This is an optimization exercise on Yosys and OpenROAD, whose aim is small area and a short achievable clock period, not a production implementation. The RTL was checked by simulation tests, not by an equivalence proof against the original design. The series may have gaps, and a smaller design here may also do less where the tests do not look.

`flow/design.v`:
```
`timescale 1ns / 1ps
module nf_fa (input logic a, input logic b, input logic c, output logic s, output logic co);
    assign s = a ^ b ^ c;
    assign co = (a & b) | (a & c) | (b & c);
endmodule
module nf_ha (input logic a, input logic b, output logic s, output logic co);
    assign s = a ^ b;
    assign co = a & b;
endmodule
module nf_csa8 (input logic [7:0] a, input logic [7:0] b, input logic [7:0] c, output logic [15:0] y);
    for (genvar i = 0; i < 8; i++) begin : g
        nf_fa u (.a(a[i]), .b(b[i]), .c(c[i]), .s(y[i]), .co(y[8 + i]));
    end
endmodule
module nf_add8 (input logic [7:0] a, input logic [7:0] b, input logic cin, output logic [8:0] y);
    logic [8:0] c;
    assign c[0] = cin;
    for (genvar i = 0; i < 8; i++) begin : g
        nf_fa u (.a(a[i]), .b(b[i]), .c(c[i]), .s(y[i]), .co(c[i + 1]));
    end
    assign y[8] = c[8];
endmodule
module notch_filter #(
    parameter int DATA_WIDTH = 16
)(
    input  logic                    clk,
    input  logic                    rst_n,
    input  logic                    valid_i,
    input  logic signed [DATA_WIDTH-1:0] data_i,
    output logic                    valid_o,
    output logic signed [DATA_WIDTH-1:0] data_o
);
    logic [15:0] x;
    logic [31:0] s1, s2;
    logic [8:1] p;
    logic n80;
    logic n81;
    logic n82;
    logic n83;
    logic n84;
    logic n85;
    logic n86;
    logic n87;
    logic n88;
    logic n89;
    logic n90;
    logic n91;
    logic n92;
    logic n93;
    logic n94;
    logic n95;
    logic n96;
    logic n97;
    logic n98;
    logic n99;
    logic n100;
    logic n101;
    logic n102;
    logic n103;
    logic n104;
    logic n105;
    logic n106;
    logic n107;
    logic n108;
    logic n109;
    logic n110;
    logic n111;
    logic n112;
    logic n113;
    logic n114;
    logic n115;
    logic n116;
    logic n117;
    logic n118;
    logic n119;
    logic n120;
    logic n121;
    logic n122;
    logic n123;
    logic n124;
    logic n125;
    logic n126;
    logic n127;
    logic n128;
    logic n129;
    logic n130;
    logic n131;
    logic n132;
    logic n133;
    logic n134;
    logic n135;
    logic n136;
    logic n137;
    logic n138;
    logic n139;
    logic n140;
    logic n141;
    logic n142;
    logic n143;
    logic n144;
    logic n145;
    logic n146;
    logic n147;
    logic n148;
    logic n149;
    logic n150;
    logic n151;
    logic n152;
    logic n153;
    logic n154;
    logic n155;
    logic n156;
    logic n157;
    logic n158;
    logic n159;
    logic n160;
    logic n161;
    logic n162;
    logic n163;
    logic n164;
    logic n165;
    logic n166;
    logic n167;
    logic n168;
    logic n169;
    logic n170;
    logic n171;
    logic n172;
    logic n173;
    logic n174;
    logic n175;
    logic n176;
    logic n177;
    logic n178;
    logic n179;
    logic n180;
    logic n181;
    logic n182;
    logic n183;
    logic n184;
    logic n185;
    logic n186;
    logic n187;
    logic n188;
    logic n189;
    logic n190;
    logic n191;
    logic n192;
    logic n193;
    logic n194;
    logic n195;
    logic n196;
    logic n197;
    logic n198;
    logic n199;
    logic n200;
    logic n201;
    logic n208;
    logic n209;
    logic n210;
    logic n211;
    logic n212;
    logic n213;
    logic n214;
    logic n215;
    logic n216;
    logic n217;
    logic n218;
    logic n219;
    logic n220;
    logic n221;
    logic n222;
    logic n223;
    logic n224;
    logic n225;
    logic n226;
    logic n227;
    logic n228;
    logic n229;
    logic n230;
    logic n231;
    logic n232;
    logic n233;
    logic n234;
    logic n235;
    logic n236;
    logic n237;
    logic n238;
    logic n239;
    logic n240;
    logic n241;
    logic n242;
    logic n243;
    logic n244;
    logic n245;
    logic n246;
    logic n247;
    logic n248;
    logic n249;
    logic n250;
    logic n251;
    logic n252;
    logic n253;
    logic n254;
    logic n255;
    logic n256;
    logic n257;
    logic n258;
    logic n259;
    logic n260;
    logic n261;
    logic n262;
    logic n263;
    logic n266;
    logic n267;
    logic n268;
    logic n269;
    logic n270;
    logic n271;
    logic n272;
    logic n273;
    logic n274;
    logic n275;
    logic n276;
    logic n277;
    logic n278;
    logic n279;
    logic n280;
    logic n281;
    logic n282;
    logic n283;
    logic n284;
    logic n285;
    logic n286;
    logic n287;
    logic n288;
    logic n289;
    logic n290;
    logic n291;
    logic n292;
    logic n293;
    logic n294;
    logic n295;
    logic n296;
    logic n297;
    logic n298;
    logic n299;
    logic n300;
    logic n301;
    logic n302;
    logic n303;
    logic n304;
    logic n305;
    logic n306;
    logic n307;
    logic n308;
    logic n309;
    logic n310;
    logic n311;
    logic n312;
    logic n313;
    logic n314;
    logic n315;
    logic n316;
    logic n317;
    logic n318;
    logic n319;
    logic n320;
    logic n321;
    logic n322;
    logic n323;
    logic n324;
    logic n325;
    logic n326;
    logic n327;
    logic n328;
    logic n329;
    logic n348;
    logic n349;
    logic n350;
    logic n351;
    logic n352;
    logic n353;
    logic n354;
    logic n355;
    logic n356;
    logic n357;
    logic n358;
    logic n359;
    logic n360;
    logic n361;
    logic n362;
    logic n363;
    logic n364;
    logic n365;
    logic n366;
    logic n367;
    logic n368;
    logic n369;
    logic n370;
    logic n371;
    logic n372;
    logic n373;
    logic n374;
    logic n375;
    logic n376;
    logic n377;
    logic n378;
    logic n379;
    logic n380;
    logic n381;
    logic n382;
    logic n383;
    logic n384;
    logic n385;
    logic n412;
    logic n413;
    logic n414;
    logic n415;
    logic n416;
    logic n417;
    logic n418;
    logic n419;
    logic n420;
    logic n421;
    logic n422;
    logic n423;
    logic n424;
    logic n425;
    logic n426;
    logic n427;
    logic n428;
    logic n429;
    logic n430;
    logic n431;
    logic n432;
    logic n433;
    logic n434;
    logic n435;
    logic n436;
    logic n437;
    logic n438;
    logic n439;
    logic n440;
    logic n441;
    logic n442;
    logic n443;
    logic n444;
    logic n445;
    logic n446;
    logic n447;
    logic n448;
    logic n449;
    logic n450;
    logic n451;
    logic n452;
    logic n453;
    logic n454;
    logic n455;
    logic n456;
    logic n457;
    logic n458;
    logic n459;
    logic n460;
    logic n461;
    logic n462;
    logic n463;
    logic n464;
    logic n465;
    logic n466;
    logic n467;
    logic n468;
    logic n469;
    logic n470;
    logic n471;
    logic n472;
    logic n473;
    logic n474;
    logic n475;
    logic n476;
    logic n477;
    logic n478;
    logic n479;
    logic n480;
    logic n481;
    logic n482;
    logic n483;
    logic n484;
    logic n485;
    logic n486;
    logic n487;
    logic n488;
    logic n489;
    logic n490;
    logic n491;
    logic n492;
    logic n493;
    logic n494;
    logic n495;
    logic n496;
    logic n497;
    logic n498;
    logic n499;
    logic n500;
    logic n501;
    logic n502;
    logic n503;
    logic n504;
    logic n505;
    logic n506;
    logic n507;
    logic n508;
    logic n509;
    logic n510;
    logic n511;
    logic n512;
    logic n513;
    logic n514;
    logic n515;
    logic n516;
    logic n517;
    logic n518;
    logic n519;
    logic n520;
    logic n521;
    logic n522;
    logic n523;
    logic n524;
    logic n525;
    logic n526;
    logic n527;
    logic n528;
    logic n529;
    logic n530;
    logic n531;
    logic n532;
    logic n533;
    logic n534;
    logic n535;
    logic n536;
    logic n537;
    logic n538;
    logic n539;
    logic n540;
    logic n541;
    logic n542;
    logic n543;
    logic n544;
    logic n545;
    logic n546;
    logic n547;
    logic n548;
    logic n549;
    logic n550;
    logic n551;
    logic n552;
    logic n553;
    logic n554;
    logic n555;
    logic n556;
    logic n557;
    logic n558;
    logic n559;
    logic n560;
    logic n561;
    logic n562;
    logic n563;
    logic n564;
    logic n565;
    logic n566;
    logic n567;
    logic n568;
    logic n569;
    logic n570;
    logic n571;
    logic n572;
    logic n573;
    logic n574;
    logic n575;
    logic n576;
    logic n577;
    logic n578;
    logic n579;
    logic n580;
    logic n581;
    logic n582;
    logic n583;
    logic n584;
    logic n585;
    logic n586;
    logic n587;
    logic n588;
    logic n589;
    logic n590;
    logic n591;
    logic n592;
    logic n593;
    logic n594;
    logic n595;
    logic n596;
    logic n597;
    logic xs1;
    logic xs2;
    logic xs3;
    logic n88_d1;
    logic n90_d1;
    logic n92_d1;
    logic n94_d1;
    logic n96_d1;
    logic n98_d1;
    logic n99_d1;
    logic n106_d1;
    logic n108_d1;
    logic n109_d1;
    logic n120_d1;
    logic n121_d1;
    logic n138_d1;
    logic n139_d1;
    logic n145_d1;
    logic n162_d1;
    logic n163_d1;
    logic n180_d1;
    logic n181_d1;
    logic n198_d1;
    logic n199_d1;
    logic n222_d1;
    logic n223_d1;
    logic n240_d1;
    logic n241_d1;
    logic n258_d1;
    logic n259_d1;
    logic n285_d1;
    logic n302_d1;
    logic n303_d1;
    logic n320_d1;
    logic n321_d1;
    logic n348_d1;
    logic n350_d1;
    logic n352_d1;
    logic n353_d1;
    logic n364_d1;
    logic n366_d1;
    logic n368_d1;
    logic n370_d1;
    logic n371_d1;
    logic n380_d1;
    logic n382_d1;
    logic n384_d1;
    logic n384_d2;
    logic n412_d1;
    logic n412_d2;
    logic n413_d1;
    logic n414_d1;
    logic n416_d1;
    logic n418_d1;
    logic n420_d1;
    logic n422_d1;
    logic n424_d1;
    logic n426_d1;
    logic n428_d1;
    logic n430_d1;
    logic n431_d1;
    logic n438_d1;
    logic n440_d1;
    logic n442_d1;
    logic n444_d1;
    logic n446_d1;
    logic n447_d1;
    logic n448_d1;
    logic n450_d1;
    logic n452_d1;
    logic n454_d1;
    logic n456_d1;
    logic n457_d1;
    logic n458_d1;
    logic n460_d1;
    logic n462_d1;
    logic n464_d1;
    logic n466_d1;
    logic n468_d1;
    logic n470_d1;
    logic n472_d1;
    logic n474_d1;
    logic n475_d1;
    logic n476_d1;
    logic n478_d1;
    logic n480_d1;
    logic n482_d1;
    logic n484_d1;
    logic n485_d1;
    logic n486_d1;
    logic n487_d1;
    logic n504_d1;
    logic n505_d1;
    logic n522_d1;
    logic n523_d1;
    logic n535_d1;
    logic n549_d1;
    logic n566_d1;
    logic n567_d1;
    logic n584_d1;
    logic n585_d1;
    logic xd15_1;
    nf_ha u80 (.a(x[2]), .b(x[0]), .s(n80), .co(n81));
    nf_fa u82 (.a(x[3]), .b(x[1]), .c(n81), .s(n82), .co(n83));
    nf_fa u84 (.a(x[4]), .b(x[2]), .c(n83), .s(n84), .co(n85));
    nf_fa u86 (.a(x[5]), .b(x[3]), .c(n85), .s(n86), .co(n87));
    nf_fa u88 (.a(x[6]), .b(x[4]), .c(n87), .s(n88), .co(n89));
    nf_fa u90 (.a(x[7]), .b(x[5]), .c(n89), .s(n90), .co(n91));
    nf_fa u92 (.a(x[8]), .b(x[6]), .c(n91), .s(n92), .co(n93));
    nf_fa u94 (.a(x[9]), .b(x[7]), .c(n93), .s(n94), .co(n95));
    nf_fa u96 (.a(x[10]), .b(x[8]), .c(n95), .s(n96), .co(n97));
    nf_fa u98 (.a(x[11]), .b(x[9]), .c(n97), .s(n98), .co(n99));
    nf_fa u100 (.a(x[12]), .b(x[10]), .c(n99_d1), .s(n100), .co(n101));
    nf_fa u102 (.a(x[13]), .b(x[11]), .c(n101), .s(n102), .co(n103));
    nf_fa u104 (.a(x[14]), .b(x[12]), .c(n103), .s(n104), .co(n105));
    nf_fa u106 (.a(xs1), .b(x[13]), .c(n105), .s(n106), .co(n107));
    nf_fa u108 (.a(xs1), .b(x[14]), .c(n107), .s(n108), .co(n109));
    nf_ha u110 (.a(n86), .b(x[0]), .s(n110), .co(n111));
    nf_fa u112 (.a(n88), .b(x[1]), .c(n111), .s(n112), .co(n113));
    nf_fa u114 (.a(n90), .b(n80), .c(n113), .s(n114), .co(n115));
    nf_fa u116 (.a(n92), .b(n82), .c(n115), .s(n116), .co(n117));
    nf_fa u118 (.a(n94), .b(n84), .c(n117), .s(n118), .co(n119));
    nf_fa u120 (.a(n96), .b(n86), .c(n119), .s(n120), .co(n121));
    nf_fa u122 (.a(n98_d1), .b(n88_d1), .c(n121_d1), .s(n122), .co(n123));
    nf_fa u124 (.a(n100), .b(n90_d1), .c(n123), .s(n124), .co(n125));
    nf_fa u126 (.a(n102), .b(n92_d1), .c(n125), .s(n126), .co(n127));
    nf_fa u128 (.a(n104), .b(n94_d1), .c(n127), .s(n128), .co(n129));
    nf_fa u130 (.a(n106), .b(n96_d1), .c(n129), .s(n130), .co(n131));
    nf_fa u132 (.a(n108), .b(n98_d1), .c(n131), .s(n132), .co(n133));
    nf_fa u134 (.a(n109), .b(n100), .c(n133), .s(n134), .co(n135));
    nf_fa u136 (.a(xs1), .b(n102), .c(n135), .s(n136), .co(n137));
    nf_fa u138 (.a(xs1), .b(n104), .c(n137), .s(n138), .co(n139));
    nf_fa u140 (.a(xs2), .b(n106_d1), .c(n139_d1), .s(n140), .co(n141));
    nf_fa u142 (.a(xs2), .b(n108_d1), .c(n141), .s(n142), .co(n143));
    nf_fa u144 (.a(xs2), .b(n109_d1), .c(n143), .s(n144), .co(n145));
    nf_ha u146 (.a(~x[1]), .b(~x[0]), .s(n146), .co(n147));
    nf_ha u148 (.a(~n80), .b(n147), .s(n148), .co(n149));
    nf_ha u150 (.a(~n82), .b(n149), .s(n150), .co(n151));
    nf_ha u152 (.a(~n84), .b(n151), .s(n152), .co(n153));
    nf_ha u154 (.a(~n110), .b(n153), .s(n154), .co(n155));
    nf_ha u156 (.a(~n112), .b(n155), .s(n156), .co(n157));
    nf_ha u158 (.a(~n114), .b(n157), .s(n158), .co(n159));
    nf_ha u160 (.a(~n116), .b(n159), .s(n160), .co(n161));
    nf_ha u162 (.a(~n118), .b(n161), .s(n162), .co(n163));
    nf_ha u164 (.a(~n120_d1), .b(n163_d1), .s(n164), .co(n165));
    nf_ha u166 (.a(~n122), .b(n165), .s(n166), .co(n167));
    nf_fa u168 (.a(x[0]), .b(~n124), .c(n167), .s(n168), .co(n169));
    nf_fa u170 (.a(x[1]), .b(~n126), .c(n169), .s(n170), .co(n171));
    nf_fa u172 (.a(x[2]), .b(~n128), .c(n171), .s(n172), .co(n173));
    nf_fa u174 (.a(x[3]), .b(~n130), .c(n173), .s(n174), .co(n175));
    nf_fa u176 (.a(x[4]), .b(~n132), .c(n175), .s(n176), .co(n177));
    nf_fa u178 (.a(x[5]), .b(~n134), .c(n177), .s(n178), .co(n179));
    nf_fa u180 (.a(x[6]), .b(~n136), .c(n179), .s(n180), .co(n181));
    nf_fa u182 (.a(x[7]), .b(~n138_d1), .c(n181_d1), .s(n182), .co(n183));
    nf_fa u184 (.a(x[8]), .b(~n140), .c(n183), .s(n184), .co(n185));
    nf_fa u186 (.a(x[9]), .b(~n142), .c(n185), .s(n186), .co(n187));
    nf_fa u188 (.a(x[10]), .b(~n144), .c(n187), .s(n188), .co(n189));
    nf_fa u190 (.a(x[11]), .b(~n145), .c(n189), .s(n190), .co(n191));
    nf_fa u192 (.a(x[12]), .b(~n145), .c(n191), .s(n192), .co(n193));
    nf_fa u194 (.a(x[13]), .b(~n145), .c(n193), .s(n194), .co(n195));
    nf_fa u196 (.a(x[14]), .b(~n145), .c(n195), .s(n196), .co(n197));
    nf_fa u198 (.a(xs2), .b(~n145), .c(n197), .s(n198), .co(n199));
    nf_fa u200 (.a(xs3), .b(~n145_d1), .c(n199_d1), .s(n200), .co(n201));
    nf_fa u208 (.a(x[3]), .b(n146), .c(n81), .s(n208), .co(n209));
    nf_fa u210 (.a(x[4]), .b(n148), .c(n209), .s(n210), .co(n211));
    nf_fa u212 (.a(x[5]), .b(n150), .c(n211), .s(n212), .co(n213));
    nf_fa u214 (.a(x[6]), .b(n152), .c(n213), .s(n214), .co(n215));
    nf_fa u216 (.a(x[7]), .b(n154), .c(n215), .s(n216), .co(n217));
    nf_fa u218 (.a(x[8]), .b(n156), .c(n217), .s(n218), .co(n219));
    nf_fa u220 (.a(x[9]), .b(n158), .c(n219), .s(n220), .co(n221));
    nf_fa u222 (.a(x[10]), .b(n160), .c(n221), .s(n222), .co(n223));
    nf_fa u224 (.a(x[11]), .b(n162_d1), .c(n223_d1), .s(n224), .co(n225));
    nf_fa u226 (.a(x[12]), .b(n164), .c(n225), .s(n226), .co(n227));
    nf_fa u228 (.a(x[13]), .b(n166), .c(n227), .s(n228), .co(n229));
    nf_fa u230 (.a(x[14]), .b(n168), .c(n229), .s(n230), .co(n231));
    nf_fa u232 (.a(xs1), .b(n170), .c(n231), .s(n232), .co(n233));
    nf_fa u234 (.a(xs1), .b(n172), .c(n233), .s(n234), .co(n235));
    nf_fa u236 (.a(xs1), .b(n174), .c(n235), .s(n236), .co(n237));
    nf_fa u238 (.a(xs1), .b(n176), .c(n237), .s(n238), .co(n239));
    nf_fa u240 (.a(xs1), .b(n178), .c(n239), .s(n240), .co(n241));
    nf_fa u242 (.a(xs2), .b(n180_d1), .c(n241_d1), .s(n242), .co(n243));
    nf_fa u244 (.a(xs2), .b(n182), .c(n243), .s(n244), .co(n245));
    nf_fa u246 (.a(xs2), .b(n184), .c(n245), .s(n246), .co(n247));
    nf_fa u248 (.a(xs2), .b(n186), .c(n247), .s(n248), .co(n249));
    nf_fa u250 (.a(xs2), .b(n188), .c(n249), .s(n250), .co(n251));
    nf_fa u252 (.a(xs2), .b(n190), .c(n251), .s(n252), .co(n253));
    nf_fa u254 (.a(xs2), .b(n192), .c(n253), .s(n254), .co(n255));
    nf_fa u256 (.a(xs2), .b(n194), .c(n255), .s(n256), .co(n257));
    nf_fa u258 (.a(xs2), .b(n196), .c(n257), .s(n258), .co(n259));
    nf_fa u260 (.a(xs3), .b(n198_d1), .c(n259_d1), .s(n260), .co(n261));
    nf_fa u262 (.a(xs3), .b(n200), .c(n261), .s(n262), .co(n263));
    nf_ha u266 (.a(s1[0]), .b(x[0]), .s(n266), .co(n267));
    nf_fa u268 (.a(s1[1]), .b(x[1]), .c(n267), .s(n268), .co(n269));
    nf_fa u270 (.a(s1[2]), .b(n80), .c(n269), .s(n270), .co(n271));
    nf_fa u272 (.a(s1[3]), .b(n208), .c(n271), .s(n272), .co(n273));
    nf_fa u274 (.a(s1[4]), .b(n210), .c(n273), .s(n274), .co(n275));
    nf_fa u276 (.a(s1[5]), .b(n212), .c(n275), .s(n276), .co(n277));
    nf_fa u278 (.a(s1[6]), .b(n214), .c(n277), .s(n278), .co(n279));
    nf_fa u280 (.a(s1[7]), .b(n216), .c(n279), .s(n280), .co(n281));
    nf_fa u282 (.a(s1[8]), .b(n218), .c(n281), .s(n282), .co(n283));
    nf_fa u284 (.a(s1[9]), .b(n220), .c(n283), .s(n284), .co(n285));
    nf_fa u286 (.a(s1[10]), .b(n222_d1), .c(n285_d1), .s(n286), .co(n287));
    nf_fa u288 (.a(s1[11]), .b(n224), .c(n287), .s(n288), .co(n289));
    nf_fa u290 (.a(s1[12]), .b(n226), .c(n289), .s(n290), .co(n291));
    nf_fa u292 (.a(s1[13]), .b(n228), .c(n291), .s(n292), .co(n293));
    nf_fa u294 (.a(s1[14]), .b(n230), .c(n293), .s(n294), .co(n295));
    nf_fa u296 (.a(s1[15]), .b(n232), .c(n295), .s(n296), .co(n297));
    nf_fa u298 (.a(s1[16]), .b(n234), .c(n297), .s(n298), .co(n299));
    nf_fa u300 (.a(s1[17]), .b(n236), .c(n299), .s(n300), .co(n301));
    nf_fa u302 (.a(s1[18]), .b(n238), .c(n301), .s(n302), .co(n303));
    nf_fa u304 (.a(s1[19]), .b(n240_d1), .c(n303_d1), .s(n304), .co(n305));
    nf_fa u306 (.a(s1[20]), .b(n242), .c(n305), .s(n306), .co(n307));
    nf_fa u308 (.a(s1[21]), .b(n244), .c(n307), .s(n308), .co(n309));
    nf_fa u310 (.a(s1[22]), .b(n246), .c(n309), .s(n310), .co(n311));
    nf_fa u312 (.a(s1[23]), .b(n248), .c(n311), .s(n312), .co(n313));
    nf_fa u314 (.a(s1[24]), .b(n250), .c(n313), .s(n314), .co(n315));
    nf_fa u316 (.a(s1[25]), .b(n252), .c(n315), .s(n316), .co(n317));
    nf_fa u318 (.a(s1[26]), .b(n254), .c(n317), .s(n318), .co(n319));
    nf_fa u320 (.a(s1[27]), .b(n256), .c(n319), .s(n320), .co(n321));
    nf_fa u322 (.a(s1[28]), .b(n258_d1), .c(n321_d1), .s(n322), .co(n323));
    nf_fa u324 (.a(s1[29]), .b(n260), .c(n323), .s(n324), .co(n325));
    nf_fa u326 (.a(s1[30]), .b(n262), .c(n325), .s(n326), .co(n327));
    nf_fa u328 (.a(s1[31]), .b(n262), .c(n327), .s(n328), .co(n329));
    nf_ha u348 (.a(~x[0]), .b(n294), .s(n348), .co(n349));
    nf_fa u350 (.a(~x[1]), .b(n296), .c(n349), .s(n350), .co(n351));
    nf_fa u352 (.a(~x[2]), .b(n298), .c(n351), .s(n352), .co(n353));
    nf_fa u354 (.a(x[3]), .b(s1[17]), .c(~n353_d1), .s(n354), .co(n355));
    nf_fa u356 (.a(x[4]), .b(~n302_d1), .c(n355), .s(n356), .co(n357));
    nf_fa u358 (.a(x[5]), .b(~n304), .c(n357), .s(n358), .co(n359));
    nf_fa u360 (.a(x[6]), .b(~n306), .c(n359), .s(n360), .co(n361));
    nf_fa u362 (.a(x[7]), .b(~n308), .c(n361), .s(n362), .co(n363));
    nf_fa u364 (.a(x[8]), .b(~n310), .c(n363), .s(n364), .co(n365));
    nf_fa u366 (.a(x[9]), .b(~n312), .c(n365), .s(n366), .co(n367));
    nf_fa u368 (.a(x[10]), .b(~n314), .c(n367), .s(n368), .co(n369));
    nf_fa u370 (.a(x[11]), .b(~n316), .c(n369), .s(n370), .co(n371));
    nf_fa u372 (.a(x[12]), .b(s1[26]), .c(n371_d1), .s(n372), .co(n373));
    nf_fa u374 (.a(x[13]), .b(~n320_d1), .c(n373), .s(n374), .co(n375));
    nf_fa u376 (.a(x[14]), .b(~n322), .c(n375), .s(n376), .co(n377));
    nf_fa u378 (.a(xs3), .b(~n324), .c(n377), .s(n378), .co(n379));
    nf_fa u380 (.a(xs3), .b(~n326), .c(n379), .s(n380), .co(n381));
    nf_fa u382 (.a(xs3), .b(~n328), .c(n381), .s(n382), .co(n383));
    nf_fa u384 (.a(xs3), .b(~n328), .c(n383), .s(n384), .co(n385));
    nf_ha u412 (.a(~n350), .b(~n348), .s(n412), .co(n413));
    nf_fa u414 (.a(n352_d1), .b(n350_d1), .c(~n413_d1), .s(n414), .co(n415));
    nf_fa u416 (.a(~n354), .b(n352_d1), .c(n415), .s(n416), .co(n417));
    nf_fa u418 (.a(n356), .b(n354), .c(~n417), .s(n418), .co(n419));
    nf_fa u420 (.a(n358), .b(n356), .c(n419), .s(n420), .co(n421));
    nf_fa u422 (.a(n360), .b(n358), .c(n421), .s(n422), .co(n423));
    nf_fa u424 (.a(n362), .b(n360), .c(n423), .s(n424), .co(n425));
    nf_fa u426 (.a(n364), .b(n362), .c(n425), .s(n426), .co(n427));
    nf_fa u428 (.a(n366), .b(n364), .c(n427), .s(n428), .co(n429));
    nf_fa u430 (.a(n368), .b(n366), .c(n429), .s(n430), .co(n431));
    nf_fa u432 (.a(n370_d1), .b(n368_d1), .c(n431_d1), .s(n432), .co(n433));
    nf_fa u434 (.a(n372), .b(n370_d1), .c(n433), .s(n434), .co(n435));
    nf_fa u436 (.a(n374), .b(n372), .c(n435), .s(n436), .co(n437));
    nf_fa u438 (.a(n376), .b(n374), .c(n437), .s(n438), .co(n439));
    nf_fa u440 (.a(n378), .b(n376), .c(n439), .s(n440), .co(n441));
    nf_fa u442 (.a(n380), .b(n378), .c(n441), .s(n442), .co(n443));
    nf_fa u444 (.a(n382), .b(n380), .c(n443), .s(n444), .co(n445));
    nf_fa u446 (.a(n384), .b(n382), .c(n445), .s(n446), .co(n447));
    nf_ha u448 (.a(n420), .b(~n348_d1), .s(n448), .co(n449));
    nf_fa u450 (.a(n422), .b(n412_d1), .c(n449), .s(n450), .co(n451));
    nf_fa u452 (.a(n424), .b(~n414), .c(n451), .s(n452), .co(n453));
    nf_fa u454 (.a(n426), .b(~n416), .c(n453), .s(n454), .co(n455));
    nf_fa u456 (.a(n428), .b(n418), .c(n455), .s(n456), .co(n457));
    nf_fa u458 (.a(n430_d1), .b(n420_d1), .c(n457_d1), .s(n458), .co(n459));
    nf_fa u460 (.a(n432), .b(n422_d1), .c(n459), .s(n460), .co(n461));
    nf_fa u462 (.a(n434), .b(n424_d1), .c(n461), .s(n462), .co(n463));
    nf_fa u464 (.a(n436), .b(n426_d1), .c(n463), .s(n464), .co(n465));
    nf_fa u466 (.a(n438), .b(n428_d1), .c(n465), .s(n466), .co(n467));
    nf_fa u468 (.a(n440), .b(n430_d1), .c(n467), .s(n468), .co(n469));
    nf_fa u470 (.a(n442), .b(n432), .c(n469), .s(n470), .co(n471));
    nf_fa u472 (.a(n444), .b(n434), .c(n471), .s(n472), .co(n473));
    nf_fa u474 (.a(n446), .b(n436), .c(n473), .s(n474), .co(n475));
    nf_fa u476 (.a(n447_d1), .b(n438_d1), .c(n475_d1), .s(n476), .co(n477));
    nf_fa u478 (.a(n447_d1), .b(n440_d1), .c(n477), .s(n478), .co(n479));
    nf_fa u480 (.a(n447_d1), .b(n442_d1), .c(n479), .s(n480), .co(n481));
    nf_fa u482 (.a(n447_d1), .b(n444_d1), .c(n481), .s(n482), .co(n483));
    nf_fa u484 (.a(n447_d1), .b(n446_d1), .c(n483), .s(n484), .co(n485));
    nf_ha u486 (.a(n454), .b(~n348_d1), .s(n486), .co(n487));
    nf_fa u488 (.a(n456_d1), .b(n412_d2), .c(n487_d1), .s(n488), .co(n489));
    nf_fa u490 (.a(n458), .b(~n414_d1), .c(n489), .s(n490), .co(n491));
    nf_fa u492 (.a(n460), .b(~n416_d1), .c(n491), .s(n492), .co(n493));
    nf_fa u494 (.a(n462), .b(n418_d1), .c(n493), .s(n494), .co(n495));
    nf_fa u496 (.a(n464), .b(n448_d1), .c(n495), .s(n496), .co(n497));
    nf_fa u498 (.a(n466), .b(n450_d1), .c(n497), .s(n498), .co(n499));
    nf_fa u500 (.a(n468), .b(n452_d1), .c(n499), .s(n500), .co(n501));
    nf_fa u502 (.a(n470), .b(n454_d1), .c(n501), .s(n502), .co(n503));
    nf_fa u504 (.a(n472), .b(n456_d1), .c(n503), .s(n504), .co(n505));
    nf_fa u506 (.a(n474_d1), .b(n458_d1), .c(n505_d1), .s(n506), .co(n507));
    nf_fa u508 (.a(n476), .b(n460_d1), .c(n507), .s(n508), .co(n509));
    nf_fa u510 (.a(n478), .b(n462_d1), .c(n509), .s(n510), .co(n511));
    nf_fa u512 (.a(n480), .b(n464_d1), .c(n511), .s(n512), .co(n513));
    nf_fa u514 (.a(n482), .b(n466_d1), .c(n513), .s(n514), .co(n515));
    nf_fa u516 (.a(n484), .b(n468_d1), .c(n515), .s(n516), .co(n517));
    nf_fa u518 (.a(n485), .b(n470_d1), .c(n517), .s(n518), .co(n519));
    nf_fa u520 (.a(n485), .b(n472_d1), .c(n519), .s(n520), .co(n521));
    nf_fa u522 (.a(n485), .b(n474_d1), .c(n521), .s(n522), .co(n523));
    nf_fa u524 (.a(n485_d1), .b(n476_d1), .c(n523_d1), .s(n524), .co(n525));
    nf_fa u526 (.a(n485_d1), .b(n478_d1), .c(n525), .s(n526), .co(n527));
    nf_fa u528 (.a(n485_d1), .b(n480_d1), .c(n527), .s(n528), .co(n529));
    nf_fa u530 (.a(n485_d1), .b(n482_d1), .c(n529), .s(n530), .co(n531));
    nf_fa u532 (.a(n485_d1), .b(n484_d1), .c(n531), .s(n532), .co(n533));
    nf_ha u534 (.a(~n348), .b(s2[0]), .s(n534), .co(n535));
    nf_fa u536 (.a(n412_d1), .b(s2[1]), .c(n535_d1), .s(n536), .co(n537));
    nf_fa u538 (.a(~n414), .b(s2[2]), .c(n537), .s(n538), .co(n539));
    nf_fa u540 (.a(~n416), .b(s2[3]), .c(n539), .s(n540), .co(n541));
    nf_fa u542 (.a(n418), .b(s2[4]), .c(n541), .s(n542), .co(n543));
    nf_fa u544 (.a(n448), .b(s2[5]), .c(n543), .s(n544), .co(n545));
    nf_fa u546 (.a(n450), .b(s2[6]), .c(n545), .s(n546), .co(n547));
    nf_fa u548 (.a(n452), .b(s2[7]), .c(n547), .s(n548), .co(n549));
    nf_fa u550 (.a(n486_d1), .b(s2[8]), .c(n549_d1), .s(n550), .co(n551));
    nf_fa u552 (.a(n488), .b(s2[9]), .c(n551), .s(n552), .co(n553));
    nf_fa u554 (.a(n490), .b(s2[10]), .c(n553), .s(n554), .co(n555));
    nf_fa u556 (.a(n492), .b(s2[11]), .c(n555), .s(n556), .co(n557));
    nf_fa u558 (.a(n494), .b(s2[12]), .c(n557), .s(n558), .co(n559));
    nf_fa u560 (.a(n496), .b(s2[13]), .c(n559), .s(n560), .co(n561));
    nf_fa u562 (.a(n498), .b(s2[14]), .c(n561), .s(n562), .co(n563));
    nf_fa u564 (.a(n500), .b(s2[15]), .c(n563), .s(n564), .co(n565));
    nf_fa u566 (.a(n502), .b(s2[16]), .c(n565), .s(n566), .co(n567));
    nf_fa u568 (.a(n504_d1), .b(s2[17]), .c(n567_d1), .s(n568), .co(n569));
    nf_fa u570 (.a(n506), .b(s2[18]), .c(n569), .s(n570), .co(n571));
    nf_fa u572 (.a(n508), .b(s2[19]), .c(n571), .s(n572), .co(n573));
    nf_fa u574 (.a(n510), .b(s2[20]), .c(n573), .s(n574), .co(n575));
    nf_fa u576 (.a(n512), .b(s2[21]), .c(n575), .s(n576), .co(n577));
    nf_fa u578 (.a(n514), .b(s2[22]), .c(n577), .s(n578), .co(n579));
    nf_fa u580 (.a(n516), .b(s2[23]), .c(n579), .s(n580), .co(n581));
    nf_fa u582 (.a(n518), .b(s2[24]), .c(n581), .s(n582), .co(n583));
    nf_fa u584 (.a(n520), .b(s2[25]), .c(n583), .s(n584), .co(n585));
    nf_fa u586 (.a(n522_d1), .b(s2[26]), .c(n585_d1), .s(n586), .co(n587));
    nf_fa u588 (.a(n524), .b(s2[27]), .c(n587), .s(n588), .co(n589));
    nf_fa u590 (.a(n526), .b(s2[28]), .c(n589), .s(n590), .co(n591));
    nf_fa u592 (.a(n528), .b(s2[29]), .c(n591), .s(n592), .co(n593));
    nf_fa u594 (.a(n530), .b(s2[30]), .c(n593), .s(n594), .co(n595));
    nf_fa u596 (.a(n532), .b(s2[31]), .c(n595), .s(n596), .co(n597));
    always_ff @(posedge clk) begin
        xs1 <= x[15];
        xs2 <= xs1;
        xs3 <= xs2;
        n88_d1 <= n88;
        n90_d1 <= n90;
        n92_d1 <= n92;
        n94_d1 <= n94;
        n96_d1 <= n96;
        n98_d1 <= n98;
        n99_d1 <= n99;
        n106_d1 <= n106;
        n108_d1 <= n108;
        n109_d1 <= n109;
        n120_d1 <= n120;
        n121_d1 <= n121;
        n138_d1 <= n138;
        n139_d1 <= n139;
        n145_d1 <= n145;
        n162_d1 <= n162;
        n163_d1 <= n163;
        n180_d1 <= n180;
        n181_d1 <= n181;
        n198_d1 <= n198;
        n199_d1 <= n199;
        n222_d1 <= n222;
        n223_d1 <= n223;
        n240_d1 <= n240;
        n241_d1 <= n241;
        n258_d1 <= n258;
        n259_d1 <= n259;
        n285_d1 <= n285;
        n302_d1 <= n302;
        n303_d1 <= n303;
        n320_d1 <= n320;
        n321_d1 <= n321;
        n348_d1 <= n348;
        n350_d1 <= n350;
        n352_d1 <= n352;
        n353_d1 <= n353;
        n364_d1 <= n364;
        n366_d1 <= n366;
        n368_d1 <= n368;
        n370_d1 <= n370;
        n371_d1 <= n371;
        n380_d1 <= n380;
        n382_d1 <= n382;
        n384_d1 <= n384;
        n384_d2 <= n384_d1;
        n412_d1 <= n412;
        n412_d2 <= n412_d1;
        n413_d1 <= n413;
        n414_d1 <= n414;
        n416_d1 <= n416;
        n418_d1 <= n418;
        n420_d1 <= n420;
        n422_d1 <= n422;
        n424_d1 <= n424;
        n426_d1 <= n426;
        n428_d1 <= n428;
        n430_d1 <= n430;
        n431_d1 <= n431;
        n438_d1 <= n438;
        n440_d1 <= n440;
        n442_d1 <= n442;
        n444_d1 <= n444;
        n446_d1 <= n446;
        n447_d1 <= n447;
        n448_d1 <= n448;
        n450_d1 <= n450;
        n452_d1 <= n452;
        n454_d1 <= n454;
        n456_d1 <= n456;
        n457_d1 <= n457;
        n458_d1 <= n458;
        n460_d1 <= n460;
        n462_d1 <= n462;
        n464_d1 <= n464;
        n466_d1 <= n466;
        n468_d1 <= n468;
        n470_d1 <= n470;
        n472_d1 <= n472;
        n474_d1 <= n474;
        n475_d1 <= n475;
        n476_d1 <= n476;
        n478_d1 <= n478;
        n480_d1 <= n480;
        n482_d1 <= n482;
        n484_d1 <= n484;
        n485_d1 <= n485;
        n486_d1 <= n486;
        n487_d1 <= n487;
        n504_d1 <= n504;
        n505_d1 <= n505;
        n522_d1 <= n522;
        n523_d1 <= n523;
        n535_d1 <= n535;
        n549_d1 <= n549;
        n566_d1 <= n566;
        n567_d1 <= n567;
        n584_d1 <= n584;
        n585_d1 <= n585;
        xd15_1 <= x[15];
        if (valid_i) x <= data_i;
    end
    always_ff @(posedge clk or negedge rst_n) begin
        if (!rst_n) begin
            p  <= '0;
            s1 <= '0;
            s2 <= '0;
        end else begin
            p <= {p[7:1], valid_i};
            if (p[2]) s1[0] <= n534;
            if (p[3]) s1[1] <= n536;
            if (p[3]) s1[2] <= n538;
            if (p[3]) s1[3] <= n540;
            if (p[3]) s1[4] <= n542;
            if (p[3]) s1[5] <= n544;
            if (p[3]) s1[6] <= n546;
            if (p[3]) s1[7] <= n548;
            if (p[4]) s1[8] <= n550;
            if (p[4]) s1[9] <= n552;
            if (p[4]) s1[10] <= n554;
            if (p[4]) s1[11] <= n556;
            if (p[4]) s1[12] <= n558;
            if (p[4]) s1[13] <= n560;
            if (p[2]) s1[14] <= ~n294;
            if (p[4]) s1[14] <= n562;
            if (p[2]) s1[15] <= ~n296;
            if (p[4]) s1[15] <= n564;
            if (p[2]) s1[16] <= ~n298;
            if (p[5]) s1[16] <= n566_d1;
            if (p[2]) s1[17] <= ~n300;
            if (p[5]) s1[17] <= n568;
            if (p[3]) s1[18] <= ~n302_d1;
            if (p[5]) s1[18] <= n570;
            if (p[3]) s1[19] <= ~n304;
            if (p[5]) s1[19] <= n572;
            if (p[3]) s1[20] <= ~n306;
            if (p[5]) s1[20] <= n574;
            if (p[3]) s1[21] <= ~n308;
            if (p[5]) s1[21] <= n576;
            if (p[3]) s1[22] <= ~n310;
            if (p[5]) s1[22] <= n578;
            if (p[3]) s1[23] <= ~n312;
            if (p[5]) s1[23] <= n580;
            if (p[3]) s1[24] <= ~n314;
            if (p[5]) s1[24] <= n582;
            if (p[3]) s1[25] <= ~n316;
            if (p[6]) s1[25] <= n584_d1;
            if (p[3]) s1[26] <= ~n318;
            if (p[6]) s1[26] <= n586;
            if (p[4]) s1[27] <= ~n320_d1;
            if (p[6]) s1[27] <= n588;
            if (p[4]) s1[28] <= ~n322;
            if (p[6]) s1[28] <= n590;
            if (p[4]) s1[29] <= ~n324;
            if (p[6]) s1[29] <= n592;
            if (p[4]) s1[30] <= ~n326;
            if (p[6]) s1[30] <= n594;
            if (p[4]) s1[31] <= ~n328;
            if (p[6]) s1[31] <= n596;
            if (p[5]) s2[7:0] <= ds_s2;
            if (p[6]) s2[15:8] <= ds_s2;
            if (p[7]) s2[23:16] <= ds_s2;
            if (p[8]) s2[31:24] <= ds_s2;
        end
    end
    logic [15:0] ds_xq1;
    logic [15:0] ds_xq2;
    logic [15:0] ds_xq3;
    logic [7:0] ds_x, ds_q, ds_d, ds_e, ds_e5, ds_e165, ds_t2, ds_s2;
    logic [7:0] ds_rd, ds_rd1, ds_rd2, ds_rd3, ds_re, ds_re165, ds_dr, ds_qr;
    logic [1:0] ds_eh, ds_e165h;
    logic [6:0] ds_e5h;
    logic [7:0] ds_re5, ds_v, ds_w;
    logic [15:0] ds_cs;
    logic ds_ca1, ds_ca2, ds_cb1, ds_cb2, ds_cc1, ds_cc2;
    logic [8:0] ds_sa1, ds_sa2, ds_sb1, ds_sb2, ds_sc1, ds_sc2;
    nf_add8 u_ds_sa2 (.a(ds_dr), .b(ds_qr), .cin(ds_ca2), .y(ds_sa2));
    assign ds_e = ds_sa2[7:0];
    nf_add8 u_ds_sb1 (.a(ds_e), .b({ds_e[5:0], ds_eh}), .cin(ds_cb1), .y(ds_sb1));
    assign ds_e5 = ds_sb1[7:0];
    nf_add8 u_ds_sc1 (.a(ds_e), .b({ds_rd1[1:0], ds_rd2[7:2]}), .cin(ds_cc1), .y(ds_sc1));
    assign ds_t2 = ds_sc1[7:0];
    assign ds_v = ~{ds_re5[5:0], ds_e5h[6:5]};
    assign ds_w = ~{ds_re5[0], ds_e5h};
    nf_csa8 u_ds_cs (.a(ds_re), .b(ds_v), .c(ds_w), .y(ds_cs));
    nf_add8 u_ds_sc2 (.a(ds_cs[7:0]), .b({ds_cs[14:8], ds_cb2}), .cin(ds_cc2), .y(ds_sc2));
    assign ds_s2 = ds_sc2[7:0];
    always_ff @(posedge clk) begin
        ds_dr <= p[3] ? {n362, n360, n358, n356, n354, ~n352_d1, ~n350_d1, ~n348_d1} : p[4] ? {n378, n376, n374, n372, n370_d1, n368_d1, n366_d1, n364_d1} : p[5] ? {n384_d1, n384_d1, n384_d1, n384_d1, n384_d1, n384_d1, n382_d1, n380_d1} : {n384_d2, n384_d2, n384_d2, n384_d2, n384_d2, n384_d2, n384_d2, n384_d2};
        ds_qr <= p[3] ? {~n308, ~n306, ~n304, ~n302_d1, s1[17], s1[16], s1[15], s1[14]} : p[4] ? {~n324, ~n322, ~n320_d1, s1[26], s1[25], s1[24], s1[23], s1[22]} : p[5] ? {s1[31], s1[31], s1[31], s1[31], s1[31], s1[31], s1[31], s1[30]} : {s1[31], s1[31], s1[31], s1[31], s1[31], s1[31], s1[31], s1[31]};
        ds_ca2 <= p[3] | ds_sa2[8];
        ds_cb1 <= ~p[3] & ds_sb1[8];
        ds_cc1 <= ~p[3] & ds_sc1[8];
        ds_eh <= p[3] ? 2'b0 : ds_e[7:6];
        ds_rd1 <= p[3] ? 8'b0 : ds_dr;
        ds_rd2 <= (p[3] | p[4]) ? 8'b0 : ds_rd1;
        ds_re <= ds_t2;
        ds_re5 <= ds_e5;
        ds_cb2 <= p[4] | ds_cs[15];
        ds_cc2 <= p[4] | ds_sc2[8];
        ds_e5h <= p[4] ? 7'b0 : ds_re5[7:1];
    end
    assign valid_o = p[4];
    assign data_o[0] = ~s1[14];
    assign data_o[1] = ~s1[15];
    assign data_o[2] = ~s1[16];
    assign data_o[3] = ~s1[17];
    assign data_o[4] = ~s1[18];
    assign data_o[5] = ~s1[19];
    assign data_o[6] = ~s1[20];
    assign data_o[7] = ~s1[21];
    assign data_o[8] = ~s1[22];
    assign data_o[9] = ~s1[23];
    assign data_o[10] = ~s1[24];
    assign data_o[11] = ~s1[25];
    assign data_o[12] = ~s1[26];
    assign data_o[13] = n320_d1;
    assign data_o[14] = n322;
    assign data_o[15] = n324;
endmodule
```
`flow/run.sh`:
```
#!/bin/bash
# synth_recipe.tcl (not shown) runs the flow's synth.tcl, then flattens the netlist and writes it again
# the make line also repeats each setting of config.mk as NAME=value (left out here)
make -C /OpenROAD-flow-scripts/flow DESIGN_CONFIG=/design/flow/config.mk WORK_HOME=/design/flow/orfs CLKGATE_MAP_FILE= SYNTH_SCRIPT=/design/flow/synth_recipe.tcl finish
```
`flow/config.mk`:
```
export PLATFORM = sky130hd
export DESIGN_NAME = notch_filter
export DESIGN_NICKNAME = notch_filter
export VERILOG_FILES = /design/flow/design.v
export SDC_FILE = /design/flow/constraint.sdc
export NUM_CORES = 4
export LEC_CHECK = 0
export CAP_MARGIN = 20
export CORE_MARGIN = 2
export CORE_UTILIZATION = 40
export SLEW_MARGIN = 20
export SYNTH_HIERARCHICAL = 1
```
`flow/constraint.sdc`:
```
create_clock -name core_clock -period 12.0 [get_ports {clk}]
set_input_delay 2.4000 -clock core_clock [delete_from_list [all_inputs] [get_ports {clk}]]
set_output_delay 2.4000 -clock core_clock [all_outputs]
set_load 0.01 [all_outputs]
```
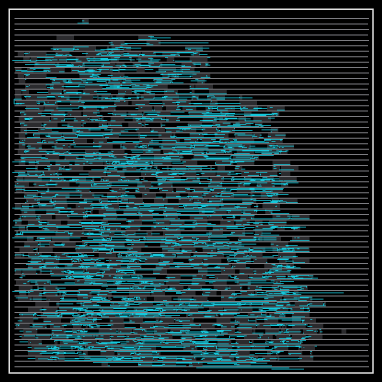
*Metal 1, run 1*
Scale: 2 px per micron. Supply wires on this layer in grey.
- nets with wire on the layer: 1040
- main direction: horizontal

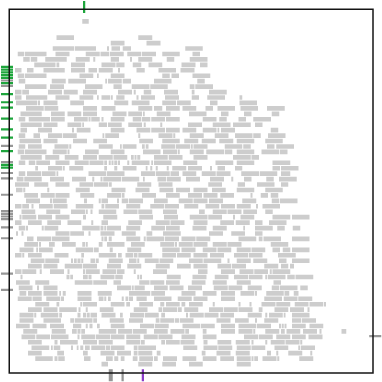
*Ports around the boundary, run 1*
Scale: 2 px per micron. Pins as bars across the die edge, other pins in grey.
- green: data_i (pins 16; direction input; edge 15 left, 1 top)
- purple: valid_o (pins 1; direction output; edge bottom)
Die W: 181 microns
die height: 181 microns

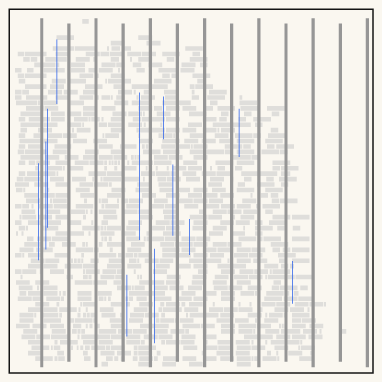
*Met4 routing, run 1*
Scale: 2 px per micron. Supply wires on this layer in grey.
- nets with wire on the layer: 8
- share of all routed wire: 1.9%
- longest straight run: 73.4 microns
- wire length on this layer: 463 microns
- main direction: vertical

==> impl_results.md, run 1 <==
* Clock skew at between 9 and 10 ps
* Commonest non-fill, non-tap cell in the layout: fa_1
* Placed Area at 13300 sq um
* Routed len/inst at 19.5 microns
* Combinational family with the most area after synthesis: adder cells
* RSZ-0062 raised after global routing: no
* Worst min path class: reg -> reg
* DR iter-0 viols at 252
* Worst Reg-to-Reg Cells at 9
* Nonclk buf count at 39
* FILL cells at 2759
* Crit-path max FO at 5
* Post-synth top area cell: fa_1
* CTS tree: yes
* Largest cell class by area: multi-input gates
* CP Capture Type: register
* Biggest regs: s1 (32), s2 (32), x (16)
* Post-Layout Cell Count at between 1000 and 1500
* Crit path required time at ~12000 ps
* Via count at slightly below 6000
* Vias in the first global route at about 6700
* DIE AREA at ~33000 sq um
* CTS resizes at 0
* Critical path depth at 9
* Reg clk slew, reported paths at around 60 ps
* Antenna viol nets, final at 0
* Max Freq at roughly 190 MHz
* Hold Path Sink: xs1$_DFF_P_
* Outcome: timing/DRC/antenna clean
* Cells after DPL at ~1200
* Synth top area cells: fa_1 (41%), dfxtp_1 (26%), dfrtp_1 (14%)
* Clock-cell share of area at 0.0635
* GR peak layer: met2
* Grt total ovfl at 0
* Finish-stage setup viols at 0
==> run 2: changes to the inputs <==
--- a/flow/design.v
+++ b/flow/design.v
@@ -615,6 +615,6 @@
     nf_fa u102 (.a(x[13]), .b(x[11]), .c(n101), .s(n102), .co(n103));
     nf_fa u104 (.a(x[14]), .b(x[12]), .c(n103), .s(n104), .co(n105));
-    nf_fa u106 (.a(xs1), .b(x[13]), .c(n105), .s(n106), .co(n107));
-    nf_fa u108 (.a(xs1), .b(x[14]), .c(n107), .s(n108), .co(n109));
+    nf_fa u106 (.a(x[15]), .b(x[13]), .c(n105), .s(n106), .co(n107));
+    nf_fa u108 (.a(x[15]), .b(x[14]), .c(n107), .s(n108), .co(n109));
     nf_ha u110 (.a(n86), .b(x[0]), .s(n110), .co(n111));
     nf_fa u112 (.a(n88), .b(x[1]), .c(n111), .s(n112), .co(n113));
@@ -630,9 +630,9 @@
     nf_fa u132 (.a(n108), .b(n98_d1), .c(n131), .s(n132), .co(n133));
     nf_fa u134 (.a(n109), .b(n100), .c(n133), .s(n134), .co(n135));
-    nf_fa u136 (.a(xs1), .b(n102), .c(n135), .s(n136), .co(n137));
-    nf_fa u138 (.a(xs1), .b(n104), .c(n137), .s(n138), .co(n139));
+    nf_fa u136 (.a(x[15]), .b(n102), .c(n135), .s(n136), .co(n137));
+    nf_fa u138 (.a(x[15]), .b(n104), .c(n137), .s(n138), .co(n139));
     nf_fa u140 (.a(xs2), .b(n106_d1), .c(n139_d1), .s(n140), .co(n141));
     nf_fa u142 (.a(xs2), .b(n108_d1), .c(n141), .s(n142), .co(n143));
-    nf_fa u144 (.a(xs2), .b(n109_d1), .c(n143), .s(n144), .co(n145));
+    nf_fa u144 (.a(x[15]), .b(n109_d1), .c(n143), .s(n144), .co(n145));
     nf_ha u146 (.a(~x[1]), .b(~x[0]), .s(n146), .co(n147));
     nf_ha u148 (.a(~n80), .b(n147), .s(n148), .co(n149));
@@ -684,9 +684,9 @@
     nf_fa u246 (.a(xs2), .b(n184), .c(n245), .s(n246), .co(n247));
     nf_fa u248 (.a(xs2), .b(n186), .c(n247), .s(n248), .co(n249));
-    nf_fa u250 (.a(xs2), .b(n188), .c(n249), .s(n250), .co(n251));
-    nf_fa u252 (.a(xs2), .b(n190), .c(n251), .s(n252), .co(n253));
+    nf_fa u250 (.a(xs1), .b(n188), .c(n249), .s(n250), .co(n251));
+    nf_fa u252 (.a(x[15]), .b(n190), .c(n251), .s(n252), .co(n253));
     nf_fa u254 (.a(xs2), .b(n192), .c(n253), .s(n254), .co(n255));
-    nf_fa u256 (.a(xs2), .b(n194), .c(n255), .s(n256), .co(n257));
-    nf_fa u258 (.a(xs2), .b(n196), .c(n257), .s(n258), .co(n259));
+    nf_fa u256 (.a(xs1), .b(n194), .c(n255), .s(n256), .co(n257));
+    nf_fa u258 (.a(x[15]), .b(n196), .c(n257), .s(n258), .co(n259));
     nf_fa u260 (.a(xs3), .b(n198_d1), .c(n259_d1), .s(n260), .co(n261));
     nf_fa u262 (.a(xs3), .b(n200), .c(n261), .s(n262), .co(n263));
--- a/flow/config.mk
+++ b/flow/config.mk
@@ -9,4 +9,6 @@
 export CORE_MARGIN = 2
 export CORE_UTILIZATION = 40
+export CTS_CLUSTER_DIAMETER = 80
+export CTS_CLUSTER_SIZE = 24
 export SLEW_MARGIN = 20
 export SYNTH_HIERARCHICAL = 1
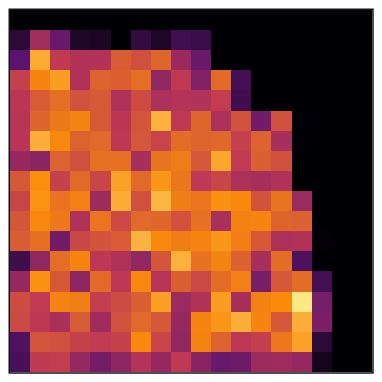
*Local utilization, run 2*
Scale: 2 px per micron. 18 x 18 tiles, from black (low) to pale yellow (high), 0 to 100% covered.
- mean over tiles: 41%
- tiles over 75% full: 7.1%
- emptiest ninth of the die: top right
- fullest tile: 95%
- nearly empty tiles: 26%

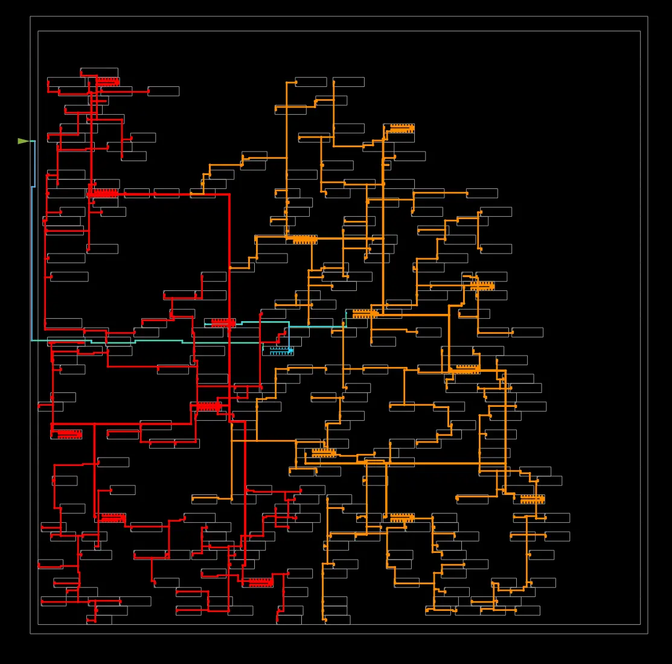
*CTS result over the die, run 2*
num sequential: 249
Root Driver: clkbuf_16
total clock buffers created by CTS: 16

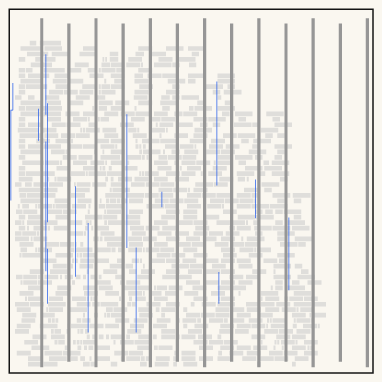
*Met4 routing, run 2*
Scale: 2 px per micron. Supply wires on this layer in grey.
- longest straight run: 66.6 microns
- wire length on this layer: 594 microns
- share of all routed wire: 2.4%
- main direction: vertical
- nets with wire on the layer: 9

==> impl_results.md, run 2 <==
* Commonest non-fill, non-tap cell in the layout: fa_1 (unchanged)
* Critical path depth at 3 (was 9)
* Via count at 5698 (was 5817)
* GR peak layer: met2 (unchanged)
* Biggest regs: s1 (32), s2 (32), x (16) (unchanged)
* Synth top area cells: fa_1 (41%), dfxtp_1 (26%), dfrtp_1 (14%) (unchanged)
* Vias in the first global route at 6579 (was 6697)
* DR iter-0 viols at 206 (was 252)
* Combinational family with the most area after synthesis: adder cells (unchanged)
* CP Capture Type: primary output (was register)
* Largest cell class by area: multi-input gates (unchanged)
* Post-synth top area cell: fa_1 (unchanged)
* Die height at 181 microns (unchanged)
* RSZ-0062 raised after global routing: no (unchanged)
* Outcome: timing/DRC/antenna clean (unchanged)
* Worst hold stages at 0 (unchanged)
* Worst Reg-to-Reg Cells at 9 (unchanged)
* Die W at 181 microns (unchanged)
* FILL cells at 2763 (was 2759)
* Cells after DPL at 1211 (was 1212)
* Clock skew at 26.3 ps (was 9.95 ps)
* Crit path required time at 9600 ps (was 12410 ps)
* Worst min path class: reg -> reg (unchanged)
* Antenna viol nets, final at 0 (unchanged)
* Placed Area at 13300 sq um (about the same)
* Hold Path Sink: n384_d2$_DFF_P_ (was xs1$_DFF_P_)
* Nonclk buf count at 39 (unchanged)
* Clock-cell share of area at 0.0403 (was 0.0635)
* Grt total ovfl at 0 (unchanged)
* Finish-stage setup viols at 0 (unchanged)
* Max Freq at 193 MHz (was 192 MHz)
==> run 3: changes to the inputs <==
--- a/flow/config.mk
+++ b/flow/config.mk
@@ -9,6 +9,4 @@
 export CORE_MARGIN = 2
 export CORE_UTILIZATION = 40
-export CTS_CLUSTER_DIAMETER = 80
-export CTS_CLUSTER_SIZE = 24
 export SLEW_MARGIN = 20
 export SYNTH_HIERARCHICAL = 1
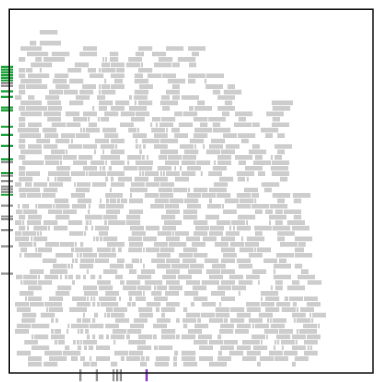
*Ports around the boundary, run 3*
Scale: 2 px per micron. Pins as bars across the die edge, other pins in grey.
- purple: valid_o (pins 1; direction output; edge bottom)
- green: data_i (pins 16; direction input; edge left)
- all pins by edge: 30 left, 6 bottom
port bufs: 35

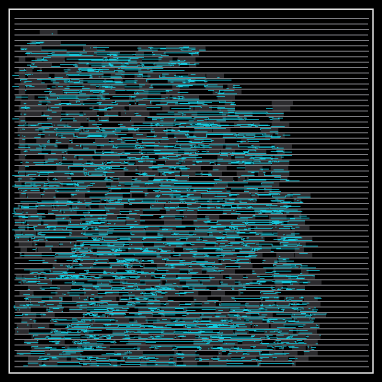
*Metal 1, run 3*
Scale: 2 px per micron. Supply wires on this layer in grey.
- wire length on this layer: 11700 microns
- longest straight run: 86.5 microns
- share of all routed wire: 47%
met1 usage: 0.239
via count: 5835

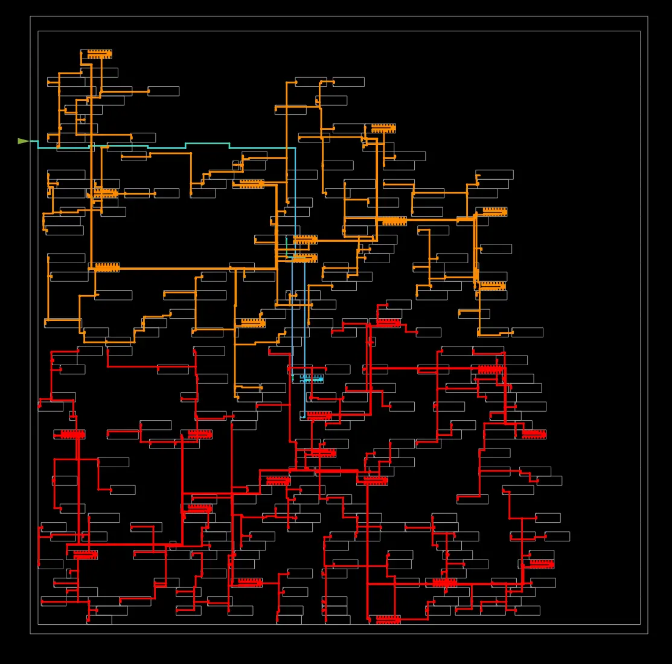
*CTS result over the die, run 3*
H-Tree Depth: 1
total clock buffers created by CTS: 27

==> impl_results.md, run 3 <==
* Outcome: timing/DRC/antenna clean (unchanged)
* Critical path depth at 3 (unchanged)
* CP max-delay cell: dfxtp_1 (unchanged)
* Met1 WL at 11700 microns (was 11800 microns)
* Cells after DPL at 1211 (unchanged)
* Met2 routed WL at 11800 microns (was 11500 microns)
* Buffer share of cell area at 0.0281 (was 0.0287)
* Hold_sp: n384_d1$_DFF_P_ (unchanged)
* Post-Layout Cell Count at 1259 (was 1239)
* Final wirelength at 25000 microns (was 24600 microns)
* Vias in the first global route at 6716 (was 6579)
* Met3 WL at 950 microns (was 738 microns)
* Finish-stage setup viols at 0 (unchanged)
* Biggest regs: s1 (32), s2 (32), x (16) (unchanged)
* Max Freq at 192 MHz (was 193 MHz)
* Antenna Cells at 0 (unchanged)
* Adder-cell share of the synthesized area at 0.424 (unchanged)
* GR peak layer: met2 (unchanged)
* Combinational family with the most area after synthesis: adder cells (unchanged)
* FILL cells at 2747 (was 2763)
* Num sequential at 249 (unchanged)
* Routed vias/inst at 4.63 (was 4.60)
* Routed len/inst at 19.9 microns (about the same)
* Placed Area at 13300 sq um (unchanged)
* CTS resizes at 0 (unchanged)
* Post-synth top area cell: fa_1 (unchanged)
* DR iter-0 viols at 230 (was 206)
* Nonclk buf count at 39 (unchanged)
* Area delta synth->final at 12.7% (was 10.4%)
* Commonest non-fill, non-tap cell in the layout: fa_1 (unchanged)
* Crit path required time at 9600 ps (about the same)
* Synth top area cells: fa_1 (41%), dfxtp_1 (26%), dfrtp_1 (14%) (unchanged)
* Reg clk slew, reported paths at 60 ps (was 90 ps)
* Die W at 181 microns (unchanged)
* Worst min path class: reg -> reg (unchanged)
* Final layout net count at 1137 (was 1126)
* DIE AREA at 32800 sq um (unchanged)
* Number of multi-input logic gates at 450 (unchanged)
* Post-Syn Nets at 1094 (unchanged)
* Hold Path Sink: n384_d2$_DFF_P_ (unchanged)
* Footprint of the multi-input gates at 6600 sq um (unchanged)
* Antenna viol nets, final at 0 (unchanged)
* Largest cell class by area: multi-input gates (unchanged)
* Grt total ovfl at 0 (unchanged)
* Die height at 181 microns (unchanged)
* Worst Reg-to-Reg Cells at 9 (unchanged)
* CTS tree: yes (unchanged)
* Crit-path max FO at 7 (unchanged)
* RSZ-0062 raised after global routing: no (unchanged)
* CP Capture Type: primary output (unchanged)
* Worst hold stages at 0 (unchanged)
* Setup TNS at 0 ps (unchanged)
==> run 4: changes to the inputs <==
--- a/flow/config.mk
+++ b/flow/config.mk
@@ -9,4 +9,6 @@
 export CORE_MARGIN = 2
 export CORE_UTILIZATION = 40
+export CTS_CLUSTER_DIAMETER = 100
+export CTS_CLUSTER_SIZE = 30
 export SLEW_MARGIN = 20
 export SYNTH_HIERARCHICAL = 1
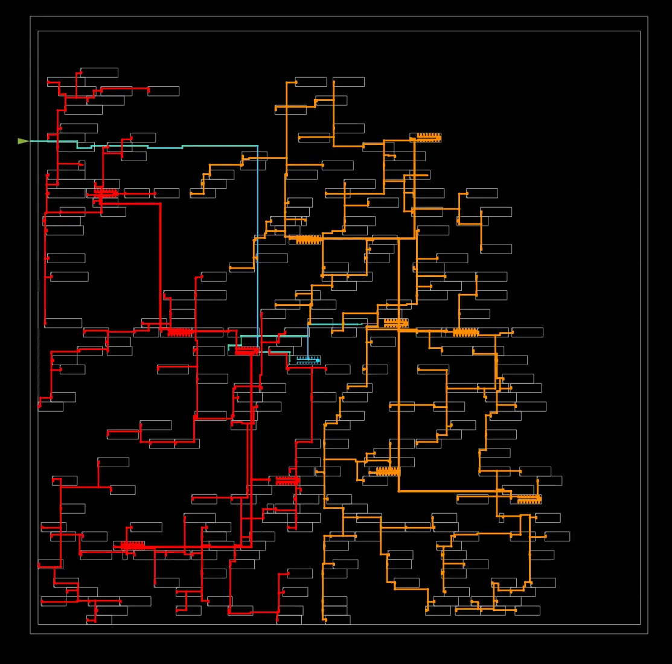
*CTS result over the die, run 4*
total clock buffers created by CTS: 12
Sink Count: 249

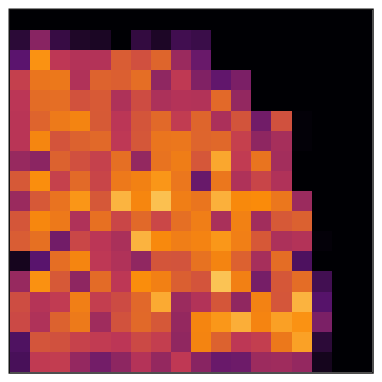
*Local utilization, run 4*
Scale: 2 px per micron. 18 x 18 tiles, from black (low) to pale yellow (high), 0 to 100% covered.
- emptiest ninth of the die: top right
- nearly empty tiles: 26%
- fullest tile: 87%
- mean over tiles: 40%
- densest ninth of the die: middle

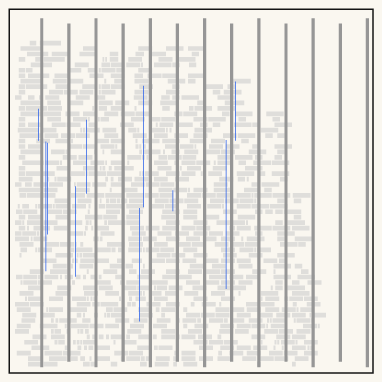
*Met4 routing, run 4*
Scale: 2 px per micron. Supply wires on this layer in grey.
- wire length on this layer: 438 microns
- main direction: vertical
- nets with wire on the layer: 7
final wirelength: 24300 microns
via count: 5666

==> impl_results.md, run 4 <==
* Outcome: timing/DRC/antenna clean (unchanged)
* Number of multi-input logic gates at 450 (unchanged)
* Routed len/inst at 19.7 microns (was 19.9 microns)
* Combinational family with the most area after synthesis: adder cells (unchanged)
* Worst Reg-to-Reg Cells at 9 (unchanged)
* Antenna Cells at 0 (unchanged)
* Post-Layout Cell Count at 1232 (was 1259)
* Post-Syn Nets at 1094 (unchanged)
* Crit-path max FO at 5 (was 7)
* DIE AREA at 32800 sq um (unchanged)
* Met3 WL at 760 microns (was 950 microns)
* Die W at 181 microns (unchanged)
* Vias in the first global route at 6489 (was 6716)
* Buffer share of cell area at 0.0291 (was 0.0281)
* Footprint of the multi-input gates at 6600 sq um (unchanged)
* Commonest non-fill, non-tap cell in the layout: fa_1 (unchanged)
* Critical path depth at 9 (was 3)
* Area delta synth->final at 8.84% (was 12.7%)
* Hold Path Sink: n384_d2$_DFF_P_ (unchanged)
* Post-synth top area cell: fa_1 (unchanged)
* H-Tree Depth at 1 (unchanged)
* Routed vias/inst at 4.60 (was 4.63)
* Worst hold stages at 0 (unchanged)
* CP bufs+invs at 0 (was 1)
* Setup TNS at 0 ps (unchanged)
* Flops & latches, synth at 249 (unchanged)
* Largest cell class by area: multi-input gates (unchanged)
* CP Capture Type: register (was primary output)
* Clock-cell share of area at 0.0268 (was 0.0598)
* Hold_sp: n384_d1$_DFF_P_ (unchanged)
* FILL cells at 2778 (was 2747)
* Worst min path class: reg -> reg (unchanged)
* Cells after DPL at 1211 (unchanged)
* Met1 WL at 11500 microns (was 11700 microns)
* CP max-delay cell: fa_1 (was dfxtp_1)
* Grt total ovfl at 0 (unchanged)
* GR peak layer: met2 (unchanged)
* Final layout net count at 1122 (was 1137)
* Port bufs at 35 (unchanged)
* Clock skew at 13.4 ps (was 28.1 ps)
* Synth top area cells: fa_1 (41%), dfxtp_1 (26%), dfrtp_1 (14%) (unchanged)
* Max Freq at 193 MHz (was 192 MHz)
* Root Driver: clkbuf_16 (unchanged)
* Finish-stage setup viols at 0 (unchanged)
* CTS tree: yes (unchanged)
* Num sequential at 249 (unchanged)
* Antenna viol nets, final at 0 (unchanged)
* Biggest regs: s1 (32), s2 (32), x (16) (unchanged)
* Placed Area at 13300 sq um (unchanged)
* Met1 usage at 0.236 (was 0.239)
==> run 5: changes to the inputs <==
--- a/flow/config.mk
+++ b/flow/config.mk
@@ -8,7 +8,8 @@
 export CAP_MARGIN = 20
 export CORE_MARGIN = 2
-export CORE_UTILIZATION = 40
+export CORE_UTILIZATION = 55
 export CTS_CLUSTER_DIAMETER = 100
 export CTS_CLUSTER_SIZE = 30
+export PLACE_DENSITY = 0.7
 export SLEW_MARGIN = 20
 export SYNTH_HIERARCHICAL = 1
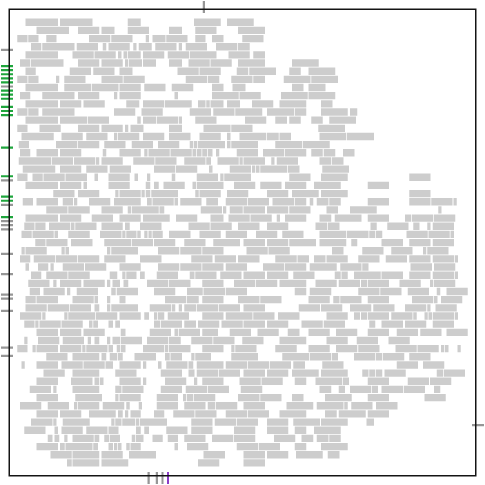
*Ports around the boundary, run 5*
Scale: 3 px per micron. Pins as bars across the die edge, other pins in grey.
- green: data_i (pins 16; direction input; edge left)
- purple: valid_o (pins 1; direction output; edge bottom)
- all pins by edge: 30 left, 4 bottom, 1 top, 1 right
die height: 155 microns
Die W: 155 microns

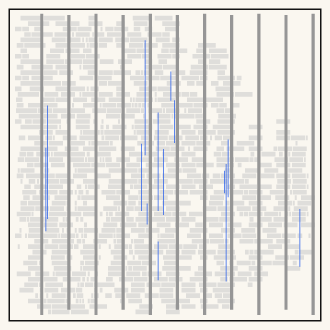
*Met4 routing, run 5*
Scale: 2 px per micron. Supply wires on this layer in grey.
- wire length on this layer: 461 microns
- share of all routed wire: 1.8%
- main direction: vertical
- longest straight run: 58.5 microns
- nets with wire on the layer: 12
via count: 5910
final wirelength: 24900 microns

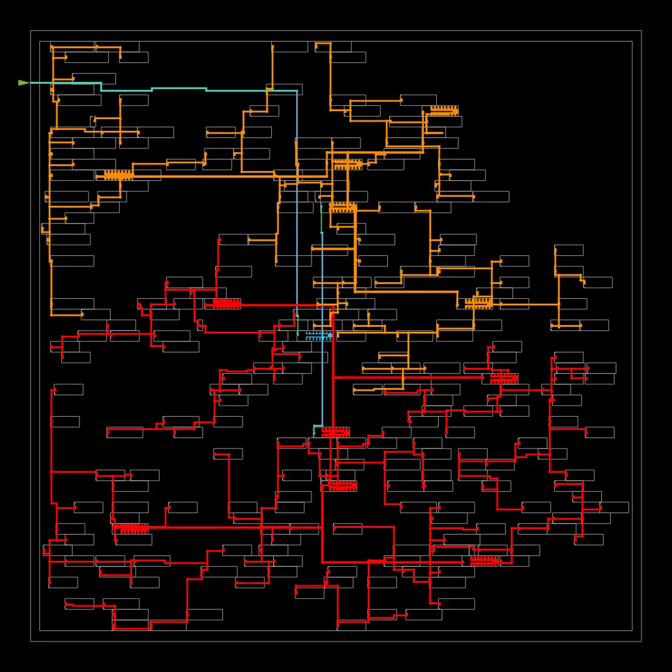
*CTS result over the die, run 5*

==> impl_results.md, run 5 <==
* Synth top area cells: fa_1 (41%), dfxtp_1 (26%), dfrtp_1 (14%) (unchanged)
* Adder-cell share of the synthesized area at 0.424 (unchanged)
* Reg clk slew, reported paths at 110 ps (about the same)
* Clock-cell share of area at 0.0285 (was 0.0268)
* Max Freq at 192 MHz (was 193 MHz)
* CP bufs+invs at 0 (unchanged)
* Finish-stage setup viols at 0 (unchanged)
* Root Driver: clkbuf_16 (unchanged)
* Total clock buffers created by CTS at 12 (unchanged)
* Met1 usage at 0.302 (was 0.236)
* Worst hold stages at 0 (unchanged)
* Cells after DPL at 1100 (was 1211)
* Area delta synth->final at 7.67% (was 8.84%)
* Outcome: timing/DRC/antenna clean (unchanged)
* DR iter-0 viols at 290 (was 243)
* Footprint of the multi-input gates at 6600 sq um (unchanged)
* Post-synth top area cell: fa_1 (unchanged)
* DIE AREA at 24000 sq um (was 32800 sq um)
* Final layout net count at 1121 (was 1122)
* Port bufs at 35 (unchanged)
* Vias in the first global route at 6922 (was 6489)
* Crit-path max FO at 5 (unchanged)
* Post-Syn Nets at 1094 (unchanged)
* CTS tree: yes (unchanged)
* Combinational family with the most area after synthesis: adder cells (unchanged)
* Setup TNS at 0 ps (unchanged)
* CP Capture Type: register (unchanged)
* Commonest non-fill, non-tap cell in the layout: fa_1 (unchanged)
* Met3 WL at 1300 microns (was 760 microns)
* Sink Count at 249 (unchanged)
==> run 6: changes to the inputs <==
--- a/flow/design.v
+++ b/flow/design.v
@@ -509,30 +509,31 @@
     logic n96_d1;
     logic n98_d1;
-    logic n99_d1;
-    logic n106_d1;
+    logic n100_d1;
+    logic n101_d1;
     logic n108_d1;
     logic n109_d1;
     logic n120_d1;
     logic n121_d1;
-    logic n138_d1;
-    logic n139_d1;
+    logic n140_d1;
+    logic n141_d1;
     logic n145_d1;
     logic n162_d1;
     logic n163_d1;
     logic n180_d1;
-    logic n181_d1;
-    logic n198_d1;
-    logic n199_d1;
+    logic n182_d1;
+    logic n183_d1;
+    logic n200_d1;
+    logic n220_d1;
     logic n222_d1;
     logic n223_d1;
     logic n240_d1;
     logic n241_d1;
-    logic n258_d1;
-    logic n259_d1;
-    logic n285_d1;
+    logic n260_d1;
+    logic n261_d1;
+    logic n283_d1;
     logic n302_d1;
     logic n303_d1;
-    logic n320_d1;
-    logic n321_d1;
+    logic n322_d1;
+    logic n323_d1;
     logic n348_d1;
     logic n350_d1;
@@ -543,5 +544,6 @@
     logic n368_d1;
     logic n370_d1;
-    logic n371_d1;
+    logic n372_d1;
+    logic n373_d1;
     logic n380_d1;
     logic n382_d1;
@@ -561,5 +563,4 @@
     logic n430_d1;
     logic n431_d1;
-    logic n438_d1;
     logic n440_d1;
     logic n442_d1;
@@ -582,6 +583,6 @@
     logic n472_d1;
     logic n474_d1;
-    logic n475_d1;
     logic n476_d1;
+    logic n477_d1;
     logic n478_d1;
     logic n480_d1;
@@ -593,12 +594,12 @@
     logic n504_d1;
     logic n505_d1;
-    logic n522_d1;
-    logic n523_d1;
+    logic n524_d1;
+    logic n525_d1;
     logic n535_d1;
     logic n549_d1;
     logic n566_d1;
     logic n567_d1;
-    logic n584_d1;
-    logic n585_d1;
+    logic n586_d1;
+    logic n587_d1;
     logic xd15_1;
     nf_ha u80 (.a(x[2]), .b(x[0]), .s(n80), .co(n81));
@@ -612,6 +613,6 @@
     nf_fa u96 (.a(x[10]), .b(x[8]), .c(n95), .s(n96), .co(n97));
     nf_fa u98 (.a(x[11]), .b(x[9]), .c(n97), .s(n98), .co(n99));
-    nf_fa u100 (.a(x[12]), .b(x[10]), .c(n99_d1), .s(n100), .co(n101));
-    nf_fa u102 (.a(x[13]), .b(x[11]), .c(n101), .s(n102), .co(n103));
+    nf_fa u100 (.a(x[12]), .b(x[10]), .c(n99), .s(n100), .co(n101));
+    nf_fa u102 (.a(x[13]), .b(x[11]), .c(n101_d1), .s(n102), .co(n103));
     nf_fa u104 (.a(x[14]), .b(x[12]), .c(n103), .s(n104), .co(n105));
     nf_fa u106 (.a(x[15]), .b(x[13]), .c(n105), .s(n106), .co(n107));
@@ -624,15 +625,15 @@
     nf_fa u120 (.a(n96), .b(n86), .c(n119), .s(n120), .co(n121));
     nf_fa u122 (.a(n98_d1), .b(n88_d1), .c(n121_d1), .s(n122), .co(n123));
-    nf_fa u124 (.a(n100), .b(n90_d1), .c(n123), .s(n124), .co(n125));
+    nf_fa u124 (.a(n100_d1), .b(n90_d1), .c(n123), .s(n124), .co(n125));
     nf_fa u126 (.a(n102), .b(n92_d1), .c(n125), .s(n126), .co(n127));
     nf_fa u128 (.a(n104), .b(n94_d1), .c(n127), .s(n128), .co(n129));
     nf_fa u130 (.a(n106), .b(n96_d1), .c(n129), .s(n130), .co(n131));
     nf_fa u132 (.a(n108), .b(n98_d1), .c(n131), .s(n132), .co(n133));
-    nf_fa u134 (.a(n109), .b(n100), .c(n133), .s(n134), .co(n135));
+    nf_fa u134 (.a(n109), .b(n100_d1), .c(n133), .s(n134), .co(n135));
     nf_fa u136 (.a(x[15]), .b(n102), .c(n135), .s(n136), .co(n137));
     nf_fa u138 (.a(x[15]), .b(n104), .c(n137), .s(n138), .co(n139));
-    nf_fa u140 (.a(xs2), .b(n106_d1), .c(n139_d1), .s(n140), .co(n141));
-    nf_fa u142 (.a(xs2), .b(n108_d1), .c(n141), .s(n142), .co(n143));
-    nf_fa u144 (.a(x[15]), .b(n109_d1), .c(n143), .s(n144), .co(n145));
+    nf_fa u140 (.a(x[15]), .b(n106), .c(n139), .s(n140), .co(n141));
+    nf_fa u142 (.a(xs2), .b(n108_d1), .c(n141_d1), .s(n142), .co(n143));
+    nf_fa u144 (.a(xs2), .b(n109_d1), .c(n143), .s(n144), .co(n145));
     nf_ha u146 (.a(~x[1]), .b(~x[0]), .s(n146), .co(n147));
     nf_ha u148 (.a(~n80), .b(n147), .s(n148), .co(n149));
@@ -653,6 +654,6 @@
     nf_fa u178 (.a(x[5]), .b(~n134), .c(n177), .s(n178), .co(n179));
     nf_fa u180 (.a(x[6]), .b(~n136), .c(n179), .s(n180), .co(n181));
-    nf_fa u182 (.a(x[7]), .b(~n138_d1), .c(n181_d1), .s(n182), .co(n183));
-    nf_fa u184 (.a(x[8]), .b(~n140), .c(n183), .s(n184), .co(n185));
+    nf_fa u182 (.a(x[7]), .b(~n138), .c(n181), .s(n182), .co(n183));
+    nf_fa u184 (.a(x[8]), .b(~n140_d1), .c(n183_d1), .s(n184), .co(n185));
     nf_fa u186 (.a(x[9]), .b(~n142), .c(n185), .s(n186), .co(n187));
     nf_fa u188 (.a(x[10]), .b(~n144), .c(n187), .s(n188), .co(n189));
@@ -662,5 +663,5 @@
     nf_fa u196 (.a(x[14]), .b(~n145), .c(n195), .s(n196), .co(n197));
     nf_fa u198 (.a(xs2), .b(~n145), .c(n197), .s(n198), .co(n199));
-    nf_fa u200 (.a(xs3), .b(~n145_d1), .c(n199_d1), .s(n200), .co(n201));
+    nf_fa u200 (.a(xs1), .b(~n145), .c(n199), .s(n200), .co(n201));
     nf_fa u208 (.a(x[3]), .b(n146), .c(n81), .s(n208), .co(n209));
     nf_fa u210 (.a(x[4]), .b(n148), .c(n209), .s(n210), .co(n211));
@@ -675,20 +676,20 @@
     nf_fa u228 (.a(x[13]), .b(n166), .c(n227), .s(n228), .co(n229));
     nf_fa u230 (.a(x[14]), .b(n168), .c(n229), .s(n230), .co(n231));
-    nf_fa u232 (.a(xs1), .b(n170), .c(n231), .s(n232), .co(n233));
-    nf_fa u234 (.a(xs1), .b(n172), .c(n233), .s(n234), .co(n235));
-    nf_fa u236 (.a(xs1), .b(n174), .c(n235), .s(n236), .co(n237));
-    nf_fa u238 (.a(xs1), .b(n176), .c(n237), .s(n238), .co(n239));
-    nf_fa u240 (.a(xs1), .b(n178), .c(n239), .s(n240), .co(n241));
+    nf_fa u232 (.a(x[15]), .b(n170), .c(n231), .s(n232), .co(n233));
+    nf_fa u234 (.a(x[15]), .b(n172), .c(n233), .s(n234), .co(n235));
+    nf_fa u236 (.a(x[15]), .b(n174), .c(n235), .s(n236), .co(n237));
+    nf_fa u238 (.a(x[15]), .b(n176), .c(n237), .s(n238), .co(n239));
+    nf_fa u240 (.a(x[15]), .b(n178), .c(n239), .s(n240), .co(n241));
     nf_fa u242 (.a(xs2), .b(n180_d1), .c(n241_d1), .s(n242), .co(n243));
-    nf_fa u244 (.a(xs2), .b(n182), .c(n243), .s(n244), .co(n245));
+    nf_fa u244 (.a(xs2), .b(n182_d1), .c(n243), .s(n244), .co(n245));
     nf_fa u246 (.a(xs2), .b(n184), .c(n245), .s(n246), .co(n247));
-    nf_fa u248 (.a(xs2), .b(n186), .c(n247), .s(n248), .co(n249));
-    nf_fa u250 (.a(xs1), .b(n188), .c(n249), .s(n250), .co(n251));
-    nf_fa u252 (.a(x[15]), .b(n190), .c(n251), .s(n252), .co(n253));
-    nf_fa u254 (.a(xs2), .b(n192), .c(n253), .s(n254), .co(n255));
-    nf_fa u256 (.a(xs1), .b(n194), .c(n255), .s(n256), .co(n257));
-    nf_fa u258 (.a(x[15]), .b(n196), .c(n257), .s(n258), .co(n259));
-    nf_fa u260 (.a(xs3), .b(n198_d1), .c(n259_d1), .s(n260), .co(n261));
-    nf_fa u262 (.a(xs3), .b(n200), .c(n261), .s(n262), .co(n263));
+    nf_fa u248 (.a(xs1), .b(n186), .c(n247), .s(n248), .co(n249));
+    nf_fa u250 (.a(x[15]), .b(n188), .c(n249), .s(n250), .co(n251));
+    nf_fa u252 (.a(xs2), .b(n190), .c(n251), .s(n252), .co(n253));
+    nf_fa u254 (.a(xs1), .b(n192), .c(n253), .s(n254), .co(n255));
+    nf_fa u256 (.a(x[15]), .b(n194), .c(n255), .s(n256), .co(n257));
+    nf_fa u258 (.a(xs2), .b(n196), .c(n257), .s(n258), .co(n259));
+    nf_fa u260 (.a(xs1), .b(n198), .c(n259), .s(n260), .co(n261));
+    nf_fa u262 (.a(xs3), .b(n200_d1), .c(n261_d1), .s(n262), .co(n263));
     nf_ha u266 (.a(s1[0]), .b(x[0]), .s(n266), .co(n267));
     nf_fa u268 (.a(s1[1]), .b(x[1]), .c(n267), .s(n268), .co(n269));
@@ -700,6 +701,6 @@
     nf_fa u280 (.a(s1[7]), .b(n216), .c(n279), .s(n280), .co(n281));
     nf_fa u282 (.a(s1[8]), .b(n218), .c(n281), .s(n282), .co(n283));
-    nf_fa u284 (.a(s1[9]), .b(n220), .c(n283), .s(n284), .co(n285));
-    nf_fa u286 (.a(s1[10]), .b(n222_d1), .c(n285_d1), .s(n286), .co(n287));
+    nf_fa u284 (.a(s1[9]), .b(n220_d1), .c(n283_d1), .s(n284), .co(n285));
+    nf_fa u286 (.a(s1[10]), .b(n222_d1), .c(n285), .s(n286), .co(n287));
     nf_fa u288 (.a(s1[11]), .b(n224), .c(n287), .s(n288), .co(n289));
     nf_fa u290 (.a(s1[12]), .b(n226), .c(n289), .s(n290), .co(n291));
@@ -719,6 +720,6 @@
     nf_fa u318 (.a(s1[26]), .b(n254), .c(n317), .s(n318), .co(n319));
     nf_fa u320 (.a(s1[27]), .b(n256), .c(n319), .s(n320), .co(n321));
-    nf_fa u322 (.a(s1[28]), .b(n258_d1), .c(n321_d1), .s(n322), .co(n323));
-    nf_fa u324 (.a(s1[29]), .b(n260), .c(n323), .s(n324), .co(n325));
+    nf_fa u322 (.a(s1[28]), .b(n258), .c(n321), .s(n322), .co(n323));
+    nf_fa u324 (.a(s1[29]), .b(n260_d1), .c(n323_d1), .s(n324), .co(n325));
     nf_fa u326 (.a(s1[30]), .b(n262), .c(n325), .s(n326), .co(n327));
     nf_fa u328 (.a(s1[31]), .b(n262), .c(n327), .s(n328), .co(n329));
@@ -735,7 +736,7 @@
     nf_fa u368 (.a(x[10]), .b(~n314), .c(n367), .s(n368), .co(n369));
     nf_fa u370 (.a(x[11]), .b(~n316), .c(n369), .s(n370), .co(n371));
-    nf_fa u372 (.a(x[12]), .b(s1[26]), .c(n371_d1), .s(n372), .co(n373));
-    nf_fa u374 (.a(x[13]), .b(~n320_d1), .c(n373), .s(n374), .co(n375));
-    nf_fa u376 (.a(x[14]), .b(~n322), .c(n375), .s(n376), .co(n377));
+    nf_fa u372 (.a(x[12]), .b(~n318), .c(n371), .s(n372), .co(n373));
+    nf_fa u374 (.a(x[13]), .b(s1[27]), .c(n373_d1), .s(n374), .co(n375));
+    nf_fa u376 (.a(x[14]), .b(~n322_d1), .c(n375), .s(n376), .co(n377));
     nf_fa u378 (.a(xs3), .b(~n324), .c(n377), .s(n378), .co(n379));
     nf_fa u380 (.a(xs3), .b(~n326), .c(n379), .s(n380), .co(n381));
@@ -753,6 +754,6 @@
     nf_fa u430 (.a(n368), .b(n366), .c(n429), .s(n430), .co(n431));
     nf_fa u432 (.a(n370_d1), .b(n368_d1), .c(n431_d1), .s(n432), .co(n433));
-    nf_fa u434 (.a(n372), .b(n370_d1), .c(n433), .s(n434), .co(n435));
-    nf_fa u436 (.a(n374), .b(n372), .c(n435), .s(n436), .co(n437));
+    nf_fa u434 (.a(n372_d1), .b(n370_d1), .c(n433), .s(n434), .co(n435));
+    nf_fa u436 (.a(n374), .b(n372_d1), .c(n435), .s(n436), .co(n437));
     nf_fa u438 (.a(n376), .b(n374), .c(n437), .s(n438), .co(n439));
     nf_fa u440 (.a(n378), .b(n376), .c(n439), .s(n440), .co(n441));
@@ -774,6 +775,6 @@
     nf_fa u472 (.a(n444), .b(n434), .c(n471), .s(n472), .co(n473));
     nf_fa u474 (.a(n446), .b(n436), .c(n473), .s(n474), .co(n475));
-    nf_fa u476 (.a(n447_d1), .b(n438_d1), .c(n475_d1), .s(n476), .co(n477));
-    nf_fa u478 (.a(n447_d1), .b(n440_d1), .c(n477), .s(n478), .co(n479));
+    nf_fa u476 (.a(n447), .b(n438), .c(n475), .s(n476), .co(n477));
+    nf_fa u478 (.a(n447_d1), .b(n440_d1), .c(n477_d1), .s(n478), .co(n479));
     nf_fa u480 (.a(n447_d1), .b(n442_d1), .c(n479), .s(n480), .co(n481));
     nf_fa u482 (.a(n447_d1), .b(n444_d1), .c(n481), .s(n482), .co(n483));
@@ -790,5 +791,5 @@
     nf_fa u504 (.a(n472), .b(n456_d1), .c(n503), .s(n504), .co(n505));
     nf_fa u506 (.a(n474_d1), .b(n458_d1), .c(n505_d1), .s(n506), .co(n507));
-    nf_fa u508 (.a(n476), .b(n460_d1), .c(n507), .s(n508), .co(n509));
+    nf_fa u508 (.a(n476_d1), .b(n460_d1), .c(n507), .s(n508), .co(n509));
     nf_fa u510 (.a(n478), .b(n462_d1), .c(n509), .s(n510), .co(n511));
     nf_fa u512 (.a(n480), .b(n464_d1), .c(n511), .s(n512), .co(n513));
@@ -798,6 +799,6 @@
     nf_fa u520 (.a(n485), .b(n472_d1), .c(n519), .s(n520), .co(n521));
     nf_fa u522 (.a(n485), .b(n474_d1), .c(n521), .s(n522), .co(n523));
-    nf_fa u524 (.a(n485_d1), .b(n476_d1), .c(n523_d1), .s(n524), .co(n525));
-    nf_fa u526 (.a(n485_d1), .b(n478_d1), .c(n525), .s(n526), .co(n527));
+    nf_fa u524 (.a(n485), .b(n476_d1), .c(n523), .s(n524), .co(n525));
+    nf_fa u526 (.a(n485_d1), .b(n478_d1), .c(n525_d1), .s(n526), .co(n527));
     nf_fa u528 (.a(n485_d1), .b(n480_d1), .c(n527), .s(n528), .co(n529));
     nf_fa u530 (.a(n485_d1), .b(n482_d1), .c(n529), .s(n530), .co(n531));
@@ -829,6 +830,6 @@
     nf_fa u582 (.a(n518), .b(s2[24]), .c(n581), .s(n582), .co(n583));
     nf_fa u584 (.a(n520), .b(s2[25]), .c(n583), .s(n584), .co(n585));
-    nf_fa u586 (.a(n522_d1), .b(s2[26]), .c(n585_d1), .s(n586), .co(n587));
-    nf_fa u588 (.a(n524), .b(s2[27]), .c(n587), .s(n588), .co(n589));
+    nf_fa u586 (.a(n522), .b(s2[26]), .c(n585), .s(n586), .co(n587));
+    nf_fa u588 (.a(n524_d1), .b(s2[27]), .c(n587_d1), .s(n588), .co(n589));
     nf_fa u590 (.a(n526), .b(s2[28]), .c(n589), .s(n590), .co(n591));
     nf_fa u592 (.a(n528), .b(s2[29]), .c(n591), .s(n592), .co(n593));
@@ -845,30 +846,31 @@
         n96_d1 <= n96;
         n98_d1 <= n98;
-        n99_d1 <= n99;
-        n106_d1 <= n106;
+        n100_d1 <= n100;
+        n101_d1 <= n101;
         n108_d1 <= n108;
         n109_d1 <= n109;
         n120_d1 <= n120;
         n121_d1 <= n121;
-        n138_d1 <= n138;
-        n139_d1 <= n139;
+        n140_d1 <= n140;
+        n141_d1 <= n141;
         n145_d1 <= n145;
         n162_d1 <= n162;
         n163_d1 <= n163;
         n180_d1 <= n180;
-        n181_d1 <= n181;
-        n198_d1 <= n198;
-        n199_d1 <= n199;
+        n182_d1 <= n182;
+        n183_d1 <= n183;
+        n200_d1 <= n200;
+        n220_d1 <= n220;
         n222_d1 <= n222;
         n223_d1 <= n223;
         n240_d1 <= n240;
         n241_d1 <= n241;
-        n258_d1 <= n258;
-        n259_d1 <= n259;
-        n285_d1 <= n285;
+        n260_d1 <= n260;
+        n261_d1 <= n261;
+        n283_d1 <= n283;
         n302_d1 <= n302;
         n303_d1 <= n303;
-        n320_d1 <= n320;
-        n321_d1 <= n321;
+        n322_d1 <= n322;
+        n323_d1 <= n323;
         n348_d1 <= n348;
         n350_d1 <= n350;
@@ -879,5 +881,6 @@
         n368_d1 <= n368;
         n370_d1 <= n370;
-        n371_d1 <= n371;
+        n372_d1 <= n372;
+        n373_d1 <= n373;
         n380_d1 <= n380;
         n382_d1 <= n382;
@@ -897,5 +900,4 @@
         n430_d1 <= n430;
         n431_d1 <= n431;
-        n438_d1 <= n438;
         n440_d1 <= n440;
         n442_d1 <= n442;
@@ -918,6 +920,6 @@
         n472_d1 <= n472;
         n474_d1 <= n474;
-        n475_d1 <= n475;
         n476_d1 <= n476;
+        n477_d1 <= n477;
         n478_d1 <= n478;
         n480_d1 <= n480;
@@ -929,12 +931,12 @@
         n504_d1 <= n504;
         n505_d1 <= n505;
-        n522_d1 <= n522;
-        n523_d1 <= n523;
+        n524_d1 <= n524;
+        n525_d1 <= n525;
         n535_d1 <= n535;
         n549_d1 <= n549;
         n566_d1 <= n566;
         n567_d1 <= n567;
-        n584_d1 <= n584;
-        n585_d1 <= n585;
+        n586_d1 <= n586;
+        n587_d1 <= n587;
         xd15_1 <= x[15];
         if (valid_i) x <= data_i;
@@ -984,10 +986,10 @@
             if (p[5]) s1[24] <= n582;
             if (p[3]) s1[25] <= ~n316;
-            if (p[6]) s1[25] <= n584_d1;
+            if (p[5]) s1[25] <= n584;
             if (p[3]) s1[26] <= ~n318;
-            if (p[6]) s1[26] <= n586;
-            if (p[4]) s1[27] <= ~n320_d1;
+            if (p[6]) s1[26] <= n586_d1;
+            if (p[3]) s1[27] <= ~n320;
             if (p[6]) s1[27] <= n588;
-            if (p[4]) s1[28] <= ~n322;
+            if (p[4]) s1[28] <= ~n322_d1;
             if (p[6]) s1[28] <= n590;
             if (p[4]) s1[29] <= ~n324;
@@ -1026,6 +1028,6 @@
     assign ds_s2 = ds_sc2[7:0];
     always_ff @(posedge clk) begin
-        ds_dr <= p[3] ? {n362, n360, n358, n356, n354, ~n352_d1, ~n350_d1, ~n348_d1} : p[4] ? {n378, n376, n374, n372, n370_d1, n368_d1, n366_d1, n364_d1} : p[5] ? {n384_d1, n384_d1, n384_d1, n384_d1, n384_d1, n384_d1, n382_d1, n380_d1} : {n384_d2, n384_d2, n384_d2, n384_d2, n384_d2, n384_d2, n384_d2, n384_d2};
-        ds_qr <= p[3] ? {~n308, ~n306, ~n304, ~n302_d1, s1[17], s1[16], s1[15], s1[14]} : p[4] ? {~n324, ~n322, ~n320_d1, s1[26], s1[25], s1[24], s1[23], s1[22]} : p[5] ? {s1[31], s1[31], s1[31], s1[31], s1[31], s1[31], s1[31], s1[30]} : {s1[31], s1[31], s1[31], s1[31], s1[31], s1[31], s1[31], s1[31]};
+        ds_dr <= p[3] ? {n362, n360, n358, n356, n354, ~n352_d1, ~n350_d1, ~n348_d1} : p[4] ? {n378, n376, n374, n372_d1, n370_d1, n368_d1, n366_d1, n364_d1} : p[5] ? {n384_d1, n384_d1, n384_d1, n384_d1, n384_d1, n384_d1, n382_d1, n380_d1} : {n384_d2, n384_d2, n384_d2, n384_d2, n384_d2, n384_d2, n384_d2, n384_d2};
+        ds_qr <= p[3] ? {~n308, ~n306, ~n304, ~n302_d1, s1[17], s1[16], s1[15], s1[14]} : p[4] ? {~n324, ~n322_d1, s1[27], s1[26], s1[25], s1[24], s1[23], s1[22]} : p[5] ? {s1[31], s1[31], s1[31], s1[31], s1[31], s1[31], s1[31], s1[30]} : {s1[31], s1[31], s1[31], s1[31], s1[31], s1[31], s1[31], s1[31]};
         ds_ca2 <= p[3] | ds_sa2[8];
         ds_cb1 <= ~p[3] & ds_sb1[8];
@@ -1054,6 +1056,6 @@
     assign data_o[11] = ~s1[25];
     assign data_o[12] = ~s1[26];
-    assign data_o[13] = n320_d1;
-    assign data_o[14] = n322;
+    assign data_o[13] = ~s1[27];
+    assign data_o[14] = n322_d1;
     assign data_o[15] = n324;
 endmodule
--- a/flow/config.mk
+++ b/flow/config.mk
@@ -8,8 +8,7 @@
 export CAP_MARGIN = 20
 export CORE_MARGIN = 2
-export CORE_UTILIZATION = 55
+export CORE_UTILIZATION = 40
 export CTS_CLUSTER_DIAMETER = 100
-export CTS_CLUSTER_SIZE = 30
-export PLACE_DENSITY = 0.7
+export CTS_CLUSTER_SIZE = 32
 export SLEW_MARGIN = 20
 export SYNTH_HIERARCHICAL = 1
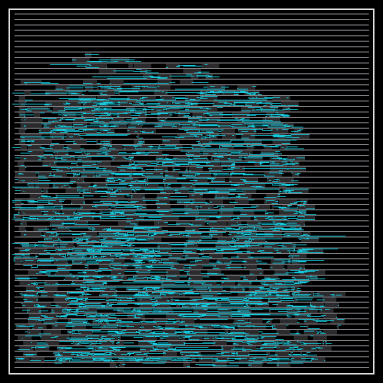
*Metal 1, run 6*
Scale: 2 px per micron. Supply wires on this layer in grey.
- nets with wire on the layer: 1023
- wire length on this layer: 11900 microns
- longest straight run: 81.0 microns

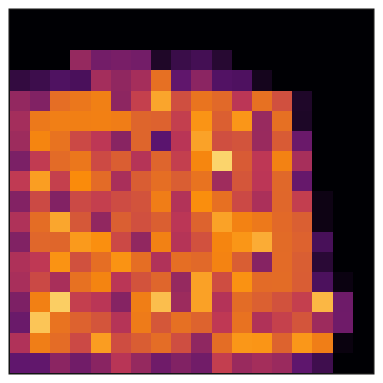
*Local utilization, run 6*
Scale: 2 px per micron. 18 x 18 tiles, from black (low) to pale yellow (high), 0 to 100% covered.
- fullest tile: 91%
- nearly empty tiles: 25%
- emptiest ninth of the die: top right
- mean over tiles: 40%
- tiles over 75% full: 8.0%

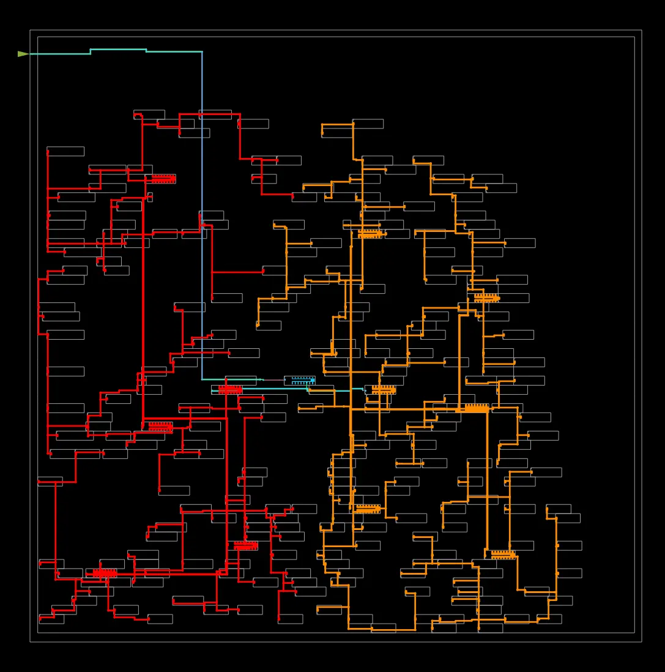
*CTS result over the die, run 6*

==> impl_results.md, run 6 <==
* Die height at 182 microns (was 155 microns)
* CP bufs+invs at 0 (unchanged)
* Root Driver: clkbuf_16 (unchanged)
* CTS tree: yes (unchanged)
* Commonest non-fill, non-tap cell in the layout: fa_1 (unchanged)
* Crit-path max FO at 9 (was 5)
* Met1 usage at 0.242 (was 0.302)
* Post-synth top area cell: fa_1 (unchanged)
* Nonclk buf count at 40 (was 38)
* Clock-cell share of area at 0.0278 (was 0.0285)
* Met2 routed WL at 11500 microns (was 13100 microns)
* Footprint of the multi-input gates at 6630 sq um (was 6600 sq um)
* Final layout net count at 1123 (was 1121)
* Total clock buffers created by CTS at 12 (unchanged)
* Flops & latches, synth at 249 (unchanged)
* Finish-stage setup viols at 0 (unchanged)
* H-Tree Depth at 1 (unchanged)
* Vias in the first global route at 6523 (was 6922)
* Combinational family with the most area after synthesis: adder cells (unchanged)
* Die W at 182 microns (was 155 microns)
* Cells after DPL at 1218 (was 1100)
* Worst hold stages at 0 (unchanged)
* Hold_sp: n384_d1$_DFF_P_ (was p[1]$_DFF_PN0_)
* Met1 WL at 11900 microns (was 10000 microns)
* Outcome: timing/DRC/antenna clean (unchanged)
* Grt total ovfl at 0 (unchanged)
* Final wirelength at 24600 microns (was 24900 microns)
* Port bufs at 35 (unchanged)
* Clock skew at 24.4 ps (was 33.1 ps)
* GR peak layer: met2 (unchanged)
* Routed vias/inst at 4.66 (was 5.28)
* Biggest regs: s1 (32), s2 (32), x (16) (unchanged)
* Number of multi-input logic gates at 451 (was 450)
* DIE AREA at 33000 sq um (was 24000 sq um)
* Adder-cell share of the synthesized area at 0.422 (was 0.424)
* Post-Layout Cell Count at 1239 (was 1120)
* CP Capture Type: register (unchanged)
* Worst min path class: reg -> reg (unchanged)
* Num sequential at 249 (unchanged)
* Routed len/inst at 19.9 microns (was 22.2 microns)
* Met3 WL at 623 microns (was 1300 microns)
* Reg clk slew, reported paths at 120 ps (was 110 ps)
==> run 7: changes to the inputs <==
--- a/flow/design.v
+++ b/flow/design.v
@@ -527,13 +527,14 @@
     logic n222_d1;
     logic n223_d1;
+    logic n238_d1;
     logic n240_d1;
     logic n241_d1;
+    logic n258_d1;
     logic n260_d1;
     logic n261_d1;
     logic n283_d1;
-    logic n302_d1;
-    logic n303_d1;
-    logic n322_d1;
-    logic n323_d1;
+    logic n301_d1;
+    logic n320_d1;
+    logic n321_d1;
     logic n348_d1;
     logic n350_d1;
@@ -563,4 +564,5 @@
     logic n430_d1;
     logic n431_d1;
+    logic n438_d1;
     logic n440_d1;
     logic n442_d1;
@@ -572,6 +574,5 @@
     logic n452_d1;
     logic n454_d1;
-    logic n456_d1;
-    logic n457_d1;
+    logic n455_d1;
     logic n458_d1;
     logic n460_d1;
@@ -583,6 +584,5 @@
     logic n472_d1;
     logic n474_d1;
-    logic n476_d1;
-    logic n477_d1;
+    logic n475_d1;
     logic n478_d1;
     logic n480_d1;
@@ -592,14 +592,17 @@
     logic n486_d1;
     logic n487_d1;
+    logic n502_d1;
     logic n504_d1;
     logic n505_d1;
+    logic n522_d1;
     logic n524_d1;
     logic n525_d1;
     logic n535_d1;
+    logic n548_d1;
     logic n549_d1;
-    logic n566_d1;
-    logic n567_d1;
-    logic n586_d1;
-    logic n587_d1;
+    logic n564_d1;
+    logic n565_d1;
+    logic n584_d1;
+    logic n585_d1;
     logic xd15_1;
     nf_ha u80 (.a(x[2]), .b(x[0]), .s(n80), .co(n81));
@@ -710,6 +713,6 @@
     nf_fa u298 (.a(s1[16]), .b(n234), .c(n297), .s(n298), .co(n299));
     nf_fa u300 (.a(s1[17]), .b(n236), .c(n299), .s(n300), .co(n301));
-    nf_fa u302 (.a(s1[18]), .b(n238), .c(n301), .s(n302), .co(n303));
-    nf_fa u304 (.a(s1[19]), .b(n240_d1), .c(n303_d1), .s(n304), .co(n305));
+    nf_fa u302 (.a(s1[18]), .b(n238_d1), .c(n301_d1), .s(n302), .co(n303));
+    nf_fa u304 (.a(s1[19]), .b(n240_d1), .c(n303), .s(n304), .co(n305));
     nf_fa u306 (.a(s1[20]), .b(n242), .c(n305), .s(n306), .co(n307));
     nf_fa u308 (.a(s1[21]), .b(n244), .c(n307), .s(n308), .co(n309));
@@ -720,6 +723,6 @@
     nf_fa u318 (.a(s1[26]), .b(n254), .c(n317), .s(n318), .co(n319));
     nf_fa u320 (.a(s1[27]), .b(n256), .c(n319), .s(n320), .co(n321));
-    nf_fa u322 (.a(s1[28]), .b(n258), .c(n321), .s(n322), .co(n323));
-    nf_fa u324 (.a(s1[29]), .b(n260_d1), .c(n323_d1), .s(n324), .co(n325));
+    nf_fa u322 (.a(s1[28]), .b(n258_d1), .c(n321_d1), .s(n322), .co(n323));
+    nf_fa u324 (.a(s1[29]), .b(n260_d1), .c(n323), .s(n324), .co(n325));
     nf_fa u326 (.a(s1[30]), .b(n262), .c(n325), .s(n326), .co(n327));
     nf_fa u328 (.a(s1[31]), .b(n262), .c(n327), .s(n328), .co(n329));
@@ -728,5 +731,5 @@
     nf_fa u352 (.a(~x[2]), .b(n298), .c(n351), .s(n352), .co(n353));
     nf_fa u354 (.a(x[3]), .b(s1[17]), .c(~n353_d1), .s(n354), .co(n355));
-    nf_fa u356 (.a(x[4]), .b(~n302_d1), .c(n355), .s(n356), .co(n357));
+    nf_fa u356 (.a(x[4]), .b(~n302), .c(n355), .s(n356), .co(n357));
     nf_fa u358 (.a(x[5]), .b(~n304), .c(n357), .s(n358), .co(n359));
     nf_fa u360 (.a(x[6]), .b(~n306), .c(n359), .s(n360), .co(n361));
@@ -737,6 +740,6 @@
     nf_fa u370 (.a(x[11]), .b(~n316), .c(n369), .s(n370), .co(n371));
     nf_fa u372 (.a(x[12]), .b(~n318), .c(n371), .s(n372), .co(n373));
-    nf_fa u374 (.a(x[13]), .b(s1[27]), .c(n373_d1), .s(n374), .co(n375));
-    nf_fa u376 (.a(x[14]), .b(~n322_d1), .c(n375), .s(n376), .co(n377));
+    nf_fa u374 (.a(x[13]), .b(~n320_d1), .c(n373_d1), .s(n374), .co(n375));
+    nf_fa u376 (.a(x[14]), .b(~n322), .c(n375), .s(n376), .co(n377));
     nf_fa u378 (.a(xs3), .b(~n324), .c(n377), .s(n378), .co(n379));
     nf_fa u380 (.a(xs3), .b(~n326), .c(n379), .s(n380), .co(n381));
@@ -765,6 +768,6 @@
     nf_fa u452 (.a(n424), .b(~n414), .c(n451), .s(n452), .co(n453));
     nf_fa u454 (.a(n426), .b(~n416), .c(n453), .s(n454), .co(n455));
-    nf_fa u456 (.a(n428), .b(n418), .c(n455), .s(n456), .co(n457));
-    nf_fa u458 (.a(n430_d1), .b(n420_d1), .c(n457_d1), .s(n458), .co(n459));
+    nf_fa u456 (.a(n428_d1), .b(n418_d1), .c(n455_d1), .s(n456), .co(n457));
+    nf_fa u458 (.a(n430_d1), .b(n420_d1), .c(n457), .s(n458), .co(n459));
     nf_fa u460 (.a(n432), .b(n422_d1), .c(n459), .s(n460), .co(n461));
     nf_fa u462 (.a(n434), .b(n424_d1), .c(n461), .s(n462), .co(n463));
@@ -775,11 +778,11 @@
     nf_fa u472 (.a(n444), .b(n434), .c(n471), .s(n472), .co(n473));
     nf_fa u474 (.a(n446), .b(n436), .c(n473), .s(n474), .co(n475));
-    nf_fa u476 (.a(n447), .b(n438), .c(n475), .s(n476), .co(n477));
-    nf_fa u478 (.a(n447_d1), .b(n440_d1), .c(n477_d1), .s(n478), .co(n479));
+    nf_fa u476 (.a(n447_d1), .b(n438_d1), .c(n475_d1), .s(n476), .co(n477));
+    nf_fa u478 (.a(n447_d1), .b(n440_d1), .c(n477), .s(n478), .co(n479));
     nf_fa u480 (.a(n447_d1), .b(n442_d1), .c(n479), .s(n480), .co(n481));
     nf_fa u482 (.a(n447_d1), .b(n444_d1), .c(n481), .s(n482), .co(n483));
     nf_fa u484 (.a(n447_d1), .b(n446_d1), .c(n483), .s(n484), .co(n485));
     nf_ha u486 (.a(n454), .b(~n348_d1), .s(n486), .co(n487));
-    nf_fa u488 (.a(n456_d1), .b(n412_d2), .c(n487_d1), .s(n488), .co(n489));
+    nf_fa u488 (.a(n456), .b(n412_d2), .c(n487_d1), .s(n488), .co(n489));
     nf_fa u490 (.a(n458), .b(~n414_d1), .c(n489), .s(n490), .co(n491));
     nf_fa u492 (.a(n460), .b(~n416_d1), .c(n491), .s(n492), .co(n493));
@@ -789,7 +792,7 @@
     nf_fa u500 (.a(n468), .b(n452_d1), .c(n499), .s(n500), .co(n501));
     nf_fa u502 (.a(n470), .b(n454_d1), .c(n501), .s(n502), .co(n503));
-    nf_fa u504 (.a(n472), .b(n456_d1), .c(n503), .s(n504), .co(n505));
+    nf_fa u504 (.a(n472), .b(n456), .c(n503), .s(n504), .co(n505));
     nf_fa u506 (.a(n474_d1), .b(n458_d1), .c(n505_d1), .s(n506), .co(n507));
-    nf_fa u508 (.a(n476_d1), .b(n460_d1), .c(n507), .s(n508), .co(n509));
+    nf_fa u508 (.a(n476), .b(n460_d1), .c(n507), .s(n508), .co(n509));
     nf_fa u510 (.a(n478), .b(n462_d1), .c(n509), .s(n510), .co(n511));
     nf_fa u512 (.a(n480), .b(n464_d1), .c(n511), .s(n512), .co(n513));
@@ -799,5 +802,5 @@
     nf_fa u520 (.a(n485), .b(n472_d1), .c(n519), .s(n520), .co(n521));
     nf_fa u522 (.a(n485), .b(n474_d1), .c(n521), .s(n522), .co(n523));
-    nf_fa u524 (.a(n485), .b(n476_d1), .c(n523), .s(n524), .co(n525));
+    nf_fa u524 (.a(n485), .b(n476), .c(n523), .s(n524), .co(n525));
     nf_fa u526 (.a(n485_d1), .b(n478_d1), .c(n525_d1), .s(n526), .co(n527));
     nf_fa u528 (.a(n485_d1), .b(n480_d1), .c(n527), .s(n528), .co(n529));
@@ -820,6 +823,6 @@
     nf_fa u562 (.a(n498), .b(s2[14]), .c(n561), .s(n562), .co(n563));
     nf_fa u564 (.a(n500), .b(s2[15]), .c(n563), .s(n564), .co(n565));
-    nf_fa u566 (.a(n502), .b(s2[16]), .c(n565), .s(n566), .co(n567));
-    nf_fa u568 (.a(n504_d1), .b(s2[17]), .c(n567_d1), .s(n568), .co(n569));
+    nf_fa u566 (.a(n502_d1), .b(s2[16]), .c(n565_d1), .s(n566), .co(n567));
+    nf_fa u568 (.a(n504_d1), .b(s2[17]), .c(n567), .s(n568), .co(n569));
     nf_fa u570 (.a(n506), .b(s2[18]), .c(n569), .s(n570), .co(n571));
     nf_fa u572 (.a(n508), .b(s2[19]), .c(n571), .s(n572), .co(n573));
@@ -830,6 +833,6 @@
     nf_fa u582 (.a(n518), .b(s2[24]), .c(n581), .s(n582), .co(n583));
     nf_fa u584 (.a(n520), .b(s2[25]), .c(n583), .s(n584), .co(n585));
-    nf_fa u586 (.a(n522), .b(s2[26]), .c(n585), .s(n586), .co(n587));
-    nf_fa u588 (.a(n524_d1), .b(s2[27]), .c(n587_d1), .s(n588), .co(n589));
+    nf_fa u586 (.a(n522_d1), .b(s2[26]), .c(n585_d1), .s(n586), .co(n587));
+    nf_fa u588 (.a(n524_d1), .b(s2[27]), .c(n587), .s(n588), .co(n589));
     nf_fa u590 (.a(n526), .b(s2[28]), .c(n589), .s(n590), .co(n591));
     nf_fa u592 (.a(n528), .b(s2[29]), .c(n591), .s(n592), .co(n593));
@@ -864,13 +867,14 @@
         n222_d1 <= n222;
         n223_d1 <= n223;
+        n238_d1 <= n238;
         n240_d1 <= n240;
         n241_d1 <= n241;
+        n258_d1 <= n258;
         n260_d1 <= n260;
         n261_d1 <= n261;
         n283_d1 <= n283;
-        n302_d1 <= n302;
-        n303_d1 <= n303;
-        n322_d1 <= n322;
-        n323_d1 <= n323;
+        n301_d1 <= n301;
+        n320_d1 <= n320;
+        n321_d1 <= n321;
         n348_d1 <= n348;
         n350_d1 <= n350;
@@ -900,4 +904,5 @@
         n430_d1 <= n430;
         n431_d1 <= n431;
+        n438_d1 <= n438;
         n440_d1 <= n440;
         n442_d1 <= n442;
@@ -909,6 +914,5 @@
         n452_d1 <= n452;
         n454_d1 <= n454;
-        n456_d1 <= n456;
-        n457_d1 <= n457;
+        n455_d1 <= n455;
         n458_d1 <= n458;
         n460_d1 <= n460;
@@ -920,6 +924,5 @@
         n472_d1 <= n472;
         n474_d1 <= n474;
-        n476_d1 <= n476;
-        n477_d1 <= n477;
+        n475_d1 <= n475;
         n478_d1 <= n478;
         n480_d1 <= n480;
@@ -929,14 +932,17 @@
         n486_d1 <= n486;
         n487_d1 <= n487;
+        n502_d1 <= n502;
         n504_d1 <= n504;
         n505_d1 <= n505;
+        n522_d1 <= n522;
         n524_d1 <= n524;
         n525_d1 <= n525;
         n535_d1 <= n535;
+        n548_d1 <= n548;
         n549_d1 <= n549;
-        n566_d1 <= n566;
-        n567_d1 <= n567;
-        n586_d1 <= n586;
-        n587_d1 <= n587;
+        n564_d1 <= n564;
+        n565_d1 <= n565;
+        n584_d1 <= n584;
+        n585_d1 <= n585;
         xd15_1 <= x[15];
         if (valid_i) x <= data_i;
@@ -956,5 +962,5 @@
             if (p[3]) s1[5] <= n544;
             if (p[3]) s1[6] <= n546;
-            if (p[3]) s1[7] <= n548;
+            if (p[4]) s1[7] <= n548_d1;
             if (p[4]) s1[8] <= n550;
             if (p[4]) s1[9] <= n552;
@@ -966,10 +972,10 @@
             if (p[4]) s1[14] <= n562;
             if (p[2]) s1[15] <= ~n296;
-            if (p[4]) s1[15] <= n564;
+            if (p[5]) s1[15] <= n564_d1;
             if (p[2]) s1[16] <= ~n298;
-            if (p[5]) s1[16] <= n566_d1;
+            if (p[5]) s1[16] <= n566;
             if (p[2]) s1[17] <= ~n300;
             if (p[5]) s1[17] <= n568;
-            if (p[3]) s1[18] <= ~n302_d1;
+            if (p[3]) s1[18] <= ~n302;
             if (p[5]) s1[18] <= n570;
             if (p[3]) s1[19] <= ~n304;
@@ -986,10 +992,10 @@
             if (p[5]) s1[24] <= n582;
             if (p[3]) s1[25] <= ~n316;
-            if (p[5]) s1[25] <= n584;
+            if (p[6]) s1[25] <= n584_d1;
             if (p[3]) s1[26] <= ~n318;
-            if (p[6]) s1[26] <= n586_d1;
-            if (p[3]) s1[27] <= ~n320;
+            if (p[6]) s1[26] <= n586;
+            if (p[4]) s1[27] <= ~n320_d1;
             if (p[6]) s1[27] <= n588;
-            if (p[4]) s1[28] <= ~n322_d1;
+            if (p[4]) s1[28] <= ~n322;
             if (p[6]) s1[28] <= n590;
             if (p[4]) s1[29] <= ~n324;
@@ -1029,5 +1035,5 @@
     always_ff @(posedge clk) begin
         ds_dr <= p[3] ? {n362, n360, n358, n356, n354, ~n352_d1, ~n350_d1, ~n348_d1} : p[4] ? {n378, n376, n374, n372_d1, n370_d1, n368_d1, n366_d1, n364_d1} : p[5] ? {n384_d1, n384_d1, n384_d1, n384_d1, n384_d1, n384_d1, n382_d1, n380_d1} : {n384_d2, n384_d2, n384_d2, n384_d2, n384_d2, n384_d2, n384_d2, n384_d2};
-        ds_qr <= p[3] ? {~n308, ~n306, ~n304, ~n302_d1, s1[17], s1[16], s1[15], s1[14]} : p[4] ? {~n324, ~n322_d1, s1[27], s1[26], s1[25], s1[24], s1[23], s1[22]} : p[5] ? {s1[31], s1[31], s1[31], s1[31], s1[31], s1[31], s1[31], s1[30]} : {s1[31], s1[31], s1[31], s1[31], s1[31], s1[31], s1[31], s1[31]};
+        ds_qr <= p[3] ? {~n308, ~n306, ~n304, ~n302, s1[17], s1[16], s1[15], s1[14]} : p[4] ? {~n324, ~n322, ~n320_d1, s1[26], s1[25], s1[24], s1[23], s1[22]} : p[5] ? {s1[31], s1[31], s1[31], s1[31], s1[31], s1[31], s1[31], s1[30]} : {s1[31], s1[31], s1[31], s1[31], s1[31], s1[31], s1[31], s1[31]};
         ds_ca2 <= p[3] | ds_sa2[8];
         ds_cb1 <= ~p[3] & ds_sb1[8];
@@ -1056,6 +1062,6 @@
     assign data_o[11] = ~s1[25];
     assign data_o[12] = ~s1[26];
-    assign data_o[13] = ~s1[27];
-    assign data_o[14] = n322_d1;
+    assign data_o[13] = n320_d1;
+    assign data_o[14] = n322;
     assign data_o[15] = n324;
 endmodule
--- a/flow/config.mk
+++ b/flow/config.mk
@@ -10,5 +10,5 @@
 export CORE_UTILIZATION = 40
 export CTS_CLUSTER_DIAMETER = 100
-export CTS_CLUSTER_SIZE = 32
+export CTS_CLUSTER_SIZE = 30
 export SLEW_MARGIN = 20
 export SYNTH_HIERARCHICAL = 1
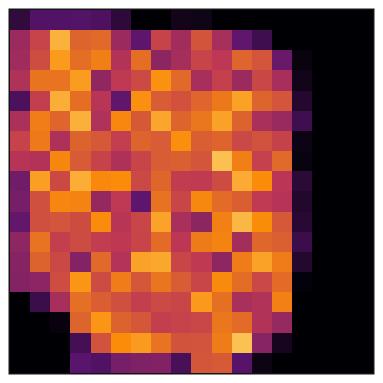
*Local utilization, run 7*
Scale: 2 px per micron. 18 x 18 tiles, from black (low) to pale yellow (high), 0 to 100% covered.
- fullest tile: 87%
- emptiest ninth of the die: top right
- tiles over 75% full: 7.7%

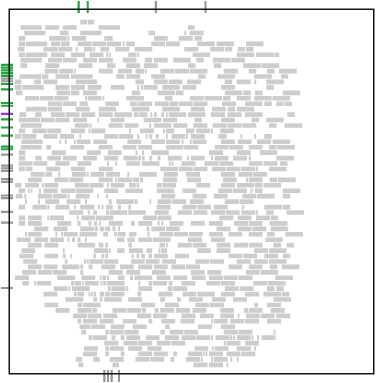
*Ports around the boundary, run 7*
Scale: 2 px per micron. Pins as bars across the die edge, other pins in grey.
- green: data_i (pins 16; direction input; edge 14 left, 2 top)
- purple: valid_o (pins 1; direction output; edge left)

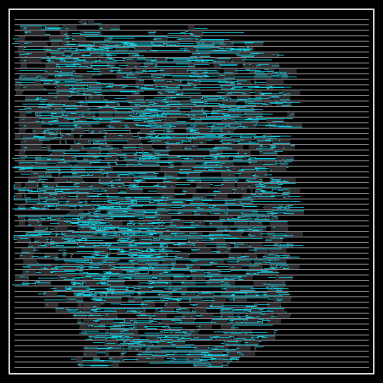
*Metal 1, run 7*
Scale: 2 px per micron. Supply wires on this layer in grey.
- main direction: horizontal
- wire length on this layer: 11100 microns
- longest straight run: 80.5 microns
- share of all routed wire: 47%
met1 usage: 0.225
final wirelength: 23800 microns
via count: 5653

==> impl_results.md, run 7 <==
* RSZ-0062 raised after global routing: no (unchanged)
* Antenna Cells at 0 (unchanged)
* Met1 WL at 11100 microns (was 11900 microns)
* Total clock buffers created by CTS at 12 (unchanged)
* Sink Count at 252 (was 249)
* Worst min path class: reg -> reg (unchanged)
* Biggest regs: s1 (32), s2 (32), x (16) (unchanged)
* Num sequential at 252 (was 249)
* CP bufs+invs at 0 (unchanged)
* Routed len/inst at 19.2 microns (was 19.9 microns)
* Rows at 64 (was 65)
* Root Driver: clkbuf_16 (unchanged)
* Vias in the first global route at 6443 (was 6523)
* Commonest non-fill, non-tap cell in the layout: fa_1 (unchanged)
* DR iter-0 viols at 246 (was 358)
* Post-synth top area cell: fa_1 (unchanged)
* Max Freq at 206 MHz (was 201 MHz)
* Worst hold stages at 0 (unchanged)
* Crit-path max FO at 4 (was 9)
* Synth top area cells: fa_1 (40%), dfxtp_1 (26%), dfrtp_1 (14%) (unchanged)
* CTS resizes at 0 (unchanged)
* CP max-delay cell: edfxtp_1 (was dfxtp_1)
* Crit path required time at 12370 ps (was 12360 ps)
* Largest cell class by area: multi-input gates (unchanged)
* Footprint of the multi-input gates at 6580 sq um (was 6630 sq um)
* Final layout net count at 1126 (was 1123)
* Hold Path Sink: p[2]$_DFF_PN0_ (was n384_d2$_DFF_P_)
* GR peak layer: met2 (unchanged)
* Adder-cell share of the synthesized area at 0.422 (about the same)
* Hold_sp: p[1]$_DFF_PN0_ (was n384_d1$_DFF_P_)
* Outcome: timing/DRC/antenna clean (unchanged)
* Flops & latches, synth at 252 (was 249)
* CTS tree: yes (unchanged)
* Routed vias/inst at 4.57 (was 4.66)
* Commonest non-fill, non-tap cells in the layout: fa_1 (254), dfxtp_1 (164), inv_1 (76), dfrtp_1 (72), mux2_2 (46) (was fa_1 (254), dfxtp_1 (161), inv_1 (76), dfrtp_1 (71), mux2_2 (46))
* Placed Area at 13300 sq um (about the same)
* Buffer share of cell area at 0.0281 (was 0.0290)
* H-Tree Depth at 1 (unchanged)
* Met3 WL at 985 microns (was 623 microns)
* Combinational family with the most area after synthesis: adder cells (unchanged)
* Min cycle time layout at 4860 ps (was 4960 ps)
* Tap cells at 396 (was 402)
* Met2 routed WL at 11300 microns (was 11500 microns)
* Clock skew at 27.3 ps (was 24.4 ps)
* Port bufs at 35 (unchanged)
* Die height at 181 microns (was 182 microns)
* Area delta synth->final at 8.87% (was 8.75%)
* Grt total ovfl at 0 (unchanged)
* Die W at 181 microns (was 182 microns)
* DIE AREA at 32900 sq um (was 33000 sq um)
* Reg clk slew, reported paths at 110 ps (was 120 ps)
* Critical path depth at 11 (was 10)
* Setup TNS at 0 ps (unchanged)
* Cells after DPL at 1216 (was 1218)
* Number of multi-input logic gates at 450 (was 451)
==> run 8: changes to the inputs <==
--- a/flow/config.mk
+++ b/flow/config.mk
@@ -8,5 +8,5 @@
 export CAP_MARGIN = 20
 export CORE_MARGIN = 2
-export CORE_UTILIZATION = 40
+export CORE_UTILIZATION = 35
 export CTS_CLUSTER_DIAMETER = 100
 export CTS_CLUSTER_SIZE = 30
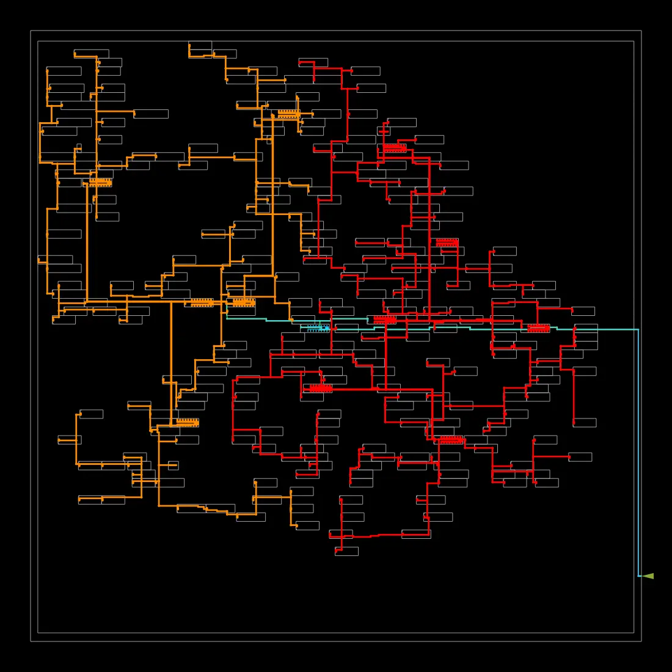
*CTS result over the die, run 8*
Sink Count: 252
num sequential: 252

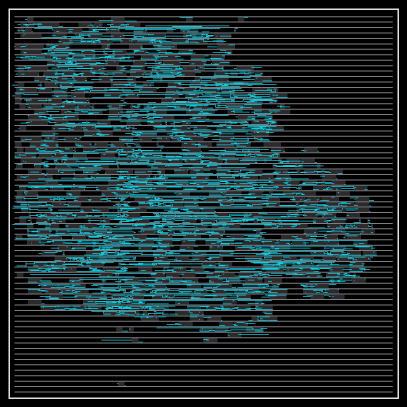
*Metal 1, run 8*
Scale: 2 px per micron. Supply wires on this layer in grey.
- main direction: horizontal
- longest straight run: 64.9 microns
- share of all routed wire: 45%
- nets with wire on the layer: 1035
final wirelength: 24900 microns
via count: 5749
met1 usage: 0.203

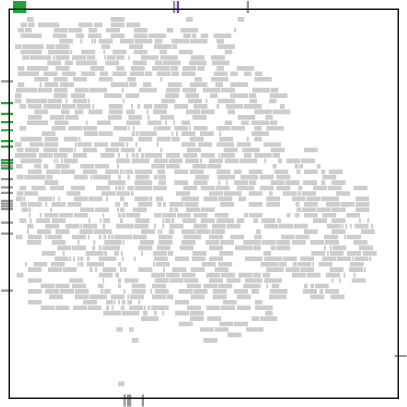
*Ports around the boundary, run 8*
Scale: 2 px per micron. Pins as bars across the die edge, other pins in grey.
- green: data_i (pins 16; direction input; edge 9 left, 7 top)
- purple: valid_o (pins 1; direction output; edge top)
- all pins by edge: 21 left, 10 top, 4 bottom, 1 right

==> impl_results.md, run 8 <==
* Outcome: timing/DRC/antenna clean (unchanged)
* Adder-cell share of the synthesized area at 0.422 (unchanged)
* Area delta synth->final at 9.17% (was 8.87%)
* CP max-delay cell: edfxtp_1 (unchanged)
* Hold_sp: p[1]$_DFF_PN0_ (unchanged)
* Commonest non-fill, non-tap cell in the layout: fa_1 (unchanged)
* Commonest non-fill, non-tap cells in the layout: fa_1 (254), dfxtp_1 (164), inv_1 (76), dfrtp_1 (72), mux2_2 (46) (unchanged)
* Setup TNS at 0 ps (unchanged)
* Footprint of the multi-input gates at 6580 sq um (unchanged)
* Nonclk buf count at 39 (was 40)
* Post-Syn Nets at 1097 (unchanged)
* Biggest regs: s1 (32), s2 (32), x (16) (unchanged)
* Worst hold stages at 0 (unchanged)
* Port bufs at 35 (unchanged)
* Grt total ovfl at 0 (unchanged)
* Tap cells at 461 (was 396)
* Clock-cell share of area at 0.0262 (was 0.0288)
* CTS tree: yes (unchanged)
* Met2 routed WL at 12100 microns (was 11300 microns)
* DR iter-0 viols at 318 (was 246)
* Placed Area at 13400 sq um (was 13300 sq um)
* Hold Path Sink: p[2]$_DFF_PN0_ (unchanged)
* Root Driver: clkbuf_16 (unchanged)
* Routed len/inst at 19.2 microns (about the same)
* Worst Reg-to-Reg Cells at 11 (unchanged)
* Die W at 194 microns (was 181 microns)
* Die height at 194 microns (was 181 microns)
* Largest cell class by area: multi-input gates (unchanged)
* CP bufs+invs at 0 (unchanged)
* Clock skew at 16.1 ps (was 27.3 ps)
==> run 9: changes to the inputs <==
--- a/flow/config.mk
+++ b/flow/config.mk
@@ -8,5 +8,5 @@
 export CAP_MARGIN = 20
 export CORE_MARGIN = 2
-export CORE_UTILIZATION = 35
+export CORE_UTILIZATION = 48
 export CTS_CLUSTER_DIAMETER = 100
 export CTS_CLUSTER_SIZE = 30
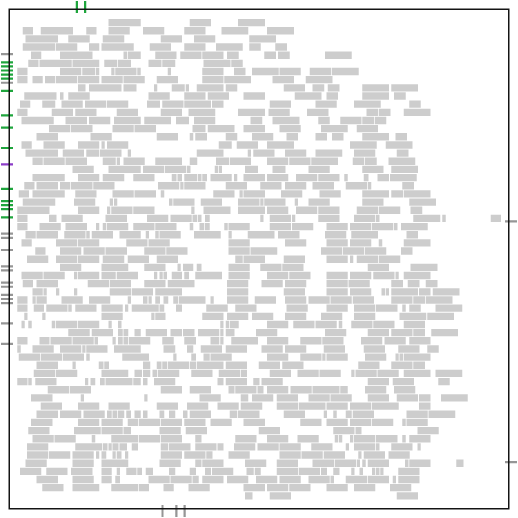
*Ports around the boundary, run 9*
Scale: 3 px per micron. Pins as bars across the die edge, other pins in grey.
- green: data_i (pins 16; direction input; edge 14 left, 2 top)
- purple: valid_o (pins 1; direction output; edge left)

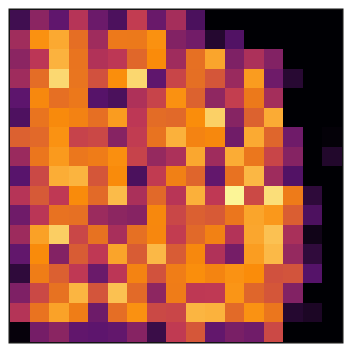
*Local utilization, run 9*
Scale: 2 px per micron. 17 x 17 tiles, from black (low) to pale yellow (high), 0 to 100% covered.
- nearly empty tiles: 14%
- emptiest ninth of the die: top right
- fullest tile: 98%
Core ar.: 25900 sq um
Final Util: 0.525

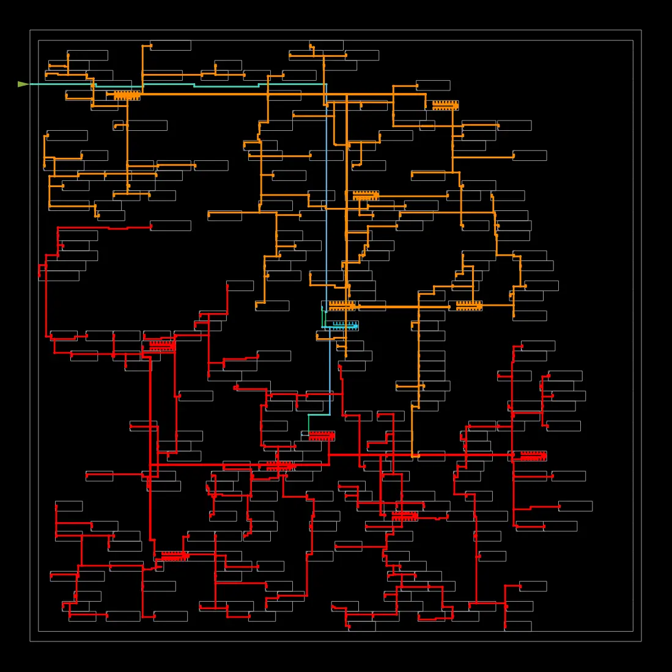
*CTS result over the die, run 9*

==> impl_results.md, run 9 <==
* Combinational family with the most area after synthesis: adder cells (unchanged)
* DIE AREA at 27600 sq um (was 37500 sq um)
* Grt total ovfl at 0 (unchanged)
* Commonest non-fill, non-tap cell in the layout: fa_1 (unchanged)
* CTS tree: yes (unchanged)
* Antenna viol nets, final at 0 (unchanged)
* Via count at 5752 (was 5749)
* Critical path depth at 11 (unchanged)
* CP bufs+invs at 1 (was 0)
* Cells after DPL at 1154 (was 1280)
* Flops & latches, synth at 252 (unchanged)
* Commonest non-fill, non-tap cells in the layout: fa_1 (254), dfxtp_1 (164), inv_1 (76), dfrtp_1 (72), mux2_2 (46) (unchanged)
* Footprint of the multi-input gates at 6580 sq um (unchanged)
* Setup TNS at 0 ps (unchanged)
* Met2 routed WL at 12300 microns (was 12100 microns)
* Worst hold stages at 0 (unchanged)
* Placed Area at 13200 sq um (was 13400 sq um)
* Synth top area cells: fa_1 (40%), dfxtp_1 (26%), dfrtp_1 (14%) (unchanged)
* Met1 WL at 11200 microns (was 11300 microns)
* Clock-cell share of area at 0.0273 (was 0.0262)
* Hold_sp: p[1]$_DFF_PN0_ (unchanged)
* Clock skew at 12.3 ps (was 16.1 ps)
* Tap cells at 335 (was 461)
* Met1 usage at 0.279 (was 0.203)
* Biggest regs: s1 (32), s2 (32), x (16) (unchanged)
* Area delta synth->final at 8.03% (was 9.17%)
* Hold Path Sink: p[2]$_DFF_PN0_ (unchanged)
* Rows at 59 (was 69)
* CTS resizes at 0 (unchanged)
* Total clock buffers created by CTS at 12 (unchanged)
* Die W at 166 microns (was 194 microns)
* Adder-cell share of the synthesized area at 0.422 (unchanged)
* Finish-stage setup viols at 0 (unchanged)
* Post-Layout Cell Count at 1174 (was 1299)
* Outcome: timing/DRC/antenna clean (unchanged)
* Min cycle time layout at 4900 ps (was 4870 ps)
* H-Tree Depth at 1 (unchanged)
* CP Capture Type: register (unchanged)
* Post-synth top area cell: fa_1 (unchanged)
* Worst Reg-to-Reg Cells at 11 (unchanged)
* RSZ-0062 raised after global routing: no (unchanged)
* Antenna Cells at 1 (was 0)
* DR iter-0 viols at 303 (was 318)
* CP max-delay cell: fa_1 (was edfxtp_1)
* GR peak layer: met2 (unchanged)
* Reg clk slew, reported paths at 110 ps (about the same)
* Buffer share of cell area at 0.0278 (was 0.0275)
* Post-Syn Nets at 1097 (unchanged)
* Root Driver: clkbuf_16 (unchanged)
* Max Freq at 204 MHz (was 205 MHz)
==> run 10: changes to the inputs <==
--- a/flow/design.v
+++ b/flow/design.v
@@ -503,4 +503,8 @@
     logic xs2;
     logic xs3;
+    logic xq15_1;
+    logic xq15_2;
+    logic xq15_3;
+    logic xq15_4;
     logic n88_d1;
     logic n90_d1;
@@ -620,5 +624,5 @@
     nf_fa u104 (.a(x[14]), .b(x[12]), .c(n103), .s(n104), .co(n105));
     nf_fa u106 (.a(x[15]), .b(x[13]), .c(n105), .s(n106), .co(n107));
-    nf_fa u108 (.a(x[15]), .b(x[14]), .c(n107), .s(n108), .co(n109));
+    nf_fa u108 (.a(xq15_2), .b(x[14]), .c(n107), .s(n108), .co(n109));
     nf_ha u110 (.a(n86), .b(x[0]), .s(n110), .co(n111));
     nf_fa u112 (.a(n88), .b(x[1]), .c(n111), .s(n112), .co(n113));
@@ -634,7 +638,7 @@
     nf_fa u132 (.a(n108), .b(n98_d1), .c(n131), .s(n132), .co(n133));
     nf_fa u134 (.a(n109), .b(n100_d1), .c(n133), .s(n134), .co(n135));
-    nf_fa u136 (.a(x[15]), .b(n102), .c(n135), .s(n136), .co(n137));
+    nf_fa u136 (.a(xs1), .b(n102), .c(n135), .s(n136), .co(n137));
     nf_fa u138 (.a(x[15]), .b(n104), .c(n137), .s(n138), .co(n139));
-    nf_fa u140 (.a(x[15]), .b(n106), .c(n139), .s(n140), .co(n141));
+    nf_fa u140 (.a(xq15_2), .b(n106), .c(n139), .s(n140), .co(n141));
     nf_fa u142 (.a(xs2), .b(n108_d1), .c(n141_d1), .s(n142), .co(n143));
     nf_fa u144 (.a(xs2), .b(n109_d1), .c(n143), .s(n144), .co(n145));
@@ -679,19 +683,19 @@
     nf_fa u228 (.a(x[13]), .b(n166), .c(n227), .s(n228), .co(n229));
     nf_fa u230 (.a(x[14]), .b(n168), .c(n229), .s(n230), .co(n231));
-    nf_fa u232 (.a(x[15]), .b(n170), .c(n231), .s(n232), .co(n233));
-    nf_fa u234 (.a(x[15]), .b(n172), .c(n233), .s(n234), .co(n235));
+    nf_fa u232 (.a(xq15_2), .b(n170), .c(n231), .s(n232), .co(n233));
+    nf_fa u234 (.a(xs1), .b(n172), .c(n233), .s(n234), .co(n235));
     nf_fa u236 (.a(x[15]), .b(n174), .c(n235), .s(n236), .co(n237));
-    nf_fa u238 (.a(x[15]), .b(n176), .c(n237), .s(n238), .co(n239));
-    nf_fa u240 (.a(x[15]), .b(n178), .c(n239), .s(n240), .co(n241));
-    nf_fa u242 (.a(xs2), .b(n180_d1), .c(n241_d1), .s(n242), .co(n243));
-    nf_fa u244 (.a(xs2), .b(n182_d1), .c(n243), .s(n244), .co(n245));
-    nf_fa u246 (.a(xs2), .b(n184), .c(n245), .s(n246), .co(n247));
-    nf_fa u248 (.a(xs1), .b(n186), .c(n247), .s(n248), .co(n249));
-    nf_fa u250 (.a(x[15]), .b(n188), .c(n249), .s(n250), .co(n251));
-    nf_fa u252 (.a(xs2), .b(n190), .c(n251), .s(n252), .co(n253));
+    nf_fa u238 (.a(xq15_2), .b(n176), .c(n237), .s(n238), .co(n239));
+    nf_fa u240 (.a(xs1), .b(n178), .c(n239), .s(n240), .co(n241));
+    nf_fa u242 (.a(xq15_3), .b(n180_d1), .c(n241_d1), .s(n242), .co(n243));
+    nf_fa u244 (.a(xq15_3), .b(n182_d1), .c(n243), .s(n244), .co(n245));
+    nf_fa u246 (.a(xq15_3), .b(n184), .c(n245), .s(n246), .co(n247));
+    nf_fa u248 (.a(xq15_3), .b(n186), .c(n247), .s(n248), .co(n249));
+    nf_fa u250 (.a(xs1), .b(n188), .c(n249), .s(n250), .co(n251));
+    nf_fa u252 (.a(xq15_3), .b(n190), .c(n251), .s(n252), .co(n253));
     nf_fa u254 (.a(xs1), .b(n192), .c(n253), .s(n254), .co(n255));
-    nf_fa u256 (.a(x[15]), .b(n194), .c(n255), .s(n256), .co(n257));
-    nf_fa u258 (.a(xs2), .b(n196), .c(n257), .s(n258), .co(n259));
-    nf_fa u260 (.a(xs1), .b(n198), .c(n259), .s(n260), .co(n261));
+    nf_fa u256 (.a(xq15_3), .b(n194), .c(n255), .s(n256), .co(n257));
+    nf_fa u258 (.a(xs1), .b(n196), .c(n257), .s(n258), .co(n259));
+    nf_fa u260 (.a(xq15_3), .b(n198), .c(n259), .s(n260), .co(n261));
     nf_fa u262 (.a(xs3), .b(n200_d1), .c(n261_d1), .s(n262), .co(n263));
     nf_ha u266 (.a(s1[0]), .b(x[0]), .s(n266), .co(n267));
@@ -843,4 +847,8 @@
         xs2 <= xs1;
         xs3 <= xs2;
+        xq15_1 <= data_i[15];
+        xq15_2 <= xq15_1;
+        xq15_3 <= xq15_2;
+        xq15_4 <= xq15_3;
         n88_d1 <= n88;
         n90_d1 <= n90;
--- a/flow/config.mk
+++ b/flow/config.mk
@@ -8,5 +8,5 @@
 export CAP_MARGIN = 20
 export CORE_MARGIN = 2
-export CORE_UTILIZATION = 48
+export CORE_UTILIZATION = 40
 export CTS_CLUSTER_DIAMETER = 100
 export CTS_CLUSTER_SIZE = 30
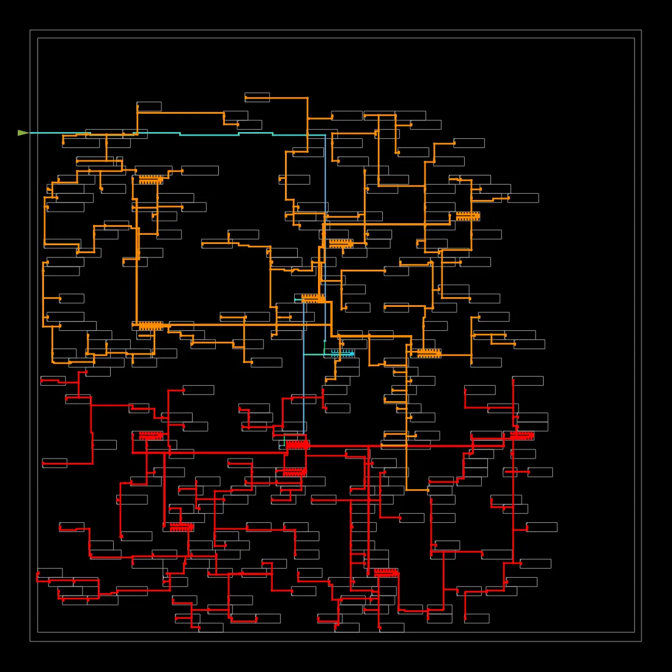
*CTS result over the die, run 10*
Sink Count: 255
num sequential: 255
total clock buffers created by CTS: 13

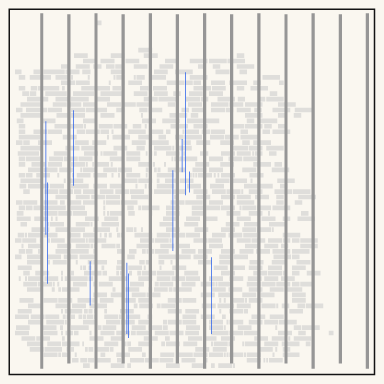
*Met4 routing, run 10*
Scale: 2 px per micron. Supply wires on this layer in grey.
- share of all routed wire: 1.6%
- wire length on this layer: 399 microns
- main direction: vertical
final wirelength: 24600 microns
via count: 5733

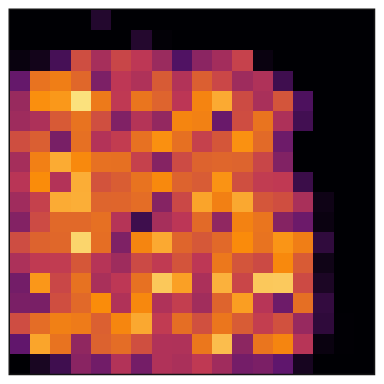
*Local utilization, run 10*
Scale: 2 px per micron. 18 x 18 tiles, from black (low) to pale yellow (high), 0 to 100% covered.
- fullest tile: 94%
- nearly empty tiles: 25%
- emptiest ninth of the die: top right
Final Util: 0.439
Initial Util: 0.403
Core ar.: 31400 sq um

==> impl_results.md, run 10 <==
* Die height at 182 microns (was 166 microns)
* GR peak layer: met2 (unchanged)
* Worst min path class: reg -> reg (unchanged)
* Area delta synth->final at 8.75% (was 8.03%)
* CP Capture Type: register (unchanged)
* Max Freq at 205 MHz (was 204 MHz)
* Clock-cell share of area at 0.0280 (was 0.0273)
* Commonest non-fill, non-tap cells in the layout: fa_1 (254), dfxtp_1 (167), inv_1 (76), dfrtp_1 (72), mux2_2 (46) (was fa_1 (254), dfxtp_1 (164), inv_1 (76), dfrtp_1 (72), mux2_2 (46))
* Synth top area cells: fa_1 (40%), dfxtp_1 (26%), dfrtp_1 (14%) (unchanged)
* Commonest non-fill, non-tap cell in the layout: fa_1 (unchanged)
* CP bufs+invs at 0 (was 1)
* Critical path depth at 10 (was 11)
* Port bufs at 35 (unchanged)
* Nonclk buf count at 39 (unchanged)
* Min cycle time layout at 4880 ps (was 4900 ps)
* Antenna viol nets, final at 0 (unchanged)
* Buffer share of cell area at 0.0274 (was 0.0278)
* RSZ-0062 raised after global routing: no (unchanged)
* Combinational family with the most area after synthesis: adder cells (unchanged)
* Final layout net count at 1129 (was 1125)
* Hold_sp: xq15_1$_DFF_P_ (was p[1]$_DFF_PN0_)
* Rows at 65 (was 59)
* Grt total ovfl at 0 (unchanged)
* Root Driver: clkbuf_16 (unchanged)
* Adder-cell share of the synthesized area at 0.420 (was 0.422)
* Clock skew at 21.7 ps (was 12.3 ps)
* FILL cells at 2860 (was 2093)
* Largest cell class by area: multi-input gates (unchanged)
* CTS resizes at 0 (unchanged)
* Post-Syn Nets at 1100 (was 1097)
* DIE AREA at 33100 sq um (was 27600 sq um)
* Met2 routed WL at 11600 microns (was 12300 microns)
* Worst hold stages at 0 (unchanged)
* Outcome: timing/DRC/antenna clean (unchanged)
* Reg clk slew, reported paths at 110 ps (about the same)
* Met3 WL at 1240 microns (was 1190 microns)
* Number of multi-input logic gates at 450 (unchanged)
* Routed vias/inst at 4.61 (was 4.90)
* Post-synth top area cell: fa_1 (unchanged)
* Die W at 182 microns (was 166 microns)
* Flops & latches, synth at 255 (was 252)
* Vias in the first global route at 6705 (was 6914)
* CTS tree: yes (unchanged)
* H-Tree Depth at 1 (unchanged)
* Setup TNS at 0 ps (unchanged)
* Tap cells at 402 (was 335)
* Hold Path Sink: xq15_2$_DFF_P_ (was p[2]$_DFF_PN0_)
--- run 11 (changed files replaced; the others as in run 10) ---
==> flow/design.v <==
`timescale 1ns / 1ps
module nf_fa (input logic a, input logic b, input logic c, output logic s, output logic co);
    assign s = a ^ b ^ c;
    assign co = (a & b) | (a & c) | (b & c);
endmodule
module nf_ha (input logic a, input logic b, output logic s, output logic co);
    assign s = a ^ b;
    assign co = a & b;
endmodule
module nf_csa8 (input logic [7:0] a, input logic [7:0] b, input logic [7:0] c, output logic [15:0] y);
    for (genvar i = 0; i < 8; i++) begin : g
        nf_fa u (.a(a[i]), .b(b[i]), .c(c[i]), .s(y[i]), .co(y[8 + i]));
    end
endmodule
module nf_add8 (input logic [7:0] a, input logic [7:0] b, input logic cin, output logic [8:0] y);
    logic [8:0] c;
    assign c[0] = cin;
    for (genvar i = 0; i < 8; i++) begin : g
        nf_fa u (.a(a[i]), .b(b[i]), .c(c[i]), .s(y[i]), .co(c[i + 1]));
    end
    assign y[8] = c[8];
endmodule
module notch_filter #(
    parameter int DATA_WIDTH = 16
)(
    input  logic                    clk,
    input  logic                    rst_n,
    input  logic                    valid_i,
    input  logic signed [DATA_WIDTH-1:0] data_i,
    output logic                    valid_o,
    output logic signed [DATA_WIDTH-1:0] data_o
);
    logic [15:0] x;
    logic [31:0] s1, s2;
    logic [8:1] p;
    logic n80;
    logic n81;
    logic n82;
    logic n83;
    logic n84;
    logic n85;
    logic n86;
    logic n87;
    logic n88;
    logic n89;
    logic n90;
    logic n91;
    logic n92;
    logic n93;
    logic n94;
    logic n95;
    logic n96;
    logic n97;
    logic n98;
    logic n99;
    logic n100;
    logic n101;
    logic n102;
    logic n103;
    logic n104;
    logic n105;
    logic n106;
    logic n107;
    logic n108;
    logic n109;
    logic n110;
    logic n111;
    logic n112;
    logic n113;
    logic n114;
    logic n115;
    logic n116;
    logic n117;
    logic n118;
    logic n119;
    logic n120;
    logic n121;
    logic n122;
    logic n123;
    logic n124;
    logic n125;
    logic n126;
    logic n127;
    logic n128;
    logic n129;
    logic n130;
    logic n131;
    logic n132;
    logic n133;
    logic n134;
    logic n135;
    logic n136;
    logic n137;
    logic n138;
    logic n139;
    logic n140;
    logic n141;
    logic n142;
    logic n143;
    logic n144;
    logic n145;
    logic n146;
    logic n147;
    logic n148;
    logic n149;
    logic n150;
    logic n151;
    logic n152;
    logic n153;
    logic n154;
    logic n155;
    logic n156;
    logic n157;
    logic n158;
    logic n159;
    logic n160;
    logic n161;
    logic n162;
    logic n163;
    logic n164;
    logic n165;
    logic n166;
    logic n167;
    logic n168;
    logic n169;
    logic n170;
    logic n171;
    logic n172;
    logic n173;
    logic n174;
    logic n175;
    logic n176;
    logic n177;
    logic n178;
    logic n179;
    logic n180;
    logic n181;
    logic n182;
    logic n183;
    logic n184;
    logic n185;
    logic n186;
    logic n187;
    logic n188;
    logic n189;
    logic n190;
    logic n191;
    logic n192;
    logic n193;
    logic n194;
    logic n195;
    logic n196;
    logic n197;
    logic n198;
    logic n199;
    logic n200;
    logic n201;
    logic n208;
    logic n209;
    logic n210;
    logic n211;
    logic n212;
    logic n213;
    logic n214;
    logic n215;
    logic n216;
    logic n217;
    logic n218;
    logic n219;
    logic n220;
    logic n221;
    logic n222;
    logic n223;
    logic n224;
    logic n225;
    logic n226;
    logic n227;
    logic n228;
    logic n229;
    logic n230;
    logic n231;
    logic n232;
    logic n233;
    logic n234;
    logic n235;
    logic n236;
    logic n237;
    logic n238;
    logic n239;
    logic n240;
    logic n241;
    logic n242;
    logic n243;
    logic n244;
    logic n245;
    logic n246;
    logic n247;
    logic n248;
    logic n249;
    logic n250;
    logic n251;
    logic n252;
    logic n253;
    logic n254;
    logic n255;
    logic n256;
    logic n257;
    logic n258;
    logic n259;
    logic n260;
    logic n261;
    logic n262;
    logic n263;
    logic n266;
    logic n267;
    logic n268;
    logic n269;
    logic n270;
    logic n271;
    logic n272;
    logic n273;
    logic n274;
    logic n275;
    logic n276;
    logic n277;
    logic n278;
    logic n279;
    logic n280;
    logic n281;
    logic n282;
    logic n283;
    logic n284;
    logic n285;
    logic n286;
    logic n287;
    logic n288;
    logic n289;
    logic n290;
    logic n291;
    logic n292;
    logic n293;
    logic n294;
    logic n295;
    logic n296;
    logic n297;
    logic n298;
    logic n299;
    logic n300;
    logic n301;
    logic n302;
    logic n303;
    logic n304;
    logic n305;
    logic n306;
    logic n307;
    logic n308;
    logic n309;
    logic n310;
    logic n311;
    logic n312;
    logic n313;
    logic n314;
    logic n315;
    logic n316;
    logic n317;
    logic n318;
    logic n319;
    logic n320;
    logic n321;
    logic n322;
    logic n323;
    logic n324;
    logic n325;
    logic n326;
    logic n327;
    logic n328;
    logic n329;
    logic n348;
    logic n349;
    logic n350;
    logic n351;
    logic n352;
    logic n353;
    logic n354;
    logic n355;
    logic n356;
    logic n357;
    logic n358;
    logic n359;
    logic n360;
    logic n361;
    logic n362;
    logic n363;
    logic n364;
    logic n365;
    logic n366;
    logic n367;
    logic n368;
    logic n369;
    logic n370;
    logic n371;
    logic n372;
    logic n373;
    logic n374;
    logic n375;
    logic n376;
    logic n377;
    logic n378;
    logic n379;
    logic n380;
    logic n381;
    logic n382;
    logic n383;
    logic n384;
    logic n385;
    logic n412;
    logic n413;
    logic n414;
    logic n415;
    logic n416;
    logic n417;
    logic n418;
    logic n419;
    logic n420;
    logic n421;
    logic n422;
    logic n423;
    logic n424;
    logic n425;
    logic n426;
    logic n427;
    logic n428;
    logic n429;
    logic n430;
    logic n431;
    logic n432;
    logic n433;
    logic n434;
    logic n435;
    logic n436;
    logic n437;
    logic n438;
    logic n439;
    logic n440;
    logic n441;
    logic n442;
    logic n443;
    logic n444;
    logic n445;
    logic n446;
    logic n447;
    logic n448;
    logic n449;
    logic n450;
    logic n451;
    logic n452;
    logic n453;
    logic n454;
    logic n455;
    logic n456;
    logic n457;
    logic n458;
    logic n459;
    logic n460;
    logic n461;
    logic n462;
    logic n463;
    logic n464;
    logic n465;
    logic n466;
    logic n467;
    logic n468;
    logic n469;
    logic n470;
    logic n471;
    logic n472;
    logic n473;
    logic n474;
    logic n475;
    logic n476;
    logic n477;
    logic n478;
    logic n479;
    logic n480;
    logic n481;
    logic n482;
    logic n483;
    logic n484;
    logic n485;
    logic n486;
    logic n487;
    logic n488;
    logic n489;
    logic n490;
    logic n491;
    logic n492;
    logic n493;
    logic n494;
    logic n495;
    logic n496;
    logic n497;
    logic n498;
    logic n499;
    logic n500;
    logic n501;
    logic n502;
    logic n503;
    logic n504;
    logic n505;
    logic n506;
    logic n507;
    logic n508;
    logic n509;
    logic n510;
    logic n511;
    logic n512;
    logic n513;
    logic n514;
    logic n515;
    logic n516;
    logic n517;
    logic n518;
    logic n519;
    logic n520;
    logic n521;
    logic n522;
    logic n523;
    logic n524;
    logic n525;
    logic n526;
    logic n527;
    logic n528;
    logic n529;
    logic n530;
    logic n531;
    logic n532;
    logic n533;
    logic n534;
    logic n535;
    logic n536;
    logic n537;
    logic n538;
    logic n539;
    logic n540;
    logic n541;
    logic n542;
    logic n543;
    logic n544;
    logic n545;
    logic n546;
    logic n547;
    logic n548;
    logic n549;
    logic n550;
    logic n551;
    logic n552;
    logic n553;
    logic n554;
    logic n555;
    logic n556;
    logic n557;
    logic n558;
    logic n559;
    logic n560;
    logic n561;
    logic n562;
    logic n563;
    logic n564;
    logic n565;
    logic n566;
    logic n567;
    logic n568;
    logic n569;
    logic n570;
    logic n571;
    logic n572;
    logic n573;
    logic n574;
    logic n575;
    logic n576;
    logic n577;
    logic n578;
    logic n579;
    logic n580;
    logic n581;
    logic n582;
    logic n583;
    logic n584;
    logic n585;
    logic n586;
    logic n587;
    logic n588;
    logic n589;
    logic n590;
    logic n591;
    logic n592;
    logic n593;
    logic n594;
    logic n595;
    logic n596;
    logic n597;
    logic xs1;
    logic xs2;
    logic xs3;
    logic n80_d1;
    logic n82_d1;
    logic n84_d1;
    logic n85_d1;
    logic n92_d1;
    logic n94_d1;
    logic n96_d1;
    logic n98_d1;
    logic n100_d1;
    logic n102_d1;
    logic n103_d1;
    logic n109_d1;
    logic n124_d1;
    logic n125_d1;
    logic n140_d1;
    logic n142_d1;
    logic n143_d1;
    logic n145_d1;
    logic n150_d1;
    logic n151_d1;
    logic n166_d1;
    logic n167_d1;
    logic n182_d1;
    logic n183_d1;
    logic n200_d1;
    logic n201_d1;
    logic n208_d1;
    logic n210_d1;
    logic n211_d1;
    logic n224_d1;
    logic n226_d1;
    logic n227_d1;
    logic n242_d1;
    logic n243_d1;
    logic n260_d1;
    logic n261_d1;
    logic n271_d1;
    logic n287_d1;
    logic n304_d1;
    logic n305_d1;
    logic n322_d1;
    logic n323_d1;
    logic n348_d1;
    logic n350_d1;
    logic n352_d1;
    logic n354_d1;
    logic n355_d1;
    logic n364_d1;
    logic n366_d1;
    logic n368_d1;
    logic n370_d1;
    logic n372_d1;
    logic n373_d1;
    logic n380_d1;
    logic n382_d1;
    logic n384_d1;
    logic n384_d2;
    logic n412_d1;
    logic n412_d2;
    logic n414_d1;
    logic n414_d2;
    logic n415_d1;
    logic n416_d1;
    logic n418_d1;
    logic n420_d1;
    logic n422_d1;
    logic n424_d1;
    logic n426_d1;
    logic n428_d1;
    logic n430_d1;
    logic n431_d1;
    logic n438_d1;
    logic n440_d1;
    logic n442_d1;
    logic n444_d1;
    logic n446_d1;
    logic n447_d1;
    logic n448_d1;
    logic n450_d1;
    logic n452_d1;
    logic n454_d1;
    logic n456_d1;
    logic n457_d1;
    logic n458_d1;
    logic n460_d1;
    logic n462_d1;
    logic n464_d1;
    logic n466_d1;
    logic n468_d1;
    logic n470_d1;
    logic n472_d1;
    logic n474_d1;
    logic n475_d1;
    logic n476_d1;
    logic n478_d1;
    logic n480_d1;
    logic n482_d1;
    logic n484_d1;
    logic n485_d1;
    logic n486_d1;
    logic n487_d1;
    logic n502_d1;
    logic n504_d1;
    logic n505_d1;
    logic n520_d1;
    logic n522_d1;
    logic n523_d1;
    logic n537_d1;
    logic n549_d1;
    logic n564_d1;
    logic n565_d1;
    logic n582_d1;
    logic n583_d1;
    logic xd15_1;
    logic xd15_2;
    nf_ha u80 (.a(data_i[2]), .b(data_i[0]), .s(n80), .co(n81));
    nf_fa u82 (.a(data_i[3]), .b(data_i[1]), .c(n81), .s(n82), .co(n83));
    nf_fa u84 (.a(data_i[4]), .b(data_i[2]), .c(n83), .s(n84), .co(n85));
    nf_fa u86 (.a(x[5]), .b(x[3]), .c(n85_d1), .s(n86), .co(n87));
    nf_fa u88 (.a(x[6]), .b(x[4]), .c(n87), .s(n88), .co(n89));
    nf_fa u90 (.a(x[7]), .b(x[5]), .c(n89), .s(n90), .co(n91));
    nf_fa u92 (.a(x[8]), .b(x[6]), .c(n91), .s(n92), .co(n93));
    nf_fa u94 (.a(x[9]), .b(x[7]), .c(n93), .s(n94), .co(n95));
    nf_fa u96 (.a(x[10]), .b(x[8]), .c(n95), .s(n96), .co(n97));
    nf_fa u98 (.a(x[11]), .b(x[9]), .c(n97), .s(n98), .co(n99));
    nf_fa u100 (.a(x[12]), .b(x[10]), .c(n99), .s(n100), .co(n101));
    nf_fa u102 (.a(x[13]), .b(x[11]), .c(n101), .s(n102), .co(n103));
    nf_fa u104 (.a(x[14]), .b(x[12]), .c(n103_d1), .s(n104), .co(n105));
    nf_fa u106 (.a(x[15]), .b(x[13]), .c(n105), .s(n106), .co(n107));
    nf_fa u108 (.a(x[15]), .b(x[14]), .c(n107), .s(n108), .co(n109));
    nf_ha u110 (.a(n86), .b(x[0]), .s(n110), .co(n111));
    nf_fa u112 (.a(n88), .b(x[1]), .c(n111), .s(n112), .co(n113));
    nf_fa u114 (.a(n90), .b(n80_d1), .c(n113), .s(n114), .co(n115));
    nf_fa u116 (.a(n92), .b(n82_d1), .c(n115), .s(n116), .co(n117));
    nf_fa u118 (.a(n94), .b(n84_d1), .c(n117), .s(n118), .co(n119));
    nf_fa u120 (.a(n96), .b(n86), .c(n119), .s(n120), .co(n121));
    nf_fa u122 (.a(n98), .b(n88), .c(n121), .s(n122), .co(n123));
    nf_fa u124 (.a(n100), .b(n90), .c(n123), .s(n124), .co(n125));
    nf_fa u126 (.a(n102_d1), .b(n92_d1), .c(n125_d1), .s(n126), .co(n127));
    nf_fa u128 (.a(n104), .b(n94_d1), .c(n127), .s(n128), .co(n129));
    nf_fa u130 (.a(n106), .b(n96_d1), .c(n129), .s(n130), .co(n131));
    nf_fa u132 (.a(n108), .b(n98_d1), .c(n131), .s(n132), .co(n133));
    nf_fa u134 (.a(n109), .b(n100_d1), .c(n133), .s(n134), .co(n135));
    nf_fa u136 (.a(x[15]), .b(n102_d1), .c(n135), .s(n136), .co(n137));
    nf_fa u138 (.a(x[15]), .b(n104), .c(n137), .s(n138), .co(n139));
    nf_fa u140 (.a(x[15]), .b(n106), .c(n139), .s(n140), .co(n141));
    nf_fa u142 (.a(x[15]), .b(n108), .c(n141), .s(n142), .co(n143));
    nf_fa u144 (.a(xs2), .b(n109_d1), .c(n143_d1), .s(n144), .co(n145));
    nf_ha u146 (.a(~data_i[1]), .b(~data_i[0]), .s(n146), .co(n147));
    nf_ha u148 (.a(~n80), .b(n147), .s(n148), .co(n149));
    nf_ha u150 (.a(~n82), .b(n149), .s(n150), .co(n151));
    nf_ha u152 (.a(~n84_d1), .b(n151_d1), .s(n152), .co(n153));
    nf_ha u154 (.a(~n110), .b(n153), .s(n154), .co(n155));
    nf_ha u156 (.a(~n112), .b(n155), .s(n156), .co(n157));
    nf_ha u158 (.a(~n114), .b(n157), .s(n158), .co(n159));
    nf_ha u160 (.a(~n116), .b(n159), .s(n160), .co(n161));
    nf_ha u162 (.a(~n118), .b(n161), .s(n162), .co(n163));
    nf_ha u164 (.a(~n120), .b(n163), .s(n164), .co(n165));
    nf_ha u166 (.a(~n122), .b(n165), .s(n166), .co(n167));
    nf_fa u168 (.a(x[0]), .b(~n124_d1), .c(n167_d1), .s(n168), .co(n169));
    nf_fa u170 (.a(x[1]), .b(~n126), .c(n169), .s(n170), .co(n171));
    nf_fa u172 (.a(x[2]), .b(~n128), .c(n171), .s(n172), .co(n173));
    nf_fa u174 (.a(x[3]), .b(~n130), .c(n173), .s(n174), .co(n175));
    nf_fa u176 (.a(x[4]), .b(~n132), .c(n175), .s(n176), .co(n177));
    nf_fa u178 (.a(x[5]), .b(~n134), .c(n177), .s(n178), .co(n179));
    nf_fa u180 (.a(x[6]), .b(~n136), .c(n179), .s(n180), .co(n181));
    nf_fa u182 (.a(x[7]), .b(~n138), .c(n181), .s(n182), .co(n183));
    nf_fa u184 (.a(x[8]), .b(~n140_d1), .c(n183_d1), .s(n184), .co(n185));
    nf_fa u186 (.a(x[9]), .b(~n142_d1), .c(n185), .s(n186), .co(n187));
    nf_fa u188 (.a(x[10]), .b(~n144), .c(n187), .s(n188), .co(n189));
    nf_fa u190 (.a(x[11]), .b(~n145), .c(n189), .s(n190), .co(n191));
    nf_fa u192 (.a(x[12]), .b(~n145), .c(n191), .s(n192), .co(n193));
    nf_fa u194 (.a(x[13]), .b(~n145), .c(n193), .s(n194), .co(n195));
    nf_fa u196 (.a(x[14]), .b(~n145), .c(n195), .s(n196), .co(n197));
    nf_fa u198 (.a(xs2), .b(~n145), .c(n197), .s(n198), .co(n199));
    nf_fa u200 (.a(xs2), .b(~n145), .c(n199), .s(n200), .co(n201));
    nf_fa u208 (.a(data_i[3]), .b(n146), .c(n81), .s(n208), .co(n209));
    nf_fa u210 (.a(data_i[4]), .b(n148), .c(n209), .s(n210), .co(n211));
    nf_fa u212 (.a(x[5]), .b(n150_d1), .c(n211_d1), .s(n212), .co(n213));
    nf_fa u214 (.a(x[6]), .b(n152), .c(n213), .s(n214), .co(n215));
    nf_fa u216 (.a(x[7]), .b(n154), .c(n215), .s(n216), .co(n217));
    nf_fa u218 (.a(x[8]), .b(n156), .c(n217), .s(n218), .co(n219));
    nf_fa u220 (.a(x[9]), .b(n158), .c(n219), .s(n220), .co(n221));
    nf_fa u222 (.a(x[10]), .b(n160), .c(n221), .s(n222), .co(n223));
    nf_fa u224 (.a(x[11]), .b(n162), .c(n223), .s(n224), .co(n225));
    nf_fa u226 (.a(x[12]), .b(n164), .c(n225), .s(n226), .co(n227));
    nf_fa u228 (.a(x[13]), .b(n166_d1), .c(n227_d1), .s(n228), .co(n229));
    nf_fa u230 (.a(x[14]), .b(n168), .c(n229), .s(n230), .co(n231));
    nf_fa u232 (.a(x[15]), .b(n170), .c(n231), .s(n232), .co(n233));
    nf_fa u234 (.a(x[15]), .b(n172), .c(n233), .s(n234), .co(n235));
    nf_fa u236 (.a(x[15]), .b(n174), .c(n235), .s(n236), .co(n237));
    nf_fa u238 (.a(x[15]), .b(n176), .c(n237), .s(n238), .co(n239));
    nf_fa u240 (.a(x[15]), .b(n178), .c(n239), .s(n240), .co(n241));
    nf_fa u242 (.a(x[15]), .b(n180), .c(n241), .s(n242), .co(n243));
    nf_fa u244 (.a(xs2), .b(n182_d1), .c(n243_d1), .s(n244), .co(n245));
    nf_fa u246 (.a(xs2), .b(n184), .c(n245), .s(n246), .co(n247));
    nf_fa u248 (.a(xs2), .b(n186), .c(n247), .s(n248), .co(n249));
    nf_fa u250 (.a(x[15]), .b(n188), .c(n249), .s(n250), .co(n251));
    nf_fa u252 (.a(xs2), .b(n190), .c(n251), .s(n252), .co(n253));
    nf_fa u254 (.a(xs1), .b(n192), .c(n253), .s(n254), .co(n255));
    nf_fa u256 (.a(x[15]), .b(n194), .c(n255), .s(n256), .co(n257));
    nf_fa u258 (.a(xs2), .b(n196), .c(n257), .s(n258), .co(n259));
    nf_fa u260 (.a(xs1), .b(n198), .c(n259), .s(n260), .co(n261));
    nf_fa u262 (.a(xs3), .b(n200_d1), .c(n261_d1), .s(n262), .co(n263));
    nf_ha u266 (.a(s1[0]), .b(data_i[0]), .s(n266), .co(n267));
    nf_fa u268 (.a(s1[1]), .b(data_i[1]), .c(n267), .s(n268), .co(n269));
    nf_fa u270 (.a(s1[2]), .b(n80), .c(n269), .s(n270), .co(n271));
    nf_fa u272 (.a(s1[3]), .b(n208_d1), .c(n271_d1), .s(n272), .co(n273));
    nf_fa u274 (.a(s1[4]), .b(n210_d1), .c(n273), .s(n274), .co(n275));
    nf_fa u276 (.a(s1[5]), .b(n212), .c(n275), .s(n276), .co(n277));
    nf_fa u278 (.a(s1[6]), .b(n214), .c(n277), .s(n278), .co(n279));
    nf_fa u280 (.a(s1[7]), .b(n216), .c(n279), .s(n280), .co(n281));
    nf_fa u282 (.a(s1[8]), .b(n218), .c(n281), .s(n282), .co(n283));
    nf_fa u284 (.a(s1[9]), .b(n220), .c(n283), .s(n284), .co(n285));
    nf_fa u286 (.a(s1[10]), .b(n222), .c(n285), .s(n286), .co(n287));
    nf_fa u288 (.a(s1[11]), .b(n224_d1), .c(n287_d1), .s(n288), .co(n289));
    nf_fa u290 (.a(s1[12]), .b(n226_d1), .c(n289), .s(n290), .co(n291));
    nf_fa u292 (.a(s1[13]), .b(n228), .c(n291), .s(n292), .co(n293));
    nf_fa u294 (.a(s1[14]), .b(n230), .c(n293), .s(n294), .co(n295));
    nf_fa u296 (.a(s1[15]), .b(n232), .c(n295), .s(n296), .co(n297));
    nf_fa u298 (.a(s1[16]), .b(n234), .c(n297), .s(n298), .co(n299));
    nf_fa u300 (.a(s1[17]), .b(n236), .c(n299), .s(n300), .co(n301));
    nf_fa u302 (.a(s1[18]), .b(n238), .c(n301), .s(n302), .co(n303));
    nf_fa u304 (.a(s1[19]), .b(n240), .c(n303), .s(n304), .co(n305));
    nf_fa u306 (.a(s1[20]), .b(n242_d1), .c(n305_d1), .s(n306), .co(n307));
    nf_fa u308 (.a(s1[21]), .b(n244), .c(n307), .s(n308), .co(n309));
    nf_fa u310 (.a(s1[22]), .b(n246), .c(n309), .s(n310), .co(n311));
    nf_fa u312 (.a(s1[23]), .b(n248), .c(n311), .s(n312), .co(n313));
    nf_fa u314 (.a(s1[24]), .b(n250), .c(n313), .s(n314), .co(n315));
    nf_fa u316 (.a(s1[25]), .b(n252), .c(n315), .s(n316), .co(n317));
    nf_fa u318 (.a(s1[26]), .b(n254), .c(n317), .s(n318), .co(n319));
    nf_fa u320 (.a(s1[27]), .b(n256), .c(n319), .s(n320), .co(n321));
    nf_fa u322 (.a(s1[28]), .b(n258), .c(n321), .s(n322), .co(n323));
    nf_fa u324 (.a(s1[29]), .b(n260_d1), .c(n323_d1), .s(n324), .co(n325));
    nf_fa u326 (.a(s1[30]), .b(n262), .c(n325), .s(n326), .co(n327));
    nf_fa u328 (.a(s1[31]), .b(n262), .c(n327), .s(n328), .co(n329));
    nf_ha u348 (.a(~x[0]), .b(n294), .s(n348), .co(n349));
    nf_fa u350 (.a(~x[1]), .b(n296), .c(n349), .s(n350), .co(n351));
    nf_fa u352 (.a(~x[2]), .b(n298), .c(n351), .s(n352), .co(n353));
    nf_fa u354 (.a(~x[3]), .b(n300), .c(n353), .s(n354), .co(n355));
    nf_fa u356 (.a(x[4]), .b(s1[18]), .c(~n355_d1), .s(n356), .co(n357));
    nf_fa u358 (.a(x[5]), .b(~n304_d1), .c(n357), .s(n358), .co(n359));
    nf_fa u360 (.a(x[6]), .b(~n306), .c(n359), .s(n360), .co(n361));
    nf_fa u362 (.a(x[7]), .b(~n308), .c(n361), .s(n362), .co(n363));
    nf_fa u364 (.a(x[8]), .b(~n310), .c(n363), .s(n364), .co(n365));
    nf_fa u366 (.a(x[9]), .b(~n312), .c(n365), .s(n366), .co(n367));
    nf_fa u368 (.a(x[10]), .b(~n314), .c(n367), .s(n368), .co(n369));
    nf_fa u370 (.a(x[11]), .b(~n316), .c(n369), .s(n370), .co(n371));
    nf_fa u372 (.a(x[12]), .b(~n318), .c(n371), .s(n372), .co(n373));
    nf_fa u374 (.a(x[13]), .b(s1[27]), .c(n373_d1), .s(n374), .co(n375));
    nf_fa u376 (.a(x[14]), .b(~n322_d1), .c(n375), .s(n376), .co(n377));
    nf_fa u378 (.a(xs3), .b(~n324), .c(n377), .s(n378), .co(n379));
    nf_fa u380 (.a(xs3), .b(~n326), .c(n379), .s(n380), .co(n381));
    nf_fa u382 (.a(xs3), .b(~n328), .c(n381), .s(n382), .co(n383));
    nf_fa u384 (.a(xs3), .b(~n328), .c(n383), .s(n384), .co(n385));
    nf_ha u412 (.a(~n350), .b(~n348), .s(n412), .co(n413));
    nf_fa u414 (.a(n352), .b(n350), .c(~n413), .s(n414), .co(n415));
    nf_fa u416 (.a(n354_d1), .b(n352_d1), .c(n415_d1), .s(n416), .co(n417));
    nf_fa u418 (.a(~n356), .b(n354_d1), .c(n417), .s(n418), .co(n419));
    nf_fa u420 (.a(n358), .b(n356), .c(~n419), .s(n420), .co(n421));
    nf_fa u422 (.a(n360), .b(n358), .c(n421), .s(n422), .co(n423));
    nf_fa u424 (.a(n362), .b(n360), .c(n423), .s(n424), .co(n425));
    nf_fa u426 (.a(n364), .b(n362), .c(n425), .s(n426), .co(n427));
    nf_fa u428 (.a(n366), .b(n364), .c(n427), .s(n428), .co(n429));
    nf_fa u430 (.a(n368), .b(n366), .c(n429), .s(n430), .co(n431));
    nf_fa u432 (.a(n370_d1), .b(n368_d1), .c(n431_d1), .s(n432), .co(n433));
    nf_fa u434 (.a(n372_d1), .b(n370_d1), .c(n433), .s(n434), .co(n435));
    nf_fa u436 (.a(n374), .b(n372_d1), .c(n435), .s(n436), .co(n437));
    nf_fa u438 (.a(n376), .b(n374), .c(n437), .s(n438), .co(n439));
    nf_fa u440 (.a(n378), .b(n376), .c(n439), .s(n440), .co(n441));
    nf_fa u442 (.a(n380), .b(n378), .c(n441), .s(n442), .co(n443));
    nf_fa u444 (.a(n382), .b(n380), .c(n443), .s(n444), .co(n445));
    nf_fa u446 (.a(n384), .b(n382), .c(n445), .s(n446), .co(n447));
    nf_ha u448 (.a(n420), .b(~n348_d1), .s(n448), .co(n449));
    nf_fa u450 (.a(n422), .b(n412_d1), .c(n449), .s(n450), .co(n451));
    nf_fa u452 (.a(n424), .b(~n414_d1), .c(n451), .s(n452), .co(n453));
    nf_fa u454 (.a(n426), .b(~n416), .c(n453), .s(n454), .co(n455));
    nf_fa u456 (.a(n428), .b(~n418), .c(n455), .s(n456), .co(n457));
    nf_fa u458 (.a(n430_d1), .b(n420_d1), .c(n457_d1), .s(n458), .co(n459));
    nf_fa u460 (.a(n432), .b(n422_d1), .c(n459), .s(n460), .co(n461));
    nf_fa u462 (.a(n434), .b(n424_d1), .c(n461), .s(n462), .co(n463));
    nf_fa u464 (.a(n436), .b(n426_d1), .c(n463), .s(n464), .co(n465));
    nf_fa u466 (.a(n438), .b(n428_d1), .c(n465), .s(n466), .co(n467));
    nf_fa u468 (.a(n440), .b(n430_d1), .c(n467), .s(n468), .co(n469));
    nf_fa u470 (.a(n442), .b(n432), .c(n469), .s(n470), .co(n471));
    nf_fa u472 (.a(n444), .b(n434), .c(n471), .s(n472), .co(n473));
    nf_fa u474 (.a(n446), .b(n436), .c(n473), .s(n474), .co(n475));
    nf_fa u476 (.a(n447_d1), .b(n438_d1), .c(n475_d1), .s(n476), .co(n477));
    nf_fa u478 (.a(n447_d1), .b(n440_d1), .c(n477), .s(n478), .co(n479));
    nf_fa u480 (.a(n447_d1), .b(n442_d1), .c(n479), .s(n480), .co(n481));
    nf_fa u482 (.a(n447_d1), .b(n444_d1), .c(n481), .s(n482), .co(n483));
    nf_fa u484 (.a(n447_d1), .b(n446_d1), .c(n483), .s(n484), .co(n485));
    nf_ha u486 (.a(n454), .b(~n348_d1), .s(n486), .co(n487));
    nf_fa u488 (.a(n456_d1), .b(n412_d2), .c(n487_d1), .s(n488), .co(n489));
    nf_fa u490 (.a(n458), .b(~n414_d2), .c(n489), .s(n490), .co(n491));
    nf_fa u492 (.a(n460), .b(~n416_d1), .c(n491), .s(n492), .co(n493));
    nf_fa u494 (.a(n462), .b(~n418_d1), .c(n493), .s(n494), .co(n495));
    nf_fa u496 (.a(n464), .b(n448_d1), .c(n495), .s(n496), .co(n497));
    nf_fa u498 (.a(n466), .b(n450_d1), .c(n497), .s(n498), .co(n499));
    nf_fa u500 (.a(n468), .b(n452_d1), .c(n499), .s(n500), .co(n501));
    nf_fa u502 (.a(n470), .b(n454_d1), .c(n501), .s(n502), .co(n503));
    nf_fa u504 (.a(n472), .b(n456_d1), .c(n503), .s(n504), .co(n505));
    nf_fa u506 (.a(n474_d1), .b(n458_d1), .c(n505_d1), .s(n506), .co(n507));
    nf_fa u508 (.a(n476), .b(n460_d1), .c(n507), .s(n508), .co(n509));
    nf_fa u510 (.a(n478), .b(n462_d1), .c(n509), .s(n510), .co(n511));
    nf_fa u512 (.a(n480), .b(n464_d1), .c(n511), .s(n512), .co(n513));
    nf_fa u514 (.a(n482), .b(n466_d1), .c(n513), .s(n514), .co(n515));
    nf_fa u516 (.a(n484), .b(n468_d1), .c(n515), .s(n516), .co(n517));
    nf_fa u518 (.a(n485), .b(n470_d1), .c(n517), .s(n518), .co(n519));
    nf_fa u520 (.a(n485), .b(n472_d1), .c(n519), .s(n520), .co(n521));
    nf_fa u522 (.a(n485), .b(n474_d1), .c(n521), .s(n522), .co(n523));
    nf_fa u524 (.a(n485_d1), .b(n476_d1), .c(n523_d1), .s(n524), .co(n525));
    nf_fa u526 (.a(n485_d1), .b(n478_d1), .c(n525), .s(n526), .co(n527));
    nf_fa u528 (.a(n485_d1), .b(n480_d1), .c(n527), .s(n528), .co(n529));
    nf_fa u530 (.a(n485_d1), .b(n482_d1), .c(n529), .s(n530), .co(n531));
    nf_fa u532 (.a(n485_d1), .b(n484_d1), .c(n531), .s(n532), .co(n533));
    nf_ha u534 (.a(~n348), .b(s2[0]), .s(n534), .co(n535));
    nf_fa u536 (.a(n412), .b(s2[1]), .c(n535), .s(n536), .co(n537));
    nf_fa u538 (.a(~n414_d1), .b(s2[2]), .c(n537_d1), .s(n538), .co(n539));
    nf_fa u540 (.a(~n416), .b(s2[3]), .c(n539), .s(n540), .co(n541));
    nf_fa u542 (.a(~n418), .b(s2[4]), .c(n541), .s(n542), .co(n543));
    nf_fa u544 (.a(n448), .b(s2[5]), .c(n543), .s(n544), .co(n545));
    nf_fa u546 (.a(n450), .b(s2[6]), .c(n545), .s(n546), .co(n547));
    nf_fa u548 (.a(n452), .b(s2[7]), .c(n547), .s(n548), .co(n549));
    nf_fa u550 (.a(n486_d1), .b(s2[8]), .c(n549_d1), .s(n550), .co(n551));
    nf_fa u552 (.a(n488), .b(s2[9]), .c(n551), .s(n552), .co(n553));
    nf_fa u554 (.a(n490), .b(s2[10]), .c(n553), .s(n554), .co(n555));
    nf_fa u556 (.a(n492), .b(s2[11]), .c(n555), .s(n556), .co(n557));
    nf_fa u558 (.a(n494), .b(s2[12]), .c(n557), .s(n558), .co(n559));
    nf_fa u560 (.a(n496), .b(s2[13]), .c(n559), .s(n560), .co(n561));
    nf_fa u562 (.a(n498), .b(s2[14]), .c(n561), .s(n562), .co(n563));
    nf_fa u564 (.a(n500), .b(s2[15]), .c(n563), .s(n564), .co(n565));
    nf_fa u566 (.a(n502_d1), .b(s2[16]), .c(n565_d1), .s(n566), .co(n567));
    nf_fa u568 (.a(n504_d1), .b(s2[17]), .c(n567), .s(n568), .co(n569));
    nf_fa u570 (.a(n506), .b(s2[18]), .c(n569), .s(n570), .co(n571));
    nf_fa u572 (.a(n508), .b(s2[19]), .c(n571), .s(n572), .co(n573));
    nf_fa u574 (.a(n510), .b(s2[20]), .c(n573), .s(n574), .co(n575));
    nf_fa u576 (.a(n512), .b(s2[21]), .c(n575), .s(n576), .co(n577));
    nf_fa u578 (.a(n514), .b(s2[22]), .c(n577), .s(n578), .co(n579));
    nf_fa u580 (.a(n516), .b(s2[23]), .c(n579), .s(n580), .co(n581));
    nf_fa u582 (.a(n518), .b(s2[24]), .c(n581), .s(n582), .co(n583));
    nf_fa u584 (.a(n520_d1), .b(s2[25]), .c(n583_d1), .s(n584), .co(n585));
    nf_fa u586 (.a(n522_d1), .b(s2[26]), .c(n585), .s(n586), .co(n587));
    nf_fa u588 (.a(n524), .b(s2[27]), .c(n587), .s(n588), .co(n589));
    nf_fa u590 (.a(n526), .b(s2[28]), .c(n589), .s(n590), .co(n591));
    nf_fa u592 (.a(n528), .b(s2[29]), .c(n591), .s(n592), .co(n593));
    nf_fa u594 (.a(n530), .b(s2[30]), .c(n593), .s(n594), .co(n595));
    nf_fa u596 (.a(n532), .b(s2[31]), .c(n595), .s(n596), .co(n597));
    always_ff @(posedge clk) begin
        xs1 <= x[15];
        xs2 <= xs1;
        xs3 <= xs2;
        n80_d1 <= n80;
        n82_d1 <= n82;
        n84_d1 <= n84;
        n85_d1 <= n85;
        n92_d1 <= n92;
        n94_d1 <= n94;
        n96_d1 <= n96;
        n98_d1 <= n98;
        n100_d1 <= n100;
        n102_d1 <= n102;
        n103_d1 <= n103;
        n109_d1 <= n109;
        n124_d1 <= n124;
        n125_d1 <= n125;
        n140_d1 <= n140;
        n142_d1 <= n142;
        n143_d1 <= n143;
        n145_d1 <= n145;
        n150_d1 <= n150;
        n151_d1 <= n151;
        n166_d1 <= n166;
        n167_d1 <= n167;
        n182_d1 <= n182;
        n183_d1 <= n183;
        n200_d1 <= n200;
        n201_d1 <= n201;
        n208_d1 <= n208;
        n210_d1 <= n210;
        n211_d1 <= n211;
        n224_d1 <= n224;
        n226_d1 <= n226;
        n227_d1 <= n227;
        n242_d1 <= n242;
        n243_d1 <= n243;
        n260_d1 <= n260;
        n261_d1 <= n261;
        n271_d1 <= n271;
        n287_d1 <= n287;
        n304_d1 <= n304;
        n305_d1 <= n305;
        n322_d1 <= n322;
        n323_d1 <= n323;
        n348_d1 <= n348;
        n350_d1 <= n350;
        n352_d1 <= n352;
        n354_d1 <= n354;
        n355_d1 <= n355;
        n364_d1 <= n364;
        n366_d1 <= n366;
        n368_d1 <= n368;
        n370_d1 <= n370;
        n372_d1 <= n372;
        n373_d1 <= n373;
        n380_d1 <= n380;
        n382_d1 <= n382;
        n384_d1 <= n384;
        n384_d2 <= n384_d1;
        n412_d1 <= n412;
        n412_d2 <= n412_d1;
        n414_d1 <= n414;
        n414_d2 <= n414_d1;
        n415_d1 <= n415;
        n416_d1 <= n416;
        n418_d1 <= n418;
        n420_d1 <= n420;
        n422_d1 <= n422;
        n424_d1 <= n424;
        n426_d1 <= n426;
        n428_d1 <= n428;
        n430_d1 <= n430;
        n431_d1 <= n431;
        n438_d1 <= n438;
        n440_d1 <= n440;
        n442_d1 <= n442;
        n444_d1 <= n444;
        n446_d1 <= n446;
        n447_d1 <= n447;
        n448_d1 <= n448;
        n450_d1 <= n450;
        n452_d1 <= n452;
        n454_d1 <= n454;
        n456_d1 <= n456;
        n457_d1 <= n457;
        n458_d1 <= n458;
        n460_d1 <= n460;
        n462_d1 <= n462;
        n464_d1 <= n464;
        n466_d1 <= n466;
        n468_d1 <= n468;
        n470_d1 <= n470;
        n472_d1 <= n472;
        n474_d1 <= n474;
        n475_d1 <= n475;
        n476_d1 <= n476;
        n478_d1 <= n478;
        n480_d1 <= n480;
        n482_d1 <= n482;
        n484_d1 <= n484;
        n485_d1 <= n485;
        n486_d1 <= n486;
        n487_d1 <= n487;
        n502_d1 <= n502;
        n504_d1 <= n504;
        n505_d1 <= n505;
        n520_d1 <= n520;
        n522_d1 <= n522;
        n523_d1 <= n523;
        n537_d1 <= n537;
        n549_d1 <= n549;
        n564_d1 <= n564;
        n565_d1 <= n565;
        n582_d1 <= n582;
        n583_d1 <= n583;
        xd15_1 <= x[15];
        xd15_2 <= xd15_1;
        if (valid_i) x <= data_i;
    end
    always_ff @(posedge clk or negedge rst_n) begin
        if (!rst_n) begin
            p  <= '0;
            s1 <= '0;
            s2 <= '0;
        end else begin
            p <= {p[7:1], valid_i};
            if (p[2]) s1[0] <= n534;
            if (p[2]) s1[1] <= n536;
            if (p[3]) s1[2] <= n538;
            if (p[3]) s1[3] <= n540;
            if (p[3]) s1[4] <= n542;
            if (p[3]) s1[5] <= n544;
            if (p[3]) s1[6] <= n546;
            if (p[3]) s1[7] <= n548;
            if (p[4]) s1[8] <= n550;
            if (p[4]) s1[9] <= n552;
            if (p[4]) s1[10] <= n554;
            if (p[4]) s1[11] <= n556;
            if (p[4]) s1[12] <= n558;
            if (p[4]) s1[13] <= n560;
            if (p[2]) s1[14] <= ~n294;
            if (p[4]) s1[14] <= n562;
            if (p[2]) s1[15] <= ~n296;
            if (p[5]) s1[15] <= n564_d1;
            if (p[2]) s1[16] <= ~n298;
            if (p[5]) s1[16] <= n566;
            if (p[2]) s1[17] <= ~n300;
            if (p[5]) s1[17] <= n568;
            if (p[2]) s1[18] <= ~n302;
            if (p[5]) s1[18] <= n570;
            if (p[3]) s1[19] <= ~n304_d1;
            if (p[5]) s1[19] <= n572;
            if (p[3]) s1[20] <= ~n306;
            if (p[5]) s1[20] <= n574;
            if (p[3]) s1[21] <= ~n308;
            if (p[5]) s1[21] <= n576;
            if (p[3]) s1[22] <= ~n310;
            if (p[5]) s1[22] <= n578;
            if (p[3]) s1[23] <= ~n312;
            if (p[5]) s1[23] <= n580;
            if (p[3]) s1[24] <= ~n314;
            if (p[6]) s1[24] <= n582_d1;
            if (p[3]) s1[25] <= ~n316;
            if (p[6]) s1[25] <= n584;
            if (p[3]) s1[26] <= ~n318;
            if (p[6]) s1[26] <= n586;
            if (p[3]) s1[27] <= ~n320;
            if (p[6]) s1[27] <= n588;
            if (p[4]) s1[28] <= ~n322_d1;
            if (p[6]) s1[28] <= n590;
            if (p[4]) s1[29] <= ~n324;
            if (p[6]) s1[29] <= n592;
            if (p[4]) s1[30] <= ~n326;
            if (p[6]) s1[30] <= n594;
            if (p[4]) s1[31] <= ~n328;
            if (p[6]) s1[31] <= n596;
            if (p[5]) s2[7:0] <= ds_s2;
            if (p[6]) s2[15:8] <= ds_s2;
            if (p[7]) s2[23:16] <= ds_s2;
            if (p[8]) s2[31:24] <= ds_s2;
        end
    end
    logic [15:0] ds_xq1;
    logic [15:0] ds_xq2;
    logic [15:0] ds_xq3;
    logic [7:0] ds_x, ds_q, ds_d, ds_e, ds_e5, ds_e165, ds_t2, ds_s2;
    logic [7:0] ds_rd, ds_rd1, ds_rd2, ds_rd3, ds_re, ds_re165, ds_dr, ds_qr;
    logic [1:0] ds_eh, ds_e165h;
    logic [6:0] ds_e5h;
    logic [7:0] ds_re5, ds_v, ds_w;
    logic [15:0] ds_cs;
    logic ds_ca1, ds_ca2, ds_cb1, ds_cb2, ds_cc1, ds_cc2;
    logic [8:0] ds_sa1, ds_sa2, ds_sb1, ds_sb2, ds_sc1, ds_sc2;
    nf_add8 u_ds_sa2 (.a(ds_dr), .b(ds_qr), .cin(ds_ca2), .y(ds_sa2));
    assign ds_e = ds_sa2[7:0];
    nf_add8 u_ds_sb1 (.a(ds_e), .b({ds_e[5:0], ds_eh}), .cin(ds_cb1), .y(ds_sb1));
    assign ds_e5 = ds_sb1[7:0];
    nf_add8 u_ds_sc1 (.a(ds_e), .b({ds_rd1[1:0], ds_rd2[7:2]}), .cin(ds_cc1), .y(ds_sc1));
    assign ds_t2 = ds_sc1[7:0];
    assign ds_v = ~{ds_re5[5:0], ds_e5h[6:5]};
    assign ds_w = ~{ds_re5[0], ds_e5h};
    nf_csa8 u_ds_cs (.a(ds_re), .b(ds_v), .c(ds_w), .y(ds_cs));
    nf_add8 u_ds_sc2 (.a(ds_cs[7:0]), .b({ds_cs[14:8], ds_cb2}), .cin(ds_cc2), .y(ds_sc2));
    assign ds_s2 = ds_sc2[7:0];
    always_ff @(posedge clk) begin
        ds_dr <= p[3] ? {n362, n360, n358, n356, ~n354_d1, ~n352_d1, ~n350_d1, ~n348_d1} : p[4] ? {n378, n376, n374, n372_d1, n370_d1, n368_d1, n366_d1, n364_d1} : p[5] ? {n384_d1, n384_d1, n384_d1, n384_d1, n384_d1, n384_d1, n382_d1, n380_d1} : {n384_d2, n384_d2, n384_d2, n384_d2, n384_d2, n384_d2, n384_d2, n384_d2};
        ds_qr <= p[3] ? {~n308, ~n306, ~n304_d1, s1[18], s1[17], s1[16], s1[15], s1[14]} : p[4] ? {~n324, ~n322_d1, s1[27], s1[26], s1[25], s1[24], s1[23], s1[22]} : p[5] ? {s1[31], s1[31], s1[31], s1[31], s1[31], s1[31], s1[31], s1[30]} : {s1[31], s1[31], s1[31], s1[31], s1[31], s1[31], s1[31], s1[31]};
        ds_ca2 <= p[3] | ds_sa2[8];
        ds_cb1 <= ~p[3] & ds_sb1[8];
        ds_cc1 <= ~p[3] & ds_sc1[8];
        ds_eh <= p[3] ? 2'b0 : ds_e[7:6];
        ds_rd1 <= p[3] ? 8'b0 : ds_dr;
        ds_rd2 <= (p[3] | p[4]) ? 8'b0 : ds_rd1;
        ds_re <= ds_t2;
        ds_re5 <= ds_e5;
        ds_cb2 <= p[4] | ds_cs[15];
        ds_cc2 <= p[4] | ds_sc2[8];
        ds_e5h <= p[4] ? 7'b0 : ds_re5[7:1];
    end
    assign valid_o = p[4];
    assign data_o[0] = ~s1[14];
    assign data_o[1] = ~s1[15];
    assign data_o[2] = ~s1[16];
    assign data_o[3] = ~s1[17];
    assign data_o[4] = ~s1[18];
    assign data_o[5] = ~s1[19];
    assign data_o[6] = ~s1[20];
    assign data_o[7] = ~s1[21];
    assign data_o[8] = ~s1[22];
    assign data_o[9] = ~s1[23];
    assign data_o[10] = ~s1[24];
    assign data_o[11] = ~s1[25];
    assign data_o[12] = ~s1[26];
    assign data_o[13] = ~s1[27];
    assign data_o[14] = n322_d1;
    assign data_o[15] = n324;
endmodule
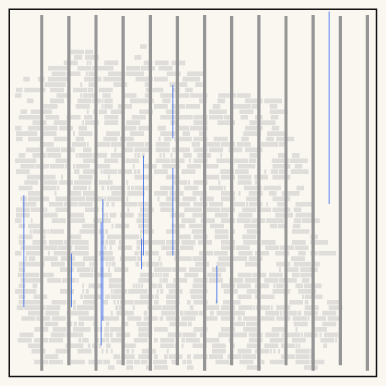
*Met4 routing, run 11*
Scale: 2 px per micron. Supply wires on this layer in grey.
- nets with wire on the layer: 9
- main direction: vertical
- longest straight run: 95.9 microns
via count: 5864
final wirelength: 24800 microns

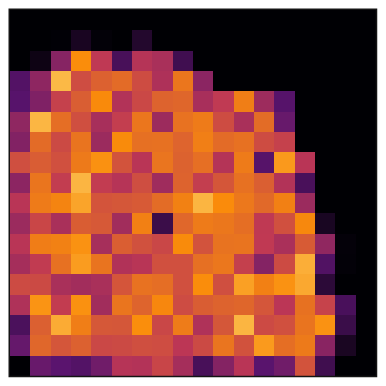
*Local utilization, run 11*
Scale: 2 px per micron. 18 x 18 tiles, from black (low) to pale yellow (high), 0 to 100% covered.
- nearly empty tiles: 27%
- mean over tiles: 40%
- tiles over 75% full: 6.8%
- fullest tile: 85%

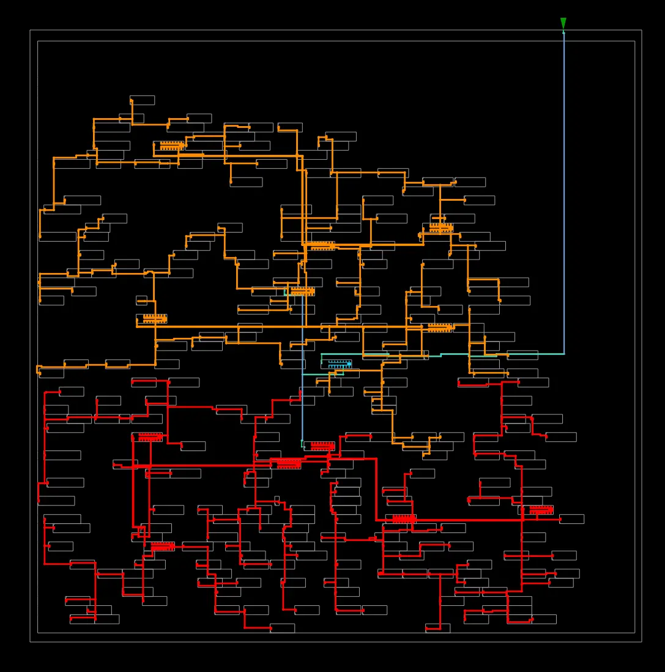
*CTS result over the die, run 11*
Sink Count: 262
num sequential: 262

==> impl_results.md, run 11 <==
* DR iter-0 viols at 256 (was 258)
* Biggest regs: s1 (32), s2 (32), x (16) (unchanged)
* Commonest non-fill, non-tap cell in the layout: fa_1 (unchanged)
* CTS tree: yes (unchanged)
* Met2 routed WL at 11600 microns (about the same)
* Outcome: timing/DRC/antenna clean (unchanged)
* Met1 WL at 12000 microns (was 11400 microns)
* Post-synth top area cell: fa_1 (unchanged)
* Core ar. at 31600 sq um (was 31400 sq um)
* Min cycle time layout at 4740 ps (was 4880 ps)
* Final layout net count at 1146 (was 1129)
* Area delta synth->final at 8.88% (was 8.75%)
* Footprint of the multi-input gates at 6590 sq um (was 6580 sq um)
* CP max-delay cell: edfxtp_1 (was dfxtp_1)
* Adder-cell share of the synthesized area at 0.416 (was 0.420)
* Crit path required time at 12360 ps (about the same)
* Number of multi-input logic gates at 456 (was 450)
* Worst Reg-to-Reg Cells at 9 (was 10)
* GR peak layer: met2 (unchanged)
* CTS resizes at 0 (unchanged)
* Nonclk buf count at 40 (was 39)
* Rows at 65 (unchanged)
* CP Capture Type: register (unchanged)
* Worst min path class: reg -> reg (unchanged)
* Largest cell class by area: multi-input gates (unchanged)
* DIE AREA at 33400 sq um (was 33100 sq um)
* Max Freq at 211 MHz (was 205 MHz)
* Synth top area cells: fa_1 (40%), dfxtp_1 (27%), dfrtp_1 (14%) (was fa_1 (40%), dfxtp_1 (26%), dfrtp_1 (14%))
* Placed Area at 13500 sq um (was 13400 sq um)
* Worst hold stages at 0 (unchanged)
* Final Util at 0.441 (was 0.439)
==> run 12: changes to the inputs <==
--- a/flow/design.v
+++ b/flow/design.v
@@ -573,5 +573,6 @@
     logic n428_d1;
     logic n430_d1;
-    logic n431_d1;
+    logic n432_d1;
+    logic n433_d1;
     logic n438_d1;
     logic n440_d1;
@@ -604,18 +605,16 @@
     logic n486_d1;
     logic n487_d1;
-    logic n502_d1;
     logic n504_d1;
     logic n505_d1;
-    logic n520_d1;
     logic n522_d1;
     logic n523_d1;
+    logic n536_d1;
     logic n537_d1;
     logic n549_d1;
-    logic n564_d1;
-    logic n565_d1;
-    logic n582_d1;
-    logic n583_d1;
+    logic n566_d1;
+    logic n567_d1;
+    logic n584_d1;
+    logic n585_d1;
     logic xd15_1;
-    logic xd15_2;
     nf_ha u80 (.a(data_i[2]), .b(data_i[0]), .s(n80), .co(n81));
     nf_fa u82 (.a(data_i[3]), .b(data_i[1]), .c(n81), .s(n82), .co(n83));
@@ -768,6 +767,6 @@
     nf_fa u428 (.a(n366), .b(n364), .c(n427), .s(n428), .co(n429));
     nf_fa u430 (.a(n368), .b(n366), .c(n429), .s(n430), .co(n431));
-    nf_fa u432 (.a(n370_d1), .b(n368_d1), .c(n431_d1), .s(n432), .co(n433));
-    nf_fa u434 (.a(n372_d1), .b(n370_d1), .c(n433), .s(n434), .co(n435));
+    nf_fa u432 (.a(n370), .b(n368), .c(n431), .s(n432), .co(n433));
+    nf_fa u434 (.a(n372_d1), .b(n370_d1), .c(n433_d1), .s(n434), .co(n435));
     nf_fa u436 (.a(n374), .b(n372_d1), .c(n435), .s(n436), .co(n437));
     nf_fa u438 (.a(n376), .b(n374), .c(n437), .s(n438), .co(n439));
@@ -782,10 +781,10 @@
     nf_fa u456 (.a(n428), .b(~n418), .c(n455), .s(n456), .co(n457));
     nf_fa u458 (.a(n430_d1), .b(n420_d1), .c(n457_d1), .s(n458), .co(n459));
-    nf_fa u460 (.a(n432), .b(n422_d1), .c(n459), .s(n460), .co(n461));
+    nf_fa u460 (.a(n432_d1), .b(n422_d1), .c(n459), .s(n460), .co(n461));
     nf_fa u462 (.a(n434), .b(n424_d1), .c(n461), .s(n462), .co(n463));
     nf_fa u464 (.a(n436), .b(n426_d1), .c(n463), .s(n464), .co(n465));
     nf_fa u466 (.a(n438), .b(n428_d1), .c(n465), .s(n466), .co(n467));
     nf_fa u468 (.a(n440), .b(n430_d1), .c(n467), .s(n468), .co(n469));
-    nf_fa u470 (.a(n442), .b(n432), .c(n469), .s(n470), .co(n471));
+    nf_fa u470 (.a(n442), .b(n432_d1), .c(n469), .s(n470), .co(n471));
     nf_fa u472 (.a(n444), .b(n434), .c(n471), .s(n472), .co(n473));
     nf_fa u474 (.a(n446), .b(n436), .c(n473), .s(n474), .co(n475));
@@ -835,6 +834,6 @@
     nf_fa u562 (.a(n498), .b(s2[14]), .c(n561), .s(n562), .co(n563));
     nf_fa u564 (.a(n500), .b(s2[15]), .c(n563), .s(n564), .co(n565));
-    nf_fa u566 (.a(n502_d1), .b(s2[16]), .c(n565_d1), .s(n566), .co(n567));
-    nf_fa u568 (.a(n504_d1), .b(s2[17]), .c(n567), .s(n568), .co(n569));
+    nf_fa u566 (.a(n502), .b(s2[16]), .c(n565), .s(n566), .co(n567));
+    nf_fa u568 (.a(n504_d1), .b(s2[17]), .c(n567_d1), .s(n568), .co(n569));
     nf_fa u570 (.a(n506), .b(s2[18]), .c(n569), .s(n570), .co(n571));
     nf_fa u572 (.a(n508), .b(s2[19]), .c(n571), .s(n572), .co(n573));
@@ -844,6 +843,6 @@
     nf_fa u580 (.a(n516), .b(s2[23]), .c(n579), .s(n580), .co(n581));
     nf_fa u582 (.a(n518), .b(s2[24]), .c(n581), .s(n582), .co(n583));
-    nf_fa u584 (.a(n520_d1), .b(s2[25]), .c(n583_d1), .s(n584), .co(n585));
-    nf_fa u586 (.a(n522_d1), .b(s2[26]), .c(n585), .s(n586), .co(n587));
+    nf_fa u584 (.a(n520), .b(s2[25]), .c(n583), .s(n584), .co(n585));
+    nf_fa u586 (.a(n522_d1), .b(s2[26]), .c(n585_d1), .s(n586), .co(n587));
     nf_fa u588 (.a(n524), .b(s2[27]), .c(n587), .s(n588), .co(n589));
     nf_fa u590 (.a(n526), .b(s2[28]), .c(n589), .s(n590), .co(n591));
@@ -925,5 +924,6 @@
         n428_d1 <= n428;
         n430_d1 <= n430;
-        n431_d1 <= n431;
+        n432_d1 <= n432;
+        n433_d1 <= n433;
         n438_d1 <= n438;
         n440_d1 <= n440;
@@ -956,18 +956,16 @@
         n486_d1 <= n486;
         n487_d1 <= n487;
-        n502_d1 <= n502;
         n504_d1 <= n504;
         n505_d1 <= n505;
-        n520_d1 <= n520;
         n522_d1 <= n522;
         n523_d1 <= n523;
+        n536_d1 <= n536;
         n537_d1 <= n537;
         n549_d1 <= n549;
-        n564_d1 <= n564;
-        n565_d1 <= n565;
-        n582_d1 <= n582;
-        n583_d1 <= n583;
+        n566_d1 <= n566;
+        n567_d1 <= n567;
+        n584_d1 <= n584;
+        n585_d1 <= n585;
         xd15_1 <= x[15];
-        xd15_2 <= xd15_1;
         if (valid_i) x <= data_i;
     end
@@ -980,5 +978,5 @@
             p <= {p[7:1], valid_i};
             if (p[2]) s1[0] <= n534;
-            if (p[2]) s1[1] <= n536;
+            if (p[3]) s1[1] <= n536_d1;
             if (p[3]) s1[2] <= n538;
             if (p[3]) s1[3] <= n540;
@@ -996,7 +994,7 @@
             if (p[4]) s1[14] <= n562;
             if (p[2]) s1[15] <= ~n296;
-            if (p[5]) s1[15] <= n564_d1;
+            if (p[4]) s1[15] <= n564;
             if (p[2]) s1[16] <= ~n298;
-            if (p[5]) s1[16] <= n566;
+            if (p[5]) s1[16] <= n566_d1;
             if (p[2]) s1[17] <= ~n300;
             if (p[5]) s1[17] <= n568;
@@ -1014,7 +1012,7 @@
             if (p[5]) s1[23] <= n580;
             if (p[3]) s1[24] <= ~n314;
-            if (p[6]) s1[24] <= n582_d1;
+            if (p[5]) s1[24] <= n582;
             if (p[3]) s1[25] <= ~n316;
-            if (p[6]) s1[25] <= n584;
+            if (p[6]) s1[25] <= n584_d1;
             if (p[3]) s1[26] <= ~n318;
             if (p[6]) s1[26] <= n586;
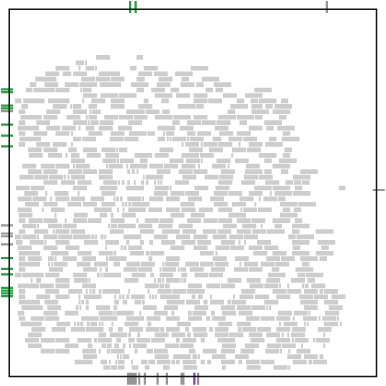
*Ports around the boundary, run 12*
Scale: 2 px per micron. Pins as bars across the die edge, other pins in grey.
- purple: valid_o (pins 1; direction output; edge bottom)
- green: data_i (pins 16; direction input; edge 14 left, 2 top)
- all pins by edge: 19 left, 13 bottom, 3 top, 1 right
die height: 183 microns
Die W: 183 microns

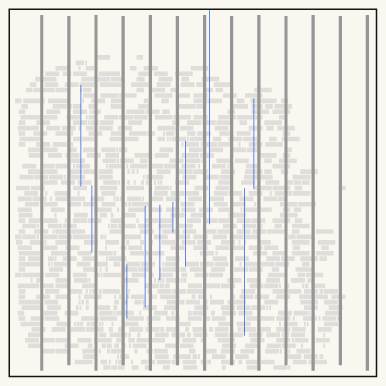
*Met4 routing, run 12*
Scale: 2 px per micron. Supply wires on this layer in grey.
- wire length on this layer: 501 microns
- share of all routed wire: 2.1%
- longest straight run: 107 microns
- main direction: vertical
via count: 5744
final wirelength: 24400 microns

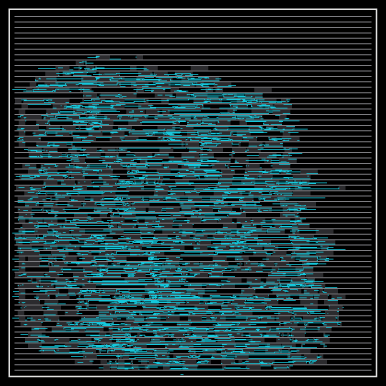
*Metal 1, run 12*
Scale: 2 px per micron. Supply wires on this layer in grey.
- main direction: horizontal
- wire length on this layer: 11800 microns
- longest straight run: 79.1 microns
- nets with wire on the layer: 1055

==> impl_results.md, run 12 <==
* Setup TNS at 0 ps (unchanged)
* Crit-path max FO at 5 (unchanged)
* CP max-delay cell: edfxtp_1 (unchanged)
* Port bufs at 35 (unchanged)
* RSZ-0062 raised after global routing: no (unchanged)
* Largest cell class by area: multi-input gates (unchanged)
* Met1 WL at 11800 microns (was 12000 microns)
* Footprint of the multi-input gates at 6590 sq um (unchanged)
* Met3 WL at 768 microns (was 742 microns)
* DIE AREA at 33400 sq um (about the same)
* Sink Count at 262 (unchanged)
* Met2 routed WL at 11300 microns (was 11600 microns)
* Root Driver: clkbuf_16 (unchanged)
* Worst min path class: reg -> reg (unchanged)
* Outcome: timing/DRC/antenna clean (unchanged)
* CTS resizes at 0 (unchanged)
* Tap cells at 402 (unchanged)
* Commonest non-fill, non-tap cells in the layout: fa_1 (254), dfxtp_1 (174), inv_1 (80), dfrtp_1 (71), mux2_2 (46) (unchanged)
* CP Capture Type: register (unchanged)
* Final Util at 0.441 (about the same)
* Routed len/inst at 19.3 microns (was 19.6 microns)
* Nonclk buf count at 39 (was 40)
* FILL cells at 2842 (was 2825)
* Hold_sp: p[1]$_DFF_PN0_ (unchanged)
* Adder-cell share of the synthesized area at 0.416 (about the same)
* Area delta synth->final at 8.87% (was 8.88%)
* Final layout net count at 1145 (was 1146)
* Synth top area cells: fa_1 (40%), dfxtp_1 (27%), dfrtp_1 (14%) (unchanged)
* Post-Syn Nets at 1116 (was 1117)
* Grt total ovfl at 0 (unchanged)
* Num sequential at 262 (unchanged)
* Total clock buffers created by CTS at 13 (unchanged)
* Combinational family with the most area after synthesis: adder cells (unchanged)
* CP bufs+invs at 0 (unchanged)
* Rows at 65 (unchanged)
* Initial Util at 0.405 (about the same)
* Commonest non-fill, non-tap cell in the layout: fa_1 (unchanged)
* Reg clk slew, reported paths at 110 ps (was 100 ps)
==> run 13: changes to the inputs <==
--- a/flow/config.mk
+++ b/flow/config.mk
@@ -9,5 +9,5 @@
 export CORE_MARGIN = 2
 export CORE_UTILIZATION = 40
-export CTS_CLUSTER_DIAMETER = 100
+export CTS_CLUSTER_DIAMETER = 60
 export CTS_CLUSTER_SIZE = 30
 export SLEW_MARGIN = 20
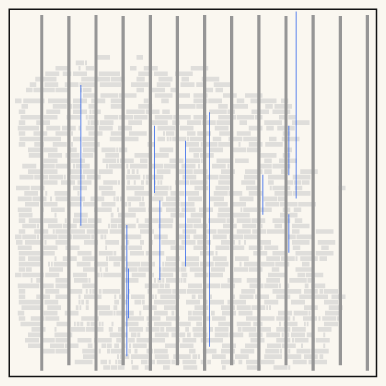
*Met4 routing, run 13*
Scale: 2 px per micron. Supply wires on this layer in grey.
- main direction: vertical
- wire length on this layer: 569 microns
- longest straight run: 117 microns
via count: 5849
final wirelength: 24800 microns

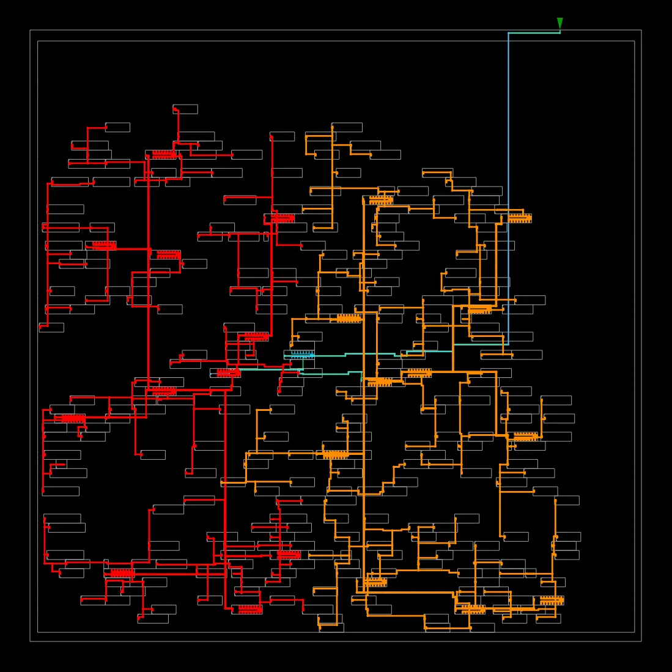
*CTS result over the die, run 13*
total clock buffers created by CTS: 23

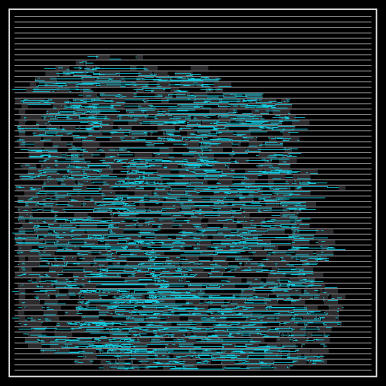
*Metal 1, run 13*
Scale: 2 px per micron. Supply wires on this layer in grey.
- nets with wire on the layer: 1066
- longest straight run: 79.1 microns
- main direction: horizontal
- share of all routed wire: 48%
met1 usage: 0.245

==> impl_results.md, run 13 <==
* Rows at 65 (unchanged)
* Clock skew at 21.7 ps (was 19.2 ps)
* Grt total ovfl at 0 (unchanged)
* Biggest regs: s1 (32), s2 (32), x (16) (unchanged)
* Clock-cell share of area at 0.0550 (was 0.0279)
* Post-Layout Cell Count at 1281 (was 1261)
* H-Tree Depth at 1 (unchanged)
* Num sequential at 262 (unchanged)
* Initial Util at 0.405 (unchanged)
* Core ar. at 31600 sq um (unchanged)
* Met2 routed WL at 11500 microns (was 11300 microns)
* CTS tree: yes (unchanged)
* Largest cell class by area: multi-input gates (unchanged)
* Outcome: timing/DRC/antenna clean (unchanged)
* CP max-delay cell: fa_1 (was edfxtp_1)
* CTS resizes at 0 (unchanged)
* Nonclk buf count at 39 (unchanged)
* Area delta synth->final at 12.0% (was 8.87%)
* Antenna Cells at 0 (unchanged)
* Vias in the first global route at 6650 (was 6539)
* Setup TNS at 0 ps (unchanged)
* DIE AREA at 33400 sq um (unchanged)
* RSZ-0062 raised after global routing: no (unchanged)
* Die height at 183 microns (unchanged)
* Hold Path Sink: p[2]$_DFF_PN0_ (unchanged)
* Antenna viol nets, final at 0 (unchanged)
* Final Util at 0.454 (was 0.441)
* Post-synth top area cell: fa_1 (unchanged)
* CP Capture Type: register (unchanged)
* Sink Count at 262 (unchanged)
* GR peak layer: met2 (unchanged)
==> run 14: changes to the inputs <==
--- a/flow/config.mk
+++ b/flow/config.mk
@@ -9,5 +9,5 @@
 export CORE_MARGIN = 2
 export CORE_UTILIZATION = 40
-export CTS_CLUSTER_DIAMETER = 60
+export CTS_CLUSTER_DIAMETER = 150
 export CTS_CLUSTER_SIZE = 30
 export SLEW_MARGIN = 20
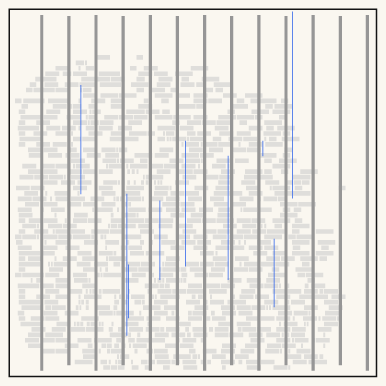
*Met4 routing, run 14*
Scale: 2 px per micron. Supply wires on this layer in grey.
- longest straight run: 93.2 microns
- wire length on this layer: 450 microns
- main direction: vertical
- nets with wire on the layer: 6
- share of all routed wire: 1.8%

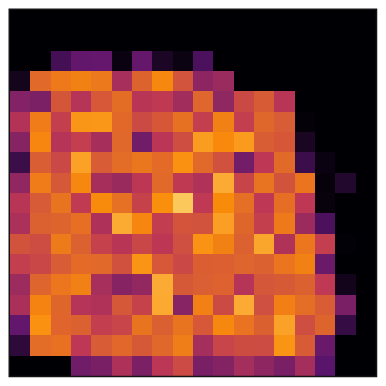
*Local utilization, run 14*
Scale: 2 px per micron. 18 x 18 tiles, from black (low) to pale yellow (high), 0 to 100% covered.
- fullest tile: 88%
- nearly empty tiles: 27%
- mean over tiles: 40%
- tiles over 75% full: 6.2%
- emptiest ninth of the die: top right

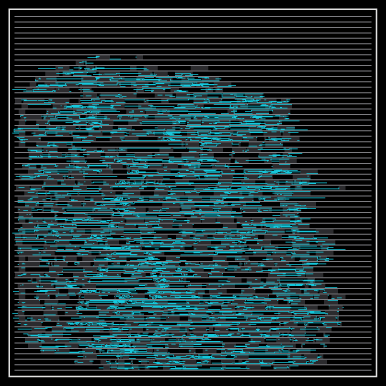
*Metal 1, run 14*
Scale: 2 px per micron. Supply wires on this layer in grey.
- main direction: horizontal
- nets with wire on the layer: 1050
- longest straight run: 79.1 microns
- wire length on this layer: 11800 microns
- share of all routed wire: 48%
via count: 5787
final wirelength: 24300 microns
met1 usage: 0.243

==> impl_results.md, run 14 <==
* Outcome: timing/DRC/antenna clean (unchanged)
* Rows at 65 (unchanged)
* Port bufs at 35 (unchanged)
* Nonclk buf count at 39 (unchanged)
* DIE AREA at 33400 sq um (unchanged)
* Footprint of the multi-input gates at 6590 sq um (unchanged)
* Final layout net count at 1144 (was 1155)
* CP max-delay cell: fa_1 (unchanged)
* Post-Syn Nets at 1116 (unchanged)
* Die height at 183 microns (unchanged)
* Initial Util at 0.405 (unchanged)
* Buffer share of cell area at 0.0272 (was 0.0264)
* Routed vias/inst at 4.59 (was 4.57)
* Crit-path max FO at 5 (unchanged)
* Grt total ovfl at 0 (unchanged)
* Met2 routed WL at 11300 microns (was 11500 microns)
* Cells after DPL at 1240 (unchanged)
* Max Freq at 212 MHz (was 211 MHz)
* Core ar. at 31600 sq um (unchanged)
* Min cycle time layout at 4730 ps (was 4740 ps)
* Vias in the first global route at 6486 (was 6650)
* Placed Area at 13500 sq um (unchanged)
* Met1 WL at 11800 microns (was 11900 microns)
* Worst min path class: reg -> reg (unchanged)
* Clock skew at 21.2 ps (was 21.7 ps)
* Critical path depth at 8 (unchanged)
* Hold Path Sink: p[2]$_DFF_PN0_ (unchanged)
* CTS tree: yes (unchanged)
* Largest cell class by area: multi-input gates (unchanged)
* Antenna viol nets, final at 0 (unchanged)
* Num sequential at 262 (unchanged)
* CP bufs+invs at 0 (unchanged)
* GR peak layer: met2 (unchanged)
* Crit path required time at 12380 ps (was 12400 ps)
* Root Driver: clkbuf_16 (unchanged)
* FILL cells at 2834 (was 2803)
* CTS resizes at 0 (unchanged)
## Run 15: large edit since run 14, in outline
flow/design.v: 1089 -> 1093 lines; modules unchanged: 4
  notch_filter: edited, 1067 -> 1071 lines
--- a/flow/config.mk
+++ b/flow/config.mk
@@ -9,5 +9,5 @@
 export CORE_MARGIN = 2
 export CORE_UTILIZATION = 40
-export CTS_CLUSTER_DIAMETER = 150
+export CTS_CLUSTER_DIAMETER = 100
 export CTS_CLUSTER_SIZE = 30
 export SLEW_MARGIN = 20
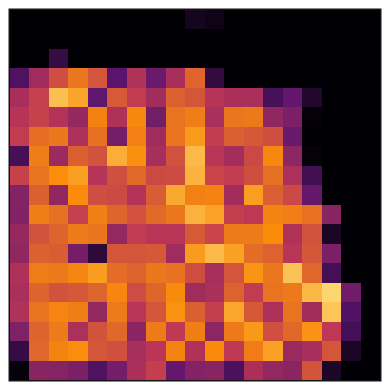
*Local utilization, run 15*
Scale: 2 px per micron. 19 x 19 tiles, from black (low) to pale yellow (high), 0 to 100% covered.
- fullest tile: 91%
- emptiest ninth of the die: top right
- mean over tiles: 40%
- densest ninth of the die: middle
Initial Util: 0.405
Final Util: 0.438
Core ar.: 32400 sq um

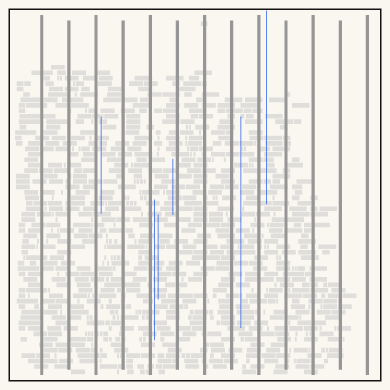
*Met4 routing, run 15*
Scale: 2 px per micron. Supply wires on this layer in grey.
- wire length on this layer: 390 microns
- main direction: vertical
- longest straight run: 105 microns

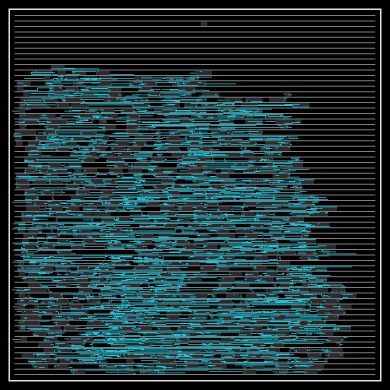
*Metal 1, run 15*
Scale: 2 px per micron. Supply wires on this layer in grey.
- nets with wire on the layer: 1076
- share of all routed wire: 49%
- main direction: horizontal

==> impl_results.md, run 15 <==
* Outcome: timing/DRC/antenna clean (unchanged)
* Flops & latches, synth at 264 (was 262)
* Post-Layout Cell Count at 1323 (was 1260)
* Via count at 5872 (was 5787)
* Combinational family with the most area after synthesis: adder cells (unchanged)
* Post-synth top area cell: fa_1 (unchanged)
* H-Tree Depth at 1 (unchanged)
* Worst min path class: reg -> reg (unchanged)
* Root Driver: clkbuf_16 (unchanged)
* Met3 WL at 675 microns (was 824 microns)
* Min cycle time layout at 5070 ps (was 4730 ps)
* Commonest non-fill, non-tap cell in the layout: fa_1 (unchanged)
* Met2 routed WL at 11600 microns (was 11300 microns)
* Biggest regs: s1 (32), s2 (32), x (16) (unchanged)
* Clock-cell share of area at 0.0250 (was 0.0257)
* Grt total ovfl at 0 (unchanged)
* Hold Path Sink: n384_d2$_DFF_P_ (was p[2]$_DFF_PN0_)
* Commonest non-fill, non-tap cells in the layout: fa_1 (254), dfxtp_1 (176), inv_1 (107), dfrtp_1 (72), mux2_2 (40) (was fa_1 (254), dfxtp_1 (174), inv_1 (80), dfrtp_1 (71), mux2_2 (46))
* Die height at 185 microns (was 183 microns)
* Rows at 66 (was 65)
* FILL cells at 2964 (was 2834)
* Adder-cell share of the synthesized area at 0.406 (was 0.416)
* GR peak layer: met2 (unchanged)
* Worst hold stages at 0 (unchanged)
* Footprint of the multi-input gates at 6670 sq um (was 6590 sq um)
* Final layout net count at 1165 (was 1144)
* Setup TNS at 0 ps (unchanged)
* Tap cells at 442 (was 402)
* Cells after DPL at 1300 (was 1240)
* CTS resizes at 0 (unchanged)
* Crit path required time at 9600 ps (was 12380 ps)
* Routed vias/inst at 4.44 (was 4.59)
* CTS tree: yes (unchanged)
* Synth top area cells: fa_1 (39%), dfxtp_1 (27%), dfrtp_1 (14%) (was fa_1 (40%), dfxtp_1 (27%), dfrtp_1 (14%))
* Post-Syn Nets at 1137 (was 1116)
* Largest cell class by area: multi-input gates (unchanged)
* Total clock buffers created by CTS at 12 (unchanged)
* CP Capture Type: primary output (was register)
* Max Freq at 197 MHz (was 212 MHz)
* Buffer share of cell area at 0.0280 (was 0.0272)
* Area delta synth->final at 8.24% (was 8.63%)
* RSZ-0062 raised after global routing: no (unchanged)
* Placed Area at 13800 sq um (was 13500 sq um)
--- run 16: outline of the changes from run 15 ---
flow/design.v: 1093 -> 1083 lines; modules unchanged: 4
  notch_filter: edited, 1071 -> 1061 lines
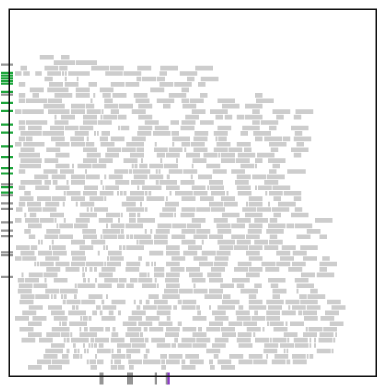
*Ports around the boundary, run 16*
Scale: 2 px per micron. Pins as bars across the die edge, other pins in grey.
- purple: valid_o (pins 1; direction output; edge bottom)
- green: data_i (pins 16; direction input; edge left)
- all pins by edge: 28 left, 8 bottom
Die W: 183 microns
die height: 183 microns

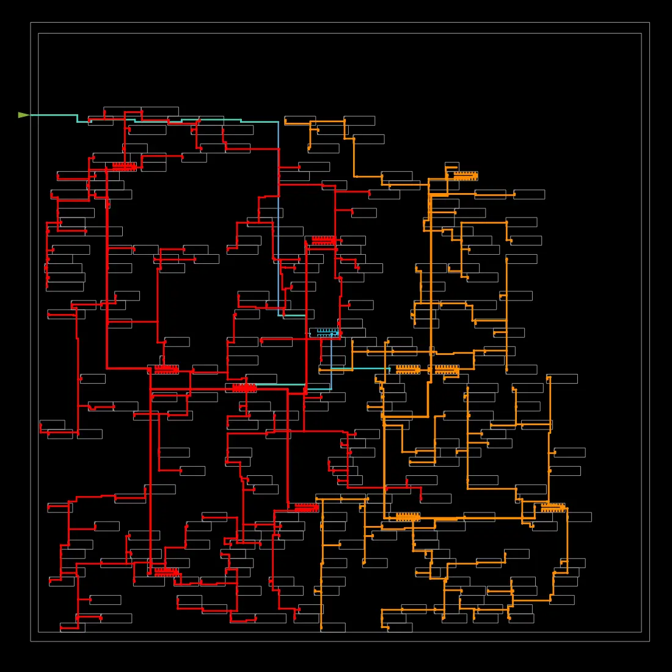
*CTS result over the die, run 16*
num sequential: 259
Sink Count: 259
total clock buffers created by CTS: 12

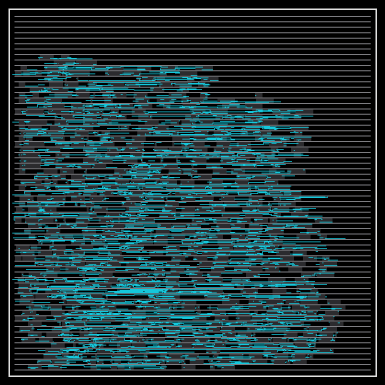
*Metal 1, run 16*
Scale: 2 px per micron. Supply wires on this layer in grey.
- main direction: horizontal
- share of all routed wire: 49%
- wire length on this layer: 12000 microns

==> impl_results.md, run 16 <==
* Outcome: timing/DRC/antenna clean (unchanged)
* Commonest non-fill, non-tap cells in the layout: fa_1 (254), dfxtp_1 (171), inv_1 (79), dfrtp_1 (71), mux2_2 (46) (was fa_1 (254), dfxtp_1 (176), inv_1 (107), dfrtp_1 (72), mux2_2 (40))
* Footprint of the multi-input gates at 6610 sq um (was 6670 sq um)
* Worst hold stages at 0 (unchanged)
* Clock skew at 31.4 ps (was 29.3 ps)
* Met1 WL at 12000 microns (was 12400 microns)
* Met2 routed WL at 11100 microns (was 11600 microns)
* Biggest regs: s1 (32), s2 (32), x (16) (unchanged)
* Antenna viol nets, final at 0 (unchanged)
* GR peak layer: met1 (was met2)
* Cells after DPL at 1230 (was 1300)
* CP Capture Type: primary output (unchanged)
* Min cycle time layout at 4890 ps (was 5070 ps)
* Area delta synth->final at 8.60% (was 8.24%)
* Max Freq at 204 MHz (was 197 MHz)
* Hold_sp: p[1]$_DFF_PN0_ (was n384_d1$_DFF_P_)
* Flops & latches, synth at 259 (was 264)
* Post-Syn Nets at 1106 (was 1137)
* Critical path depth at 3 (unchanged)
* Placed Area at 13500 sq um (was 13800 sq um)
* Setup TNS at 0 ps (unchanged)
* Adder-cell share of the synthesized area at 0.417 (was 0.406)
* Post-Layout Cell Count at 1251 (was 1323)
* Finish-stage setup viols at 0 (unchanged)
* Via count at 5761 (was 5872)
* Post-synth top area cell: fa_1 (unchanged)
* Buffer share of cell area at 0.0292 (was 0.0280)
* CP bufs+invs at 1 (unchanged)
* Tap cells at 402 (was 442)
--- run 17: outline of the changes from run 16 ---
flow/design.v: 1083 -> 1065 lines; modules unchanged: 4
  notch_filter: edited, 1061 -> 1043 lines
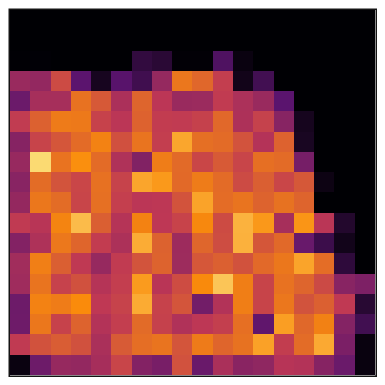
*Local utilization, run 17*
Scale: 2 px per micron. 18 x 18 tiles, from black (low) to pale yellow (high), 0 to 100% covered.
- fullest tile: 92%
- nearly empty tiles: 24%
- densest ninth of the die: middle
- mean over tiles: 40%
- emptiest ninth of the die: top right
- tiles over 75% full: 5.9%

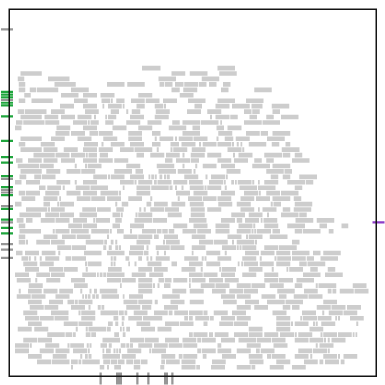
*Ports around the boundary, run 17*
Scale: 2 px per micron. Pins as bars across the die edge, other pins in grey.
- green: data_i (pins 16; direction input; edge left)
- purple: valid_o (pins 1; direction output; edge right)

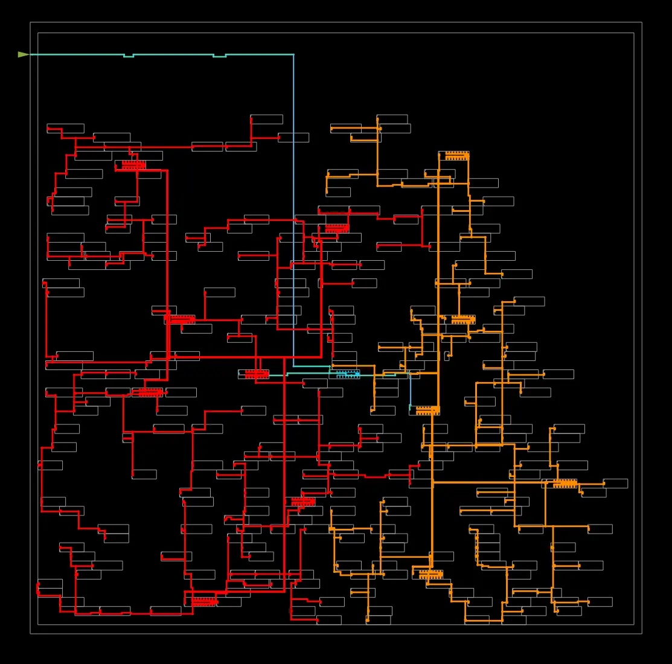
*CTS result over the die, run 17*
Sink Count: 252
total clock buffers created by CTS: 13

==> impl_results.md, run 17 <==
* Met1 usage at 0.250 (was 0.243)
* Commonest non-fill, non-tap cells in the layout: fa_1 (254), dfxtp_1 (164), inv_1 (117), dfrtp_1 (71), mux2_2 (49) (was fa_1 (254), dfxtp_1 (171), inv_1 (79), dfrtp_1 (71), mux2_2 (46))
* Initial Util at 0.406 (about the same)
* Via count at 5794 (was 5761)
* Outcome: timing/DRC/antenna clean (unchanged)
* Footprint of the multi-input gates at 6600 sq um (was 6610 sq um)
* Critical path depth at 3 (unchanged)
* Combinational family with the most area after synthesis: adder cells (unchanged)
* Area delta synth->final at 9.08% (was 8.60%)
* Tap cells at 402 (unchanged)
* Antenna viol nets, final at 0 (unchanged)
* FILL cells at 2774 (was 2775)
* Routed len/inst at 19.5 microns (was 19.6 microns)
* Cells after DPL at 1258 (was 1230)
* Met3 WL at 629 microns (was 884 microns)
* Crit path required time at 9600 ps (about the same)
* GR peak layer: met1 (unchanged)
* Port bufs at 35 (unchanged)
* Hold Path Sink: p[2]$_DFF_PN0_ (unchanged)
* Routed vias/inst at 4.53 (was 4.61)
* Rows at 65 (unchanged)
* DIE AREA at 33400 sq um (about the same)
* Clock skew at 41.8 ps (was 31.4 ps)
* Reg clk slew, reported paths at 110 ps (about the same)
## Run 18: large edit since run 17, in outline
flow/design.v: 1065 -> 1032 lines; modules unchanged: 4
  notch_filter: edited, 1043 -> 1010 lines
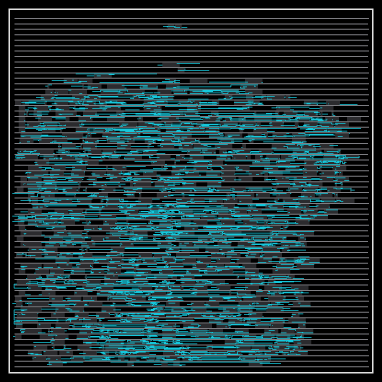
*Metal 1, run 18*
Scale: 2 px per micron. Supply wires on this layer in grey.
- wire length on this layer: 11500 microns
- share of all routed wire: 46%
- longest straight run: 79.6 microns
- nets with wire on the layer: 1039

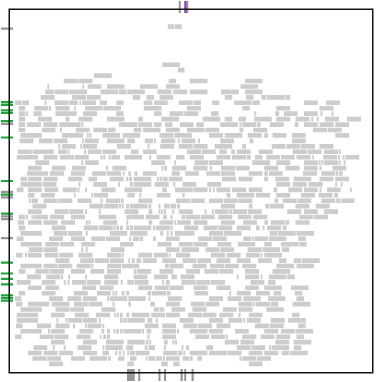
*Ports around the boundary, run 18*
Scale: 2 px per micron. Pins as bars across the die edge, other pins in grey.
- green: data_i (pins 16; direction input; edge left)
- purple: valid_o (pins 1; direction output; edge top)
- all pins by edge: 23 left, 10 bottom, 3 top
die height: 181 microns
Die W: 181 microns

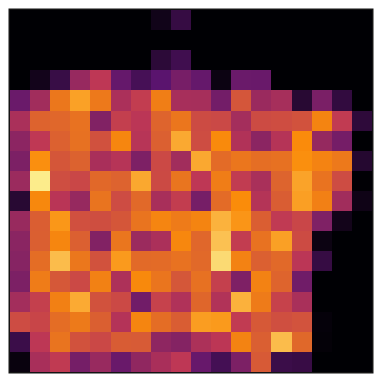
*Local utilization, run 18*
Scale: 2 px per micron. 18 x 18 tiles, from black (low) to pale yellow (high), 0 to 100% covered.
- mean over tiles: 40%
- emptiest ninth of the die: top right
- tiles over 75% full: 7.1%

==> impl_results.md, run 18 <==
* Outcome: timing/DRC/antenna clean (unchanged)
* H-Tree Depth at 1 (unchanged)
* Met1 WL at 11500 microns (was 12600 microns)
* Sink Count at 258 (was 252)
* CTS resizes at 0 (unchanged)
* Footprint of the multi-input gates at 6350 sq um (was 6600 sq um)
* Clock-cell share of area at 0.0263 (was 0.0316)
* CTS tree: yes (unchanged)
* Max Freq at 211 MHz (was 191 MHz)
* Antenna viol nets, final at 0 (unchanged)
* Via count at 5704 (was 5794)
* Initial Util at 0.408 (was 0.406)
* Hold Path Sink: xs2$_DFF_P_ (was p[2]$_DFF_PN0_)
* Routed vias/inst at 4.56 (was 4.53)
* Finish-stage setup viols at 0 (unchanged)
* Critical path depth at 8 (was 3)
* Adder-cell share of the synthesized area at 0.406 (was 0.417)
* Nonclk buf count at 38 (was 39)
* RSZ-0062 raised after global routing: no (unchanged)
* CP max-delay cell: fa_1 (was dfxtp_1)
* Vias in the first global route at 6698 (was 6595)
* Min cycle time layout at 4730 ps (was 5240 ps)
* Num sequential at 258 (was 252)
* Final Util at 0.443 (about the same)
* Worst Reg-to-Reg Cells at 8 (was 10)
* Root Driver: clkbuf_16 (unchanged)
--- run 19: outline of the changes from run 18 ---
flow/design.v: 1032 -> 1996 lines; modules unchanged: 0
  notch_filter: edited, 1010 -> 1995 lines
  removed: nf_fa, nf_ha, nf_csa8, nf_add8
--- a/flow/config.mk
+++ b/flow/config.mk
@@ -9,6 +9,5 @@
 export CORE_MARGIN = 2
 export CORE_UTILIZATION = 40
-export CTS_CLUSTER_DIAMETER = 100
+export CTS_BUF_LIST = sky130_fd_sc_hd__clkbuf_8
 export CTS_CLUSTER_SIZE = 30
 export SLEW_MARGIN = 20
-export SYNTH_HIERARCHICAL = 1
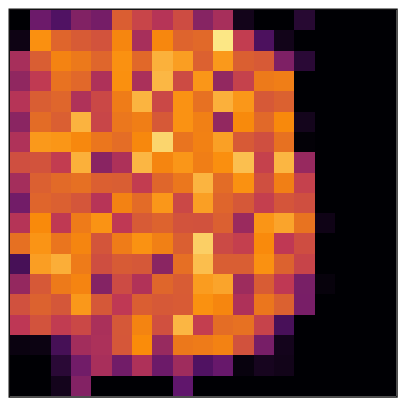
*Local utilization, run 19*
Scale: 2 px per micron. 19 x 19 tiles, from black (low) to pale yellow (high), 0 to 100% covered.
- nearly empty tiles: 27%
- fullest tile: 95%
- tiles over 75% full: 12%
- densest ninth of the die: middle
Final Util: 0.453
Core ar.: 35400 sq um
Initial Util: 0.404

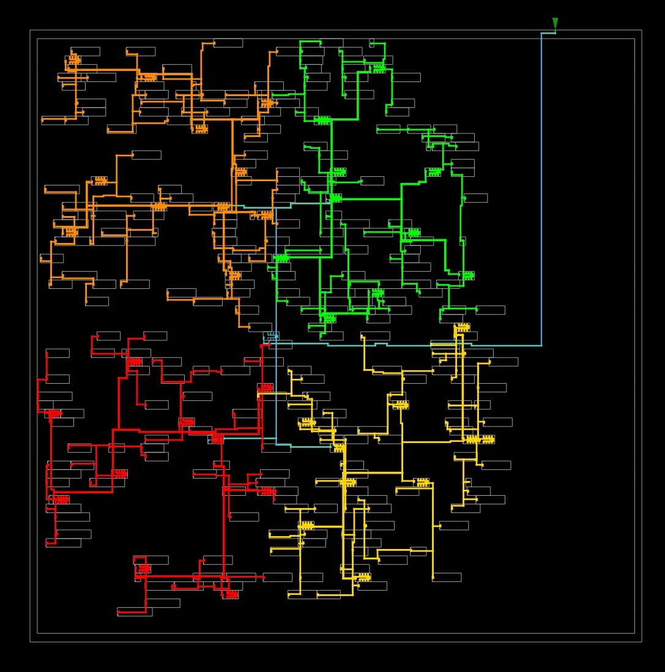
*CTS result over the die, run 19*
num sequential: 242
H-Tree Depth: 2
total clock buffers created by CTS: 42
Root Driver: clkbuf_8
Sink Count: 242

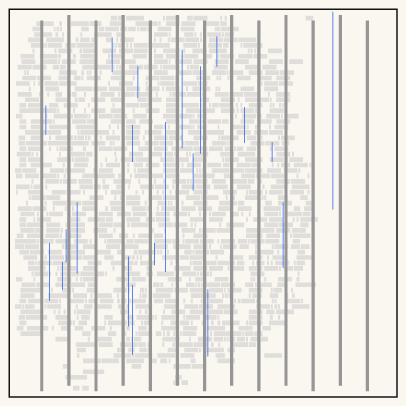
*Met4 routing, run 19*
Scale: 2 px per micron. Supply wires on this layer in grey.
- main direction: vertical
- wire length on this layer: 632 microns

==> impl_results.md, run 19 <==
* Setup TNS at 0 ps (unchanged)
* Number of multi-input logic gates at 486 (was 441)
* Port bufs at 35 (unchanged)
* Post-Syn Nets at 1454 (was 1098)
* Relative slew slack at 0.432 (was 0.330)
* Placed Area at 15100 sq um (was 13300 sq um)
* Antenna Cells at 0 (unchanged)
* FILL cells at 3260 (was 2805)
* Met2 routed WL at 14000 microns (was 12300 microns)
* Post-Layout Cell Count at 1653 (was 1250)
* Antenna viol nets, final at 0 (unchanged)
* Clock-cell share of area at 0.0592 (was 0.0263)
* Die height at 193 microns (was 181 microns)
* GR peak layer: met2 (unchanged)
* Die W at 193 microns (was 181 microns)
* DR iter-0 viols at 277 (was 318)
* CP max-delay cell: fa_1 (unchanged)
* Grt total ovfl at 0 (unchanged)
* Routed vias/inst at 4.37 (was 4.56)
* Tap cells at 461 (was 396)
* Hold Path Sink: n342_d2$_DFF_P_ (was xs2$_DFF_P_)
* Clock skew at 16.2 ps (was 25.9 ps)
* CP Capture Type: register (unchanged)
* Critical path depth at 16 (was 8)
* Adder-cell share of the synthesized area at 0.446 (was 0.406)
* CTS resizes at 0 (unchanged)
* Buffer share of cell area at 0.0233 (was 0.0272)
* DIE AREA at 37300 sq um (was 32800 sq um)
* Area delta synth->final at 12.1% (was 8.70%)
* Largest cell class by area: multi-input gates (unchanged)
* Outcome: timing/DRC/antenna clean (unchanged)
* Worst hold stages at 0 (unchanged)
* Boundary Pins at 36 (unchanged)
* Pre-antenna DRT Iters at 4 (unchanged)
* Met1 WL at 12800 microns (was 11500 microns)
* Min cycle time layout at 5460 ps (was 4730 ps)
* CP bufs+invs at 5 (was 0)
* Flops & latches, synth at 242 (was 258)
* RSZ-0062 raised after global routing: no (unchanged)
* Vias in the first global route at 8407 (was 6698)
* Met3 WL at 794 microns (was 769 microns)
* Final wirelength at 28200 microns (was 25100 microns)
* CTS tree: yes (unchanged)
* Cells after DPL at 1575 (was 1230)
* Finish-stage setup viols at 0 (unchanged)
* Worst Reg-to-Reg Cells at 16 (was 8)
* Via count at 7219 (was 5704)
* Biggest regs: s1 (32), s2 (32), x (16) (unchanged)
* Routed len/inst at 17.0 microns (was 20.1 microns)
* Footprint of the multi-input gates at 7480 sq um (was 6350 sq um)
* Crit path required time at 12400 ps (was 12370 ps)
* Max Freq at 183 MHz (was 211 MHz)
* Crit path largest cell delay at 550 ps (was 560 ps)
==> run 20: changes to the inputs <==
--- a/flow/config.mk
+++ b/flow/config.mk
@@ -9,5 +9,3 @@
 export CORE_MARGIN = 2
 export CORE_UTILIZATION = 40
-export CTS_BUF_LIST = sky130_fd_sc_hd__clkbuf_8
-export CTS_CLUSTER_SIZE = 30
 export SLEW_MARGIN = 20
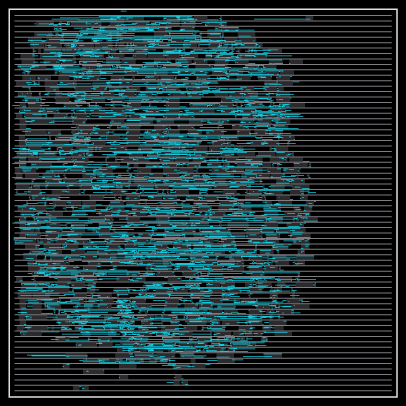
*Metal 1, run 20*
Scale: 2 px per micron. Supply wires on this layer in grey.
- longest straight run: 67.6 microns
- nets with wire on the layer: 1413
- main direction: horizontal
final wirelength: 28000 microns
via count: 7119
met1 usage: 0.227

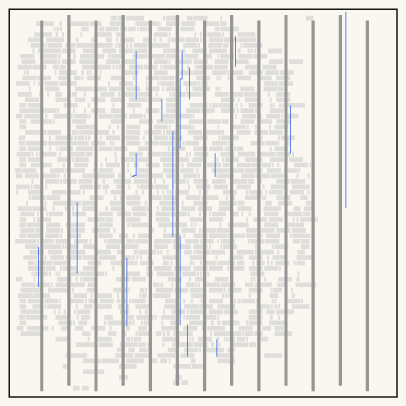
*Met4 routing, run 20*
Scale: 2 px per micron. Supply wires on this layer in grey.
- nets with wire on the layer: 7
- main direction: vertical

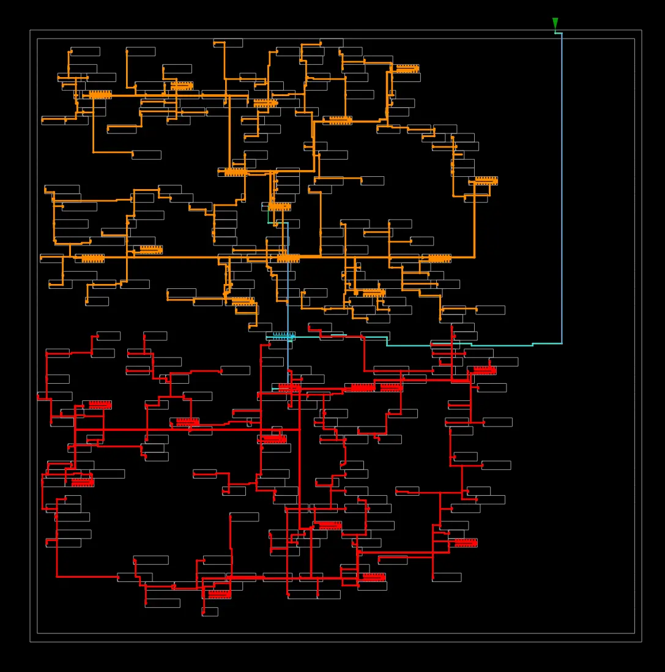
*CTS result over the die, run 20*
H-Tree Depth: 1
Root Driver: clkbuf_16

==> impl_results.md, run 20 <==
* CP Capture Type: register (unchanged)
* Clock-cell share of area at 0.0565 (was 0.0592)
* Adder-cell share of the synthesized area at 0.446 (unchanged)
* CTS tree: yes (unchanged)
* CP bufs+invs at 5 (unchanged)
* Placed Area at 15100 sq um (unchanged)
* Final layout net count at 1493 (was 1508)
* Footprint of the multi-input gates at 7480 sq um (unchanged)
* Critical path depth at 16 (unchanged)
* Outcome: timing/DRC/antenna clean (unchanged)
* Total clock buffers created by CTS at 27 (was 42)
* Largest cell class by area: multi-input gates (unchanged)
* Max Freq at 183 MHz (about the same)
* Worst hold stages at 0 (unchanged)
* Crit-path max FO at 3 (unchanged)
* Synth top area cells: fa_1 (41%), dfxtp_1 (22%), dfrtp_1 (12%) (unchanged)
* Commonest non-fill, non-tap cell in the layout: inv_1 (unchanged)
* Port bufs at 35 (unchanged)
* Die height at 193 microns (unchanged)
* Initial Util at 0.404 (unchanged)
* Flops & latches, synth at 242 (unchanged)
* Pre-antenna DRT Iters at 4 (unchanged)
* Finish-stage setup viols at 0 (unchanged)
* Boundary Pins at 36 (unchanged)
* Nonclk buf count at 38 (unchanged)
* Post-Layout Cell Count at 1625 (was 1653)
* CP max-delay cell: fa_1 (unchanged)
* Buffer share of cell area at 0.0234 (was 0.0233)
* Worst min path class: reg -> reg (unchanged)
* Combinational family with the most area after synthesis: adder cells (unchanged)
* Vias in the first global route at 8226 (was 8407)
* Hold_sp: n358_d1$_DFF_P_ (was n342_d1$_DFF_P_)
* Reg clk slew, reported paths at 60 ps (about the same)
* Met2 routed WL at 13900 microns (was 14000 microns)
* Antenna viol nets, final at 0 (unchanged)
* Area delta synth->final at 11.8% (was 12.1%)
* Setup TNS at 0 ps (unchanged)
* GR peak layer: met2 (unchanged)
* Hold Path Sink: n358_d2$_DFF_P_ (was n342_d2$_DFF_P_)
* Biggest regs: s1 (32), s2 (32), x (16) (unchanged)
* Core ar. at 35400 sq um (unchanged)
* Post-Syn Nets at 1454 (unchanged)
* FILL cells at 3255 (was 3260)
==> run 21: changes to the inputs <==
--- a/flow/config.mk
+++ b/flow/config.mk
@@ -8,4 +8,6 @@
 export CAP_MARGIN = 20
 export CORE_MARGIN = 2
-export CORE_UTILIZATION = 40
+export CORE_UTILIZATION = 60
+export CTS_BUF_LIST = sky130_fd_sc_hd__clkbuf_4 sky130_fd_sc_hd__clkbuf_8
+export PLACE_DENSITY = 0.75
 export SLEW_MARGIN = 20
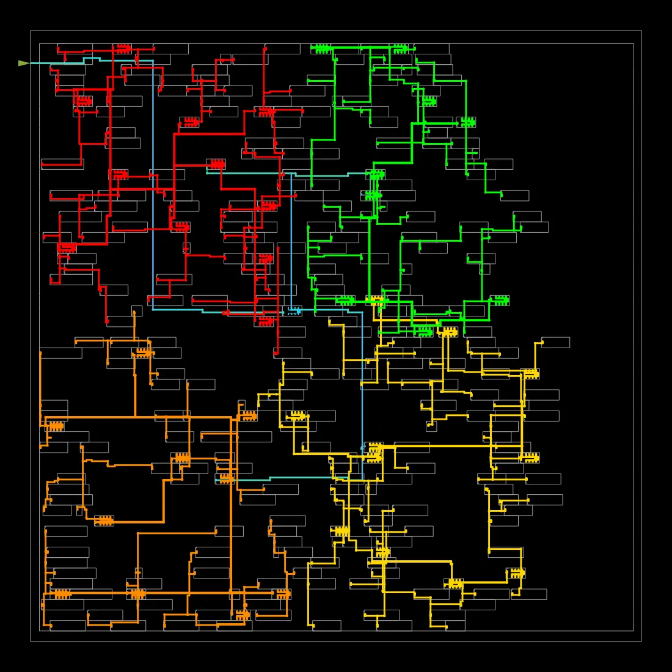
*CTS result over the die, run 21*
Root Driver: clkbuf_8
H-Tree Depth: 2

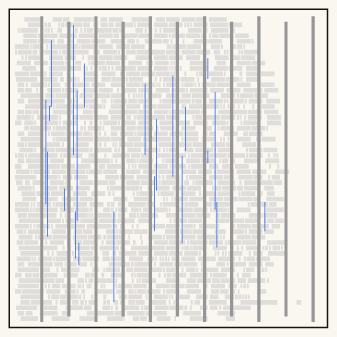
*Met4 routing, run 21*
Scale: 2 px per micron. Supply wires on this layer in grey.
- main direction: vertical
- nets with wire on the layer: 15
final wirelength: 27600 microns
via count: 7283

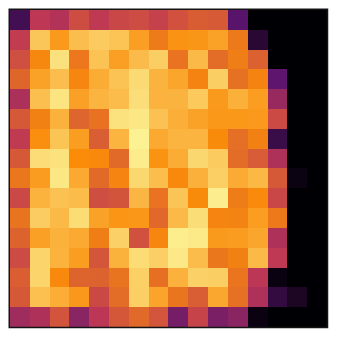
*Local utilization, run 21*
Scale: 2 px per micron. 16 x 16 tiles, from black (low) to pale yellow (high), 0 to 100% covered.
- fullest tile: 97%
- mean over tiles: 61%
- nearly empty tiles: 14%
- tiles over 75% full: 44%
- emptiest ninth of the die: top right

==> impl_results.md, run 21 <==
* CP max-delay cell: fa_1 (unchanged)
* Final layout net count at 1510 (was 1493)
* Outcome: timing/DRC/antenna clean (unchanged)
* Crit-path max FO at 3 (unchanged)
* RSZ-0062 raised after global routing: no (unchanged)
* Buffer share of cell area at 0.0244 (was 0.0234)
* DR iter-0 viols at 327 (was 266)
* Met1 WL at 11100 microns (was 12800 microns)
* Critical path depth at 16 (unchanged)
* FILL cells at 1654 (was 3255)
* Relative slew slack at 0.484 (was 0.435)
* Cells after DPL at 1435 (was 1575)
* Pre-antenna DRT Iters at 4 (unchanged)
* Grt total ovfl at 0 (unchanged)
* Met1 usage at 0.331 (was 0.227)
* Worst Reg-to-Reg Cells at 16 (unchanged)
* Boundary Pins at 36 (unchanged)
* Setup TNS at 0 ps (unchanged)
* Num sequential at 242 (unchanged)
* Adder-cell share of the synthesized area at 0.446 (unchanged)
* Clock skew at 19.8 ps (was 13.0 ps)
* Post-Syn Nets at 1454 (unchanged)
* CTS resizes at 0 (unchanged)
* Crit path required time at 12420 ps (was 12400 ps)
* CTS tree: yes (unchanged)
* Crit path largest cell delay at 560 ps (was 550 ps)
* Die height at 158 microns (was 193 microns)
* Footprint of the multi-input gates at 7480 sq um (unchanged)
* Area delta synth->final at 10.5% (was 11.8%)
* Worst min path class: reg -> reg (unchanged)
## Run 22: large edit since run 21, in outline
flow/design.v: 1996 -> 1942 lines; modules unchanged: 0
  notch_filter: edited, 1995 -> 1941 lines
--- a/flow/config.mk
+++ b/flow/config.mk
@@ -8,6 +8,4 @@
 export CAP_MARGIN = 20
 export CORE_MARGIN = 2
-export CORE_UTILIZATION = 60
-export CTS_BUF_LIST = sky130_fd_sc_hd__clkbuf_4 sky130_fd_sc_hd__clkbuf_8
-export PLACE_DENSITY = 0.75
+export CORE_UTILIZATION = 40
 export SLEW_MARGIN = 20
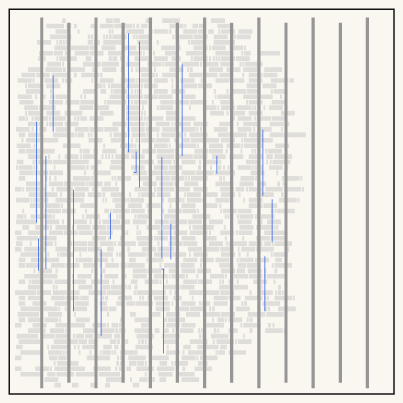
*Met4 routing, run 22*
Scale: 2 px per micron. Supply wires on this layer in grey.
- wire length on this layer: 656 microns
- longest straight run: 72.8 microns
- nets with wire on the layer: 10
- share of all routed wire: 2.3%

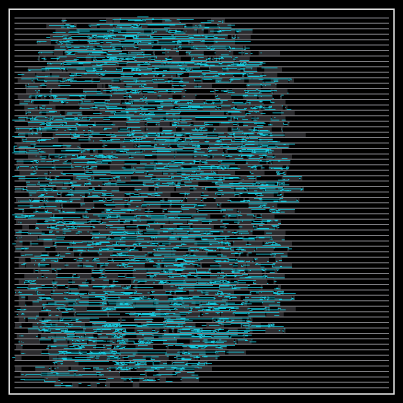
*Metal 1, run 22*
Scale: 2 px per micron. Supply wires on this layer in grey.
- main direction: horizontal
- wire length on this layer: 12500 microns
- longest straight run: 69.5 microns
- nets with wire on the layer: 1432
- share of all routed wire: 45%
final wirelength: 28100 microns
met1 usage: 0.229
via count: 7163

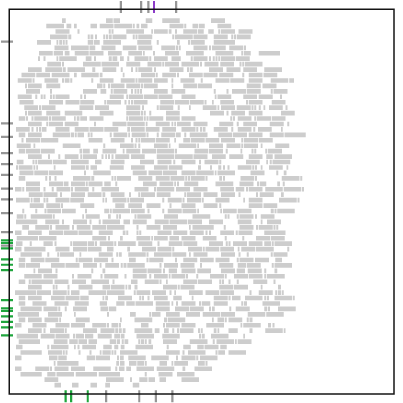
*Ports around the boundary, run 22*
Scale: 2 px per micron. Pins as bars across the die edge, other pins in grey.
- green: data_i (pins 16; direction input; edge 13 left, 3 bottom)
- purple: valid_o (pins 1; direction output; edge top)
die height: 192 microns
Die W: 192 microns

==> impl_results.md, run 22 <==
* FILL cells at 3099 (was 1654)
* Commonest non-fill, non-tap cells in the layout: inv_1 (359), fa_1 (296), dfxtp_1 (158), dfrtp_1 (70), clkdlybuf4s50_1 (34) (was inv_1 (347), fa_1 (295), dfxtp_1 (156), dfrtp_1 (70), clkbuf_8 (50))
* Outcome: timing/DRC/antenna clean (unchanged)
* Worst hold stages at 0 (unchanged)
* DR iter-0 viols at 284 (was 327)
* Routed len/inst at 17.2 microns (was 18.3 microns)
* Worst Reg-to-Reg Cells at 12 (was 16)
* Clock skew at 12.5 ps (was 19.8 ps)
* RSZ-0062 raised after global routing: no (unchanged)
* Reg clk slew, reported paths at 60 ps (about the same)
* Pre-antenna DRT Iters at 6 (was 4)
* Initial Util at 0.407 (was 0.610)
* Setup TNS at 0 ps (unchanged)
* Met1 WL at 12500 microns (was 11100 microns)
* Crit-path max FO at 9 (was 3)
* Core ar. at 34600 sq um (was 23500 sq um)
* Final layout net count at 1499 (was 1510)
* Total clock buffers created by CTS at 26 (was 42)
* Relative slew slack at 0.350 (was 0.484)
* Footprint of the multi-input gates at 7270 sq um (was 7480 sq um)
* DIE AREA at 36700 sq um (was 25100 sq um)
* Area delta synth->final at 13.2% (was 10.5%)
* CTS tree: yes (unchanged)
* Largest cell class by area: multi-input gates (unchanged)
* Rows at 68 (was 56)
* H-Tree Depth at 1 (was 2)
* Combinational family with the most area after synthesis: adder cells (unchanged)
* Met2 routed WL at 14100 microns (was 14000 microns)
* Antenna viol nets, final at 0 (unchanged)
* Num sequential at 244 (was 242)
* CTS resizes at 0 (unchanged)
* Synth top area cells: fa_1 (42%), dfxtp_1 (22%), dfrtp_1 (12%) (was fa_1 (41%), dfxtp_1 (22%), dfrtp_1 (12%))
* Worst min path class: reg -> reg (unchanged)
* Port bufs at 35 (unchanged)
* Hold Path Sink: n364_d2$_DFF_P_ (was n360_d2$_DFF_P_)
* Adder-cell share of the synthesized area at 0.446 (about the same)
* Max Freq at 186 MHz (was 182 MHz)
* Crit path required time at 12410 ps (was 12420 ps)
==> run 23: too many edits to list; what changed since run 22 <==
flow/design.v: 1942 -> 1342 lines; modules unchanged: 0
  notch_filter: edited, 1941 -> 1341 lines
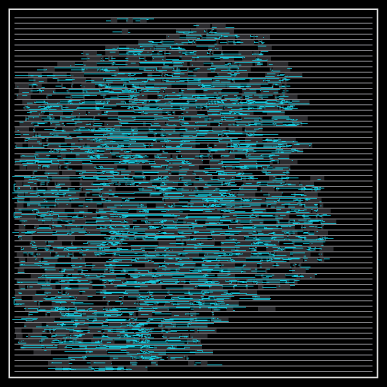
*Metal 1, run 23*
Scale: 2 px per micron. Supply wires on this layer in grey.
- nets with wire on the layer: 1272
- share of all routed wire: 45%
met1 usage: 0.236
final wirelength: 26800 microns

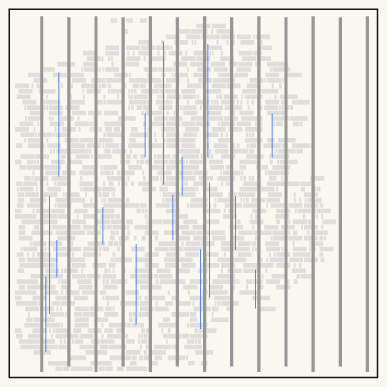
*Met4 routing, run 23*
Scale: 2 px per micron. Supply wires on this layer in grey.
- share of all routed wire: 2.2%
- main direction: vertical

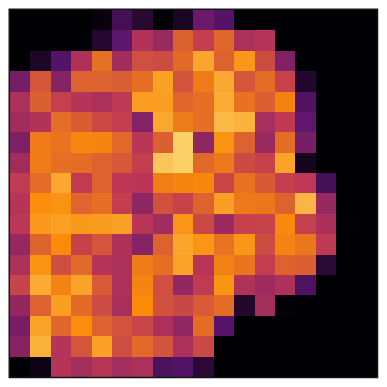
*Local utilization, run 23*
Scale: 2 px per micron. 18 x 18 tiles, from black (low) to pale yellow (high), 0 to 100% covered.
- emptiest ninth of the die: bottom right
- fullest tile: 90%
- mean over tiles: 42%
- nearly empty tiles: 26%

==> impl_results.md, run 23 <==
* Final layout net count at 1347 (was 1499)
* Vias in the first global route at 7564 (was 8296)
* Tap cells at 402 (was 455)
* Commonest non-fill, non-tap cells in the layout: inv_1 (281), fa_1 (244), dfxtp_1 (146), dfrtp_1 (70), a21oi_1 (45) (was inv_1 (359), fa_1 (296), dfxtp_1 (158), dfrtp_1 (70), clkdlybuf4s50_1 (34))
* Post-synth top area cell: fa_1 (unchanged)
* Rows at 65 (was 68)
* Worst min path class: reg -> reg (unchanged)
* Crit path largest cell delay at 540 ps (was 720 ps)
* Min cycle time layout at 5890 ps (was 5370 ps)
* Port bufs at 35 (unchanged)
* RSZ-0062 raised after global routing: no (unchanged)
* Critical path depth at 13 (was 12)
* Reg clk slew, reported paths at 70 ps (was 60 ps)
* DR iter-0 viols at 319 (was 284)
* Antenna viol nets, final at 0 (unchanged)
* Worst Reg-to-Reg Cells at 13 (was 12)
* Die height at 183 microns (was 192 microns)
* Crit-path max FO at 60 (was 9)
* Nonclk buf count at 39 (unchanged)
* Hold Path Sink: ds_rd2[6]$_DFF_P_ (was n364_d2$_DFF_P_)
* Grt total ovfl at 0 (unchanged)
* Met1 WL at 12100 microns (was 12500 microns)
* Outcome: timing/DRC/antenna clean (unchanged)
* Routed len/inst at 18.0 microns (was 17.2 microns)
* Clock skew at 30.0 ps (was 12.5 ps)
* H-Tree Depth at 1 (unchanged)
* Footprint of the multi-input gates at 6490 sq um (was 7270 sq um)
* Max Freq at 170 MHz (was 186 MHz)
* Antenna Cells at 0 (unchanged)
* Placed Area at 13600 sq um (was 15000 sq um)
* Setup TNS at 0 ps (unchanged)
* Root Driver: clkbuf_16 (unchanged)
* Adder-cell share of the synthesized area at 0.398 (was 0.446)
* Pre-antenna DRT Iters at 4 (was 6)
* Largest cell class by area: multi-input gates (unchanged)
* Area delta synth->final at 12.6% (was 13.2%)
* Post-Syn Nets at 1306 (was 1448)
* Synth top area cells: fa_1 (38%), dfxtp_1 (23%), dfrtp_1 (14%) (was fa_1 (42%), dfxtp_1 (22%), dfrtp_1 (12%))
* GR peak layer: met2 (unchanged)
* Worst hold stages at 0 (unchanged)
* Total clock buffers created by CTS at 25 (was 26)
* Via count at 6697 (was 7163)
* DIE AREA at 33600 sq um (was 36700 sq um)
* Final Util at 0.458 (was 0.460)
* CP bufs+invs at 1 (was 4)
* Initial Util at 0.407 (about the same)
* Post-Layout Cell Count at 1487 (was 1635)
* Met3 WL at 747 microns (was 818 microns)
* Crit path required time at 12410 ps (about the same)
* Num sequential at 234 (was 244)
* Combinational family with the most area after synthesis: adder cells (unchanged)
* Clock-cell share of area at 0.0600 (was 0.0618)

==> screenshots <==
Local utilization.
Plate I
Scale: 2 px per micron. 18 x 18 tiles, from black (low) to pale yellow (high), 0 to 100% covered.
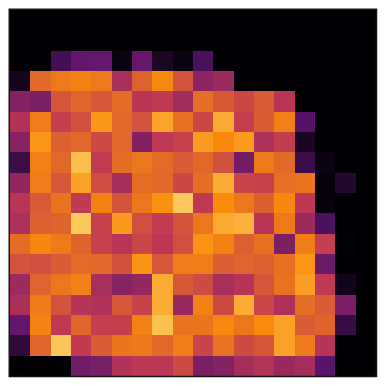
Plate II
Scale: 2 px per micron. 16 x 16 tiles, from black (low) to pale yellow (high), 0 to 100% covered.
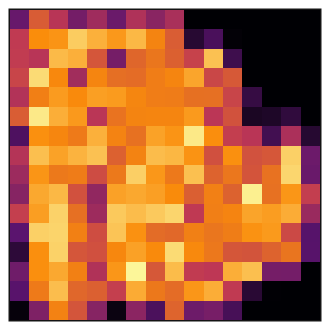
Plate III
Scale: 2 px per micron. 19 x 19 tiles, from black (low) to pale yellow (high), 0 to 100% covered.
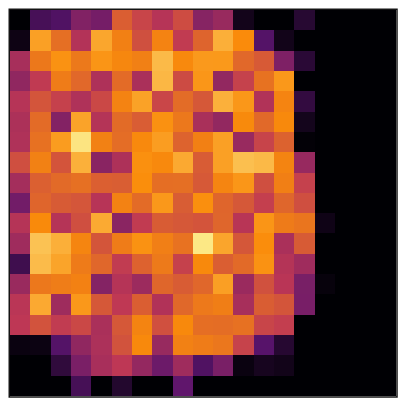
Plate IV
Scale: 2 px per micron. 19 x 19 tiles, from black (low) to pale yellow (high), 0 to 100% covered.
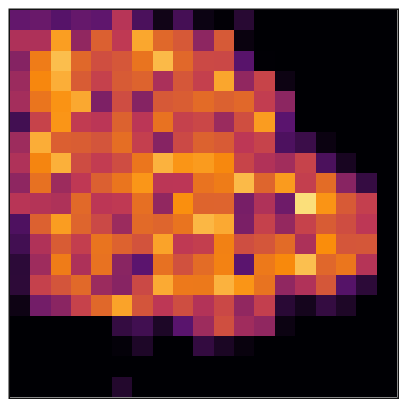
Plate V
Scale: 2 px per micron. 19 x 19 tiles, from black (low) to pale yellow (high), 0 to 100% covered.
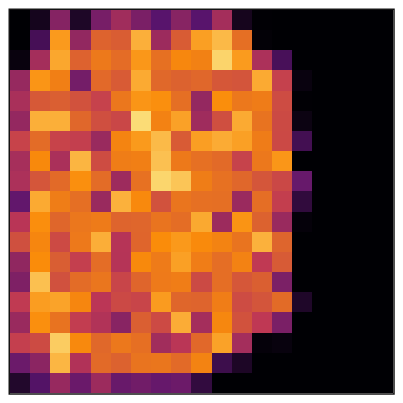
- highest utilization: Plate II
- smallest die: Plate II
- run 13 = Plate I
- run 22 = Plate V
- run 5 = Plate II
- run 20 = Plate III
- run 8 = Plate IV

Key to Plate II:
- nearly empty tiles: 13%
- densest ninth of the die: middle
- mean over tiles: 55%
- tiles over 75% full: 29%
- emptiest ninth of the die: top right
- fullest tile: 98%

==> afterwards: timing with drivers on the ports <==
The results above use ideal ports. As a check the final layouts listed here were re-extracted and re-timed, cells and wires unchanged. Step 1 (the two cells are an assumption about what drives the block):
set clk [get_ports {clk}]
set_driving_cell -lib_cell sky130_fd_sc_hd__clkbuf_16 $clk
set_driving_cell -lib_cell sky130_fd_sc_hd__buf_2 [delete_from_list [all_inputs] $clk]
Step 2, shift: input delay + t, output delay - t, t = (earliest + latest rising clock arrival at the registers) / 2. This alone moves slack from input paths to output paths. Slacks: ideal ports / drivers / drivers and shift; pairs: ideal ports / drivers.
run | t, ns | setup WS [ns] | clock arrival spread, ns | worst data-port slew with drivers (ns)
run 1 | 0.590 | 6.791 / 6.754 / 6.791 | 0.010 / 0.010 | 0.03
run 2 | 0.538 | 6.824 / 6.781 / 6.837 | 0.027 / 0.027 | 0.04
run 3 | 0.589 | 6.793 / 6.745 / 6.812 | 0.029 / 0.030 | 0.04
run 4 | 0.525 | 6.826 / 6.799 / 6.826 | 0.014 / 0.014 | 0.04
run 5 | 0.524 | 6.778 / 6.778 / 6.778 | 0.034 / 0.035 | 0.04
run 6 | 0.532 | 7.036 / 7.036 / 7.036 | 0.025 / 0.025 | 0.04
run 7 | 0.520 | 7.137 / 7.137 / 7.137 | 0.027 / 0.028 | 0.04
run 8 | 0.530 | 7.131 / 7.118 / 7.131 | 0.018 / 0.019 | 0.04
run 9 | 0.520 | 7.100 / 7.100 / 7.100 | 0.013 / 0.013 | 0.04
run 10 | 0.526 | 7.124 / 7.107 / 7.124 | 0.023 / 0.023 | 0.04
run 11 | 0.530 | 7.258 / 7.258 / 7.258 | 0.021 / 0.021 | 0.03
run 12 | 0.536 | 7.258 / 7.258 / 7.258 | 0.022 / 0.021 | 0.04
run 13 | 0.564 | 7.265 / 7.265 / 7.265 | 0.027 / 0.028 | 0.04
run 14 | 0.537 | 7.272 / 7.272 / 7.272 | 0.022 / 0.022 | 0.04
run 15 | 0.534 | 6.932 / 6.884 / 7.048 | 0.030 / 0.030 | 0.04
run 16 | 0.534 | 7.107 / 7.059 / 7.386 | 0.033 / 0.033 | 0.03
run 17 | 0.539 | 6.758 / 6.711 / 7.154 | 0.042 / 0.042 | 0.03
run 18 | 0.532 | 7.271 / 7.271 / 7.271 | 0.028 / 0.028 | 0.04
run 19 | 0.581 | 6.542 / 6.542 / 6.542 | 0.018 / 0.018 | 0.04
run 20 | 0.585 | 6.525 / 6.525 / 6.525 | 0.014 / 0.015 | 0.04
run 21 | 0.587 | 6.509 / 6.509 / 6.509 | 0.021 / 0.021 | 0.04
run 22 | 0.575 | 6.630 / 6.630 / 6.630 | 0.013 / 0.013 | 0.03
run 23 | 0.574 | 6.109 / 6.109 / 6.109 | 0.031 / 0.030 | 0.04
After both steps setup and hold are still met in every run listed.
